This is an optimization exercise on Yosys and OpenROAD, whose aim is a short achievable clock period and few clock cycles, not a production implementation.
Function was checked by simulation only, so behaviour that the tests miss may differ from the original.
Not every run is shown, and edits may drop behaviour that the tests do not exercise.
Power and IR drop assume default switching activity.

===== flow/constraint.sdc =====
create_clock -name core_clock -period 23.0 [get_ports {clk}]
set_input_delay 4.6000 -clock core_clock [delete_from_list [all_inputs] [get_ports {clk}]]
set_output_delay 4.6000 -clock core_clock [all_outputs]
set_load 0.01 [all_outputs]

===== flow/config.mk =====
export PLATFORM = sky130hd
export DESIGN_NAME = mips
export DESIGN_NICKNAME = mips
export VERILOG_FILES = /design/flow/design.v
export SDC_FILE = /design/flow/constraint.sdc
export NUM_CORES = 4
export LEC_CHECK = 0
export CAP_MARGIN = 20
export CORE_MARGIN = 2
export CORE_UTILIZATION = 70
export CTS_CLUSTER_DIAMETER = 100
export CTS_CLUSTER_SIZE = 25
export SLEW_MARGIN = 20
export SYNTH_HIERARCHICAL = 1

===== flow/design.v =====
module mul_cs (
    input  wire [31:0] a,
    input  wire [31:0] b,
    output wire [31:0] s,
    output wire [31:0] c,
    output wire [31:0] d
);
wire w1;
wire w2;
wire w3;
wire w4;
wire w5;
wire w6;
wire w7;
wire w8;
wire w9;
wire w10;
wire w11;
wire w12;
wire w13;
wire w14;
wire w15;
wire w16;
wire w17;
wire w18;
wire w19;
wire w20;
wire w21;
wire w22;
wire w23;
wire w24;
wire w25;
wire w26;
wire w27;
wire w28;
wire w29;
wire w30;
wire w31;
wire w32;
wire w33;
wire w34;
wire w35;
wire w36;
wire w37;
wire w38;
wire w39;
wire w40;
wire w41;
wire w42;
wire w43;
wire w44;
wire w45;
wire w46;
wire w47;
wire w48;
wire w49;
wire w50;
wire w51;
wire w52;
wire w53;
wire w54;
wire w55;
wire w56;
wire w57;
wire w58;
wire w59;
wire w60;
wire w61;
wire w62;
wire w63;
wire w64;
wire w65;
wire w66;
wire w67;
wire w68;
wire w69;
wire w70;
wire w71;
wire w72;
wire w73;
wire w74;
wire w75;
wire w76;
wire w77;
wire w78;
wire w79;
wire w80;
wire w81;
wire w82;
wire w83;
wire w84;
wire w85;
wire w86;
wire w87;
wire w88;
wire w89;
wire w90;
wire w91;
wire w92;
wire w93;
wire w94;
wire w95;
wire w96;
wire w97;
wire w98;
wire w99;
wire w100;
wire w101;
wire w102;
wire w103;
wire w104;
wire w105;
wire w106;
wire w107;
wire w108;
wire w109;
wire w110;
wire w111;
wire w112;
wire w113;
wire w114;
wire w115;
wire w116;
wire w117;
wire w118;
wire w119;
wire w120;
wire w121;
wire w122;
wire w123;
wire w124;
wire w125;
wire w126;
wire w127;
wire w128;
wire w129;
wire w130;
wire w131;
wire w132;
wire w133;
wire w134;
wire w135;
wire w136;
wire w137;
wire w138;
wire w139;
wire w140;
wire w141;
wire w142;
wire w143;
wire w144;
wire w145;
wire w146;
wire w147;
wire w148;
wire w149;
wire w150;
wire w151;
wire w152;
wire w153;
wire w154;
wire w155;
wire w156;
wire w157;
wire w158;
wire w159;
wire w160;
wire w161;
wire w162;
wire w163;
wire w164;
wire w165;
wire w166;
wire w167;
wire w168;
wire w169;
wire w170;
wire w171;
wire w172;
wire w173;
wire w174;
wire w175;
wire w176;
wire w177;
wire w178;
wire w179;
wire w180;
wire w181;
wire w182;
wire w183;
wire w184;
wire w185;
wire w186;
wire w187;
wire w188;
wire w189;
wire w190;
wire w191;
wire w192;
wire w193;
wire w194;
wire w195;
wire w196;
wire w197;
wire w198;
wire w199;
wire w200;
wire w201;
wire w202;
wire w203;
wire w204;
wire w205;
wire w206;
wire w207;
wire w208;
wire w209;
wire w210;
wire w211;
wire w212;
wire w213;
wire w214;
wire w215;
wire w216;
wire w217;
wire w218;
wire w219;
wire w220;
wire w221;
wire w222;
wire w223;
wire w224;
wire w225;
wire w226;
wire w227;
wire w228;
wire w229;
wire w230;
wire w231;
wire w232;
wire w233;
wire w234;
wire w235;
wire w236;
wire w237;
wire w238;
wire w239;
wire w240;
wire w241;
wire w242;
wire w243;
wire w244;
wire w245;
wire w246;
wire w247;
wire w248;
wire w249;
wire w250;
wire w251;
wire w252;
wire w253;
wire w254;
wire w255;
wire w256;
wire w257;
wire w258;
wire w259;
wire w260;
wire w261;
wire w262;
wire w263;
wire w264;
wire w265;
wire w266;
wire w267;
wire w268;
wire w269;
wire w270;
wire w271;
wire w272;
wire w273;
wire w274;
wire w275;
wire w276;
wire w277;
wire w278;
wire w279;
wire w280;
wire w281;
wire w282;
wire w283;
wire w284;
wire w285;
wire w286;
wire w287;
wire w288;
wire w289;
wire w290;
wire w291;
wire w292;
wire w293;
wire w294;
wire w295;
wire w296;
wire w297;
wire w298;
wire w299;
wire w300;
wire w301;
wire w302;
wire w303;
wire w304;
wire w305;
wire w306;
wire w307;
wire w308;
wire w309;
wire w310;
wire w311;
wire w312;
wire w313;
wire w314;
wire w315;
wire w316;
wire w317;
wire w318;
wire w319;
wire w320;
wire w321;
wire w322;
wire w323;
wire w324;
wire w325;
wire w326;
wire w327;
wire w328;
wire w329;
wire w330;
wire w331;
wire w332;
wire w333;
wire w334;
wire w335;
wire w336;
wire w337;
wire w338;
wire w339;
wire w340;
wire w341;
wire w342;
wire w343;
wire w344;
wire w345;
wire w346;
wire w347;
wire w348;
wire w349;
wire w350;
wire w351;
wire w352;
wire w353;
wire w354;
wire w355;
wire w356;
wire w357;
wire w358;
wire w359;
wire w360;
wire w361;
wire w362;
wire w363;
wire w364;
wire w365;
wire w366;
wire w367;
wire w368;
wire w369;
wire w370;
wire w371;
wire w372;
wire w373;
wire w374;
wire w375;
wire w376;
wire w377;
wire w378;
wire w379;
wire w380;
wire w381;
wire w382;
wire w383;
wire w384;
wire w385;
wire w386;
wire w387;
wire w388;
wire w389;
wire w390;
wire w391;
wire w392;
wire w393;
wire w394;
wire w395;
wire w396;
wire w397;
wire w398;
wire w399;
wire w400;
wire w401;
wire w402;
wire w403;
wire w404;
wire w405;
wire w406;
wire w407;
wire w408;
wire w409;
wire w410;
wire w411;
wire w412;
wire w413;
wire w414;
wire w415;
wire w416;
wire w417;
wire w418;
wire w419;
wire w420;
wire w421;
wire w422;
wire w423;
wire w424;
wire w425;
wire w426;
wire w427;
wire w428;
wire w429;
wire w430;
wire w431;
wire w432;
wire w433;
wire w434;
wire w435;
wire w436;
wire w437;
wire w438;
wire w439;
wire w440;
wire w441;
wire w442;
wire w443;
wire w444;
wire w445;
wire w446;
wire w447;
wire w448;
wire w449;
wire w450;
wire w451;
wire w452;
wire w453;
wire w454;
wire w455;
wire w456;
wire w457;
wire w458;
wire w459;
wire w460;
wire w461;
wire w462;
wire w463;
wire w464;
wire w465;
wire w466;
wire w467;
wire w468;
wire w469;
wire w470;
wire w471;
wire w472;
wire w473;
wire w474;
wire w475;
wire w476;
wire w477;
wire w478;
wire w479;
wire w480;
wire w481;
wire w482;
wire w483;
wire w484;
wire w485;
wire w486;
wire w487;
wire w488;
wire w489;
wire w490;
wire w491;
wire w492;
wire w493;
wire w494;
wire w495;
wire w496;
wire w497;
wire w498;
wire w499;
wire w500;
wire w501;
wire w502;
wire w503;
wire w504;
wire w505;
wire w506;
wire w507;
wire w508;
wire w509;
wire w510;
wire w511;
wire w512;
wire w513;
wire w514;
wire w515;
wire w516;
wire w517;
wire w518;
wire w519;
wire w520;
wire w521;
wire w522;
wire w523;
wire w524;
wire w525;
wire w526;
wire w527;
wire w528;
wire w529;
wire w530;
wire w531;
wire w532;
wire w533;
wire w534;
wire w535;
wire w536;
wire w537;
wire w538;
wire w539;
wire w540;
wire w541;
wire w542;
wire w543;
wire w544;
wire w545;
wire w546;
wire w547;
wire w548;
wire w549;
wire w550;
wire w551;
wire w552;
wire w553;
wire w554;
wire w555;
wire w556;
wire w557;
wire w558;
wire w559;
wire w560;
wire w561;
wire w562;
wire w563;
wire w564;
wire w565;
wire w566;
wire w567;
wire w568;
wire w569;
wire w570;
wire w571;
wire w572;
wire w573;
wire w574;
wire w575;
wire w576;
wire w577;
wire w578;
wire w579;
wire w580;
wire w581;
wire w582;
wire w583;
wire w584;
wire w585;
wire w586;
wire w587;
wire w588;
wire w589;
wire w590;
wire w591;
wire w592;
wire w593;
wire w594;
wire w595;
wire w596;
wire w597;
wire w598;
wire w599;
wire w600;
wire w601;
wire w602;
wire w603;
wire w604;
wire w605;
wire w606;
wire w607;
wire w608;
wire w609;
wire w610;
wire w611;
wire w612;
wire w613;
wire w614;
wire w615;
wire w616;
wire w617;
wire w618;
wire w619;
wire w620;
wire w621;
wire w622;
wire w623;
wire w624;
wire w625;
wire w626;
wire w627;
wire w628;
wire w629;
wire w630;
wire w631;
wire w632;
wire w633;
wire w634;
wire w635;
wire w636;
wire w637;
wire w638;
wire w639;
wire w640;
wire w641;
wire w642;
wire w643;
wire w644;
wire w645;
wire w646;
wire w647;
wire w648;
wire w649;
wire w650;
wire w651;
wire w652;
wire w653;
wire w654;
wire w655;
wire w656;
wire w657;
wire w658;
wire w659;
wire w660;
wire w661;
wire w662;
wire w663;
wire w664;
wire w665;
wire w666;
wire w667;
wire w668;
wire w669;
wire w670;
wire w671;
wire w672;
wire w673;
wire w674;
wire w675;
wire w676;
wire w677;
wire w678;
wire w679;
wire w680;
wire w681;
wire w682;
wire w683;
wire w684;
wire w685;
wire w686;
wire w687;
wire w688;
wire w689;
wire w690;
wire w691;
wire w692;
wire w693;
wire w694;
wire w695;
wire w696;
wire w697;
wire w698;
wire w699;
wire w700;
wire w701;
wire w702;
wire w703;
wire w704;
wire w705;
wire w706;
wire w707;
wire w708;
wire w709;
wire w710;
wire w711;
wire w712;
wire w713;
wire w714;
wire w715;
wire w716;
wire w717;
wire w718;
wire w719;
wire w720;
wire w721;
wire w722;
wire w723;
wire w724;
wire w725;
wire w726;
wire w727;
wire w728;
wire w729;
wire w730;
wire w731;
wire w732;
wire w733;
wire w734;
wire w735;
wire w736;
wire w737;
wire w738;
wire w739;
wire w740;
wire w741;
wire w742;
wire w743;
wire w744;
wire w745;
wire w746;
wire w747;
wire w748;
wire w749;
wire w750;
wire w751;
wire w752;
wire w753;
wire w754;
wire w755;
wire w756;
wire w757;
wire w758;
wire w759;
wire w760;
wire w761;
wire w762;
wire w763;
wire w764;
wire w765;
wire w766;
wire w767;
wire w768;
wire w769;
wire w770;
wire w771;
wire w772;
wire w773;
wire w774;
wire w775;
wire w776;
wire w777;
wire w778;
wire w779;
wire w780;
wire w781;
wire w782;
wire w783;
wire w784;
wire w785;
wire w786;
wire w787;
wire w788;
wire w789;
wire w790;
wire w791;
wire w792;
wire w793;
wire w794;
wire w795;
wire w796;
wire w797;
wire w798;
wire w799;
wire w800;
wire w801;
wire w802;
wire w803;
wire w804;
wire w805;
wire w806;
wire w807;
wire w808;
wire w809;
wire w810;
wire w811;
wire w812;
wire w813;
wire w814;
wire w815;
wire w816;
wire w817;
wire w818;
wire w819;
wire w820;
wire w821;
wire w822;
wire w823;
wire w824;
wire w825;
wire w826;
wire w827;
wire w828;
wire w829;
wire w830;
wire w831;
wire w832;
wire w833;
wire w834;
wire w835;
wire w836;
wire w837;
wire w838;
wire w839;
wire w840;
wire w841;
wire w842;
wire w843;
wire w844;
wire w845;
wire w846;
wire w847;
wire w848;
wire w849;
wire w850;
wire w851;
wire w852;
wire w853;
wire w854;
wire w855;
wire w856;
wire w857;
wire w858;
wire w859;
wire w860;
wire w861;
wire w862;
wire w863;
wire w864;
wire w865;
wire w866;
wire w867;
wire w868;
wire w869;
wire w870;
assign w1 = (a[28]&b[0]) ^ (a[27]&b[1]);
assign w2 = (a[28]&b[0]) & (a[27]&b[1]);
assign w3 = (a[29]&b[0]) ^ (a[28]&b[1]) ^ (a[27]&b[2]);
assign w4 = ((a[29]&b[0]) & (a[28]&b[1])) | ((a[29]&b[0]) & (a[27]&b[2])) | ((a[28]&b[1]) & (a[27]&b[2]));
assign w5 = (a[26]&b[3]) ^ (a[25]&b[4]);
assign w6 = (a[26]&b[3]) & (a[25]&b[4]);
assign w7 = (a[30]&b[0]) ^ (a[29]&b[1]) ^ (a[28]&b[2]);
assign w8 = ((a[30]&b[0]) & (a[29]&b[1])) | ((a[30]&b[0]) & (a[28]&b[2])) | ((a[29]&b[1]) & (a[28]&b[2]));
assign w9 = (a[27]&b[3]) ^ (a[26]&b[4]) ^ (a[25]&b[5]);
assign w10 = ((a[27]&b[3]) & (a[26]&b[4])) | ((a[27]&b[3]) & (a[25]&b[5])) | ((a[26]&b[4]) & (a[25]&b[5]));
assign w11 = (a[24]&b[6]) ^ (a[23]&b[7]);
assign w12 = (a[24]&b[6]) & (a[23]&b[7]);
assign w13 = (a[31]&b[0]) ^ (a[30]&b[1]) ^ (a[29]&b[2]);
assign w14 = ((a[31]&b[0]) & (a[30]&b[1])) | ((a[31]&b[0]) & (a[29]&b[2])) | ((a[30]&b[1]) & (a[29]&b[2]));
assign w15 = (a[28]&b[3]) ^ (a[27]&b[4]) ^ (a[26]&b[5]);
assign w16 = ((a[28]&b[3]) & (a[27]&b[4])) | ((a[28]&b[3]) & (a[26]&b[5])) | ((a[27]&b[4]) & (a[26]&b[5]));
assign w17 = (a[25]&b[6]) ^ (a[24]&b[7]) ^ (a[23]&b[8]);
assign w18 = ((a[25]&b[6]) & (a[24]&b[7])) | ((a[25]&b[6]) & (a[23]&b[8])) | ((a[24]&b[7]) & (a[23]&b[8]));
assign w19 = (a[22]&b[9]) ^ (a[21]&b[10]);
assign w20 = (a[22]&b[9]) & (a[21]&b[10]);
assign w21 = (a[19]&b[0]) ^ (a[18]&b[1]);
assign w22 = (a[19]&b[0]) & (a[18]&b[1]);
assign w23 = (a[20]&b[0]) ^ (a[19]&b[1]) ^ (a[18]&b[2]);
assign w24 = ((a[20]&b[0]) & (a[19]&b[1])) | ((a[20]&b[0]) & (a[18]&b[2])) | ((a[19]&b[1]) & (a[18]&b[2]));
assign w25 = (a[17]&b[3]) ^ (a[16]&b[4]);
assign w26 = (a[17]&b[3]) & (a[16]&b[4]);
assign w27 = (a[21]&b[0]) ^ (a[20]&b[1]) ^ (a[19]&b[2]);
assign w28 = ((a[21]&b[0]) & (a[20]&b[1])) | ((a[21]&b[0]) & (a[19]&b[2])) | ((a[20]&b[1]) & (a[19]&b[2]));
assign w29 = (a[18]&b[3]) ^ (a[17]&b[4]) ^ (a[16]&b[5]);
assign w30 = ((a[18]&b[3]) & (a[17]&b[4])) | ((a[18]&b[3]) & (a[16]&b[5])) | ((a[17]&b[4]) & (a[16]&b[5]));
assign w31 = (a[15]&b[6]) ^ (a[14]&b[7]);
assign w32 = (a[15]&b[6]) & (a[14]&b[7]);
assign w33 = (a[22]&b[0]) ^ (a[21]&b[1]) ^ (a[20]&b[2]);
assign w34 = ((a[22]&b[0]) & (a[21]&b[1])) | ((a[22]&b[0]) & (a[20]&b[2])) | ((a[21]&b[1]) & (a[20]&b[2]));
assign w35 = (a[19]&b[3]) ^ (a[18]&b[4]) ^ (a[17]&b[5]);
assign w36 = ((a[19]&b[3]) & (a[18]&b[4])) | ((a[19]&b[3]) & (a[17]&b[5])) | ((a[18]&b[4]) & (a[17]&b[5]));
assign w37 = (a[16]&b[6]) ^ (a[15]&b[7]) ^ (a[14]&b[8]);
assign w38 = ((a[16]&b[6]) & (a[15]&b[7])) | ((a[16]&b[6]) & (a[14]&b[8])) | ((a[15]&b[7]) & (a[14]&b[8]));
assign w39 = (a[13]&b[9]) ^ (a[12]&b[10]);
assign w40 = (a[13]&b[9]) & (a[12]&b[10]);
assign w41 = (a[23]&b[0]) ^ (a[22]&b[1]) ^ (a[21]&b[2]);
assign w42 = ((a[23]&b[0]) & (a[22]&b[1])) | ((a[23]&b[0]) & (a[21]&b[2])) | ((a[22]&b[1]) & (a[21]&b[2]));
assign w43 = (a[20]&b[3]) ^ (a[19]&b[4]) ^ (a[18]&b[5]);
assign w44 = ((a[20]&b[3]) & (a[19]&b[4])) | ((a[20]&b[3]) & (a[18]&b[5])) | ((a[19]&b[4]) & (a[18]&b[5]));
assign w45 = (a[17]&b[6]) ^ (a[16]&b[7]) ^ (a[15]&b[8]);
assign w46 = ((a[17]&b[6]) & (a[16]&b[7])) | ((a[17]&b[6]) & (a[15]&b[8])) | ((a[16]&b[7]) & (a[15]&b[8]));
assign w47 = (a[14]&b[9]) ^ (a[13]&b[10]) ^ (a[12]&b[11]);
assign w48 = ((a[14]&b[9]) & (a[13]&b[10])) | ((a[14]&b[9]) & (a[12]&b[11])) | ((a[13]&b[10]) & (a[12]&b[11]));
assign w49 = (a[11]&b[12]) ^ (a[10]&b[13]);
assign w50 = (a[11]&b[12]) & (a[10]&b[13]);
assign w51 = (a[24]&b[0]) ^ (a[23]&b[1]) ^ (a[22]&b[2]);
assign w52 = ((a[24]&b[0]) & (a[23]&b[1])) | ((a[24]&b[0]) & (a[22]&b[2])) | ((a[23]&b[1]) & (a[22]&b[2]));
assign w53 = (a[21]&b[3]) ^ (a[20]&b[4]) ^ (a[19]&b[5]);
assign w54 = ((a[21]&b[3]) & (a[20]&b[4])) | ((a[21]&b[3]) & (a[19]&b[5])) | ((a[20]&b[4]) & (a[19]&b[5]));
assign w55 = (a[18]&b[6]) ^ (a[17]&b[7]) ^ (a[16]&b[8]);
assign w56 = ((a[18]&b[6]) & (a[17]&b[7])) | ((a[18]&b[6]) & (a[16]&b[8])) | ((a[17]&b[7]) & (a[16]&b[8]));
assign w57 = (a[15]&b[9]) ^ (a[14]&b[10]) ^ (a[13]&b[11]);
assign w58 = ((a[15]&b[9]) & (a[14]&b[10])) | ((a[15]&b[9]) & (a[13]&b[11])) | ((a[14]&b[10]) & (a[13]&b[11]));
assign w59 = (a[12]&b[12]) ^ (a[11]&b[13]) ^ (a[10]&b[14]);
assign w60 = ((a[12]&b[12]) & (a[11]&b[13])) | ((a[12]&b[12]) & (a[10]&b[14])) | ((a[11]&b[13]) & (a[10]&b[14]));
assign w61 = (a[9]&b[15]) ^ (a[8]&b[16]);
assign w62 = (a[9]&b[15]) & (a[8]&b[16]);
assign w63 = (a[25]&b[0]) ^ (a[24]&b[1]) ^ (a[23]&b[2]);
assign w64 = ((a[25]&b[0]) & (a[24]&b[1])) | ((a[25]&b[0]) & (a[23]&b[2])) | ((a[24]&b[1]) & (a[23]&b[2]));
assign w65 = (a[22]&b[3]) ^ (a[21]&b[4]) ^ (a[20]&b[5]);
assign w66 = ((a[22]&b[3]) & (a[21]&b[4])) | ((a[22]&b[3]) & (a[20]&b[5])) | ((a[21]&b[4]) & (a[20]&b[5]));
assign w67 = (a[19]&b[6]) ^ (a[18]&b[7]) ^ (a[17]&b[8]);
assign w68 = ((a[19]&b[6]) & (a[18]&b[7])) | ((a[19]&b[6]) & (a[17]&b[8])) | ((a[18]&b[7]) & (a[17]&b[8]));
assign w69 = (a[16]&b[9]) ^ (a[15]&b[10]) ^ (a[14]&b[11]);
assign w70 = ((a[16]&b[9]) & (a[15]&b[10])) | ((a[16]&b[9]) & (a[14]&b[11])) | ((a[15]&b[10]) & (a[14]&b[11]));
assign w71 = (a[13]&b[12]) ^ (a[12]&b[13]) ^ (a[11]&b[14]);
assign w72 = ((a[13]&b[12]) & (a[12]&b[13])) | ((a[13]&b[12]) & (a[11]&b[14])) | ((a[12]&b[13]) & (a[11]&b[14]));
assign w73 = (a[10]&b[15]) ^ (a[9]&b[16]) ^ (a[8]&b[17]);
assign w74 = ((a[10]&b[15]) & (a[9]&b[16])) | ((a[10]&b[15]) & (a[8]&b[17])) | ((a[9]&b[16]) & (a[8]&b[17]));
assign w75 = (a[7]&b[18]) ^ (a[6]&b[19]);
assign w76 = (a[7]&b[18]) & (a[6]&b[19]);
assign w77 = (a[26]&b[0]) ^ (a[25]&b[1]) ^ (a[24]&b[2]);
assign w78 = ((a[26]&b[0]) & (a[25]&b[1])) | ((a[26]&b[0]) & (a[24]&b[2])) | ((a[25]&b[1]) & (a[24]&b[2]));
assign w79 = (a[23]&b[3]) ^ (a[22]&b[4]) ^ (a[21]&b[5]);
assign w80 = ((a[23]&b[3]) & (a[22]&b[4])) | ((a[23]&b[3]) & (a[21]&b[5])) | ((a[22]&b[4]) & (a[21]&b[5]));
assign w81 = (a[20]&b[6]) ^ (a[19]&b[7]) ^ (a[18]&b[8]);
assign w82 = ((a[20]&b[6]) & (a[19]&b[7])) | ((a[20]&b[6]) & (a[18]&b[8])) | ((a[19]&b[7]) & (a[18]&b[8]));
assign w83 = (a[17]&b[9]) ^ (a[16]&b[10]) ^ (a[15]&b[11]);
assign w84 = ((a[17]&b[9]) & (a[16]&b[10])) | ((a[17]&b[9]) & (a[15]&b[11])) | ((a[16]&b[10]) & (a[15]&b[11]));
assign w85 = (a[14]&b[12]) ^ (a[13]&b[13]) ^ (a[12]&b[14]);
assign w86 = ((a[14]&b[12]) & (a[13]&b[13])) | ((a[14]&b[12]) & (a[12]&b[14])) | ((a[13]&b[13]) & (a[12]&b[14]));
assign w87 = (a[11]&b[15]) ^ (a[10]&b[16]) ^ (a[9]&b[17]);
assign w88 = ((a[11]&b[15]) & (a[10]&b[16])) | ((a[11]&b[15]) & (a[9]&b[17])) | ((a[10]&b[16]) & (a[9]&b[17]));
assign w89 = (a[8]&b[18]) ^ (a[7]&b[19]) ^ (a[6]&b[20]);
assign w90 = ((a[8]&b[18]) & (a[7]&b[19])) | ((a[8]&b[18]) & (a[6]&b[20])) | ((a[7]&b[19]) & (a[6]&b[20]));
assign w91 = (a[5]&b[21]) ^ (a[4]&b[22]);
assign w92 = (a[5]&b[21]) & (a[4]&b[22]);
assign w93 = (a[27]&b[0]) ^ (a[26]&b[1]) ^ (a[25]&b[2]);
assign w94 = ((a[27]&b[0]) & (a[26]&b[1])) | ((a[27]&b[0]) & (a[25]&b[2])) | ((a[26]&b[1]) & (a[25]&b[2]));
assign w95 = (a[24]&b[3]) ^ (a[23]&b[4]) ^ (a[22]&b[5]);
assign w96 = ((a[24]&b[3]) & (a[23]&b[4])) | ((a[24]&b[3]) & (a[22]&b[5])) | ((a[23]&b[4]) & (a[22]&b[5]));
assign w97 = (a[21]&b[6]) ^ (a[20]&b[7]) ^ (a[19]&b[8]);
assign w98 = ((a[21]&b[6]) & (a[20]&b[7])) | ((a[21]&b[6]) & (a[19]&b[8])) | ((a[20]&b[7]) & (a[19]&b[8]));
assign w99 = (a[18]&b[9]) ^ (a[17]&b[10]) ^ (a[16]&b[11]);
assign w100 = ((a[18]&b[9]) & (a[17]&b[10])) | ((a[18]&b[9]) & (a[16]&b[11])) | ((a[17]&b[10]) & (a[16]&b[11]));
assign w101 = (a[15]&b[12]) ^ (a[14]&b[13]) ^ (a[13]&b[14]);
assign w102 = ((a[15]&b[12]) & (a[14]&b[13])) | ((a[15]&b[12]) & (a[13]&b[14])) | ((a[14]&b[13]) & (a[13]&b[14]));
assign w103 = (a[12]&b[15]) ^ (a[11]&b[16]) ^ (a[10]&b[17]);
assign w104 = ((a[12]&b[15]) & (a[11]&b[16])) | ((a[12]&b[15]) & (a[10]&b[17])) | ((a[11]&b[16]) & (a[10]&b[17]));
assign w105 = (a[9]&b[18]) ^ (a[8]&b[19]) ^ (a[7]&b[20]);
assign w106 = ((a[9]&b[18]) & (a[8]&b[19])) | ((a[9]&b[18]) & (a[7]&b[20])) | ((a[8]&b[19]) & (a[7]&b[20]));
assign w107 = (a[6]&b[21]) ^ (a[5]&b[22]) ^ (a[4]&b[23]);
assign w108 = ((a[6]&b[21]) & (a[5]&b[22])) | ((a[6]&b[21]) & (a[4]&b[23])) | ((a[5]&b[22]) & (a[4]&b[23]));
assign w109 = (a[3]&b[24]) ^ (a[2]&b[25]);
assign w110 = (a[3]&b[24]) & (a[2]&b[25]);
assign w111 = w1 ^ (a[26]&b[2]) ^ (a[25]&b[3]);
assign w112 = (w1 & (a[26]&b[2])) | (w1 & (a[25]&b[3])) | ((a[26]&b[2]) & (a[25]&b[3]));
assign w113 = (a[24]&b[4]) ^ (a[23]&b[5]) ^ (a[22]&b[6]);
assign w114 = ((a[24]&b[4]) & (a[23]&b[5])) | ((a[24]&b[4]) & (a[22]&b[6])) | ((a[23]&b[5]) & (a[22]&b[6]));
assign w115 = (a[21]&b[7]) ^ (a[20]&b[8]) ^ (a[19]&b[9]);
assign w116 = ((a[21]&b[7]) & (a[20]&b[8])) | ((a[21]&b[7]) & (a[19]&b[9])) | ((a[20]&b[8]) & (a[19]&b[9]));
assign w117 = (a[18]&b[10]) ^ (a[17]&b[11]) ^ (a[16]&b[12]);
assign w118 = ((a[18]&b[10]) & (a[17]&b[11])) | ((a[18]&b[10]) & (a[16]&b[12])) | ((a[17]&b[11]) & (a[16]&b[12]));
assign w119 = (a[15]&b[13]) ^ (a[14]&b[14]) ^ (a[13]&b[15]);
assign w120 = ((a[15]&b[13]) & (a[14]&b[14])) | ((a[15]&b[13]) & (a[13]&b[15])) | ((a[14]&b[14]) & (a[13]&b[15]));
assign w121 = (a[12]&b[16]) ^ (a[11]&b[17]) ^ (a[10]&b[18]);
assign w122 = ((a[12]&b[16]) & (a[11]&b[17])) | ((a[12]&b[16]) & (a[10]&b[18])) | ((a[11]&b[17]) & (a[10]&b[18]));
assign w123 = (a[9]&b[19]) ^ (a[8]&b[20]) ^ (a[7]&b[21]);
assign w124 = ((a[9]&b[19]) & (a[8]&b[20])) | ((a[9]&b[19]) & (a[7]&b[21])) | ((a[8]&b[20]) & (a[7]&b[21]));
assign w125 = (a[6]&b[22]) ^ (a[5]&b[23]) ^ (a[4]&b[24]);
assign w126 = ((a[6]&b[22]) & (a[5]&b[23])) | ((a[6]&b[22]) & (a[4]&b[24])) | ((a[5]&b[23]) & (a[4]&b[24]));
assign w127 = (a[3]&b[25]) ^ (a[2]&b[26]) ^ (a[1]&b[27]);
assign w128 = ((a[3]&b[25]) & (a[2]&b[26])) | ((a[3]&b[25]) & (a[1]&b[27])) | ((a[2]&b[26]) & (a[1]&b[27]));
assign w129 = w2 ^ w3 ^ w5;
assign w130 = (w2 & w3) | (w2 & w5) | (w3 & w5);
assign w131 = (a[24]&b[5]) ^ (a[23]&b[6]) ^ (a[22]&b[7]);
assign w132 = ((a[24]&b[5]) & (a[23]&b[6])) | ((a[24]&b[5]) & (a[22]&b[7])) | ((a[23]&b[6]) & (a[22]&b[7]));
assign w133 = (a[21]&b[8]) ^ (a[20]&b[9]) ^ (a[19]&b[10]);
assign w134 = ((a[21]&b[8]) & (a[20]&b[9])) | ((a[21]&b[8]) & (a[19]&b[10])) | ((a[20]&b[9]) & (a[19]&b[10]));
assign w135 = (a[18]&b[11]) ^ (a[17]&b[12]) ^ (a[16]&b[13]);
assign w136 = ((a[18]&b[11]) & (a[17]&b[12])) | ((a[18]&b[11]) & (a[16]&b[13])) | ((a[17]&b[12]) & (a[16]&b[13]));
assign w137 = (a[15]&b[14]) ^ (a[14]&b[15]) ^ (a[13]&b[16]);
assign w138 = ((a[15]&b[14]) & (a[14]&b[15])) | ((a[15]&b[14]) & (a[13]&b[16])) | ((a[14]&b[15]) & (a[13]&b[16]));
assign w139 = (a[12]&b[17]) ^ (a[11]&b[18]) ^ (a[10]&b[19]);
assign w140 = ((a[12]&b[17]) & (a[11]&b[18])) | ((a[12]&b[17]) & (a[10]&b[19])) | ((a[11]&b[18]) & (a[10]&b[19]));
assign w141 = (a[9]&b[20]) ^ (a[8]&b[21]) ^ (a[7]&b[22]);
assign w142 = ((a[9]&b[20]) & (a[8]&b[21])) | ((a[9]&b[20]) & (a[7]&b[22])) | ((a[8]&b[21]) & (a[7]&b[22]));
assign w143 = (a[6]&b[23]) ^ (a[5]&b[24]) ^ (a[4]&b[25]);
assign w144 = ((a[6]&b[23]) & (a[5]&b[24])) | ((a[6]&b[23]) & (a[4]&b[25])) | ((a[5]&b[24]) & (a[4]&b[25]));
assign w145 = (a[3]&b[26]) ^ (a[2]&b[27]) ^ (a[1]&b[28]);
assign w146 = ((a[3]&b[26]) & (a[2]&b[27])) | ((a[3]&b[26]) & (a[1]&b[28])) | ((a[2]&b[27]) & (a[1]&b[28]));
assign w147 = w4 ^ w6 ^ w7;
assign w148 = (w4 & w6) | (w4 & w7) | (w6 & w7);
assign w149 = w9 ^ w11 ^ (a[22]&b[8]);
assign w150 = (w9 & w11) | (w9 & (a[22]&b[8])) | (w11 & (a[22]&b[8]));
assign w151 = (a[21]&b[9]) ^ (a[20]&b[10]) ^ (a[19]&b[11]);
assign w152 = ((a[21]&b[9]) & (a[20]&b[10])) | ((a[21]&b[9]) & (a[19]&b[11])) | ((a[20]&b[10]) & (a[19]&b[11]));
assign w153 = (a[18]&b[12]) ^ (a[17]&b[13]) ^ (a[16]&b[14]);
assign w154 = ((a[18]&b[12]) & (a[17]&b[13])) | ((a[18]&b[12]) & (a[16]&b[14])) | ((a[17]&b[13]) & (a[16]&b[14]));
assign w155 = (a[15]&b[15]) ^ (a[14]&b[16]) ^ (a[13]&b[17]);
assign w156 = ((a[15]&b[15]) & (a[14]&b[16])) | ((a[15]&b[15]) & (a[13]&b[17])) | ((a[14]&b[16]) & (a[13]&b[17]));
assign w157 = (a[12]&b[18]) ^ (a[11]&b[19]) ^ (a[10]&b[20]);
assign w158 = ((a[12]&b[18]) & (a[11]&b[19])) | ((a[12]&b[18]) & (a[10]&b[20])) | ((a[11]&b[19]) & (a[10]&b[20]));
assign w159 = (a[9]&b[21]) ^ (a[8]&b[22]) ^ (a[7]&b[23]);
assign w160 = ((a[9]&b[21]) & (a[8]&b[22])) | ((a[9]&b[21]) & (a[7]&b[23])) | ((a[8]&b[22]) & (a[7]&b[23]));
assign w161 = (a[6]&b[24]) ^ (a[5]&b[25]) ^ (a[4]&b[26]);
assign w162 = ((a[6]&b[24]) & (a[5]&b[25])) | ((a[6]&b[24]) & (a[4]&b[26])) | ((a[5]&b[25]) & (a[4]&b[26]));
assign w163 = (a[3]&b[27]) ^ (a[2]&b[28]) ^ (a[1]&b[29]);
assign w164 = ((a[3]&b[27]) & (a[2]&b[28])) | ((a[3]&b[27]) & (a[1]&b[29])) | ((a[2]&b[28]) & (a[1]&b[29]));
assign w165 = w8 ^ w10 ^ w12;
assign w166 = (w8 & w10) | (w8 & w12) | (w10 & w12);
assign w167 = w13 ^ w15 ^ w17;
assign w168 = (w13 & w15) | (w13 & w17) | (w15 & w17);
assign w169 = w19 ^ (a[20]&b[11]) ^ (a[19]&b[12]);
assign w170 = (w19 & (a[20]&b[11])) | (w19 & (a[19]&b[12])) | ((a[20]&b[11]) & (a[19]&b[12]));
assign w171 = (a[18]&b[13]) ^ (a[17]&b[14]) ^ (a[16]&b[15]);
assign w172 = ((a[18]&b[13]) & (a[17]&b[14])) | ((a[18]&b[13]) & (a[16]&b[15])) | ((a[17]&b[14]) & (a[16]&b[15]));
assign w173 = (a[15]&b[16]) ^ (a[14]&b[17]) ^ (a[13]&b[18]);
assign w174 = ((a[15]&b[16]) & (a[14]&b[17])) | ((a[15]&b[16]) & (a[13]&b[18])) | ((a[14]&b[17]) & (a[13]&b[18]));
assign w175 = (a[12]&b[19]) ^ (a[11]&b[20]) ^ (a[10]&b[21]);
assign w176 = ((a[12]&b[19]) & (a[11]&b[20])) | ((a[12]&b[19]) & (a[10]&b[21])) | ((a[11]&b[20]) & (a[10]&b[21]));
assign w177 = (a[9]&b[22]) ^ (a[8]&b[23]) ^ (a[7]&b[24]);
assign w178 = ((a[9]&b[22]) & (a[8]&b[23])) | ((a[9]&b[22]) & (a[7]&b[24])) | ((a[8]&b[23]) & (a[7]&b[24]));
assign w179 = (a[6]&b[25]) ^ (a[5]&b[26]) ^ (a[4]&b[27]);
assign w180 = ((a[6]&b[25]) & (a[5]&b[26])) | ((a[6]&b[25]) & (a[4]&b[27])) | ((a[5]&b[26]) & (a[4]&b[27]));
assign w181 = (a[3]&b[28]) ^ (a[2]&b[29]) ^ (a[1]&b[30]);
assign w182 = ((a[3]&b[28]) & (a[2]&b[29])) | ((a[3]&b[28]) & (a[1]&b[30])) | ((a[2]&b[29]) & (a[1]&b[30]));
assign w183 = (a[13]&b[0]) ^ (a[12]&b[1]);
assign w184 = (a[13]&b[0]) & (a[12]&b[1]);
assign w185 = (a[14]&b[0]) ^ (a[13]&b[1]) ^ (a[12]&b[2]);
assign w186 = ((a[14]&b[0]) & (a[13]&b[1])) | ((a[14]&b[0]) & (a[12]&b[2])) | ((a[13]&b[1]) & (a[12]&b[2]));
assign w187 = (a[11]&b[3]) ^ (a[10]&b[4]);
assign w188 = (a[11]&b[3]) & (a[10]&b[4]);
assign w189 = (a[15]&b[0]) ^ (a[14]&b[1]) ^ (a[13]&b[2]);
assign w190 = ((a[15]&b[0]) & (a[14]&b[1])) | ((a[15]&b[0]) & (a[13]&b[2])) | ((a[14]&b[1]) & (a[13]&b[2]));
assign w191 = (a[12]&b[3]) ^ (a[11]&b[4]) ^ (a[10]&b[5]);
assign w192 = ((a[12]&b[3]) & (a[11]&b[4])) | ((a[12]&b[3]) & (a[10]&b[5])) | ((a[11]&b[4]) & (a[10]&b[5]));
assign w193 = (a[9]&b[6]) ^ (a[8]&b[7]);
assign w194 = (a[9]&b[6]) & (a[8]&b[7]);
assign w195 = (a[16]&b[0]) ^ (a[15]&b[1]) ^ (a[14]&b[2]);
assign w196 = ((a[16]&b[0]) & (a[15]&b[1])) | ((a[16]&b[0]) & (a[14]&b[2])) | ((a[15]&b[1]) & (a[14]&b[2]));
assign w197 = (a[13]&b[3]) ^ (a[12]&b[4]) ^ (a[11]&b[5]);
assign w198 = ((a[13]&b[3]) & (a[12]&b[4])) | ((a[13]&b[3]) & (a[11]&b[5])) | ((a[12]&b[4]) & (a[11]&b[5]));
assign w199 = (a[10]&b[6]) ^ (a[9]&b[7]) ^ (a[8]&b[8]);
assign w200 = ((a[10]&b[6]) & (a[9]&b[7])) | ((a[10]&b[6]) & (a[8]&b[8])) | ((a[9]&b[7]) & (a[8]&b[8]));
assign w201 = (a[7]&b[9]) ^ (a[6]&b[10]);
assign w202 = (a[7]&b[9]) & (a[6]&b[10]);
assign w203 = (a[17]&b[0]) ^ (a[16]&b[1]) ^ (a[15]&b[2]);
assign w204 = ((a[17]&b[0]) & (a[16]&b[1])) | ((a[17]&b[0]) & (a[15]&b[2])) | ((a[16]&b[1]) & (a[15]&b[2]));
assign w205 = (a[14]&b[3]) ^ (a[13]&b[4]) ^ (a[12]&b[5]);
assign w206 = ((a[14]&b[3]) & (a[13]&b[4])) | ((a[14]&b[3]) & (a[12]&b[5])) | ((a[13]&b[4]) & (a[12]&b[5]));
assign w207 = (a[11]&b[6]) ^ (a[10]&b[7]) ^ (a[9]&b[8]);
assign w208 = ((a[11]&b[6]) & (a[10]&b[7])) | ((a[11]&b[6]) & (a[9]&b[8])) | ((a[10]&b[7]) & (a[9]&b[8]));
assign w209 = (a[8]&b[9]) ^ (a[7]&b[10]) ^ (a[6]&b[11]);
assign w210 = ((a[8]&b[9]) & (a[7]&b[10])) | ((a[8]&b[9]) & (a[6]&b[11])) | ((a[7]&b[10]) & (a[6]&b[11]));
assign w211 = (a[5]&b[12]) ^ (a[4]&b[13]);
assign w212 = (a[5]&b[12]) & (a[4]&b[13]);
assign w213 = (a[18]&b[0]) ^ (a[17]&b[1]) ^ (a[16]&b[2]);
assign w214 = ((a[18]&b[0]) & (a[17]&b[1])) | ((a[18]&b[0]) & (a[16]&b[2])) | ((a[17]&b[1]) & (a[16]&b[2]));
assign w215 = (a[15]&b[3]) ^ (a[14]&b[4]) ^ (a[13]&b[5]);
assign w216 = ((a[15]&b[3]) & (a[14]&b[4])) | ((a[15]&b[3]) & (a[13]&b[5])) | ((a[14]&b[4]) & (a[13]&b[5]));
assign w217 = (a[12]&b[6]) ^ (a[11]&b[7]) ^ (a[10]&b[8]);
assign w218 = ((a[12]&b[6]) & (a[11]&b[7])) | ((a[12]&b[6]) & (a[10]&b[8])) | ((a[11]&b[7]) & (a[10]&b[8]));
assign w219 = (a[9]&b[9]) ^ (a[8]&b[10]) ^ (a[7]&b[11]);
assign w220 = ((a[9]&b[9]) & (a[8]&b[10])) | ((a[9]&b[9]) & (a[7]&b[11])) | ((a[8]&b[10]) & (a[7]&b[11]));
assign w221 = (a[6]&b[12]) ^ (a[5]&b[13]) ^ (a[4]&b[14]);
assign w222 = ((a[6]&b[12]) & (a[5]&b[13])) | ((a[6]&b[12]) & (a[4]&b[14])) | ((a[5]&b[13]) & (a[4]&b[14]));
assign w223 = (a[3]&b[15]) ^ (a[2]&b[16]);
assign w224 = (a[3]&b[15]) & (a[2]&b[16]);
assign w225 = w21 ^ (a[17]&b[2]) ^ (a[16]&b[3]);
assign w226 = (w21 & (a[17]&b[2])) | (w21 & (a[16]&b[3])) | ((a[17]&b[2]) & (a[16]&b[3]));
assign w227 = (a[15]&b[4]) ^ (a[14]&b[5]) ^ (a[13]&b[6]);
assign w228 = ((a[15]&b[4]) & (a[14]&b[5])) | ((a[15]&b[4]) & (a[13]&b[6])) | ((a[14]&b[5]) & (a[13]&b[6]));
assign w229 = (a[12]&b[7]) ^ (a[11]&b[8]) ^ (a[10]&b[9]);
assign w230 = ((a[12]&b[7]) & (a[11]&b[8])) | ((a[12]&b[7]) & (a[10]&b[9])) | ((a[11]&b[8]) & (a[10]&b[9]));
assign w231 = (a[9]&b[10]) ^ (a[8]&b[11]) ^ (a[7]&b[12]);
assign w232 = ((a[9]&b[10]) & (a[8]&b[11])) | ((a[9]&b[10]) & (a[7]&b[12])) | ((a[8]&b[11]) & (a[7]&b[12]));
assign w233 = (a[6]&b[13]) ^ (a[5]&b[14]) ^ (a[4]&b[15]);
assign w234 = ((a[6]&b[13]) & (a[5]&b[14])) | ((a[6]&b[13]) & (a[4]&b[15])) | ((a[5]&b[14]) & (a[4]&b[15]));
assign w235 = (a[3]&b[16]) ^ (a[2]&b[17]) ^ (a[1]&b[18]);
assign w236 = ((a[3]&b[16]) & (a[2]&b[17])) | ((a[3]&b[16]) & (a[1]&b[18])) | ((a[2]&b[17]) & (a[1]&b[18]));
assign w237 = w22 ^ w23 ^ w25;
assign w238 = (w22 & w23) | (w22 & w25) | (w23 & w25);
assign w239 = (a[15]&b[5]) ^ (a[14]&b[6]) ^ (a[13]&b[7]);
assign w240 = ((a[15]&b[5]) & (a[14]&b[6])) | ((a[15]&b[5]) & (a[13]&b[7])) | ((a[14]&b[6]) & (a[13]&b[7]));
assign w241 = (a[12]&b[8]) ^ (a[11]&b[9]) ^ (a[10]&b[10]);
assign w242 = ((a[12]&b[8]) & (a[11]&b[9])) | ((a[12]&b[8]) & (a[10]&b[10])) | ((a[11]&b[9]) & (a[10]&b[10]));
assign w243 = (a[9]&b[11]) ^ (a[8]&b[12]) ^ (a[7]&b[13]);
assign w244 = ((a[9]&b[11]) & (a[8]&b[12])) | ((a[9]&b[11]) & (a[7]&b[13])) | ((a[8]&b[12]) & (a[7]&b[13]));
assign w245 = (a[6]&b[14]) ^ (a[5]&b[15]) ^ (a[4]&b[16]);
assign w246 = ((a[6]&b[14]) & (a[5]&b[15])) | ((a[6]&b[14]) & (a[4]&b[16])) | ((a[5]&b[15]) & (a[4]&b[16]));
assign w247 = (a[3]&b[17]) ^ (a[2]&b[18]) ^ (a[1]&b[19]);
assign w248 = ((a[3]&b[17]) & (a[2]&b[18])) | ((a[3]&b[17]) & (a[1]&b[19])) | ((a[2]&b[18]) & (a[1]&b[19]));
assign w249 = w24 ^ w26 ^ w27;
assign w250 = (w24 & w26) | (w24 & w27) | (w26 & w27);
assign w251 = w29 ^ w31 ^ (a[13]&b[8]);
assign w252 = (w29 & w31) | (w29 & (a[13]&b[8])) | (w31 & (a[13]&b[8]));
assign w253 = (a[12]&b[9]) ^ (a[11]&b[10]) ^ (a[10]&b[11]);
assign w254 = ((a[12]&b[9]) & (a[11]&b[10])) | ((a[12]&b[9]) & (a[10]&b[11])) | ((a[11]&b[10]) & (a[10]&b[11]));
assign w255 = (a[9]&b[12]) ^ (a[8]&b[13]) ^ (a[7]&b[14]);
assign w256 = ((a[9]&b[12]) & (a[8]&b[13])) | ((a[9]&b[12]) & (a[7]&b[14])) | ((a[8]&b[13]) & (a[7]&b[14]));
assign w257 = (a[6]&b[15]) ^ (a[5]&b[16]) ^ (a[4]&b[17]);
assign w258 = ((a[6]&b[15]) & (a[5]&b[16])) | ((a[6]&b[15]) & (a[4]&b[17])) | ((a[5]&b[16]) & (a[4]&b[17]));
assign w259 = (a[3]&b[18]) ^ (a[2]&b[19]) ^ (a[1]&b[20]);
assign w260 = ((a[3]&b[18]) & (a[2]&b[19])) | ((a[3]&b[18]) & (a[1]&b[20])) | ((a[2]&b[19]) & (a[1]&b[20]));
assign w261 = w28 ^ w30 ^ w32;
assign w262 = (w28 & w30) | (w28 & w32) | (w30 & w32);
assign w263 = w33 ^ w35 ^ w37;
assign w264 = (w33 & w35) | (w33 & w37) | (w35 & w37);
assign w265 = w39 ^ (a[11]&b[11]) ^ (a[10]&b[12]);
assign w266 = (w39 & (a[11]&b[11])) | (w39 & (a[10]&b[12])) | ((a[11]&b[11]) & (a[10]&b[12]));
assign w267 = (a[9]&b[13]) ^ (a[8]&b[14]) ^ (a[7]&b[15]);
assign w268 = ((a[9]&b[13]) & (a[8]&b[14])) | ((a[9]&b[13]) & (a[7]&b[15])) | ((a[8]&b[14]) & (a[7]&b[15]));
assign w269 = (a[6]&b[16]) ^ (a[5]&b[17]) ^ (a[4]&b[18]);
assign w270 = ((a[6]&b[16]) & (a[5]&b[17])) | ((a[6]&b[16]) & (a[4]&b[18])) | ((a[5]&b[17]) & (a[4]&b[18]));
assign w271 = (a[3]&b[19]) ^ (a[2]&b[20]) ^ (a[1]&b[21]);
assign w272 = ((a[3]&b[19]) & (a[2]&b[20])) | ((a[3]&b[19]) & (a[1]&b[21])) | ((a[2]&b[20]) & (a[1]&b[21]));
assign w273 = w34 ^ w36 ^ w38;
assign w274 = (w34 & w36) | (w34 & w38) | (w36 & w38);
assign w275 = w40 ^ w41 ^ w43;
assign w276 = (w40 & w41) | (w40 & w43) | (w41 & w43);
assign w277 = w45 ^ w47 ^ w49;
assign w278 = (w45 & w47) | (w45 & w49) | (w47 & w49);
assign w279 = (a[9]&b[14]) ^ (a[8]&b[15]) ^ (a[7]&b[16]);
assign w280 = ((a[9]&b[14]) & (a[8]&b[15])) | ((a[9]&b[14]) & (a[7]&b[16])) | ((a[8]&b[15]) & (a[7]&b[16]));
assign w281 = (a[6]&b[17]) ^ (a[5]&b[18]) ^ (a[4]&b[19]);
assign w282 = ((a[6]&b[17]) & (a[5]&b[18])) | ((a[6]&b[17]) & (a[4]&b[19])) | ((a[5]&b[18]) & (a[4]&b[19]));
assign w283 = (a[3]&b[20]) ^ (a[2]&b[21]) ^ (a[1]&b[22]);
assign w284 = ((a[3]&b[20]) & (a[2]&b[21])) | ((a[3]&b[20]) & (a[1]&b[22])) | ((a[2]&b[21]) & (a[1]&b[22]));
assign w285 = w42 ^ w44 ^ w46;
assign w286 = (w42 & w44) | (w42 & w46) | (w44 & w46);
assign w287 = w48 ^ w50 ^ w51;
assign w288 = (w48 & w50) | (w48 & w51) | (w50 & w51);
assign w289 = w53 ^ w55 ^ w57;
assign w290 = (w53 & w55) | (w53 & w57) | (w55 & w57);
assign w291 = w59 ^ w61 ^ (a[7]&b[17]);
assign w292 = (w59 & w61) | (w59 & (a[7]&b[17])) | (w61 & (a[7]&b[17]));
assign w293 = (a[6]&b[18]) ^ (a[5]&b[19]) ^ (a[4]&b[20]);
assign w294 = ((a[6]&b[18]) & (a[5]&b[19])) | ((a[6]&b[18]) & (a[4]&b[20])) | ((a[5]&b[19]) & (a[4]&b[20]));
assign w295 = (a[3]&b[21]) ^ (a[2]&b[22]) ^ (a[1]&b[23]);
assign w296 = ((a[3]&b[21]) & (a[2]&b[22])) | ((a[3]&b[21]) & (a[1]&b[23])) | ((a[2]&b[22]) & (a[1]&b[23]));
assign w297 = w52 ^ w54 ^ w56;
assign w298 = (w52 & w54) | (w52 & w56) | (w54 & w56);
assign w299 = w58 ^ w60 ^ w62;
assign w300 = (w58 & w60) | (w58 & w62) | (w60 & w62);
assign w301 = w63 ^ w65 ^ w67;
assign w302 = (w63 & w65) | (w63 & w67) | (w65 & w67);
assign w303 = w69 ^ w71 ^ w73;
assign w304 = (w69 & w71) | (w69 & w73) | (w71 & w73);
assign w305 = w75 ^ (a[5]&b[20]) ^ (a[4]&b[21]);
assign w306 = (w75 & (a[5]&b[20])) | (w75 & (a[4]&b[21])) | ((a[5]&b[20]) & (a[4]&b[21]));
assign w307 = (a[3]&b[22]) ^ (a[2]&b[23]) ^ (a[1]&b[24]);
assign w308 = ((a[3]&b[22]) & (a[2]&b[23])) | ((a[3]&b[22]) & (a[1]&b[24])) | ((a[2]&b[23]) & (a[1]&b[24]));
assign w309 = w64 ^ w66 ^ w68;
assign w310 = (w64 & w66) | (w64 & w68) | (w66 & w68);
assign w311 = w70 ^ w72 ^ w74;
assign w312 = (w70 & w72) | (w70 & w74) | (w72 & w74);
assign w313 = w76 ^ w77 ^ w79;
assign w314 = (w76 & w77) | (w76 & w79) | (w77 & w79);
assign w315 = w81 ^ w83 ^ w85;
assign w316 = (w81 & w83) | (w81 & w85) | (w83 & w85);
assign w317 = w87 ^ w89 ^ w91;
assign w318 = (w87 & w89) | (w87 & w91) | (w89 & w91);
assign w319 = (a[3]&b[23]) ^ (a[2]&b[24]) ^ (a[1]&b[25]);
assign w320 = ((a[3]&b[23]) & (a[2]&b[24])) | ((a[3]&b[23]) & (a[1]&b[25])) | ((a[2]&b[24]) & (a[1]&b[25]));
assign w321 = w78 ^ w80 ^ w82;
assign w322 = (w78 & w80) | (w78 & w82) | (w80 & w82);
assign w323 = w84 ^ w86 ^ w88;
assign w324 = (w84 & w86) | (w84 & w88) | (w86 & w88);
assign w325 = w90 ^ w92 ^ w93;
assign w326 = (w90 & w92) | (w90 & w93) | (w92 & w93);
assign w327 = w95 ^ w97 ^ w99;
assign w328 = (w95 & w97) | (w95 & w99) | (w97 & w99);
assign w329 = w101 ^ w103 ^ w105;
assign w330 = (w101 & w103) | (w101 & w105) | (w103 & w105);
assign w331 = w107 ^ w109 ^ (a[1]&b[26]);
assign w332 = (w107 & w109) | (w107 & (a[1]&b[26])) | (w109 & (a[1]&b[26]));
assign w333 = w94 ^ w96 ^ w98;
assign w334 = (w94 & w96) | (w94 & w98) | (w96 & w98);
assign w335 = w100 ^ w102 ^ w104;
assign w336 = (w100 & w102) | (w100 & w104) | (w102 & w104);
assign w337 = w106 ^ w108 ^ w110;
assign w338 = (w106 & w108) | (w106 & w110) | (w108 & w110);
assign w339 = w111 ^ w113 ^ w115;
assign w340 = (w111 & w113) | (w111 & w115) | (w113 & w115);
assign w341 = w117 ^ w119 ^ w121;
assign w342 = (w117 & w119) | (w117 & w121) | (w119 & w121);
assign w343 = w123 ^ w125 ^ w127;
assign w344 = (w123 & w125) | (w123 & w127) | (w125 & w127);
assign w345 = w112 ^ w114 ^ w116;
assign w346 = (w112 & w114) | (w112 & w116) | (w114 & w116);
assign w347 = w118 ^ w120 ^ w122;
assign w348 = (w118 & w120) | (w118 & w122) | (w120 & w122);
assign w349 = w124 ^ w126 ^ w128;
assign w350 = (w124 & w126) | (w124 & w128) | (w126 & w128);
assign w351 = w129 ^ w131 ^ w133;
assign w352 = (w129 & w131) | (w129 & w133) | (w131 & w133);
assign w353 = w135 ^ w137 ^ w139;
assign w354 = (w135 & w137) | (w135 & w139) | (w137 & w139);
assign w355 = w141 ^ w143 ^ w145;
assign w356 = (w141 & w143) | (w141 & w145) | (w143 & w145);
assign w357 = w130 ^ w132 ^ w134;
assign w358 = (w130 & w132) | (w130 & w134) | (w132 & w134);
assign w359 = w136 ^ w138 ^ w140;
assign w360 = (w136 & w138) | (w136 & w140) | (w138 & w140);
assign w361 = w142 ^ w144 ^ w146;
assign w362 = (w142 & w144) | (w142 & w146) | (w144 & w146);
assign w363 = w147 ^ w149 ^ w151;
assign w364 = (w147 & w149) | (w147 & w151) | (w149 & w151);
assign w365 = w153 ^ w155 ^ w157;
assign w366 = (w153 & w155) | (w153 & w157) | (w155 & w157);
assign w367 = w159 ^ w161 ^ w163;
assign w368 = (w159 & w161) | (w159 & w163) | (w161 & w163);
assign w369 = w148 ^ w150 ^ w152;
assign w370 = (w148 & w150) | (w148 & w152) | (w150 & w152);
assign w371 = w154 ^ w156 ^ w158;
assign w372 = (w154 & w156) | (w154 & w158) | (w156 & w158);
assign w373 = w160 ^ w162 ^ w164;
assign w374 = (w160 & w162) | (w160 & w164) | (w162 & w164);
assign w375 = w165 ^ w167 ^ w169;
assign w376 = (w165 & w167) | (w165 & w169) | (w167 & w169);
assign w377 = w171 ^ w173 ^ w175;
assign w378 = (w171 & w173) | (w171 & w175) | (w173 & w175);
assign w379 = w177 ^ w179 ^ w181;
assign w380 = (w177 & w179) | (w177 & w181) | (w179 & w181);
assign w381 = (a[9]&b[0]) ^ (a[8]&b[1]);
assign w382 = (a[9]&b[0]) & (a[8]&b[1]);
assign w383 = (a[10]&b[0]) ^ (a[9]&b[1]) ^ (a[8]&b[2]);
assign w384 = ((a[10]&b[0]) & (a[9]&b[1])) | ((a[10]&b[0]) & (a[8]&b[2])) | ((a[9]&b[1]) & (a[8]&b[2]));
assign w385 = (a[7]&b[3]) ^ (a[6]&b[4]);
assign w386 = (a[7]&b[3]) & (a[6]&b[4]);
assign w387 = (a[11]&b[0]) ^ (a[10]&b[1]) ^ (a[9]&b[2]);
assign w388 = ((a[11]&b[0]) & (a[10]&b[1])) | ((a[11]&b[0]) & (a[9]&b[2])) | ((a[10]&b[1]) & (a[9]&b[2]));
assign w389 = (a[8]&b[3]) ^ (a[7]&b[4]) ^ (a[6]&b[5]);
assign w390 = ((a[8]&b[3]) & (a[7]&b[4])) | ((a[8]&b[3]) & (a[6]&b[5])) | ((a[7]&b[4]) & (a[6]&b[5]));
assign w391 = (a[5]&b[6]) ^ (a[4]&b[7]);
assign w392 = (a[5]&b[6]) & (a[4]&b[7]);
assign w393 = (a[12]&b[0]) ^ (a[11]&b[1]) ^ (a[10]&b[2]);
assign w394 = ((a[12]&b[0]) & (a[11]&b[1])) | ((a[12]&b[0]) & (a[10]&b[2])) | ((a[11]&b[1]) & (a[10]&b[2]));
assign w395 = (a[9]&b[3]) ^ (a[8]&b[4]) ^ (a[7]&b[5]);
assign w396 = ((a[9]&b[3]) & (a[8]&b[4])) | ((a[9]&b[3]) & (a[7]&b[5])) | ((a[8]&b[4]) & (a[7]&b[5]));
assign w397 = (a[6]&b[6]) ^ (a[5]&b[7]) ^ (a[4]&b[8]);
assign w398 = ((a[6]&b[6]) & (a[5]&b[7])) | ((a[6]&b[6]) & (a[4]&b[8])) | ((a[5]&b[7]) & (a[4]&b[8]));
assign w399 = (a[3]&b[9]) ^ (a[2]&b[10]);
assign w400 = (a[3]&b[9]) & (a[2]&b[10]);
assign w401 = w183 ^ (a[11]&b[2]) ^ (a[10]&b[3]);
assign w402 = (w183 & (a[11]&b[2])) | (w183 & (a[10]&b[3])) | ((a[11]&b[2]) & (a[10]&b[3]));
assign w403 = (a[9]&b[4]) ^ (a[8]&b[5]) ^ (a[7]&b[6]);
assign w404 = ((a[9]&b[4]) & (a[8]&b[5])) | ((a[9]&b[4]) & (a[7]&b[6])) | ((a[8]&b[5]) & (a[7]&b[6]));
assign w405 = (a[6]&b[7]) ^ (a[5]&b[8]) ^ (a[4]&b[9]);
assign w406 = ((a[6]&b[7]) & (a[5]&b[8])) | ((a[6]&b[7]) & (a[4]&b[9])) | ((a[5]&b[8]) & (a[4]&b[9]));
assign w407 = (a[3]&b[10]) ^ (a[2]&b[11]) ^ (a[1]&b[12]);
assign w408 = ((a[3]&b[10]) & (a[2]&b[11])) | ((a[3]&b[10]) & (a[1]&b[12])) | ((a[2]&b[11]) & (a[1]&b[12]));
assign w409 = w184 ^ w185 ^ w187;
assign w410 = (w184 & w185) | (w184 & w187) | (w185 & w187);
assign w411 = (a[9]&b[5]) ^ (a[8]&b[6]) ^ (a[7]&b[7]);
assign w412 = ((a[9]&b[5]) & (a[8]&b[6])) | ((a[9]&b[5]) & (a[7]&b[7])) | ((a[8]&b[6]) & (a[7]&b[7]));
assign w413 = (a[6]&b[8]) ^ (a[5]&b[9]) ^ (a[4]&b[10]);
assign w414 = ((a[6]&b[8]) & (a[5]&b[9])) | ((a[6]&b[8]) & (a[4]&b[10])) | ((a[5]&b[9]) & (a[4]&b[10]));
assign w415 = (a[3]&b[11]) ^ (a[2]&b[12]) ^ (a[1]&b[13]);
assign w416 = ((a[3]&b[11]) & (a[2]&b[12])) | ((a[3]&b[11]) & (a[1]&b[13])) | ((a[2]&b[12]) & (a[1]&b[13]));
assign w417 = w186 ^ w188 ^ w189;
assign w418 = (w186 & w188) | (w186 & w189) | (w188 & w189);
assign w419 = w191 ^ w193 ^ (a[7]&b[8]);
assign w420 = (w191 & w193) | (w191 & (a[7]&b[8])) | (w193 & (a[7]&b[8]));
assign w421 = (a[6]&b[9]) ^ (a[5]&b[10]) ^ (a[4]&b[11]);
assign w422 = ((a[6]&b[9]) & (a[5]&b[10])) | ((a[6]&b[9]) & (a[4]&b[11])) | ((a[5]&b[10]) & (a[4]&b[11]));
assign w423 = (a[3]&b[12]) ^ (a[2]&b[13]) ^ (a[1]&b[14]);
assign w424 = ((a[3]&b[12]) & (a[2]&b[13])) | ((a[3]&b[12]) & (a[1]&b[14])) | ((a[2]&b[13]) & (a[1]&b[14]));
assign w425 = w190 ^ w192 ^ w194;
assign w426 = (w190 & w192) | (w190 & w194) | (w192 & w194);
assign w427 = w195 ^ w197 ^ w199;
assign w428 = (w195 & w197) | (w195 & w199) | (w197 & w199);
assign w429 = w201 ^ (a[5]&b[11]) ^ (a[4]&b[12]);
assign w430 = (w201 & (a[5]&b[11])) | (w201 & (a[4]&b[12])) | ((a[5]&b[11]) & (a[4]&b[12]));
assign w431 = (a[3]&b[13]) ^ (a[2]&b[14]) ^ (a[1]&b[15]);
assign w432 = ((a[3]&b[13]) & (a[2]&b[14])) | ((a[3]&b[13]) & (a[1]&b[15])) | ((a[2]&b[14]) & (a[1]&b[15]));
assign w433 = w196 ^ w198 ^ w200;
assign w434 = (w196 & w198) | (w196 & w200) | (w198 & w200);
assign w435 = w202 ^ w203 ^ w205;
assign w436 = (w202 & w203) | (w202 & w205) | (w203 & w205);
assign w437 = w207 ^ w209 ^ w211;
assign w438 = (w207 & w209) | (w207 & w211) | (w209 & w211);
assign w439 = (a[3]&b[14]) ^ (a[2]&b[15]) ^ (a[1]&b[16]);
assign w440 = ((a[3]&b[14]) & (a[2]&b[15])) | ((a[3]&b[14]) & (a[1]&b[16])) | ((a[2]&b[15]) & (a[1]&b[16]));
assign w441 = w204 ^ w206 ^ w208;
assign w442 = (w204 & w206) | (w204 & w208) | (w206 & w208);
assign w443 = w210 ^ w212 ^ w213;
assign w444 = (w210 & w212) | (w210 & w213) | (w212 & w213);
assign w445 = w215 ^ w217 ^ w219;
assign w446 = (w215 & w217) | (w215 & w219) | (w217 & w219);
assign w447 = w221 ^ w223 ^ (a[1]&b[17]);
assign w448 = (w221 & w223) | (w221 & (a[1]&b[17])) | (w223 & (a[1]&b[17]));
assign w449 = w214 ^ w216 ^ w218;
assign w450 = (w214 & w216) | (w214 & w218) | (w216 & w218);
assign w451 = w220 ^ w222 ^ w224;
assign w452 = (w220 & w222) | (w220 & w224) | (w222 & w224);
assign w453 = w225 ^ w227 ^ w229;
assign w454 = (w225 & w227) | (w225 & w229) | (w227 & w229);
assign w455 = w231 ^ w233 ^ w235;
assign w456 = (w231 & w233) | (w231 & w235) | (w233 & w235);
assign w457 = w226 ^ w228 ^ w230;
assign w458 = (w226 & w228) | (w226 & w230) | (w228 & w230);
assign w459 = w232 ^ w234 ^ w236;
assign w460 = (w232 & w234) | (w232 & w236) | (w234 & w236);
assign w461 = w237 ^ w239 ^ w241;
assign w462 = (w237 & w239) | (w237 & w241) | (w239 & w241);
assign w463 = w243 ^ w245 ^ w247;
assign w464 = (w243 & w245) | (w243 & w247) | (w245 & w247);
assign w465 = w238 ^ w240 ^ w242;
assign w466 = (w238 & w240) | (w238 & w242) | (w240 & w242);
assign w467 = w244 ^ w246 ^ w248;
assign w468 = (w244 & w246) | (w244 & w248) | (w246 & w248);
assign w469 = w249 ^ w251 ^ w253;
assign w470 = (w249 & w251) | (w249 & w253) | (w251 & w253);
assign w471 = w255 ^ w257 ^ w259;
assign w472 = (w255 & w257) | (w255 & w259) | (w257 & w259);
assign w473 = w250 ^ w252 ^ w254;
assign w474 = (w250 & w252) | (w250 & w254) | (w252 & w254);
assign w475 = w256 ^ w258 ^ w260;
assign w476 = (w256 & w258) | (w256 & w260) | (w258 & w260);
assign w477 = w261 ^ w263 ^ w265;
assign w478 = (w261 & w263) | (w261 & w265) | (w263 & w265);
assign w479 = w267 ^ w269 ^ w271;
assign w480 = (w267 & w269) | (w267 & w271) | (w269 & w271);
assign w481 = w262 ^ w264 ^ w266;
assign w482 = (w262 & w264) | (w262 & w266) | (w264 & w266);
assign w483 = w268 ^ w270 ^ w272;
assign w484 = (w268 & w270) | (w268 & w272) | (w270 & w272);
assign w485 = w273 ^ w275 ^ w277;
assign w486 = (w273 & w275) | (w273 & w277) | (w275 & w277);
assign w487 = w279 ^ w281 ^ w283;
assign w488 = (w279 & w281) | (w279 & w283) | (w281 & w283);
assign w489 = w274 ^ w276 ^ w278;
assign w490 = (w274 & w276) | (w274 & w278) | (w276 & w278);
assign w491 = w280 ^ w282 ^ w284;
assign w492 = (w280 & w282) | (w280 & w284) | (w282 & w284);
assign w493 = w285 ^ w287 ^ w289;
assign w494 = (w285 & w287) | (w285 & w289) | (w287 & w289);
assign w495 = w291 ^ w293 ^ w295;
assign w496 = (w291 & w293) | (w291 & w295) | (w293 & w295);
assign w497 = w286 ^ w288 ^ w290;
assign w498 = (w286 & w288) | (w286 & w290) | (w288 & w290);
assign w499 = w292 ^ w294 ^ w296;
assign w500 = (w292 & w294) | (w292 & w296) | (w294 & w296);
assign w501 = w297 ^ w299 ^ w301;
assign w502 = (w297 & w299) | (w297 & w301) | (w299 & w301);
assign w503 = w303 ^ w305 ^ w307;
assign w504 = (w303 & w305) | (w303 & w307) | (w305 & w307);
assign w505 = w298 ^ w300 ^ w302;
assign w506 = (w298 & w300) | (w298 & w302) | (w300 & w302);
assign w507 = w304 ^ w306 ^ w308;
assign w508 = (w304 & w306) | (w304 & w308) | (w306 & w308);
assign w509 = w309 ^ w311 ^ w313;
assign w510 = (w309 & w311) | (w309 & w313) | (w311 & w313);
assign w511 = w315 ^ w317 ^ w319;
assign w512 = (w315 & w317) | (w315 & w319) | (w317 & w319);
assign w513 = w310 ^ w312 ^ w314;
assign w514 = (w310 & w312) | (w310 & w314) | (w312 & w314);
assign w515 = w316 ^ w318 ^ w320;
assign w516 = (w316 & w318) | (w316 & w320) | (w318 & w320);
assign w517 = w321 ^ w323 ^ w325;
assign w518 = (w321 & w323) | (w321 & w325) | (w323 & w325);
assign w519 = w327 ^ w329 ^ w331;
assign w520 = (w327 & w329) | (w327 & w331) | (w329 & w331);
assign w521 = w322 ^ w324 ^ w326;
assign w522 = (w322 & w324) | (w322 & w326) | (w324 & w326);
assign w523 = w328 ^ w330 ^ w332;
assign w524 = (w328 & w330) | (w328 & w332) | (w330 & w332);
assign w525 = w333 ^ w335 ^ w337;
assign w526 = (w333 & w335) | (w333 & w337) | (w335 & w337);
assign w527 = w339 ^ w341 ^ w343;
assign w528 = (w339 & w341) | (w339 & w343) | (w341 & w343);
assign w529 = w334 ^ w336 ^ w338;
assign w530 = (w334 & w336) | (w334 & w338) | (w336 & w338);
assign w531 = w340 ^ w342 ^ w344;
assign w532 = (w340 & w342) | (w340 & w344) | (w342 & w344);
assign w533 = w345 ^ w347 ^ w349;
assign w534 = (w345 & w347) | (w345 & w349) | (w347 & w349);
assign w535 = w351 ^ w353 ^ w355;
assign w536 = (w351 & w353) | (w351 & w355) | (w353 & w355);
assign w537 = w346 ^ w348 ^ w350;
assign w538 = (w346 & w348) | (w346 & w350) | (w348 & w350);
assign w539 = w352 ^ w354 ^ w356;
assign w540 = (w352 & w354) | (w352 & w356) | (w354 & w356);
assign w541 = w357 ^ w359 ^ w361;
assign w542 = (w357 & w359) | (w357 & w361) | (w359 & w361);
assign w543 = w363 ^ w365 ^ w367;
assign w544 = (w363 & w365) | (w363 & w367) | (w365 & w367);
assign w545 = w358 ^ w360 ^ w362;
assign w546 = (w358 & w360) | (w358 & w362) | (w360 & w362);
assign w547 = w364 ^ w366 ^ w368;
assign w548 = (w364 & w366) | (w364 & w368) | (w366 & w368);
assign w549 = w369 ^ w371 ^ w373;
assign w550 = (w369 & w371) | (w369 & w373) | (w371 & w373);
assign w551 = w375 ^ w377 ^ w379;
assign w552 = (w375 & w377) | (w375 & w379) | (w377 & w379);
assign w553 = (a[6]&b[0]) ^ (a[5]&b[1]);
assign w554 = (a[6]&b[0]) & (a[5]&b[1]);
assign w555 = (a[7]&b[0]) ^ (a[6]&b[1]) ^ (a[5]&b[2]);
assign w556 = ((a[7]&b[0]) & (a[6]&b[1])) | ((a[7]&b[0]) & (a[5]&b[2])) | ((a[6]&b[1]) & (a[5]&b[2]));
assign w557 = (a[4]&b[3]) ^ (a[3]&b[4]);
assign w558 = (a[4]&b[3]) & (a[3]&b[4]);
assign w559 = (a[8]&b[0]) ^ (a[7]&b[1]) ^ (a[6]&b[2]);
assign w560 = ((a[8]&b[0]) & (a[7]&b[1])) | ((a[8]&b[0]) & (a[6]&b[2])) | ((a[7]&b[1]) & (a[6]&b[2]));
assign w561 = (a[5]&b[3]) ^ (a[4]&b[4]) ^ (a[3]&b[5]);
assign w562 = ((a[5]&b[3]) & (a[4]&b[4])) | ((a[5]&b[3]) & (a[3]&b[5])) | ((a[4]&b[4]) & (a[3]&b[5]));
assign w563 = (a[2]&b[6]) ^ (a[1]&b[7]);
assign w564 = (a[2]&b[6]) & (a[1]&b[7]);
assign w565 = w381 ^ (a[7]&b[2]) ^ (a[6]&b[3]);
assign w566 = (w381 & (a[7]&b[2])) | (w381 & (a[6]&b[3])) | ((a[7]&b[2]) & (a[6]&b[3]));
assign w567 = (a[5]&b[4]) ^ (a[4]&b[5]) ^ (a[3]&b[6]);
assign w568 = ((a[5]&b[4]) & (a[4]&b[5])) | ((a[5]&b[4]) & (a[3]&b[6])) | ((a[4]&b[5]) & (a[3]&b[6]));
assign w569 = (a[2]&b[7]) ^ (a[1]&b[8]) ^ (a[0]&b[9]);
assign w570 = ((a[2]&b[7]) & (a[1]&b[8])) | ((a[2]&b[7]) & (a[0]&b[9])) | ((a[1]&b[8]) & (a[0]&b[9]));
assign w571 = w382 ^ w383 ^ w385;
assign w572 = (w382 & w383) | (w382 & w385) | (w383 & w385);
assign w573 = (a[5]&b[5]) ^ (a[4]&b[6]) ^ (a[3]&b[7]);
assign w574 = ((a[5]&b[5]) & (a[4]&b[6])) | ((a[5]&b[5]) & (a[3]&b[7])) | ((a[4]&b[6]) & (a[3]&b[7]));
assign w575 = (a[2]&b[8]) ^ (a[1]&b[9]) ^ (a[0]&b[10]);
assign w576 = ((a[2]&b[8]) & (a[1]&b[9])) | ((a[2]&b[8]) & (a[0]&b[10])) | ((a[1]&b[9]) & (a[0]&b[10]));
assign w577 = w384 ^ w386 ^ w387;
assign w578 = (w384 & w386) | (w384 & w387) | (w386 & w387);
assign w579 = w389 ^ w391 ^ (a[3]&b[8]);
assign w580 = (w389 & w391) | (w389 & (a[3]&b[8])) | (w391 & (a[3]&b[8]));
assign w581 = (a[2]&b[9]) ^ (a[1]&b[10]) ^ (a[0]&b[11]);
assign w582 = ((a[2]&b[9]) & (a[1]&b[10])) | ((a[2]&b[9]) & (a[0]&b[11])) | ((a[1]&b[10]) & (a[0]&b[11]));
assign w583 = w388 ^ w390 ^ w392;
assign w584 = (w388 & w390) | (w388 & w392) | (w390 & w392);
assign w585 = w393 ^ w395 ^ w397;
assign w586 = (w393 & w395) | (w393 & w397) | (w395 & w397);
assign w587 = w399 ^ (a[1]&b[11]) ^ (a[0]&b[12]);
assign w588 = (w399 & (a[1]&b[11])) | (w399 & (a[0]&b[12])) | ((a[1]&b[11]) & (a[0]&b[12]));
assign w589 = w394 ^ w396 ^ w398;
assign w590 = (w394 & w396) | (w394 & w398) | (w396 & w398);
assign w591 = w400 ^ w401 ^ w403;
assign w592 = (w400 & w401) | (w400 & w403) | (w401 & w403);
assign w593 = w405 ^ w407 ^ (a[0]&b[13]);
assign w594 = (w405 & w407) | (w405 & (a[0]&b[13])) | (w407 & (a[0]&b[13]));
assign w595 = w402 ^ w404 ^ w406;
assign w596 = (w402 & w404) | (w402 & w406) | (w404 & w406);
assign w597 = w408 ^ w409 ^ w411;
assign w598 = (w408 & w409) | (w408 & w411) | (w409 & w411);
assign w599 = w413 ^ w415 ^ (a[0]&b[14]);
assign w600 = (w413 & w415) | (w413 & (a[0]&b[14])) | (w415 & (a[0]&b[14]));
assign w601 = w410 ^ w412 ^ w414;
assign w602 = (w410 & w412) | (w410 & w414) | (w412 & w414);
assign w603 = w416 ^ w417 ^ w419;
assign w604 = (w416 & w417) | (w416 & w419) | (w417 & w419);
assign w605 = w421 ^ w423 ^ (a[0]&b[15]);
assign w606 = (w421 & w423) | (w421 & (a[0]&b[15])) | (w423 & (a[0]&b[15]));
assign w607 = w418 ^ w420 ^ w422;
assign w608 = (w418 & w420) | (w418 & w422) | (w420 & w422);
assign w609 = w424 ^ w425 ^ w427;
assign w610 = (w424 & w425) | (w424 & w427) | (w425 & w427);
assign w611 = w429 ^ w431 ^ (a[0]&b[16]);
assign w612 = (w429 & w431) | (w429 & (a[0]&b[16])) | (w431 & (a[0]&b[16]));
assign w613 = w426 ^ w428 ^ w430;
assign w614 = (w426 & w428) | (w426 & w430) | (w428 & w430);
assign w615 = w432 ^ w433 ^ w435;
assign w616 = (w432 & w433) | (w432 & w435) | (w433 & w435);
assign w617 = w437 ^ w439 ^ (a[0]&b[17]);
assign w618 = (w437 & w439) | (w437 & (a[0]&b[17])) | (w439 & (a[0]&b[17]));
assign w619 = w434 ^ w436 ^ w438;
assign w620 = (w434 & w436) | (w434 & w438) | (w436 & w438);
assign w621 = w440 ^ w441 ^ w443;
assign w622 = (w440 & w441) | (w440 & w443) | (w441 & w443);
assign w623 = w445 ^ w447 ^ (a[0]&b[18]);
assign w624 = (w445 & w447) | (w445 & (a[0]&b[18])) | (w447 & (a[0]&b[18]));
assign w625 = w442 ^ w444 ^ w446;
assign w626 = (w442 & w444) | (w442 & w446) | (w444 & w446);
assign w627 = w448 ^ w449 ^ w451;
assign w628 = (w448 & w449) | (w448 & w451) | (w449 & w451);
assign w629 = w453 ^ w455 ^ (a[0]&b[19]);
assign w630 = (w453 & w455) | (w453 & (a[0]&b[19])) | (w455 & (a[0]&b[19]));
assign w631 = w450 ^ w452 ^ w454;
assign w632 = (w450 & w452) | (w450 & w454) | (w452 & w454);
assign w633 = w456 ^ w457 ^ w459;
assign w634 = (w456 & w457) | (w456 & w459) | (w457 & w459);
assign w635 = w461 ^ w463 ^ (a[0]&b[20]);
assign w636 = (w461 & w463) | (w461 & (a[0]&b[20])) | (w463 & (a[0]&b[20]));
assign w637 = w458 ^ w460 ^ w462;
assign w638 = (w458 & w460) | (w458 & w462) | (w460 & w462);
assign w639 = w464 ^ w465 ^ w467;
assign w640 = (w464 & w465) | (w464 & w467) | (w465 & w467);
assign w641 = w469 ^ w471 ^ (a[0]&b[21]);
assign w642 = (w469 & w471) | (w469 & (a[0]&b[21])) | (w471 & (a[0]&b[21]));
assign w643 = w466 ^ w468 ^ w470;
assign w644 = (w466 & w468) | (w466 & w470) | (w468 & w470);
assign w645 = w472 ^ w473 ^ w475;
assign w646 = (w472 & w473) | (w472 & w475) | (w473 & w475);
assign w647 = w477 ^ w479 ^ (a[0]&b[22]);
assign w648 = (w477 & w479) | (w477 & (a[0]&b[22])) | (w479 & (a[0]&b[22]));
assign w649 = w474 ^ w476 ^ w478;
assign w650 = (w474 & w476) | (w474 & w478) | (w476 & w478);
assign w651 = w480 ^ w481 ^ w483;
assign w652 = (w480 & w481) | (w480 & w483) | (w481 & w483);
assign w653 = w485 ^ w487 ^ (a[0]&b[23]);
assign w654 = (w485 & w487) | (w485 & (a[0]&b[23])) | (w487 & (a[0]&b[23]));
assign w655 = w482 ^ w484 ^ w486;
assign w656 = (w482 & w484) | (w482 & w486) | (w484 & w486);
assign w657 = w488 ^ w489 ^ w491;
assign w658 = (w488 & w489) | (w488 & w491) | (w489 & w491);
assign w659 = w493 ^ w495 ^ (a[0]&b[24]);
assign w660 = (w493 & w495) | (w493 & (a[0]&b[24])) | (w495 & (a[0]&b[24]));
assign w661 = w490 ^ w492 ^ w494;
assign w662 = (w490 & w492) | (w490 & w494) | (w492 & w494);
assign w663 = w496 ^ w497 ^ w499;
assign w664 = (w496 & w497) | (w496 & w499) | (w497 & w499);
assign w665 = w501 ^ w503 ^ (a[0]&b[25]);
assign w666 = (w501 & w503) | (w501 & (a[0]&b[25])) | (w503 & (a[0]&b[25]));
assign w667 = w498 ^ w500 ^ w502;
assign w668 = (w498 & w500) | (w498 & w502) | (w500 & w502);
assign w669 = w504 ^ w505 ^ w507;
assign w670 = (w504 & w505) | (w504 & w507) | (w505 & w507);
assign w671 = w509 ^ w511 ^ (a[0]&b[26]);
assign w672 = (w509 & w511) | (w509 & (a[0]&b[26])) | (w511 & (a[0]&b[26]));
assign w673 = w506 ^ w508 ^ w510;
assign w674 = (w506 & w508) | (w506 & w510) | (w508 & w510);
assign w675 = w512 ^ w513 ^ w515;
assign w676 = (w512 & w513) | (w512 & w515) | (w513 & w515);
assign w677 = w517 ^ w519 ^ (a[0]&b[27]);
assign w678 = (w517 & w519) | (w517 & (a[0]&b[27])) | (w519 & (a[0]&b[27]));
assign w679 = w514 ^ w516 ^ w518;
assign w680 = (w514 & w516) | (w514 & w518) | (w516 & w518);
assign w681 = w520 ^ w521 ^ w523;
assign w682 = (w520 & w521) | (w520 & w523) | (w521 & w523);
assign w683 = w525 ^ w527 ^ (a[0]&b[28]);
assign w684 = (w525 & w527) | (w525 & (a[0]&b[28])) | (w527 & (a[0]&b[28]));
assign w685 = w522 ^ w524 ^ w526;
assign w686 = (w522 & w524) | (w522 & w526) | (w524 & w526);
assign w687 = w528 ^ w529 ^ w531;
assign w688 = (w528 & w529) | (w528 & w531) | (w529 & w531);
assign w689 = w533 ^ w535 ^ (a[0]&b[29]);
assign w690 = (w533 & w535) | (w533 & (a[0]&b[29])) | (w535 & (a[0]&b[29]));
assign w691 = w530 ^ w532 ^ w534;
assign w692 = (w530 & w532) | (w530 & w534) | (w532 & w534);
assign w693 = w536 ^ w537 ^ w539;
assign w694 = (w536 & w537) | (w536 & w539) | (w537 & w539);
assign w695 = w541 ^ w543 ^ (a[0]&b[30]);
assign w696 = (w541 & w543) | (w541 & (a[0]&b[30])) | (w543 & (a[0]&b[30]));
assign w697 = w538 ^ w540 ^ w542;
assign w698 = (w538 & w540) | (w538 & w542) | (w540 & w542);
assign w699 = w544 ^ w545 ^ w547;
assign w700 = (w544 & w545) | (w544 & w547) | (w545 & w547);
assign w701 = w549 ^ w551 ^ (a[0]&b[31]);
assign w702 = (w549 & w551) | (w549 & (a[0]&b[31])) | (w551 & (a[0]&b[31]));
assign w703 = (a[4]&b[0]) ^ (a[3]&b[1]);
assign w704 = (a[4]&b[0]) & (a[3]&b[1]);
assign w705 = (a[5]&b[0]) ^ (a[4]&b[1]) ^ (a[3]&b[2]);
assign w706 = ((a[5]&b[0]) & (a[4]&b[1])) | ((a[5]&b[0]) & (a[3]&b[2])) | ((a[4]&b[1]) & (a[3]&b[2]));
assign w707 = (a[2]&b[3]) ^ (a[1]&b[4]);
assign w708 = (a[2]&b[3]) & (a[1]&b[4]);
assign w709 = w553 ^ (a[4]&b[2]) ^ (a[3]&b[3]);
assign w710 = (w553 & (a[4]&b[2])) | (w553 & (a[3]&b[3])) | ((a[4]&b[2]) & (a[3]&b[3]));
assign w711 = (a[2]&b[4]) ^ (a[1]&b[5]) ^ (a[0]&b[6]);
assign w712 = ((a[2]&b[4]) & (a[1]&b[5])) | ((a[2]&b[4]) & (a[0]&b[6])) | ((a[1]&b[5]) & (a[0]&b[6]));
assign w713 = w554 ^ w555 ^ w557;
assign w714 = (w554 & w555) | (w554 & w557) | (w555 & w557);
assign w715 = (a[2]&b[5]) ^ (a[1]&b[6]) ^ (a[0]&b[7]);
assign w716 = ((a[2]&b[5]) & (a[1]&b[6])) | ((a[2]&b[5]) & (a[0]&b[7])) | ((a[1]&b[6]) & (a[0]&b[7]));
assign w717 = w556 ^ w558 ^ w559;
assign w718 = (w556 & w558) | (w556 & w559) | (w558 & w559);
assign w719 = w561 ^ w563 ^ (a[0]&b[8]);
assign w720 = (w561 & w563) | (w561 & (a[0]&b[8])) | (w563 & (a[0]&b[8]));
assign w721 = w560 ^ w562 ^ w564;
assign w722 = (w560 & w562) | (w560 & w564) | (w562 & w564);
assign w723 = w565 ^ w567 ^ w569;
assign w724 = (w565 & w567) | (w565 & w569) | (w567 & w569);
assign w725 = w566 ^ w568 ^ w570;
assign w726 = (w566 & w568) | (w566 & w570) | (w568 & w570);
assign w727 = w571 ^ w573 ^ w575;
assign w728 = (w571 & w573) | (w571 & w575) | (w573 & w575);
assign w729 = w572 ^ w574 ^ w576;
assign w730 = (w572 & w574) | (w572 & w576) | (w574 & w576);
assign w731 = w577 ^ w579 ^ w581;
assign w732 = (w577 & w579) | (w577 & w581) | (w579 & w581);
assign w733 = w578 ^ w580 ^ w582;
assign w734 = (w578 & w580) | (w578 & w582) | (w580 & w582);
assign w735 = w583 ^ w585 ^ w587;
assign w736 = (w583 & w585) | (w583 & w587) | (w585 & w587);
assign w737 = w584 ^ w586 ^ w588;
assign w738 = (w584 & w586) | (w584 & w588) | (w586 & w588);
assign w739 = w589 ^ w591 ^ w593;
assign w740 = (w589 & w591) | (w589 & w593) | (w591 & w593);
assign w741 = w590 ^ w592 ^ w594;
assign w742 = (w590 & w592) | (w590 & w594) | (w592 & w594);
assign w743 = w595 ^ w597 ^ w599;
assign w744 = (w595 & w597) | (w595 & w599) | (w597 & w599);
assign w745 = w596 ^ w598 ^ w600;
assign w746 = (w596 & w598) | (w596 & w600) | (w598 & w600);
assign w747 = w601 ^ w603 ^ w605;
assign w748 = (w601 & w603) | (w601 & w605) | (w603 & w605);
assign w749 = w602 ^ w604 ^ w606;
assign w750 = (w602 & w604) | (w602 & w606) | (w604 & w606);
assign w751 = w607 ^ w609 ^ w611;
assign w752 = (w607 & w609) | (w607 & w611) | (w609 & w611);
assign w753 = w608 ^ w610 ^ w612;
assign w754 = (w608 & w610) | (w608 & w612) | (w610 & w612);
assign w755 = w613 ^ w615 ^ w617;
assign w756 = (w613 & w615) | (w613 & w617) | (w615 & w617);
assign w757 = w614 ^ w616 ^ w618;
assign w758 = (w614 & w616) | (w614 & w618) | (w616 & w618);
assign w759 = w619 ^ w621 ^ w623;
assign w760 = (w619 & w621) | (w619 & w623) | (w621 & w623);
assign w761 = w620 ^ w622 ^ w624;
assign w762 = (w620 & w622) | (w620 & w624) | (w622 & w624);
assign w763 = w625 ^ w627 ^ w629;
assign w764 = (w625 & w627) | (w625 & w629) | (w627 & w629);
assign w765 = w626 ^ w628 ^ w630;
assign w766 = (w626 & w628) | (w626 & w630) | (w628 & w630);
assign w767 = w631 ^ w633 ^ w635;
assign w768 = (w631 & w633) | (w631 & w635) | (w633 & w635);
assign w769 = w632 ^ w634 ^ w636;
assign w770 = (w632 & w634) | (w632 & w636) | (w634 & w636);
assign w771 = w637 ^ w639 ^ w641;
assign w772 = (w637 & w639) | (w637 & w641) | (w639 & w641);
assign w773 = w638 ^ w640 ^ w642;
assign w774 = (w638 & w640) | (w638 & w642) | (w640 & w642);
assign w775 = w643 ^ w645 ^ w647;
assign w776 = (w643 & w645) | (w643 & w647) | (w645 & w647);
assign w777 = w644 ^ w646 ^ w648;
assign w778 = (w644 & w646) | (w644 & w648) | (w646 & w648);
assign w779 = w649 ^ w651 ^ w653;
assign w780 = (w649 & w651) | (w649 & w653) | (w651 & w653);
assign w781 = w650 ^ w652 ^ w654;
assign w782 = (w650 & w652) | (w650 & w654) | (w652 & w654);
assign w783 = w655 ^ w657 ^ w659;
assign w784 = (w655 & w657) | (w655 & w659) | (w657 & w659);
assign w785 = w656 ^ w658 ^ w660;
assign w786 = (w656 & w658) | (w656 & w660) | (w658 & w660);
assign w787 = w661 ^ w663 ^ w665;
assign w788 = (w661 & w663) | (w661 & w665) | (w663 & w665);
assign w789 = w662 ^ w664 ^ w666;
assign w790 = (w662 & w664) | (w662 & w666) | (w664 & w666);
assign w791 = w667 ^ w669 ^ w671;
assign w792 = (w667 & w669) | (w667 & w671) | (w669 & w671);
assign w793 = w668 ^ w670 ^ w672;
assign w794 = (w668 & w670) | (w668 & w672) | (w670 & w672);
assign w795 = w673 ^ w675 ^ w677;
assign w796 = (w673 & w675) | (w673 & w677) | (w675 & w677);
assign w797 = w674 ^ w676 ^ w678;
assign w798 = (w674 & w676) | (w674 & w678) | (w676 & w678);
assign w799 = w679 ^ w681 ^ w683;
assign w800 = (w679 & w681) | (w679 & w683) | (w681 & w683);
assign w801 = w680 ^ w682 ^ w684;
assign w802 = (w680 & w682) | (w680 & w684) | (w682 & w684);
assign w803 = w685 ^ w687 ^ w689;
assign w804 = (w685 & w687) | (w685 & w689) | (w687 & w689);
assign w805 = w686 ^ w688 ^ w690;
assign w806 = (w686 & w688) | (w686 & w690) | (w688 & w690);
assign w807 = w691 ^ w693 ^ w695;
assign w808 = (w691 & w693) | (w691 & w695) | (w693 & w695);
assign w809 = w692 ^ w694 ^ w696;
assign w810 = (w692 & w694) | (w692 & w696) | (w694 & w696);
assign w811 = w697 ^ w699 ^ w701;
assign w812 = (w697 & w699) | (w697 & w701) | (w699 & w701);
assign w813 = (a[3]&b[0]) ^ (a[2]&b[1]);
assign w814 = (a[3]&b[0]) & (a[2]&b[1]);
assign w815 = w703 ^ (a[2]&b[2]) ^ (a[1]&b[3]);
assign w816 = (w703 & (a[2]&b[2])) | (w703 & (a[1]&b[3])) | ((a[2]&b[2]) & (a[1]&b[3]));
assign w817 = w704 ^ w705 ^ w707;
assign w818 = (w704 & w705) | (w704 & w707) | (w705 & w707);
assign w819 = w706 ^ w708 ^ w709;
assign w820 = (w706 & w708) | (w706 & w709) | (w708 & w709);
assign w821 = w710 ^ w712 ^ w713;
assign w822 = (w710 & w712) | (w710 & w713) | (w712 & w713);
assign w823 = w714 ^ w716 ^ w717;
assign w824 = (w714 & w716) | (w714 & w717) | (w716 & w717);
assign w825 = w718 ^ w720 ^ w721;
assign w826 = (w718 & w720) | (w718 & w721) | (w720 & w721);
assign w827 = w722 ^ w724 ^ w725;
assign w828 = (w722 & w724) | (w722 & w725) | (w724 & w725);
assign w829 = w726 ^ w728 ^ w729;
assign w830 = (w726 & w728) | (w726 & w729) | (w728 & w729);
assign w831 = w730 ^ w732 ^ w733;
assign w832 = (w730 & w732) | (w730 & w733) | (w732 & w733);
assign w833 = w734 ^ w736 ^ w737;
assign w834 = (w734 & w736) | (w734 & w737) | (w736 & w737);
assign w835 = w738 ^ w740 ^ w741;
assign w836 = (w738 & w740) | (w738 & w741) | (w740 & w741);
assign w837 = w742 ^ w744 ^ w745;
assign w838 = (w742 & w744) | (w742 & w745) | (w744 & w745);
assign w839 = w746 ^ w748 ^ w749;
assign w840 = (w746 & w748) | (w746 & w749) | (w748 & w749);
assign w841 = w750 ^ w752 ^ w753;
assign w842 = (w750 & w752) | (w750 & w753) | (w752 & w753);
assign w843 = w754 ^ w756 ^ w757;
assign w844 = (w754 & w756) | (w754 & w757) | (w756 & w757);
assign w845 = w758 ^ w760 ^ w761;
assign w846 = (w758 & w760) | (w758 & w761) | (w760 & w761);
assign w847 = w762 ^ w764 ^ w765;
assign w848 = (w762 & w764) | (w762 & w765) | (w764 & w765);
assign w849 = w766 ^ w768 ^ w769;
assign w850 = (w766 & w768) | (w766 & w769) | (w768 & w769);
assign w851 = w770 ^ w772 ^ w773;
assign w852 = (w770 & w772) | (w770 & w773) | (w772 & w773);
assign w853 = w774 ^ w776 ^ w777;
assign w854 = (w774 & w776) | (w774 & w777) | (w776 & w777);
assign w855 = w778 ^ w780 ^ w781;
assign w856 = (w778 & w780) | (w778 & w781) | (w780 & w781);
assign w857 = w782 ^ w784 ^ w785;
assign w858 = (w782 & w784) | (w782 & w785) | (w784 & w785);
assign w859 = w786 ^ w788 ^ w789;
assign w860 = (w786 & w788) | (w786 & w789) | (w788 & w789);
assign w861 = w790 ^ w792 ^ w793;
assign w862 = (w790 & w792) | (w790 & w793) | (w792 & w793);
assign w863 = w794 ^ w796 ^ w797;
assign w864 = (w794 & w796) | (w794 & w797) | (w796 & w797);
assign w865 = w798 ^ w800 ^ w801;
assign w866 = (w798 & w800) | (w798 & w801) | (w800 & w801);
assign w867 = w802 ^ w804 ^ w805;
assign w868 = (w802 & w804) | (w802 & w805) | (w804 & w805);
assign w869 = w806 ^ w808 ^ w809;
assign w870 = (w806 & w808) | (w806 & w809) | (w808 & w809);
assign s[0] = (a[0]&b[0]);
assign c[0] = 1'b0;
assign d[0] = 1'b0;
assign s[1] = (a[1]&b[0]);
assign c[1] = (a[0]&b[1]);
assign d[1] = 1'b0;
assign s[2] = (a[2]&b[0]);
assign c[2] = (a[1]&b[1]);
assign d[2] = (a[0]&b[2]);
assign s[3] = w813;
assign c[3] = (a[1]&b[2]);
assign d[3] = (a[0]&b[3]);
assign s[4] = w814;
assign c[4] = w815;
assign d[4] = (a[0]&b[4]);
assign s[5] = w816;
assign c[5] = w817;
assign d[5] = (a[0]&b[5]);
assign s[6] = w818;
assign c[6] = w819;
assign d[6] = w711;
assign s[7] = w820;
assign c[7] = w821;
assign d[7] = w715;
assign s[8] = w822;
assign c[8] = w823;
assign d[8] = w719;
assign s[9] = w824;
assign c[9] = w825;
assign d[9] = w723;
assign s[10] = w826;
assign c[10] = w827;
assign d[10] = w727;
assign s[11] = w828;
assign c[11] = w829;
assign d[11] = w731;
assign s[12] = w830;
assign c[12] = w831;
assign d[12] = w735;
assign s[13] = w832;
assign c[13] = w833;
assign d[13] = w739;
assign s[14] = w834;
assign c[14] = w835;
assign d[14] = w743;
assign s[15] = w836;
assign c[15] = w837;
assign d[15] = w747;
assign s[16] = w838;
assign c[16] = w839;
assign d[16] = w751;
assign s[17] = w840;
assign c[17] = w841;
assign d[17] = w755;
assign s[18] = w842;
assign c[18] = w843;
assign d[18] = w759;
assign s[19] = w844;
assign c[19] = w845;
assign d[19] = w763;
assign s[20] = w846;
assign c[20] = w847;
assign d[20] = w767;
assign s[21] = w848;
assign c[21] = w849;
assign d[21] = w771;
assign s[22] = w850;
assign c[22] = w851;
assign d[22] = w775;
assign s[23] = w852;
assign c[23] = w853;
assign d[23] = w779;
assign s[24] = w854;
assign c[24] = w855;
assign d[24] = w783;
assign s[25] = w856;
assign c[25] = w857;
assign d[25] = w787;
assign s[26] = w858;
assign c[26] = w859;
assign d[26] = w791;
assign s[27] = w860;
assign c[27] = w861;
assign d[27] = w795;
assign s[28] = w862;
assign c[28] = w863;
assign d[28] = w799;
assign s[29] = w864;
assign c[29] = w865;
assign d[29] = w803;
assign s[30] = w866;
assign c[30] = w867;
assign d[30] = w807;
assign s[31] = w868;
assign c[31] = w869;
assign d[31] = w811;
endmodule
module Alu_decoder (
    input wire [5:0] funct,
    input wire [1:0] Alu_op,
    output reg [2:0] Alu_control
);
always @(*)
    begin
        case (Alu_op)
            2'b00: Alu_control=3'b010;
            2'b01: Alu_control=3'b100;
            2'b10:
                begin
                    case (funct)
                        6'b100000: Alu_control=3'b010;
                        6'b100010: Alu_control=3'b100;
                        6'b101010: Alu_control=3'b110;
                        6'b011100: Alu_control=3'b101;
                        default: Alu_control=3'b010;
                    endcase
                end
            default: Alu_control=3'b010;
        endcase
    end
endmodule
module Main_decoder (
    input wire [5:0] opcode,
    output reg       jmp,
    output reg       mem_to_reg,
    output reg       mem_write,
    output reg       branch,
    output reg       Alu_src,
    output reg       reg_dst,
    output reg       reg_write,
    output reg [1:0] Alu_op
);
always @(*)
    begin
        case (opcode)
            6'b100011:
                begin
                    jmp=1'b0;
                    Alu_op=2'b0;
                    mem_write=1'b0;
                    reg_write=1'b1;
                    reg_dst=1'b0;
                    Alu_src=1'b1;
                    mem_to_reg=1'b1;
                    branch=1'b0;
                end 
            6'b101011:
                begin
                    jmp=1'b0;
                    Alu_op=2'b0;
                    mem_write=1'b1;
                    reg_write=1'b0;
                    reg_dst=1'b0;
                    Alu_src=1'b1;
                    mem_to_reg=1'b1;
                    branch=1'b0;
                end
            6'b000000:
                begin
                    jmp=1'b0;
                    Alu_op=2'b10;
                    mem_write=1'b0;
                    reg_write=1'b1;
                    reg_dst=1'b1;
                    Alu_src=1'b0;
                    mem_to_reg=1'b0;
                    branch=1'b0;
                end
            6'b001000:
                begin
                    jmp=1'b0;
                    Alu_op=2'b0;
                    mem_write=1'b0;
                    reg_write=1'b1;
                    reg_dst=1'b0;
                    Alu_src=1'b1;
                    mem_to_reg=1'b0;
                    branch=1'b0;
                end
            6'b000100:
                begin
                    jmp=1'b0;
                    Alu_op=2'b01;
                    mem_write=1'b0;
                    reg_write=1'b0;
                    reg_dst=1'b0;
                    Alu_src=1'b0;
                    mem_to_reg=1'b0;
                    branch=1'b1;
                end
            6'b000010:
                begin
                    jmp=1'b1;
                    Alu_op=2'b0;
                    mem_write=1'b0;
                    reg_write=1'b0;
                    reg_dst=1'b0;
                    Alu_src=1'b0;
                    mem_to_reg=1'b0;
                    branch=1'b0;
                end
            default:
                begin
                    jmp=1'b0;
                    Alu_op=2'b0;
                    mem_write=1'b0;
                    reg_write=1'b0;
                    reg_dst=1'b0;
                    Alu_src=1'b0;
                    mem_to_reg=1'b0;
                    branch=1'b0;
                end
        endcase
    end 
endmodule
module control_unit (
    input wire [5:0] opcode,
    input wire [5:0] funct,
    output wire       jmp,
    output wire       mem_to_reg,
    output wire       mem_write,
    output wire       branch,
    output wire       Alu_src,
    output wire       reg_dst,
    output wire       reg_write,
    output wire [2:0] Alu_control
);
wire [1:0] alu_op;
Main_decoder dec (
    .opcode(opcode),
    .jmp(jmp),
    .mem_to_reg(mem_to_reg),
    .mem_write(mem_write),
    .branch(branch),
    .Alu_src(Alu_src),
    .reg_dst(reg_dst),
    .reg_write(reg_write),
    .Alu_op(alu_op)
);
Alu_decoder alu_dec (
    .funct(funct),
    .Alu_op(alu_op),
    .Alu_control(Alu_control)
);
endmodule
module fetch_next (
    input  wire [31:0] inst,    
    input  wire [31:0] pc4,     
    input  wire [23:0] hip,     
    input  wire [23:0] him,     
    input  wire [31:0] pcs,     
    input  wire        hold,    
    output wire [31:0] pcx
);
wire j  = (inst[31:26] == 6'b000010);
wire bs = (inst[31:26] == 6'b000100) & (inst[25:21] == inst[20:16])
        & ((inst[15:5] == {11{1'b0}}) | (inst[15:5] == {11{1'b1}}));
wire [5:0] a = pc4[7:2];
wire [5:0] b = inst[5:0];
wire [5:0] p0 = a ^ b;
wire [5:0] g0 = a & b;
wire g1_1 = g0[1] | (p0[1] & g0[0]);
wire g1_2 = g0[2] | (p0[2] & g0[1]);
wire p1_2 = p0[2] & p0[1];
wire g1_3 = g0[3] | (p0[3] & g0[2]);
wire p1_3 = p0[3] & p0[2];
wire g1_4 = g0[4] | (p0[4] & g0[3]);
wire p1_4 = p0[4] & p0[3];
wire g1_5 = g0[5] | (p0[5] & g0[4]);
wire p1_5 = p0[5] & p0[4];
wire g2_2 = g1_2 | (p1_2 & g0[0]);
wire g2_3 = g1_3 | (p1_3 & g1_1);
wire g2_4 = g1_4 | (p1_4 & g1_2);
wire p2_4 = p1_4 & p1_2;
wire g2_5 = g1_5 | (p1_5 & g1_3);
wire p2_5 = p1_5 & p1_3;
wire g3_4 = g2_4 | (p2_4 & g0[0]);
wire g3_5 = g2_5 | (p2_5 & g1_1);
wire [5:0] lo;
assign lo[0] = p0[0];
assign lo[1] = p0[1] ^ g0[0];
assign lo[2] = p0[2] ^ g1_1;
assign lo[3] = p0[3] ^ g2_2;
assign lo[4] = p0[4] ^ g2_3;
assign lo[5] = p0[5] ^ g3_4;
wire co = g3_5;
wire [23:0] hi1 = b[5] ? pc4[31:8] : hip;
wire [23:0] hi0 = b[5] ? him : pc4[31:8];
wire [23:0] hi = co ? hi1 : hi0;
wire [31:0] bt = {hi, lo, 2'b00};
wire [31:0] jt = {pc4[31:28], inst[25:0], 2'b00};
assign pcx = (j & ~hold) ? jt : (bs & ~hold) ? bt : pcs;
endmodule
module adder (
    input wire [31:0] A,
    input wire [31:0] B,
    output wire [31:0] C
);
assign C=A+B;    
endmodule
module mux #(
    parameter Length_in=32,
    parameter Length_out=32
 )(
    input wire [Length_in-1:0] mux_i1,
    input wire [Length_in-1:0] mux_i2,
    input wire        sel,
    output reg [Length_out-1:0] mux_o
);
always @(*)
    begin
        if (!sel)
        begin
            mux_o=mux_i1;
        end
        else
            mux_o=mux_i2;
    end
endmodule
module register_file (
    input wire [4:0]  A1,
    input wire [4:0]  A2,
    input wire [4:0]  A3,
    input wire [31:0] wd3,
    input wire        clk,
    input wire        rst,
    input wire        we3,
    output wire [31:0] rd1,
    output wire [31:0] rd2
);
reg [31:0] reg_f [0:31];
reg [31:0] wv;
always @(posedge clk)
    begin
        if (we3)
            reg_f [A3] <= wd3;
    end
always @(posedge clk or negedge rst)
    begin
        if (!rst)
            wv <= 32'd0;
        else if (we3)
            wv[A3] <= 1'b1;
    end
assign rd1 = wv[A1] ? reg_f[A1] : 32'd0;
assign rd2 = wv[A2] ? reg_f[A2] : 32'd0;
endmodule
module shift_Lft_2 #(
    parameter IN_length=32,
    parameter Out_length=32
) ( 
    input wire [IN_length-1:0] shift_i,
    output wire [Out_length-1:0] shift_o
);
assign shift_o=shift_i<<2;   
endmodule
module sign_e (
    input wire [15:0] sign_i,
    output reg [31:0] sign_o
);
reg [15:0] extra;
always @(*)
    begin
        extra={16 {sign_i[15]}};
        sign_o={extra,sign_i};   
    end    
endmodule
module mips (
    input wire clk,
    input wire rst,
    output wire [31:0] imem_addr,
    input  wire [31:0] imem_rdata,
    output wire [31:0] dmem_addr,
    output wire [31:0] dmem_wdata,
    output wire        dmem_we,
    input  wire [31:0] dmem_rdata
);
reg  [31:0] pc_f;       
wire [31:0] pc4_f = pc_f + 32'd4;
wire [31:0] inst_f = imem_rdata;
assign imem_addr = pc_f;
reg         v_d;
reg  [31:0] ir_d;
reg  [31:0] pc4_d;
wire [5:0] op_d  = ir_d[31:26];
wire [4:0] rs_d  = ir_d[25:21];
wire [4:0] rt_d  = ir_d[20:16];
wire [4:0] rd_d  = ir_d[15:11];
wire [5:0] fn_d  = ir_d[5:0];
wire [31:0] imm_d = {{16{ir_d[15]}}, ir_d[15:0]};
wire is_r_d    = (op_d == 6'b000000);
wire is_addi_d = (op_d == 6'b001000);
wire is_lw_d   = (op_d == 6'b100011);
wire is_sw_d   = (op_d == 6'b101011);
wire is_beq_d  = (op_d == 6'b000100) & (rs_d != rt_d);
wire bsl_d     = (op_d == 6'b000100) & (rs_d == rt_d)
               & ~((ir_d[15:5] == 11'd0) | (ir_d[15:5] == 11'h7FF));
wire is_mul_d  = is_r_d & (fn_d == 6'b011100);
wire is_sub_d  = is_r_d & (fn_d == 6'b100010);
wire is_slt_d  = is_r_d & (fn_d == 6'b101010);
wire wr_d      = is_r_d | is_addi_d | is_lw_d;
wire [4:0] wdst_d = is_r_d ? rd_d : rt_d;
wire use_rs_d  = is_r_d | is_addi_d | is_lw_d | is_sw_d | is_beq_d;
wire use_rt_d  = is_r_d | is_sw_d | is_beq_d;
wire isel_d    = is_addi_d | is_lw_d | is_sw_d;
reg         wr_e, ld_e, mul_e, sw_e, sub_e, slt_e;
reg  [4:0]  wdst_e;
reg  [31:0] a_e, b_e, st_e, ma_e, mb_e;
wire [31:0] alu_e;
reg         wr_m, ld_m, mul_m, we_m;
reg  [4:0]  wdst_m;
reg  [31:0] res_m, std_m, s_m, c_m, d_m, da_m;
wire [31:0] val_m;
reg         wr_w;
reg  [4:0]  wdst_w;
reg  [31:0] res_w;
wire [31:0] rf_rs, rf_rt;
register_file RF (
    .A1(rs_d), .A2(rt_d), .A3(wdst_w), .wd3(res_w),
    .clk(clk), .rst(rst), .we3(wr_w),
    .rd1(rf_rs), .rd2(rf_rt)
);
wire he_rs = wr_e & (wdst_e == rs_d);
wire hm_rs = wr_m & (wdst_m == rs_d);
wire hw_rs = wr_w & (wdst_w == rs_d);
wire he_rt = wr_e & (wdst_e == rt_d);
wire hm_rt = wr_m & (wdst_m == rt_d);
wire hw_rt = wr_w & (wdst_w == rt_d);
wire [31:0] fwd_rs = he_rs ? alu_e : hm_rs ? val_m : hw_rs ? res_w : rf_rs;
wire [31:0] fwd_rt = he_rt ? alu_e : hm_rt ? val_m : hw_rt ? res_w : rf_rt;
wire late_e = ld_e | mul_e;
wire stall_d = v_d & (
      (use_rs_d & he_rs & late_e)
    | (use_rt_d & he_rt & late_e));
reg         beq_e;
reg  [31:0] bt_e;
wire        taken_e = beq_e & (a_e == b_e);
wire [31:0] bt_d    = pc4_d + {imm_d[29:0], 2'b00};
wire stall_f = stall_d & ~taken_e;
wire go_d = v_d & ~stall_d & ~taken_e;
wire        tkd_d  = v_d & bsl_d;
reg         booted;
wire        hold_f = taken_e | tkd_d | stall_d | ~booted;
wire [31:0] pcs_f  = ~booted ? 32'd0 : taken_e ? bt_e : tkd_d ? bt_d : stall_d ? pc_f : pc4_f;
wire [31:0] pcx_f;
fetch_next FN (
    .inst(inst_f), .pc4(pc4_f),
    .hip(pc4_f[31:8] + 24'd1), .him(pc4_f[31:8] - 24'd1),
    .pcs(pcs_f), .hold(hold_f), .pcx(pcx_f)
);
always @(posedge clk or negedge rst) begin
    if (!rst) begin
        v_d    <= 1'b0;
        booted <= 1'b0;
    end else begin
        booted <= 1'b1;
        if (taken_e | tkd_d | ~booted)
            v_d <= 1'b0;
        else if (!stall_d)
            v_d <= 1'b1;
    end
end
always @(posedge clk)
    pc_f <= pcx_f;
always @(posedge clk) begin
    if (!stall_f) begin
        ir_d  <= inst_f;
        pc4_d <= pc4_f;
    end
end
always @(posedge clk or negedge rst) begin
    if (!rst) begin
        wr_e  <= 1'b0;
        ld_e  <= 1'b0;
        mul_e <= 1'b0;
        sw_e  <= 1'b0;
        beq_e <= 1'b0;
    end else begin
        beq_e <= go_d & is_beq_d;
        wr_e  <= go_d & wr_d;
        ld_e  <= go_d & is_lw_d;
        mul_e <= go_d & is_mul_d;
        sw_e  <= go_d & is_sw_d;
    end
end
always @(posedge clk) begin
    wdst_e <= wdst_d;
    bt_e   <= bt_d;
    sub_e  <= is_sub_d;
    slt_e  <= is_slt_d;
    a_e    <= fwd_rs;
    b_e    <= isel_d ? imm_d : fwd_rt;
    st_e   <= fwd_rt;
    if (go_d & is_mul_d) begin
        ma_e <= fwd_rs;
        mb_e <= fwd_rt;
    end
end
wire [31:0] add_e = a_e + b_e;
wire [32:0] sub_e33 = {1'b0, a_e} - {1'b0, b_e};
assign alu_e = slt_e ? {31'd0, sub_e33[32]} : sub_e ? sub_e33[31:0] : add_e;
wire [31:0] ms_e, mc_e, md_e;
mul_cs MUL (.a(ma_e), .b(mb_e), .s(ms_e), .c(mc_e), .d(md_e));
always @(posedge clk or negedge rst) begin
    if (!rst) begin
        wr_m <= 1'b0;
        ld_m <= 1'b0;
        mul_m <= 1'b0;
    end else begin
        wr_m <= wr_e;
        ld_m <= ld_e;
        mul_m <= mul_e;
    end
end
always @(posedge clk)
    we_m <= sw_e;
always @(posedge clk) begin
    wdst_m <= wdst_e;
    res_m  <= alu_e;
    da_m   <= add_e;
    std_m  <= st_e;
    if (mul_e) begin
        s_m <= ms_e;
        c_m <= mc_e;
        d_m <= md_e;
    end
end
assign dmem_addr  = da_m;
assign dmem_wdata = std_m;
assign dmem_we    = we_m;
wire [31:0] mx_m = s_m ^ c_m ^ d_m;
wire [31:0] my_m = (s_m & c_m) | (s_m & d_m) | (c_m & d_m);
wire [31:0] mulsum_m = mx_m + {my_m[30:0], 1'b0};
assign val_m = ld_m ? dmem_rdata : mul_m ? mulsum_m : res_m;
always @(posedge clk or negedge rst) begin
    if (!rst)
        wr_w <= 1'b0;
    else
        wr_w <= wr_m;
end
always @(posedge clk) begin
    wdst_w <= wdst_m;
    res_w  <= val_m;
end
endmodule

===== flow/standard.sh =====
#!/bin/bash
# synth_recipe.tcl (not shown) runs the flow's synth.tcl, then flattens the netlist and writes it again
# the make line also repeats each setting of config.mk as NAME=value (left out here)
make -C /OpenROAD-flow-scripts/flow DESIGN_CONFIG=/design/flow/config.mk WORK_HOME=/design/flow/orfs CLKGATE_MAP_FILE= SYNTH_SCRIPT=/design/flow/synth_recipe.tcl "${@:-finish}"

===== flow/flow/run.sh =====
#!/bin/bash
set -euo pipefail
MARGIN=${MARGIN:-17.4}
sed -e "s|CLKGATE_MAP_FILE= |CLKGATE_MAP_FILE= SETUP_SLACK_MARGIN=${MARGIN} 'BUFFER_PORTS_ARGS=-buffer_cell sky130_fd_sc_hd__buf_4' |" standard.sh > standard_margin.sh
bash standard_margin.sh > make_flow.log 2>&1 || { tail -50 make_flow.log; exit 1; }
tail -5 make_flow.log

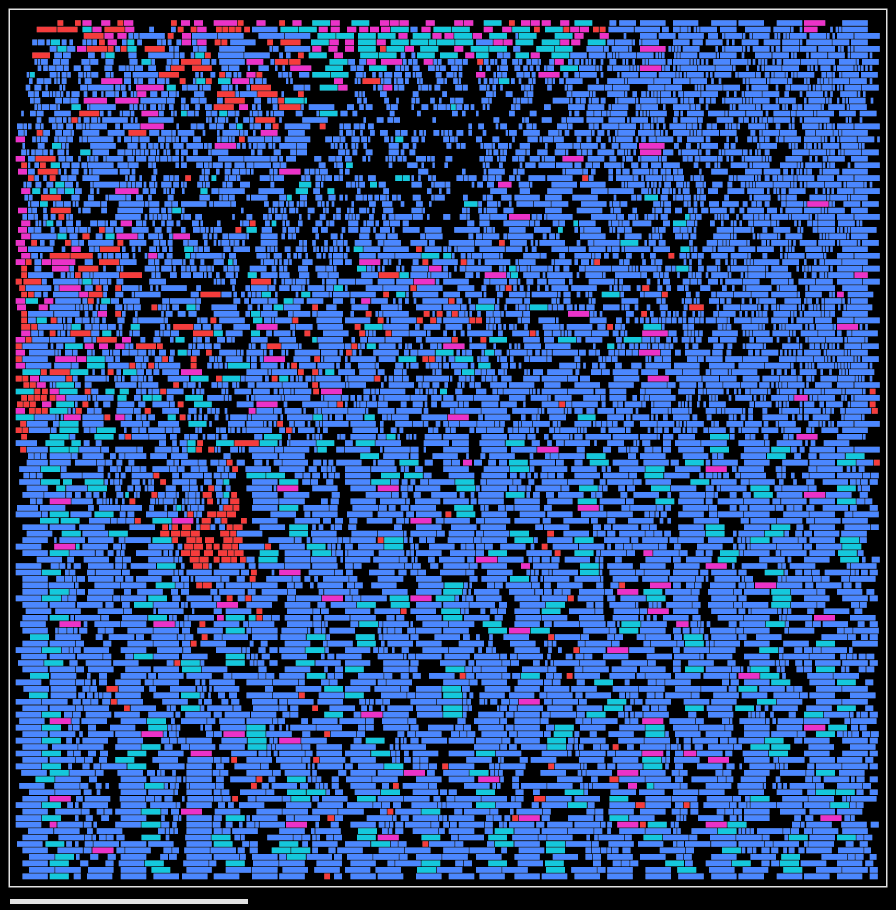
*Cell sizes after repair, run 1*
Scale bar: 100 um.
Red stands for _3 and _4 cells, cells 332, share 4.5%. Cyan stands for _2 cells, cells 472, share 6.4%. Magenta stands for _6 and larger, cells 220, share 3.0%. Blue stands for _0 and _1 cells, cells 6,402, share 86%.
Synth-to-Final Area Change: 5.98%
buffers outside the clock class: 370
final non-filler cell area: 98,600 um^2
post-route setup slack: 17.09 ns

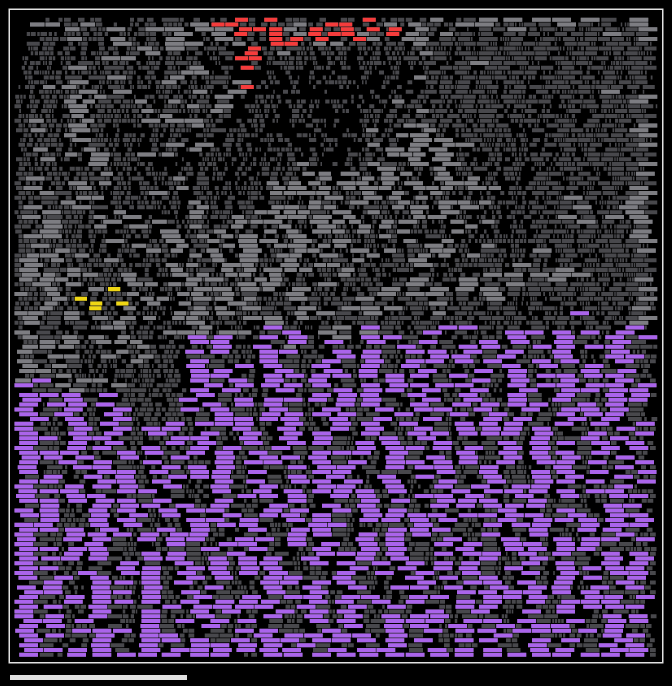
*Sequential cells coloured by netlist name, run 1*
Scale bar: 100 um. Other sequential cells in the stronger grey, the rest of the logic in the fainter grey.
Red stands for da_m, placed flops 32, where top middle. Purple stands for RF.reg_f, placed flops 1,024. Yellow stands for wdst_e, placed flops 5, where left middle.

==> results.tsv, run 1 <==
stage	metric	value	unit
timing	FMAX	169	MHz
global_routing	first-pass GRT wire length	435000	um
logic_synthesis	synth cell count leaders	1,248 x edfxtp_1, 652 x mux2i_1, 511 x inv_1	
power_and_ir_drop	clock-net power	1.61	mW
timing	Hold Violations, Final	0	
logic_synthesis	leading cell type by number of instances after synthesis	edfxtp_1	
final_layout	largest cell class by area	registers	
clocking	clk root buf	clkbuf_16	
power_and_ir_drop	Power Sequential	3.30	mW
hold_path	hold wc startpoint	st_e[13]	
final_layout	clk tree area frac	2.33	%
die	I/O pins	163	
die	die area	136000	um^2
worst_setup_path	CP top delay family	simple AND/OR/NAND/NOR gates	
worst_setup_path	Levels on crit path	7	
clocking	hold-fix buffers at CTS	0	
final_layout	most common cell after layout, fill and taps aside	edfxtp_1	
final_layout	Reg area	44900	um^2
logic_synthesis	Cell variety after synth	114	
power_and_ir_drop	Final Power	5.53	mW
clocking	CTS tree	done	
die	Rows	133	
clocking	Clk pin slew, worst setup/hold paths	0.10	ns
global_routing	remaining global-route overflow	0	
route	DRT met1 WL	102000	um
clocking	post_cts resized	243	
logic_synthesis	Synth Area in XOR/XNOR	2.81	%
global_routing	met2 global-route usage	66.1	%
power_and_ir_drop	Seq pwr share	59.7	%
final_layout	layout cell share with drive strength beyond 1	13.8	%
global_routing	largest net degree at the start of global routing	114	
placed_design	placed cells	9012	
route	WL final	298000	um
timing	Worst slew margin	21.9	%
final_layout	Inverters excl. clock	513	
final_layout	max reg flops	1024	
worst_setup_path	reg-to-reg endpoint	pc_f[3]	
timing	worst slew pin tran	1.16	ns
status	outcome	finished clean	
timing	Final Skew	0.0390	ns
power_and_ir_drop	pwr dens	56.1	nW/um^2
worst_setup_path	setup slack, reg-to-reg	17.31	ns
route	highest routed metal layer	met5	
logic_synthesis	Synth Area in Compound Gates	9.53	%
worst_setup_path	CP Max Fanout	21	
clocking	postcts setup bufs	41	
logic_synthesis	Synth Area in Adders	11.1	%
global_routing	met3 global-route usage	12.2	%
placed_design	dpl cell area	95000	um^2
worst_setup_path	worst-path cell chain	buf_6 > or4_4 > nor4_4 > o2111ai_4 > buf_12 > or3_1 > o211ai_1	
logic_synthesis	Synth area leader	edfxtp_1	
placed_design	GP Congestion	0.997	
worst_setup_path	reg2reg path depth	16	
timing	max-slew violations	0	
Testbench counts for the RTL of run 1, summed over its fixed seeds: cycles 37,690.
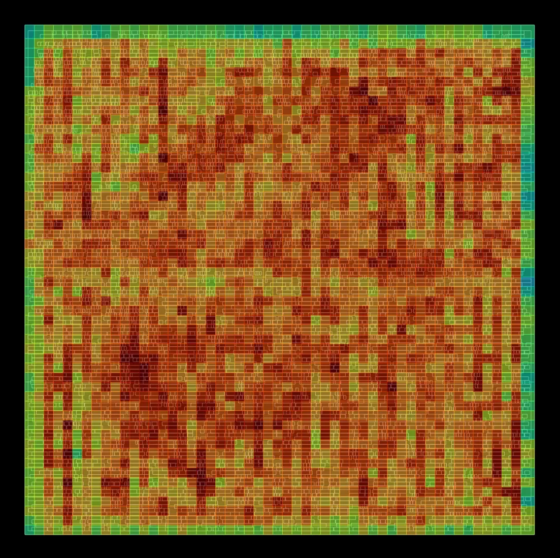
*Track usage over the die, run 1*
GR Util met1: 58.2%
wire per inst: 32.5 um
final core occ: 74.9%
gr usage total: 44.0%

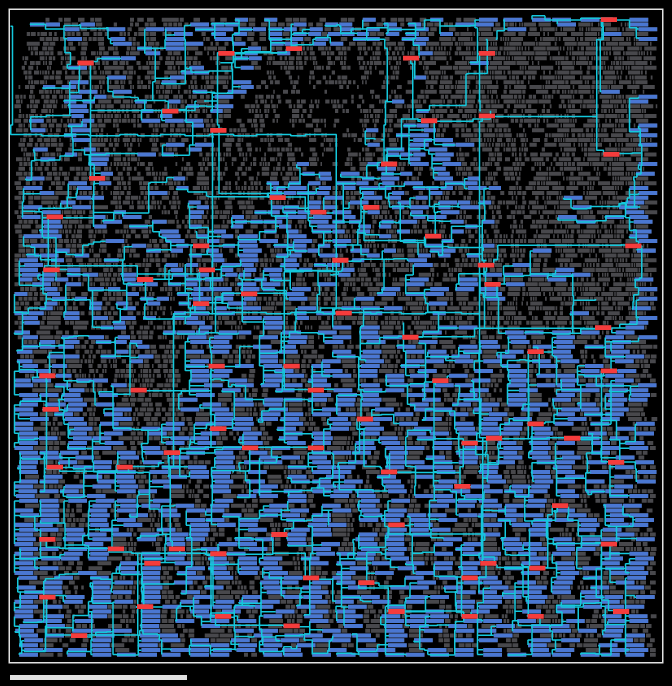
*Clock network drawn from the DEF, run 1*
Scale bar: 100 um.
Red stands for clock drivers, count 77. Blue stands for flip-flops, count 1,597. Cyan stands for clock wires, length 16,600 um.
There are 78 routed clock nets. Position of the flops: all over the die.

==> run 2: changes to the inputs <==
--- a/flow/design.v
+++ b/flow/design.v
@@ -2000,8 +2000,7 @@
     output wire [31:0] pcx
 );
 wire j  = (inst[31:26] == 6'b000010);
-wire bs = (inst[31:26] == 6'b000100) & (inst[25:21] == inst[20:16])
-        & ((inst[15:5] == {11{1'b0}}) | (inst[15:5] == {11{1'b1}}));
+wire bs = (inst[31:26] == 6'b000100) & (inst[25:21] == inst[20:16]);
 wire [5:0] a = pc4[7:2];
 wire [5:0] b = inst[5:0];
 wire [5:0] p0 = a ^ b;
--- a/flow/config.mk
+++ b/flow/config.mk
@@ -7,7 +7,7 @@
 export LEC_CHECK = 0
 export CAP_MARGIN = 20
 export CORE_MARGIN = 2
-export CORE_UTILIZATION = 70
+export CORE_UTILIZATION = 80
 export CTS_CLUSTER_DIAMETER = 100
 export CTS_CLUSTER_SIZE = 25
 export SLEW_MARGIN = 20
==> results.tsv, run 2 <==
stage	metric	value	unit
final_layout	Synth-to-Final Area Change	5.49	%
route	DRT met1 WL	93400	um
route	Avg Vias per Cell	7.86	
timing	post-route setup slack	17.15	ns
placed_design	dpl cell area	94500	um^2
clocking	clk root buf	clkbuf_16	
route	wire per inst	35.5	um
logic_synthesis	Synth Area in XOR/XNOR	2.90	%
die	die area	119000	um^2
route	highest routed metal layer	met5	
route	WL final	317000	um
clocking	CTS tree	done	
logic_synthesis	Synth area leader	edfxtp_1	
timing	Hold Violations, Final	0	
status	outcome	finished clean	
final_layout	largest cell class by area	registers	
clocking	Clk pin slew, worst setup/hold paths	0.10	ns
placed_design	placed cells	8742	
power_and_ir_drop	pwr dens	56.6	nW/um^2
worst_setup_path	setup slack, reg-to-reg	17.45	ns
die	Rows	125	
clocking	postcts setup bufs	37	
placed_design	GP Congestion	1.01	
logic_synthesis	Synth Area in Adders	11.1	%
final_layout	buffers outside the clock class	356	
global_routing	met2 global-route usage	76.9	%
worst_setup_path	CP Max Fanout	2	
hold_path	hold wc startpoint	st_e[5]	
global_routing	met3 global-route usage	22.7	%
logic_synthesis	synth cell count leaders	1,248 x edfxtp_1, 657 x mux2i_1, 507 x nand2_1	
worst_setup_path	reg2reg path depth	12	
worst_setup_path	Levels on crit path	1	
final_layout	clk tree area frac	2.25	%
timing	post-route minimum period	5.85	ns
timing	FMAX	171	MHz
die	I/O pins	163	
global_routing	remaining global-route overflow	0	
power_and_ir_drop	Final Power	5.55	mW
logic_synthesis	Synth Area in Compound Gates	9.53	%
worst_setup_path	Critical-path top delay cell	dfxtp_4	
global_routing	gr usage total	53.1	%
worst_setup_path	reg-to-reg endpoint	ma_e[23]	
power_and_ir_drop	Seq pwr share	59.8	%
final_layout	max reg flops	1024	
final_layout	layout cell share with drive strength beyond 1	14.0	%
timing	worst slew pin tran	1.18	ns
final_layout	most common cell after layout, fill and taps aside	edfxtp_1	
logic_synthesis	leading cell type by number of instances after synthesis	edfxtp_1	
power_and_ir_drop	Power Sequential	3.32	mW
final_layout	Inverters excl. clock	512	
global_routing	GR Util met1	64.5	%
logic_synthesis	Cell variety after synth	109	
Testbench counts for the RTL of run 2, summed over its fixed seeds: cycles 37,690.
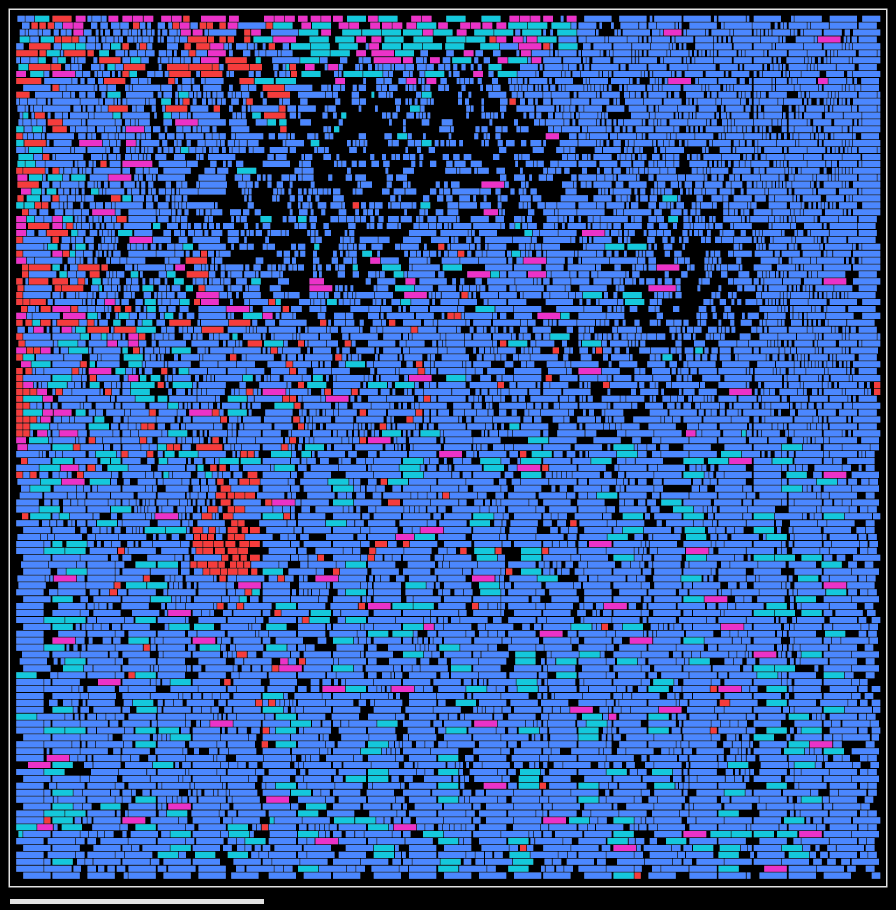
*Cell sizes after repair, run 2*
Scale bar: 100 um.
Blue stands for _0 and _1 cells, cells 6,349, share 86%. Magenta stands for _6 and larger, cells 203, share 2.7%. Cyan stands for _2 cells, cells 499, share 6.8%. Red stands for _3 and _4 cells, cells 334, share 4.5%.

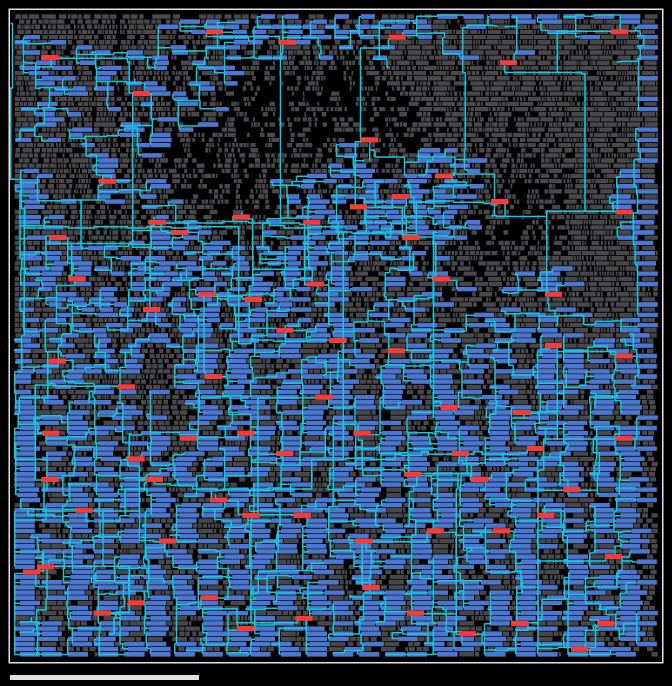
*Clock network drawn from the DEF, run 2*
Scale bar: 100 um.
Red stands for clock drivers, count 75. Blue stands for flip-flops, count 1,597. Cyan stands for clock wires, length 16,200 um.
There are 76 routed clock nets. Position of the flops: all over the die.
clock-net power: 1.59 mW
worst skew pair latency: 0.74 ns
Clk network pwr share: 28.7%
Final Skew: 0.0388 ns

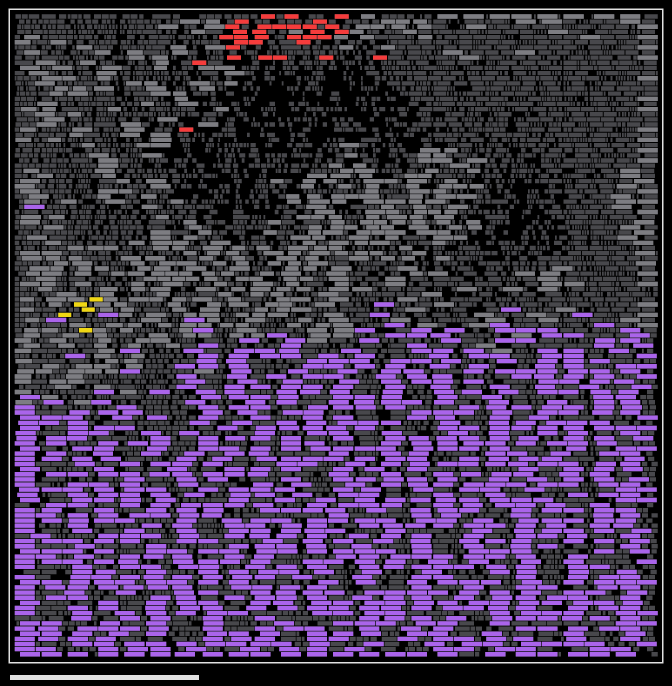
*Sequential cells coloured by netlist name, run 2*
Scale bar: 100 um. Other sequential cells in the stronger grey, the rest of the logic in the fainter grey.
Yellow stands for wdst_e, placed flops 5, where left middle. Purple stands for RF.reg_f, placed flops 1,024. Red stands for da_m, placed flops 32, where top middle.
Another 536 sequential cells are not coloured.
Seq area share: 45.8%
Reg area: 44,900 um^2
final core occ: 84.7%

==> run 3: changes to the inputs <==
--- a/flow/config.mk
+++ b/flow/config.mk
@@ -7,7 +7,7 @@
 export LEC_CHECK = 0
 export CAP_MARGIN = 20
 export CORE_MARGIN = 2
-export CORE_UTILIZATION = 80
+export CORE_UTILIZATION = 85
 export CTS_CLUSTER_DIAMETER = 100
 export CTS_CLUSTER_SIZE = 25
 export SLEW_MARGIN = 20
==> results.tsv, run 3 <==
stage	metric	value	unit
global_routing	met2 global-route usage	93.0	%
logic_synthesis	share of the synthesized area in the top cell type	40.3	%
clocking	post_cts resized	249	
logic_synthesis	leading cell type by number of instances after synthesis	edfxtp_1	
global_routing	GR Util met1	78.3	%
clocking	hold-fix buffers at CTS	0	
status	Tool Error	[ERROR GRT-0232] Routing congestion too high. Check the congestion heatmap in the GUI.	
clocking	CTS sink cnt	1597	
logic_synthesis	synth cell count leaders	1,248 x edfxtp_1, 657 x mux2i_1, 507 x nand2_1	
placed_design	GP Congestion	1.03	
global_routing	met3 global-route usage	66.5	%
placed_design	dpl cell area	94400	um^2
placed_design	dpl hpwl	211000	um
die	I/O pins	163	
clocking	postcts setup bufs	42	
clocking	number of CTS-inserted buffers	76	
status	outcome	did not finish	
die	Rows	121	
logic_synthesis	Synth area leader	edfxtp_1	
logic_synthesis	Synth Area in XOR/XNOR	2.90	%
clocking	clk root buf	clkbuf_16	
logic_synthesis	Synth Area in Compound Gates	9.53	%
logic_synthesis	largest family of logic cells by synthesized area	multiplexers	
status	Failed at	global routing	
die	Horiz. Die Dim	335	um
global_routing	largest net degree at the start of global routing	114	
global_routing	gr usage total	78.2	%
logic_synthesis	Cell variety after synth	109	
placed_design	placed cells	8626	
logic_synthesis	Synth Area in Adders	11.1	%
global_routing	remaining global-route overflow	7	
==> run 4: changes to the inputs <==
--- a/flow/design.v
+++ b/flow/design.v
@@ -2037,6 +2037,14 @@
 wire [31:0] jt = {pc4[31:28], inst[25:0], 2'b00};
 assign pcx = (j & ~hold) ? jt : (bs & ~hold) ? bt : pcs;
 endmodule
+module pc_fin (
+    input  wire [31:0] pn,
+    input  wire [31:0] bt,
+    input  wire        td,
+    output wire [31:0] pcx
+);
+assign pcx = td ? bt : pn;
+endmodule
 module adder (
     input wire [31:0] A,
     input wire [31:0] B,
@@ -2178,6 +2186,17 @@
 wire stall_d = v_d & (
       (use_rs_d & he_rs & late_e)
     | (use_rt_d & he_rt & late_e));
+wire late_m = ld_m | mul_m;
+wire [31:0] cmp_rs = hm_rs ? res_m : hw_rs ? res_w : rf_rs;
+wire [31:0] cmp_rt = hm_rt ? res_m : hw_rt ? res_w : rf_rt;
+wire        dres_d = is_beq_d & ~(hm_rs & ~he_rs & late_m) & ~(hm_rt & ~he_rt & late_m)
+                   & ~((he_rs | he_rt) & slt_e);
+wire [31:0] k_d    = he_rs ? cmp_rt : cmp_rs;
+wire [31:0] bx_e   = b_e ^ {32{sub_e}};
+wire [31:0] cfs_d  = a_e ^ bx_e ^ k_d;
+wire [31:0] cfc_d  = {(a_e[30:0] & bx_e[30:0]) | ((a_e[30:0] | bx_e[30:0]) & ~k_d[30:0]), sub_e};
+wire        eq_d   = (he_rs | he_rt) ? (cfs_d == cfc_d) : (cmp_rs == cmp_rt);
+wire        taken_d = v_d & dres_d & ~stall_d & eq_d;
 reg         beq_e;
 reg  [31:0] bt_e;
 wire        taken_e = beq_e & (a_e == b_e);
@@ -2188,19 +2207,20 @@
 reg         booted;
 wire        hold_f = taken_e | tkd_d | stall_d | ~booted;
 wire [31:0] pcs_f  = ~booted ? 32'd0 : taken_e ? bt_e : tkd_d ? bt_d : stall_d ? pc_f : pc4_f;
-wire [31:0] pcx_f;
+wire [31:0] pcn_f, pcx_f;
 fetch_next FN (
     .inst(inst_f), .pc4(pc4_f),
     .hip(pc4_f[31:8] + 24'd1), .him(pc4_f[31:8] - 24'd1),
-    .pcs(pcs_f), .hold(hold_f), .pcx(pcx_f)
+    .pcs(pcs_f), .hold(hold_f), .pcx(pcn_f)
 );
+pc_fin PF (.pn(pcn_f), .bt(bt_d), .td(taken_d & ~taken_e), .pcx(pcx_f));
 always @(posedge clk or negedge rst) begin
     if (!rst) begin
         v_d    <= 1'b0;
         booted <= 1'b0;
     end else begin
         booted <= 1'b1;
-        if (taken_e | tkd_d | ~booted)
+        if (taken_e | tkd_d | taken_d | ~booted)
             v_d <= 1'b0;
         else if (!stall_d)
             v_d <= 1'b1;
@@ -2222,7 +2242,7 @@
         sw_e  <= 1'b0;
         beq_e <= 1'b0;
     end else begin
-        beq_e <= go_d & is_beq_d;
+        beq_e <= go_d & is_beq_d & ~dres_d;
         wr_e  <= go_d & wr_d;
         ld_e  <= go_d & is_lw_d;
         mul_e <= go_d & is_mul_d;
--- a/flow/config.mk
+++ b/flow/config.mk
@@ -7,7 +7,7 @@
 export LEC_CHECK = 0
 export CAP_MARGIN = 20
 export CORE_MARGIN = 2
-export CORE_UTILIZATION = 85
+export CORE_UTILIZATION = 70
 export CTS_CLUSTER_DIAMETER = 100
 export CTS_CLUSTER_SIZE = 25
 export SLEW_MARGIN = 20
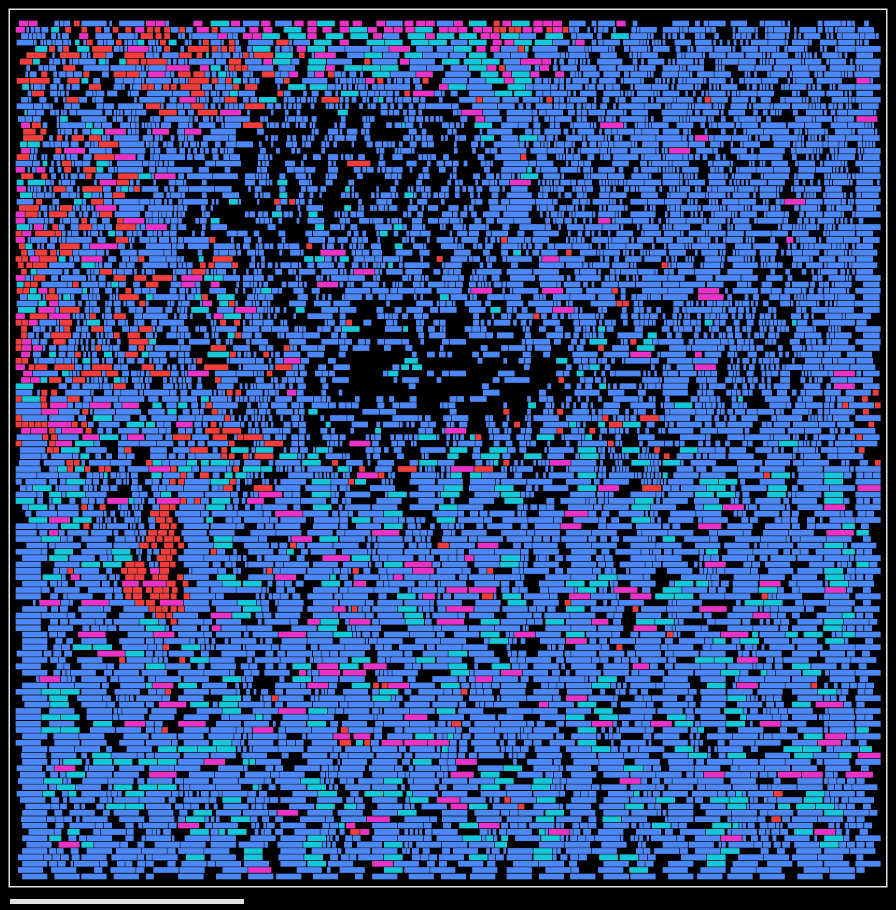
*Cell sizes after repair, run 4*
Scale bar: 100 um.
Cyan stands for _2 cells, cells 540, share 6.8%. Blue stands for _0 and _1 cells, cells 6,637, share 84%. Red stands for _3 and _4 cells, cells 427, share 5.4%. Magenta stands for _6 and larger, cells 289, share 3.7%.
Synth-to-Final Area Change: 8.58%
buffers outside the clock class: 461
final non-filler cell area: 104,000 um^2
post-route setup slack: 17.08 ns

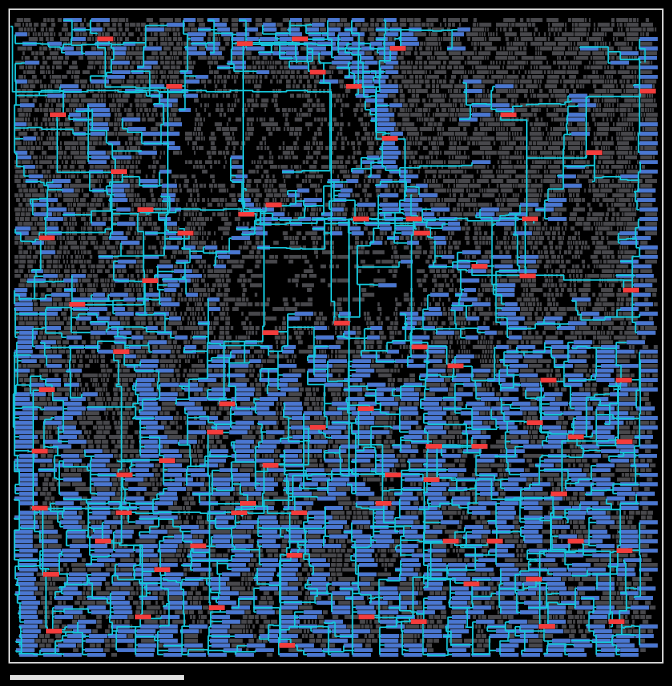
*Clock network drawn from the DEF, run 4*
Scale bar: 100 um.
Red stands for clock drivers, count 76. Cyan stands for clock wires, length 17,000 um. Blue stands for flip-flops, count 1,597.
Position of the flops: all over the die. There are 77 routed clock nets.

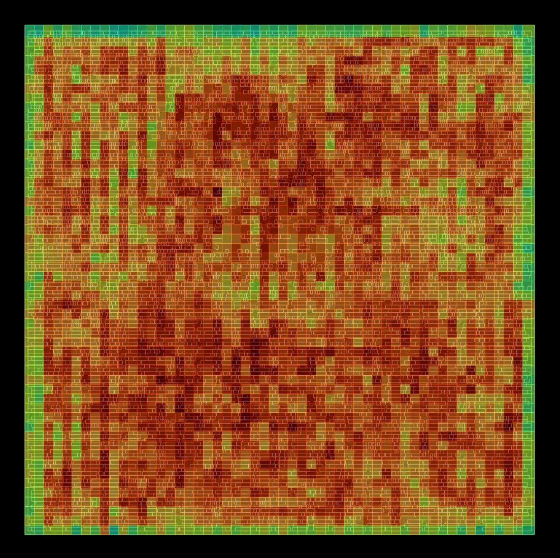
*Track usage over the die, run 4*
wire per inst: 34.5 um
gr usage total: 46.4%

==> results.tsv, run 4 <==
stage	metric	value	unit
status	outcome	finished clean	
timing	Hold Violations, Final	0	
final_layout	layout cell share with drive strength beyond 1	15.9	%
worst_setup_path	setup slack, reg-to-reg	17.08	ns
die	Horiz. Die Dim	374	um
placed_design	dpl cell area	97900	um^2
worst_setup_path	CP Max Fanout	6	
final_layout	Seq area share	43.1	%
power_and_ir_drop	pwr dens	55.6	nW/um^2
timing	Final Skew	0.0415	ns
power_and_ir_drop	Clk network pwr share	28.2	%
global_routing	remaining global-route overflow	0	
logic_synthesis	share of the synthesized area in the top cell type	39.0	%
die	die area	140000	um^2
power_and_ir_drop	clock-net power	1.64	mW
timing	worst slew pin tran	1.19	ns
logic_synthesis	Synth Area in Compound Gates	9.73	%
worst_setup_path	reg-to-reg endpoint	pc_f[27]	
worst_setup_path	CP top delay family	multiplexers	
logic_synthesis	Cell variety after synth	114	
die	Rows	135	
logic_synthesis	synth cell count leaders	1,248 x edfxtp_1, 633 x mux2i_1, 592 x nand2_1	
global_routing	GR Util met1	60.3	%
worst_setup_path	worst-path cell chain	buf_8 > ha_4 > inv_2 > fa_2 > nand2b_4 > a21oi_4 > a31oi_4 > buf_12 > clkbuf_16 > mux2_4 > o21ai_2 > mux2_4	
logic_synthesis	Synth area leader	edfxtp_1	
hold_path	hold wc startpoint	st_e[16]	
final_layout	final core occ	76.7	%
final_layout	largest cell class by area	multi-input combinational cells	
clocking	hold-fix buffers at CTS	0	
global_routing	met3 global-route usage	14.6	%
timing	post-route minimum period	5.92	ns
final_layout	Reg area	44900	um^2
global_routing	largest net degree at the start of global routing	73	
timing	max-slew violations	0	
clocking	clk root buf	clkbuf_16	
timing	Worst slew margin	20.1	%
placed_design	dpl hpwl	197000	um
clocking	CTS sink cnt	1597	
global_routing	met2 global-route usage	68.7	%
route	DRT met1 WL	110000	um
clocking	number of CTS-inserted buffers	76	
logic_synthesis	Synth Area in XOR/XNOR	3.63	%
die	I/O pins	163	
route	WL final	334000	um
worst_setup_path	Critical-path top delay cell	fa_2	
logic_synthesis	Synth Area in Adders	11.4	%
clocking	worst skew pair latency	0.75	ns
placed_design	placed cells	9381	
clocking	Clk pin slew, worst setup/hold paths	0.10	ns
final_layout	Inverters excl. clock	516	
Testbench counts for the RTL of run 4, summed over its fixed seeds: cycles 36,926.
==> run 5: changes to the inputs <==
--- a/flow/config.mk
+++ b/flow/config.mk
@@ -7,7 +7,7 @@
 export LEC_CHECK = 0
 export CAP_MARGIN = 20
 export CORE_MARGIN = 2
-export CORE_UTILIZATION = 70
+export CORE_UTILIZATION = 80
 export CTS_CLUSTER_DIAMETER = 100
 export CTS_CLUSTER_SIZE = 25
 export SLEW_MARGIN = 20
==> results.tsv, run 5 <==
stage	metric	value	unit
global_routing	met3 global-route usage	67.4	%
clocking	hold-fix buffers at CTS	0	
timing	Crit. endpoint post-GRT repair	pc_f[26]$_DFF_P_/D	
die	Die H	350	um
logic_synthesis	Synth Area in Compound Gates	9.73	%
logic_synthesis	leading cell type by number of instances after synthesis	edfxtp_1	
placed_design	placed cells	9213	
placed_design	dpl hpwl	206000	um
logic_synthesis	Synth Area in Adders	11.4	%
logic_synthesis	largest family of logic cells by synthesized area	multiplexers	
clocking	CTS sink cnt	1597	
logic_synthesis	Post-synth EDFFs	1248	
global_routing	gr usage total	79.2	%
clocking	clk root buf	clkbuf_16	
status	outcome	did not finish	
die	I/O pins	163	
global_routing	remaining global-route overflow	192	
logic_synthesis	Simple-Gate Fraction of Synth Area	9.23	%
clocking	Longest Clk Path Bufs	3	
global_routing	GR Util met1	80.8	%
timing	worst ep type	sequential cell input	
logic_synthesis	Synth area leader	edfxtp_1	
global_routing	largest net degree at the start of global routing	68	
status	Tool Error	[ERROR GRT-0232] Routing congestion too high. Check the congestion heatmap in the GUI.	
die	Horiz. Die Dim	350	um
status	Failed at	global routing	
logic_synthesis	synth cell count leaders	1,248 x edfxtp_1, 633 x mux2i_1, 592 x nand2_1	
placed_design	dpl cell area	97700	um^2
clocking	number of CTS-inserted buffers	76	
logic_synthesis	Cells after Synth	7880	
logic_synthesis	share of the synthesized area in the top cell type	39.0	%
global_routing	met2 global-route usage	92.3	%
die	Rows	127	
logic_synthesis	Synth Area in XOR/XNOR	3.63	%
logic_synthesis	Seq cells post-synth	1597	
logic_synthesis	Cell variety after synth	114	
placed_design	GP Congestion	1.05	
logic_synthesis	post-synthesis mux area share	14.0	%
clocking	post_cts resized	538	
clocking	postcts setup bufs	71	
==> run 6: changes to the inputs <==
--- a/flow/config.mk
+++ b/flow/config.mk
@@ -7,7 +7,7 @@
 export LEC_CHECK = 0
 export CAP_MARGIN = 20
 export CORE_MARGIN = 2
-export CORE_UTILIZATION = 80
+export CORE_UTILIZATION = 75
 export CTS_CLUSTER_DIAMETER = 100
 export CTS_CLUSTER_SIZE = 25
 export SLEW_MARGIN = 20
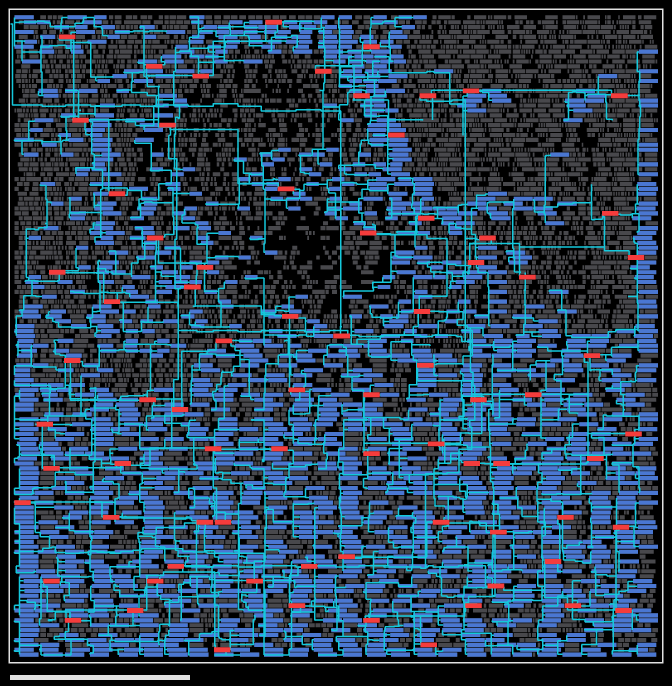
*Clock network drawn from the DEF, run 6*
Scale bar: 100 um.
Red stands for clock drivers, count 76. Blue stands for flip-flops, count 1,597. Cyan stands for clock wires, length 17,200 um.
Position of the flops: all over the die.

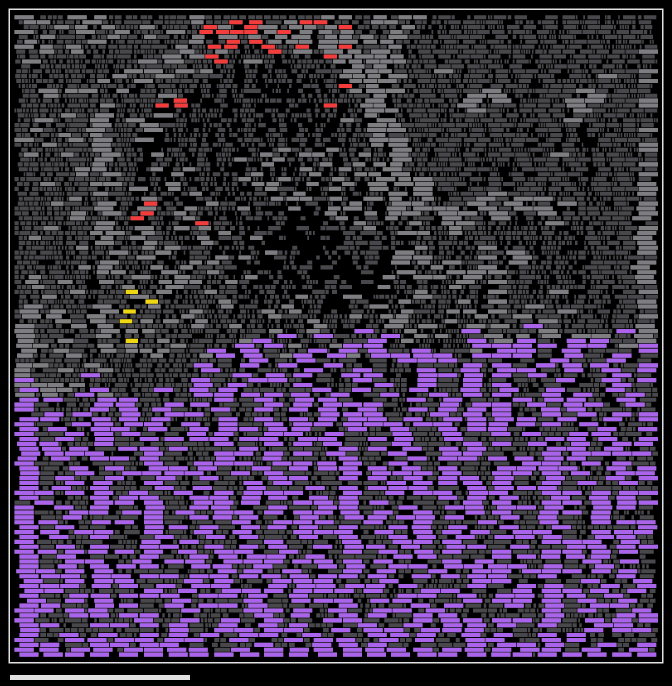
*Sequential cells coloured by netlist name, run 6*
Scale bar: 100 um. Other sequential cells in the stronger grey, the rest of the logic in the fainter grey.
Yellow stands for wdst_e, placed flops 5, where left middle. Red stands for da_m, placed flops 32. Purple stands for RF.reg_f, placed flops 1,024.
Another 536 sequential cells are not coloured.
Reg area: 44,900 um^2
Seq area share: 43.0%
Power Sequential: 3.34 mW

==> results.tsv, run 6 <==
stage	metric	value	unit
placed_design	GP Congestion	1.07	
clocking	CTS sink cnt	1597	
logic_synthesis	synth cell count leaders	1,248 x edfxtp_1, 633 x mux2i_1, 592 x nand2_1	
final_layout	Synth-to-Final Area Change	8.86	%
hold_path	hold wc startpoint	st_e[9]	
route	highest routed metal layer	met5	
global_routing	gr usage total	50.3	%
global_routing	met2 global-route usage	72.7	%
worst_setup_path	CP Max Fanout	6	
final_layout	clk tree area frac	2.16	%
global_routing	first-pass GRT wire length	473000	um
final_layout	final non-filler cell area	104000	um^2
clocking	postcts setup bufs	54	
final_layout	Inverters excl. clock	516	
logic_synthesis	Synth Area in Adders	11.4	%
logic_synthesis	largest family of logic cells by synthesized area	multiplexers	
die	Die H	362	um
timing	post-route setup slack	17.08	ns
placed_design	dpl hpwl	198000	um
logic_synthesis	Cell variety after synth	114	
clocking	number of CTS-inserted buffers	76	
power_and_ir_drop	Clk network pwr share	28.0	%
logic_synthesis	Cells after Synth	7880	
worst_setup_path	setup slack, reg-to-reg	17.27	ns
clocking	worst skew pair latency	0.80	ns
die	Horiz. Die Dim	362	um
status	outcome	finished clean	
global_routing	GR Util met1	63.0	%
global_routing	remaining global-route overflow	0	
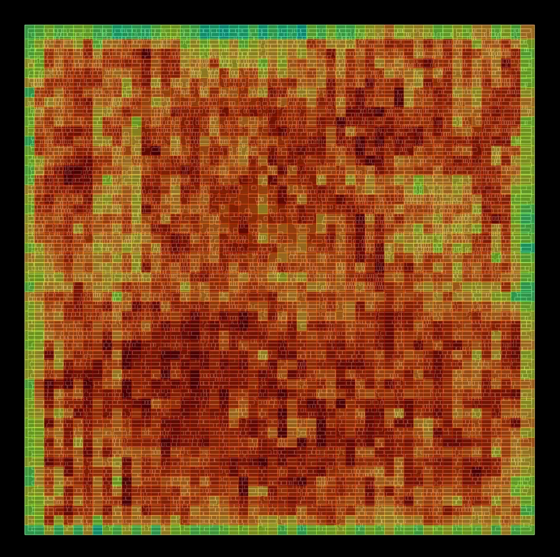
*Track usage over the die, run 6*
met3 global-route usage: 19.7%
Top Usage Layer GRT: met2
final core occ: 82.0%
wire per inst: 35.8 um

==> run 7: changes to the inputs <==
--- a/flow/design.v
+++ b/flow/design.v
@@ -1995,12 +1995,11 @@
     input  wire [31:0] pc4,     
     input  wire [23:0] hip,     
     input  wire [23:0] him,     
-    input  wire [31:0] pcs,     
-    input  wire        hold,    
-    output wire [31:0] pcx
+    output wire [31:0] nf       
 );
 wire j  = (inst[31:26] == 6'b000010);
-wire bs = (inst[31:26] == 6'b000100) & (inst[25:21] == inst[20:16]);
+wire bs = (inst[31:26] == 6'b000100) & (inst[25:21] == inst[20:16])
+        & ((inst[15:5] == {11{1'b0}}) | (inst[15:5] == {11{1'b1}}));
 wire [5:0] a = pc4[7:2];
 wire [5:0] b = inst[5:0];
 wire [5:0] p0 = a ^ b;
@@ -2035,15 +2034,15 @@
 wire [23:0] hi = co ? hi1 : hi0;
 wire [31:0] bt = {hi, lo, 2'b00};
 wire [31:0] jt = {pc4[31:28], inst[25:0], 2'b00};
-assign pcx = (j & ~hold) ? jt : (bs & ~hold) ? bt : pcs;
+assign nf = j ? jt : bs ? bt : pc4;
 endmodule
-module pc_fin (
-    input  wire [31:0] pn,
-    input  wire [31:0] bt,
-    input  wire        td,
+module pc_mux (
+    input  wire [31:0] nf,
+    input  wire [31:0] early,
+    input  wire        use_f,
     output wire [31:0] pcx
 );
-assign pcx = td ? bt : pn;
+assign pcx = use_f ? nf : early;
 endmodule
 module adder (
     input wire [31:0] A,
@@ -2203,24 +2202,24 @@
 wire [31:0] bt_d    = pc4_d + {imm_d[29:0], 2'b00};
 wire stall_f = stall_d & ~taken_e;
 wire go_d = v_d & ~stall_d & ~taken_e;
-wire        tkd_d  = v_d & bsl_d;
+wire        redir_d = (v_d & bsl_d) | taken_d;
 reg         booted;
-wire        hold_f = taken_e | tkd_d | stall_d | ~booted;
-wire [31:0] pcs_f  = ~booted ? 32'd0 : taken_e ? bt_e : tkd_d ? bt_d : stall_d ? pc_f : pc4_f;
-wire [31:0] pcn_f, pcx_f;
+wire        use_f   = booted & ~taken_e & ~redir_d & ~stall_d;
+wire [31:0] early_f = ~booted ? 32'd0 : taken_e ? bt_e : redir_d ? bt_d : pc_f;
+wire [31:0] nf_f, pcx_f;
 fetch_next FN (
     .inst(inst_f), .pc4(pc4_f),
     .hip(pc4_f[31:8] + 24'd1), .him(pc4_f[31:8] - 24'd1),
-    .pcs(pcs_f), .hold(hold_f), .pcx(pcn_f)
+    .nf(nf_f)
 );
-pc_fin PF (.pn(pcn_f), .bt(bt_d), .td(taken_d & ~taken_e), .pcx(pcx_f));
+pc_mux PM (.nf(nf_f), .early(early_f), .use_f(use_f), .pcx(pcx_f));
 always @(posedge clk or negedge rst) begin
     if (!rst) begin
         v_d    <= 1'b0;
         booted <= 1'b0;
     end else begin
         booted <= 1'b1;
-        if (taken_e | tkd_d | taken_d | ~booted)
+        if (taken_e | redir_d | ~booted)
             v_d <= 1'b0;
         else if (!stall_d)
             v_d <= 1'b1;
--- a/flow/config.mk
+++ b/flow/config.mk
@@ -7,7 +7,7 @@
 export LEC_CHECK = 0
 export CAP_MARGIN = 20
 export CORE_MARGIN = 2
-export CORE_UTILIZATION = 75
+export CORE_UTILIZATION = 70
 export CTS_CLUSTER_DIAMETER = 100
 export CTS_CLUSTER_SIZE = 25
 export SLEW_MARGIN = 20
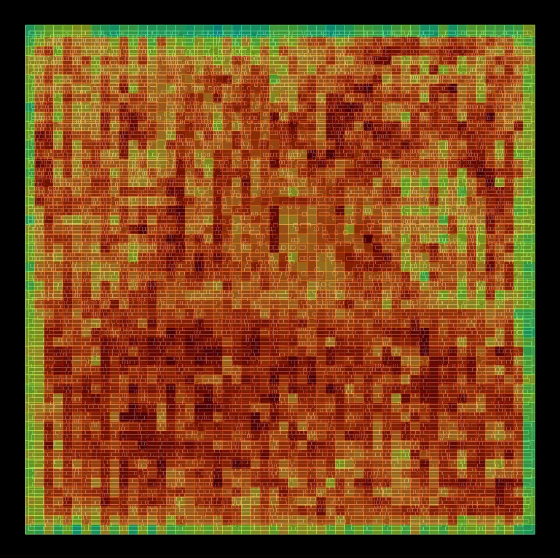
*Track usage over the die, run 7*
met3 global-route usage: 17.6%
wire per inst: 36.5 um
GR Util met1: 61.9%
gr usage total: 48.6%

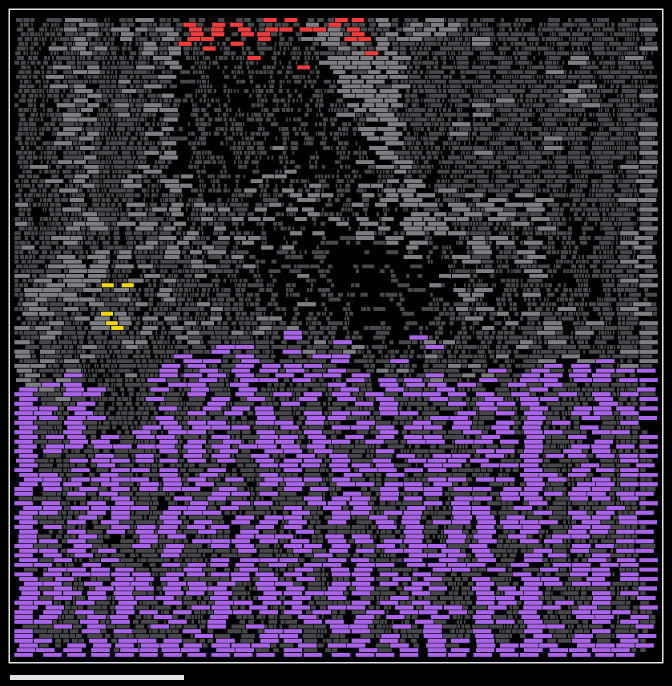
*Sequential cells coloured by netlist name, run 7*
Scale bar: 100 um. Other sequential cells in the stronger grey, the rest of the logic in the fainter grey.
Red stands for da_m, placed flops 32, where top middle. Purple stands for RF.reg_f, placed flops 1,024. Yellow stands for wdst_e, placed flops 5, where left middle.
Another 536 sequential cells are not coloured.
final core occ: 78.7%
Reg area: 44,900 um^2
Power Sequential: 3.35 mW
Seq area share: 42.0%

==> results.tsv, run 7 <==
stage	metric	value	unit
status	outcome	finished clean	
logic_synthesis	Seq cells post-synth	1597	
die	Horiz. Die Dim	374	um
logic_synthesis	Synth area leader	edfxtp_1	
clocking	Clk pin slew, worst setup/hold paths	0.11	ns
route	DRT met1 WL	112000	um
final_layout	Synth-to-Final Area Change	11.3	%
die	Die H	374	um
power_and_ir_drop	Clk network pwr share	28.1	%
logic_synthesis	synth cell count leaders	1,248 x edfxtp_1, 636 x mux2i_1, 544 x inv_1	
global_routing	met2 global-route usage	70.2	%
clocking	number of CTS-inserted buffers	78	
power_and_ir_drop	pwr dens	56.0	nW/um^2
worst_setup_path	reg2reg path depth	27	
die	I/O pins	163	
power_and_ir_drop	Seq pwr share	56.1	%
timing	Hold Violations, Final	0	
die	die area	140000	um^2
global_routing	remaining global-route overflow	0	
clocking	CTS tree	done	
worst_setup_path	reg-to-reg endpoint	pc_f[12]	
logic_synthesis	share of the synthesized area in the top cell type	39.0	%
global_routing	Top Usage Layer GRT	met2	
final_layout	final non-filler cell area	107000	um^2
worst_setup_path	Critical-path top delay cell	o31ai_4	
logic_synthesis	Post-synth EDFFs	1248	
timing	post-route minimum period	6.15	ns
logic_synthesis	leading cell type by number of instances after synthesis	edfxtp_1	
Testbench counts for the RTL of run 7, summed over its fixed seeds: cycles 36,926.
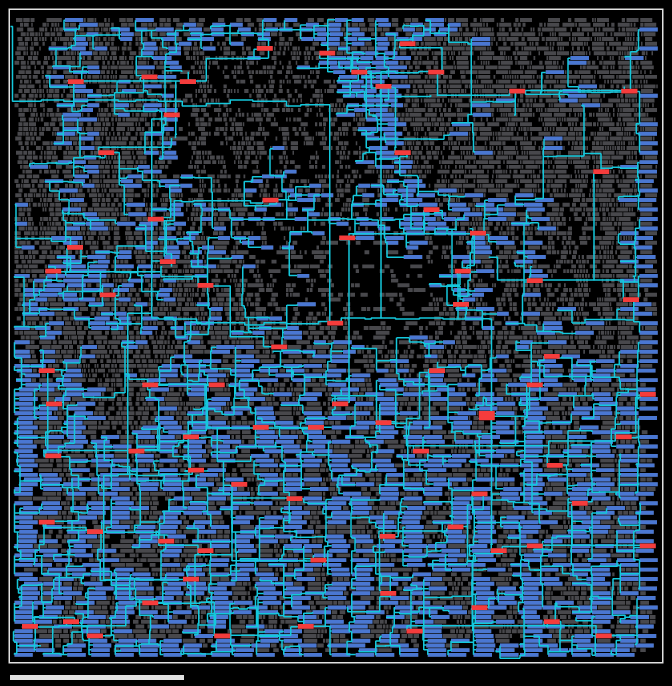
*Clock network drawn from the DEF, run 7*
Scale bar: 100 um.
Red stands for clock drivers, count 78. Blue stands for flip-flops, count 1,597. Cyan stands for clock wires, length 17,700 um.
Position of the flops: all over the die.
worst skew pair latency: 0.84 ns
clock-net power: 1.68 mW
Final Skew: 0.113 ns

re-timing with driven ports:
In the flow no input, the clock included, has a driving cell. The finished layouts below were timed again as built, in two steps.
Step 1 assumes that a clkbuf_16 drives the clock port and a buf_2 every other input.
Step 2 moves the port delays by t, midway between the first and last clock arrival at a register: inputs arrive t later, outputs are due t later. That takes back most of the time a late clock gives input paths.
Slacks: ideal ports / drivers / drivers and shift; pairs: ideal ports / drivers.
| run | shift t [ns] | slack for setup (ns) | worst hold slack (ns) | worst setup path after step 2 | worst register clock-pin slew, ns |
|---|---|---|---|---|---|
| run 1 | 0.805 | 17.091 / 17.054 / 16.336 | 0.337 / 0.337 / 0.337 | input to register | 0.11 / 0.11 |
| run 2 | 0.803 | 17.148 / 17.064 / 16.376 | 0.340 / 0.340 / 0.340 | input to register | 0.12 / 0.12 |
| run 4 | 0.821 | 17.076 / 17.055 / 16.291 | 0.323 / 0.323 / 0.323 | input to register | 0.12 / 0.12 |
| run 6 | 0.853 | 17.075 / 17.024 / 16.228 | 0.329 / 0.329 / 0.329 | input to register | 0.12 / 0.12 |
| run 7 | 0.875 | 16.852 / 16.896 / 16.022 | 0.311 / 0.311 / 0.311 | input to register | 0.12 / 0.12 |
After both steps setup and hold are still met in every run listed. For run 6, which loses most, drivers alone change the setup slack by -0.051 ns; drivers and shift together by -0.847 ns.
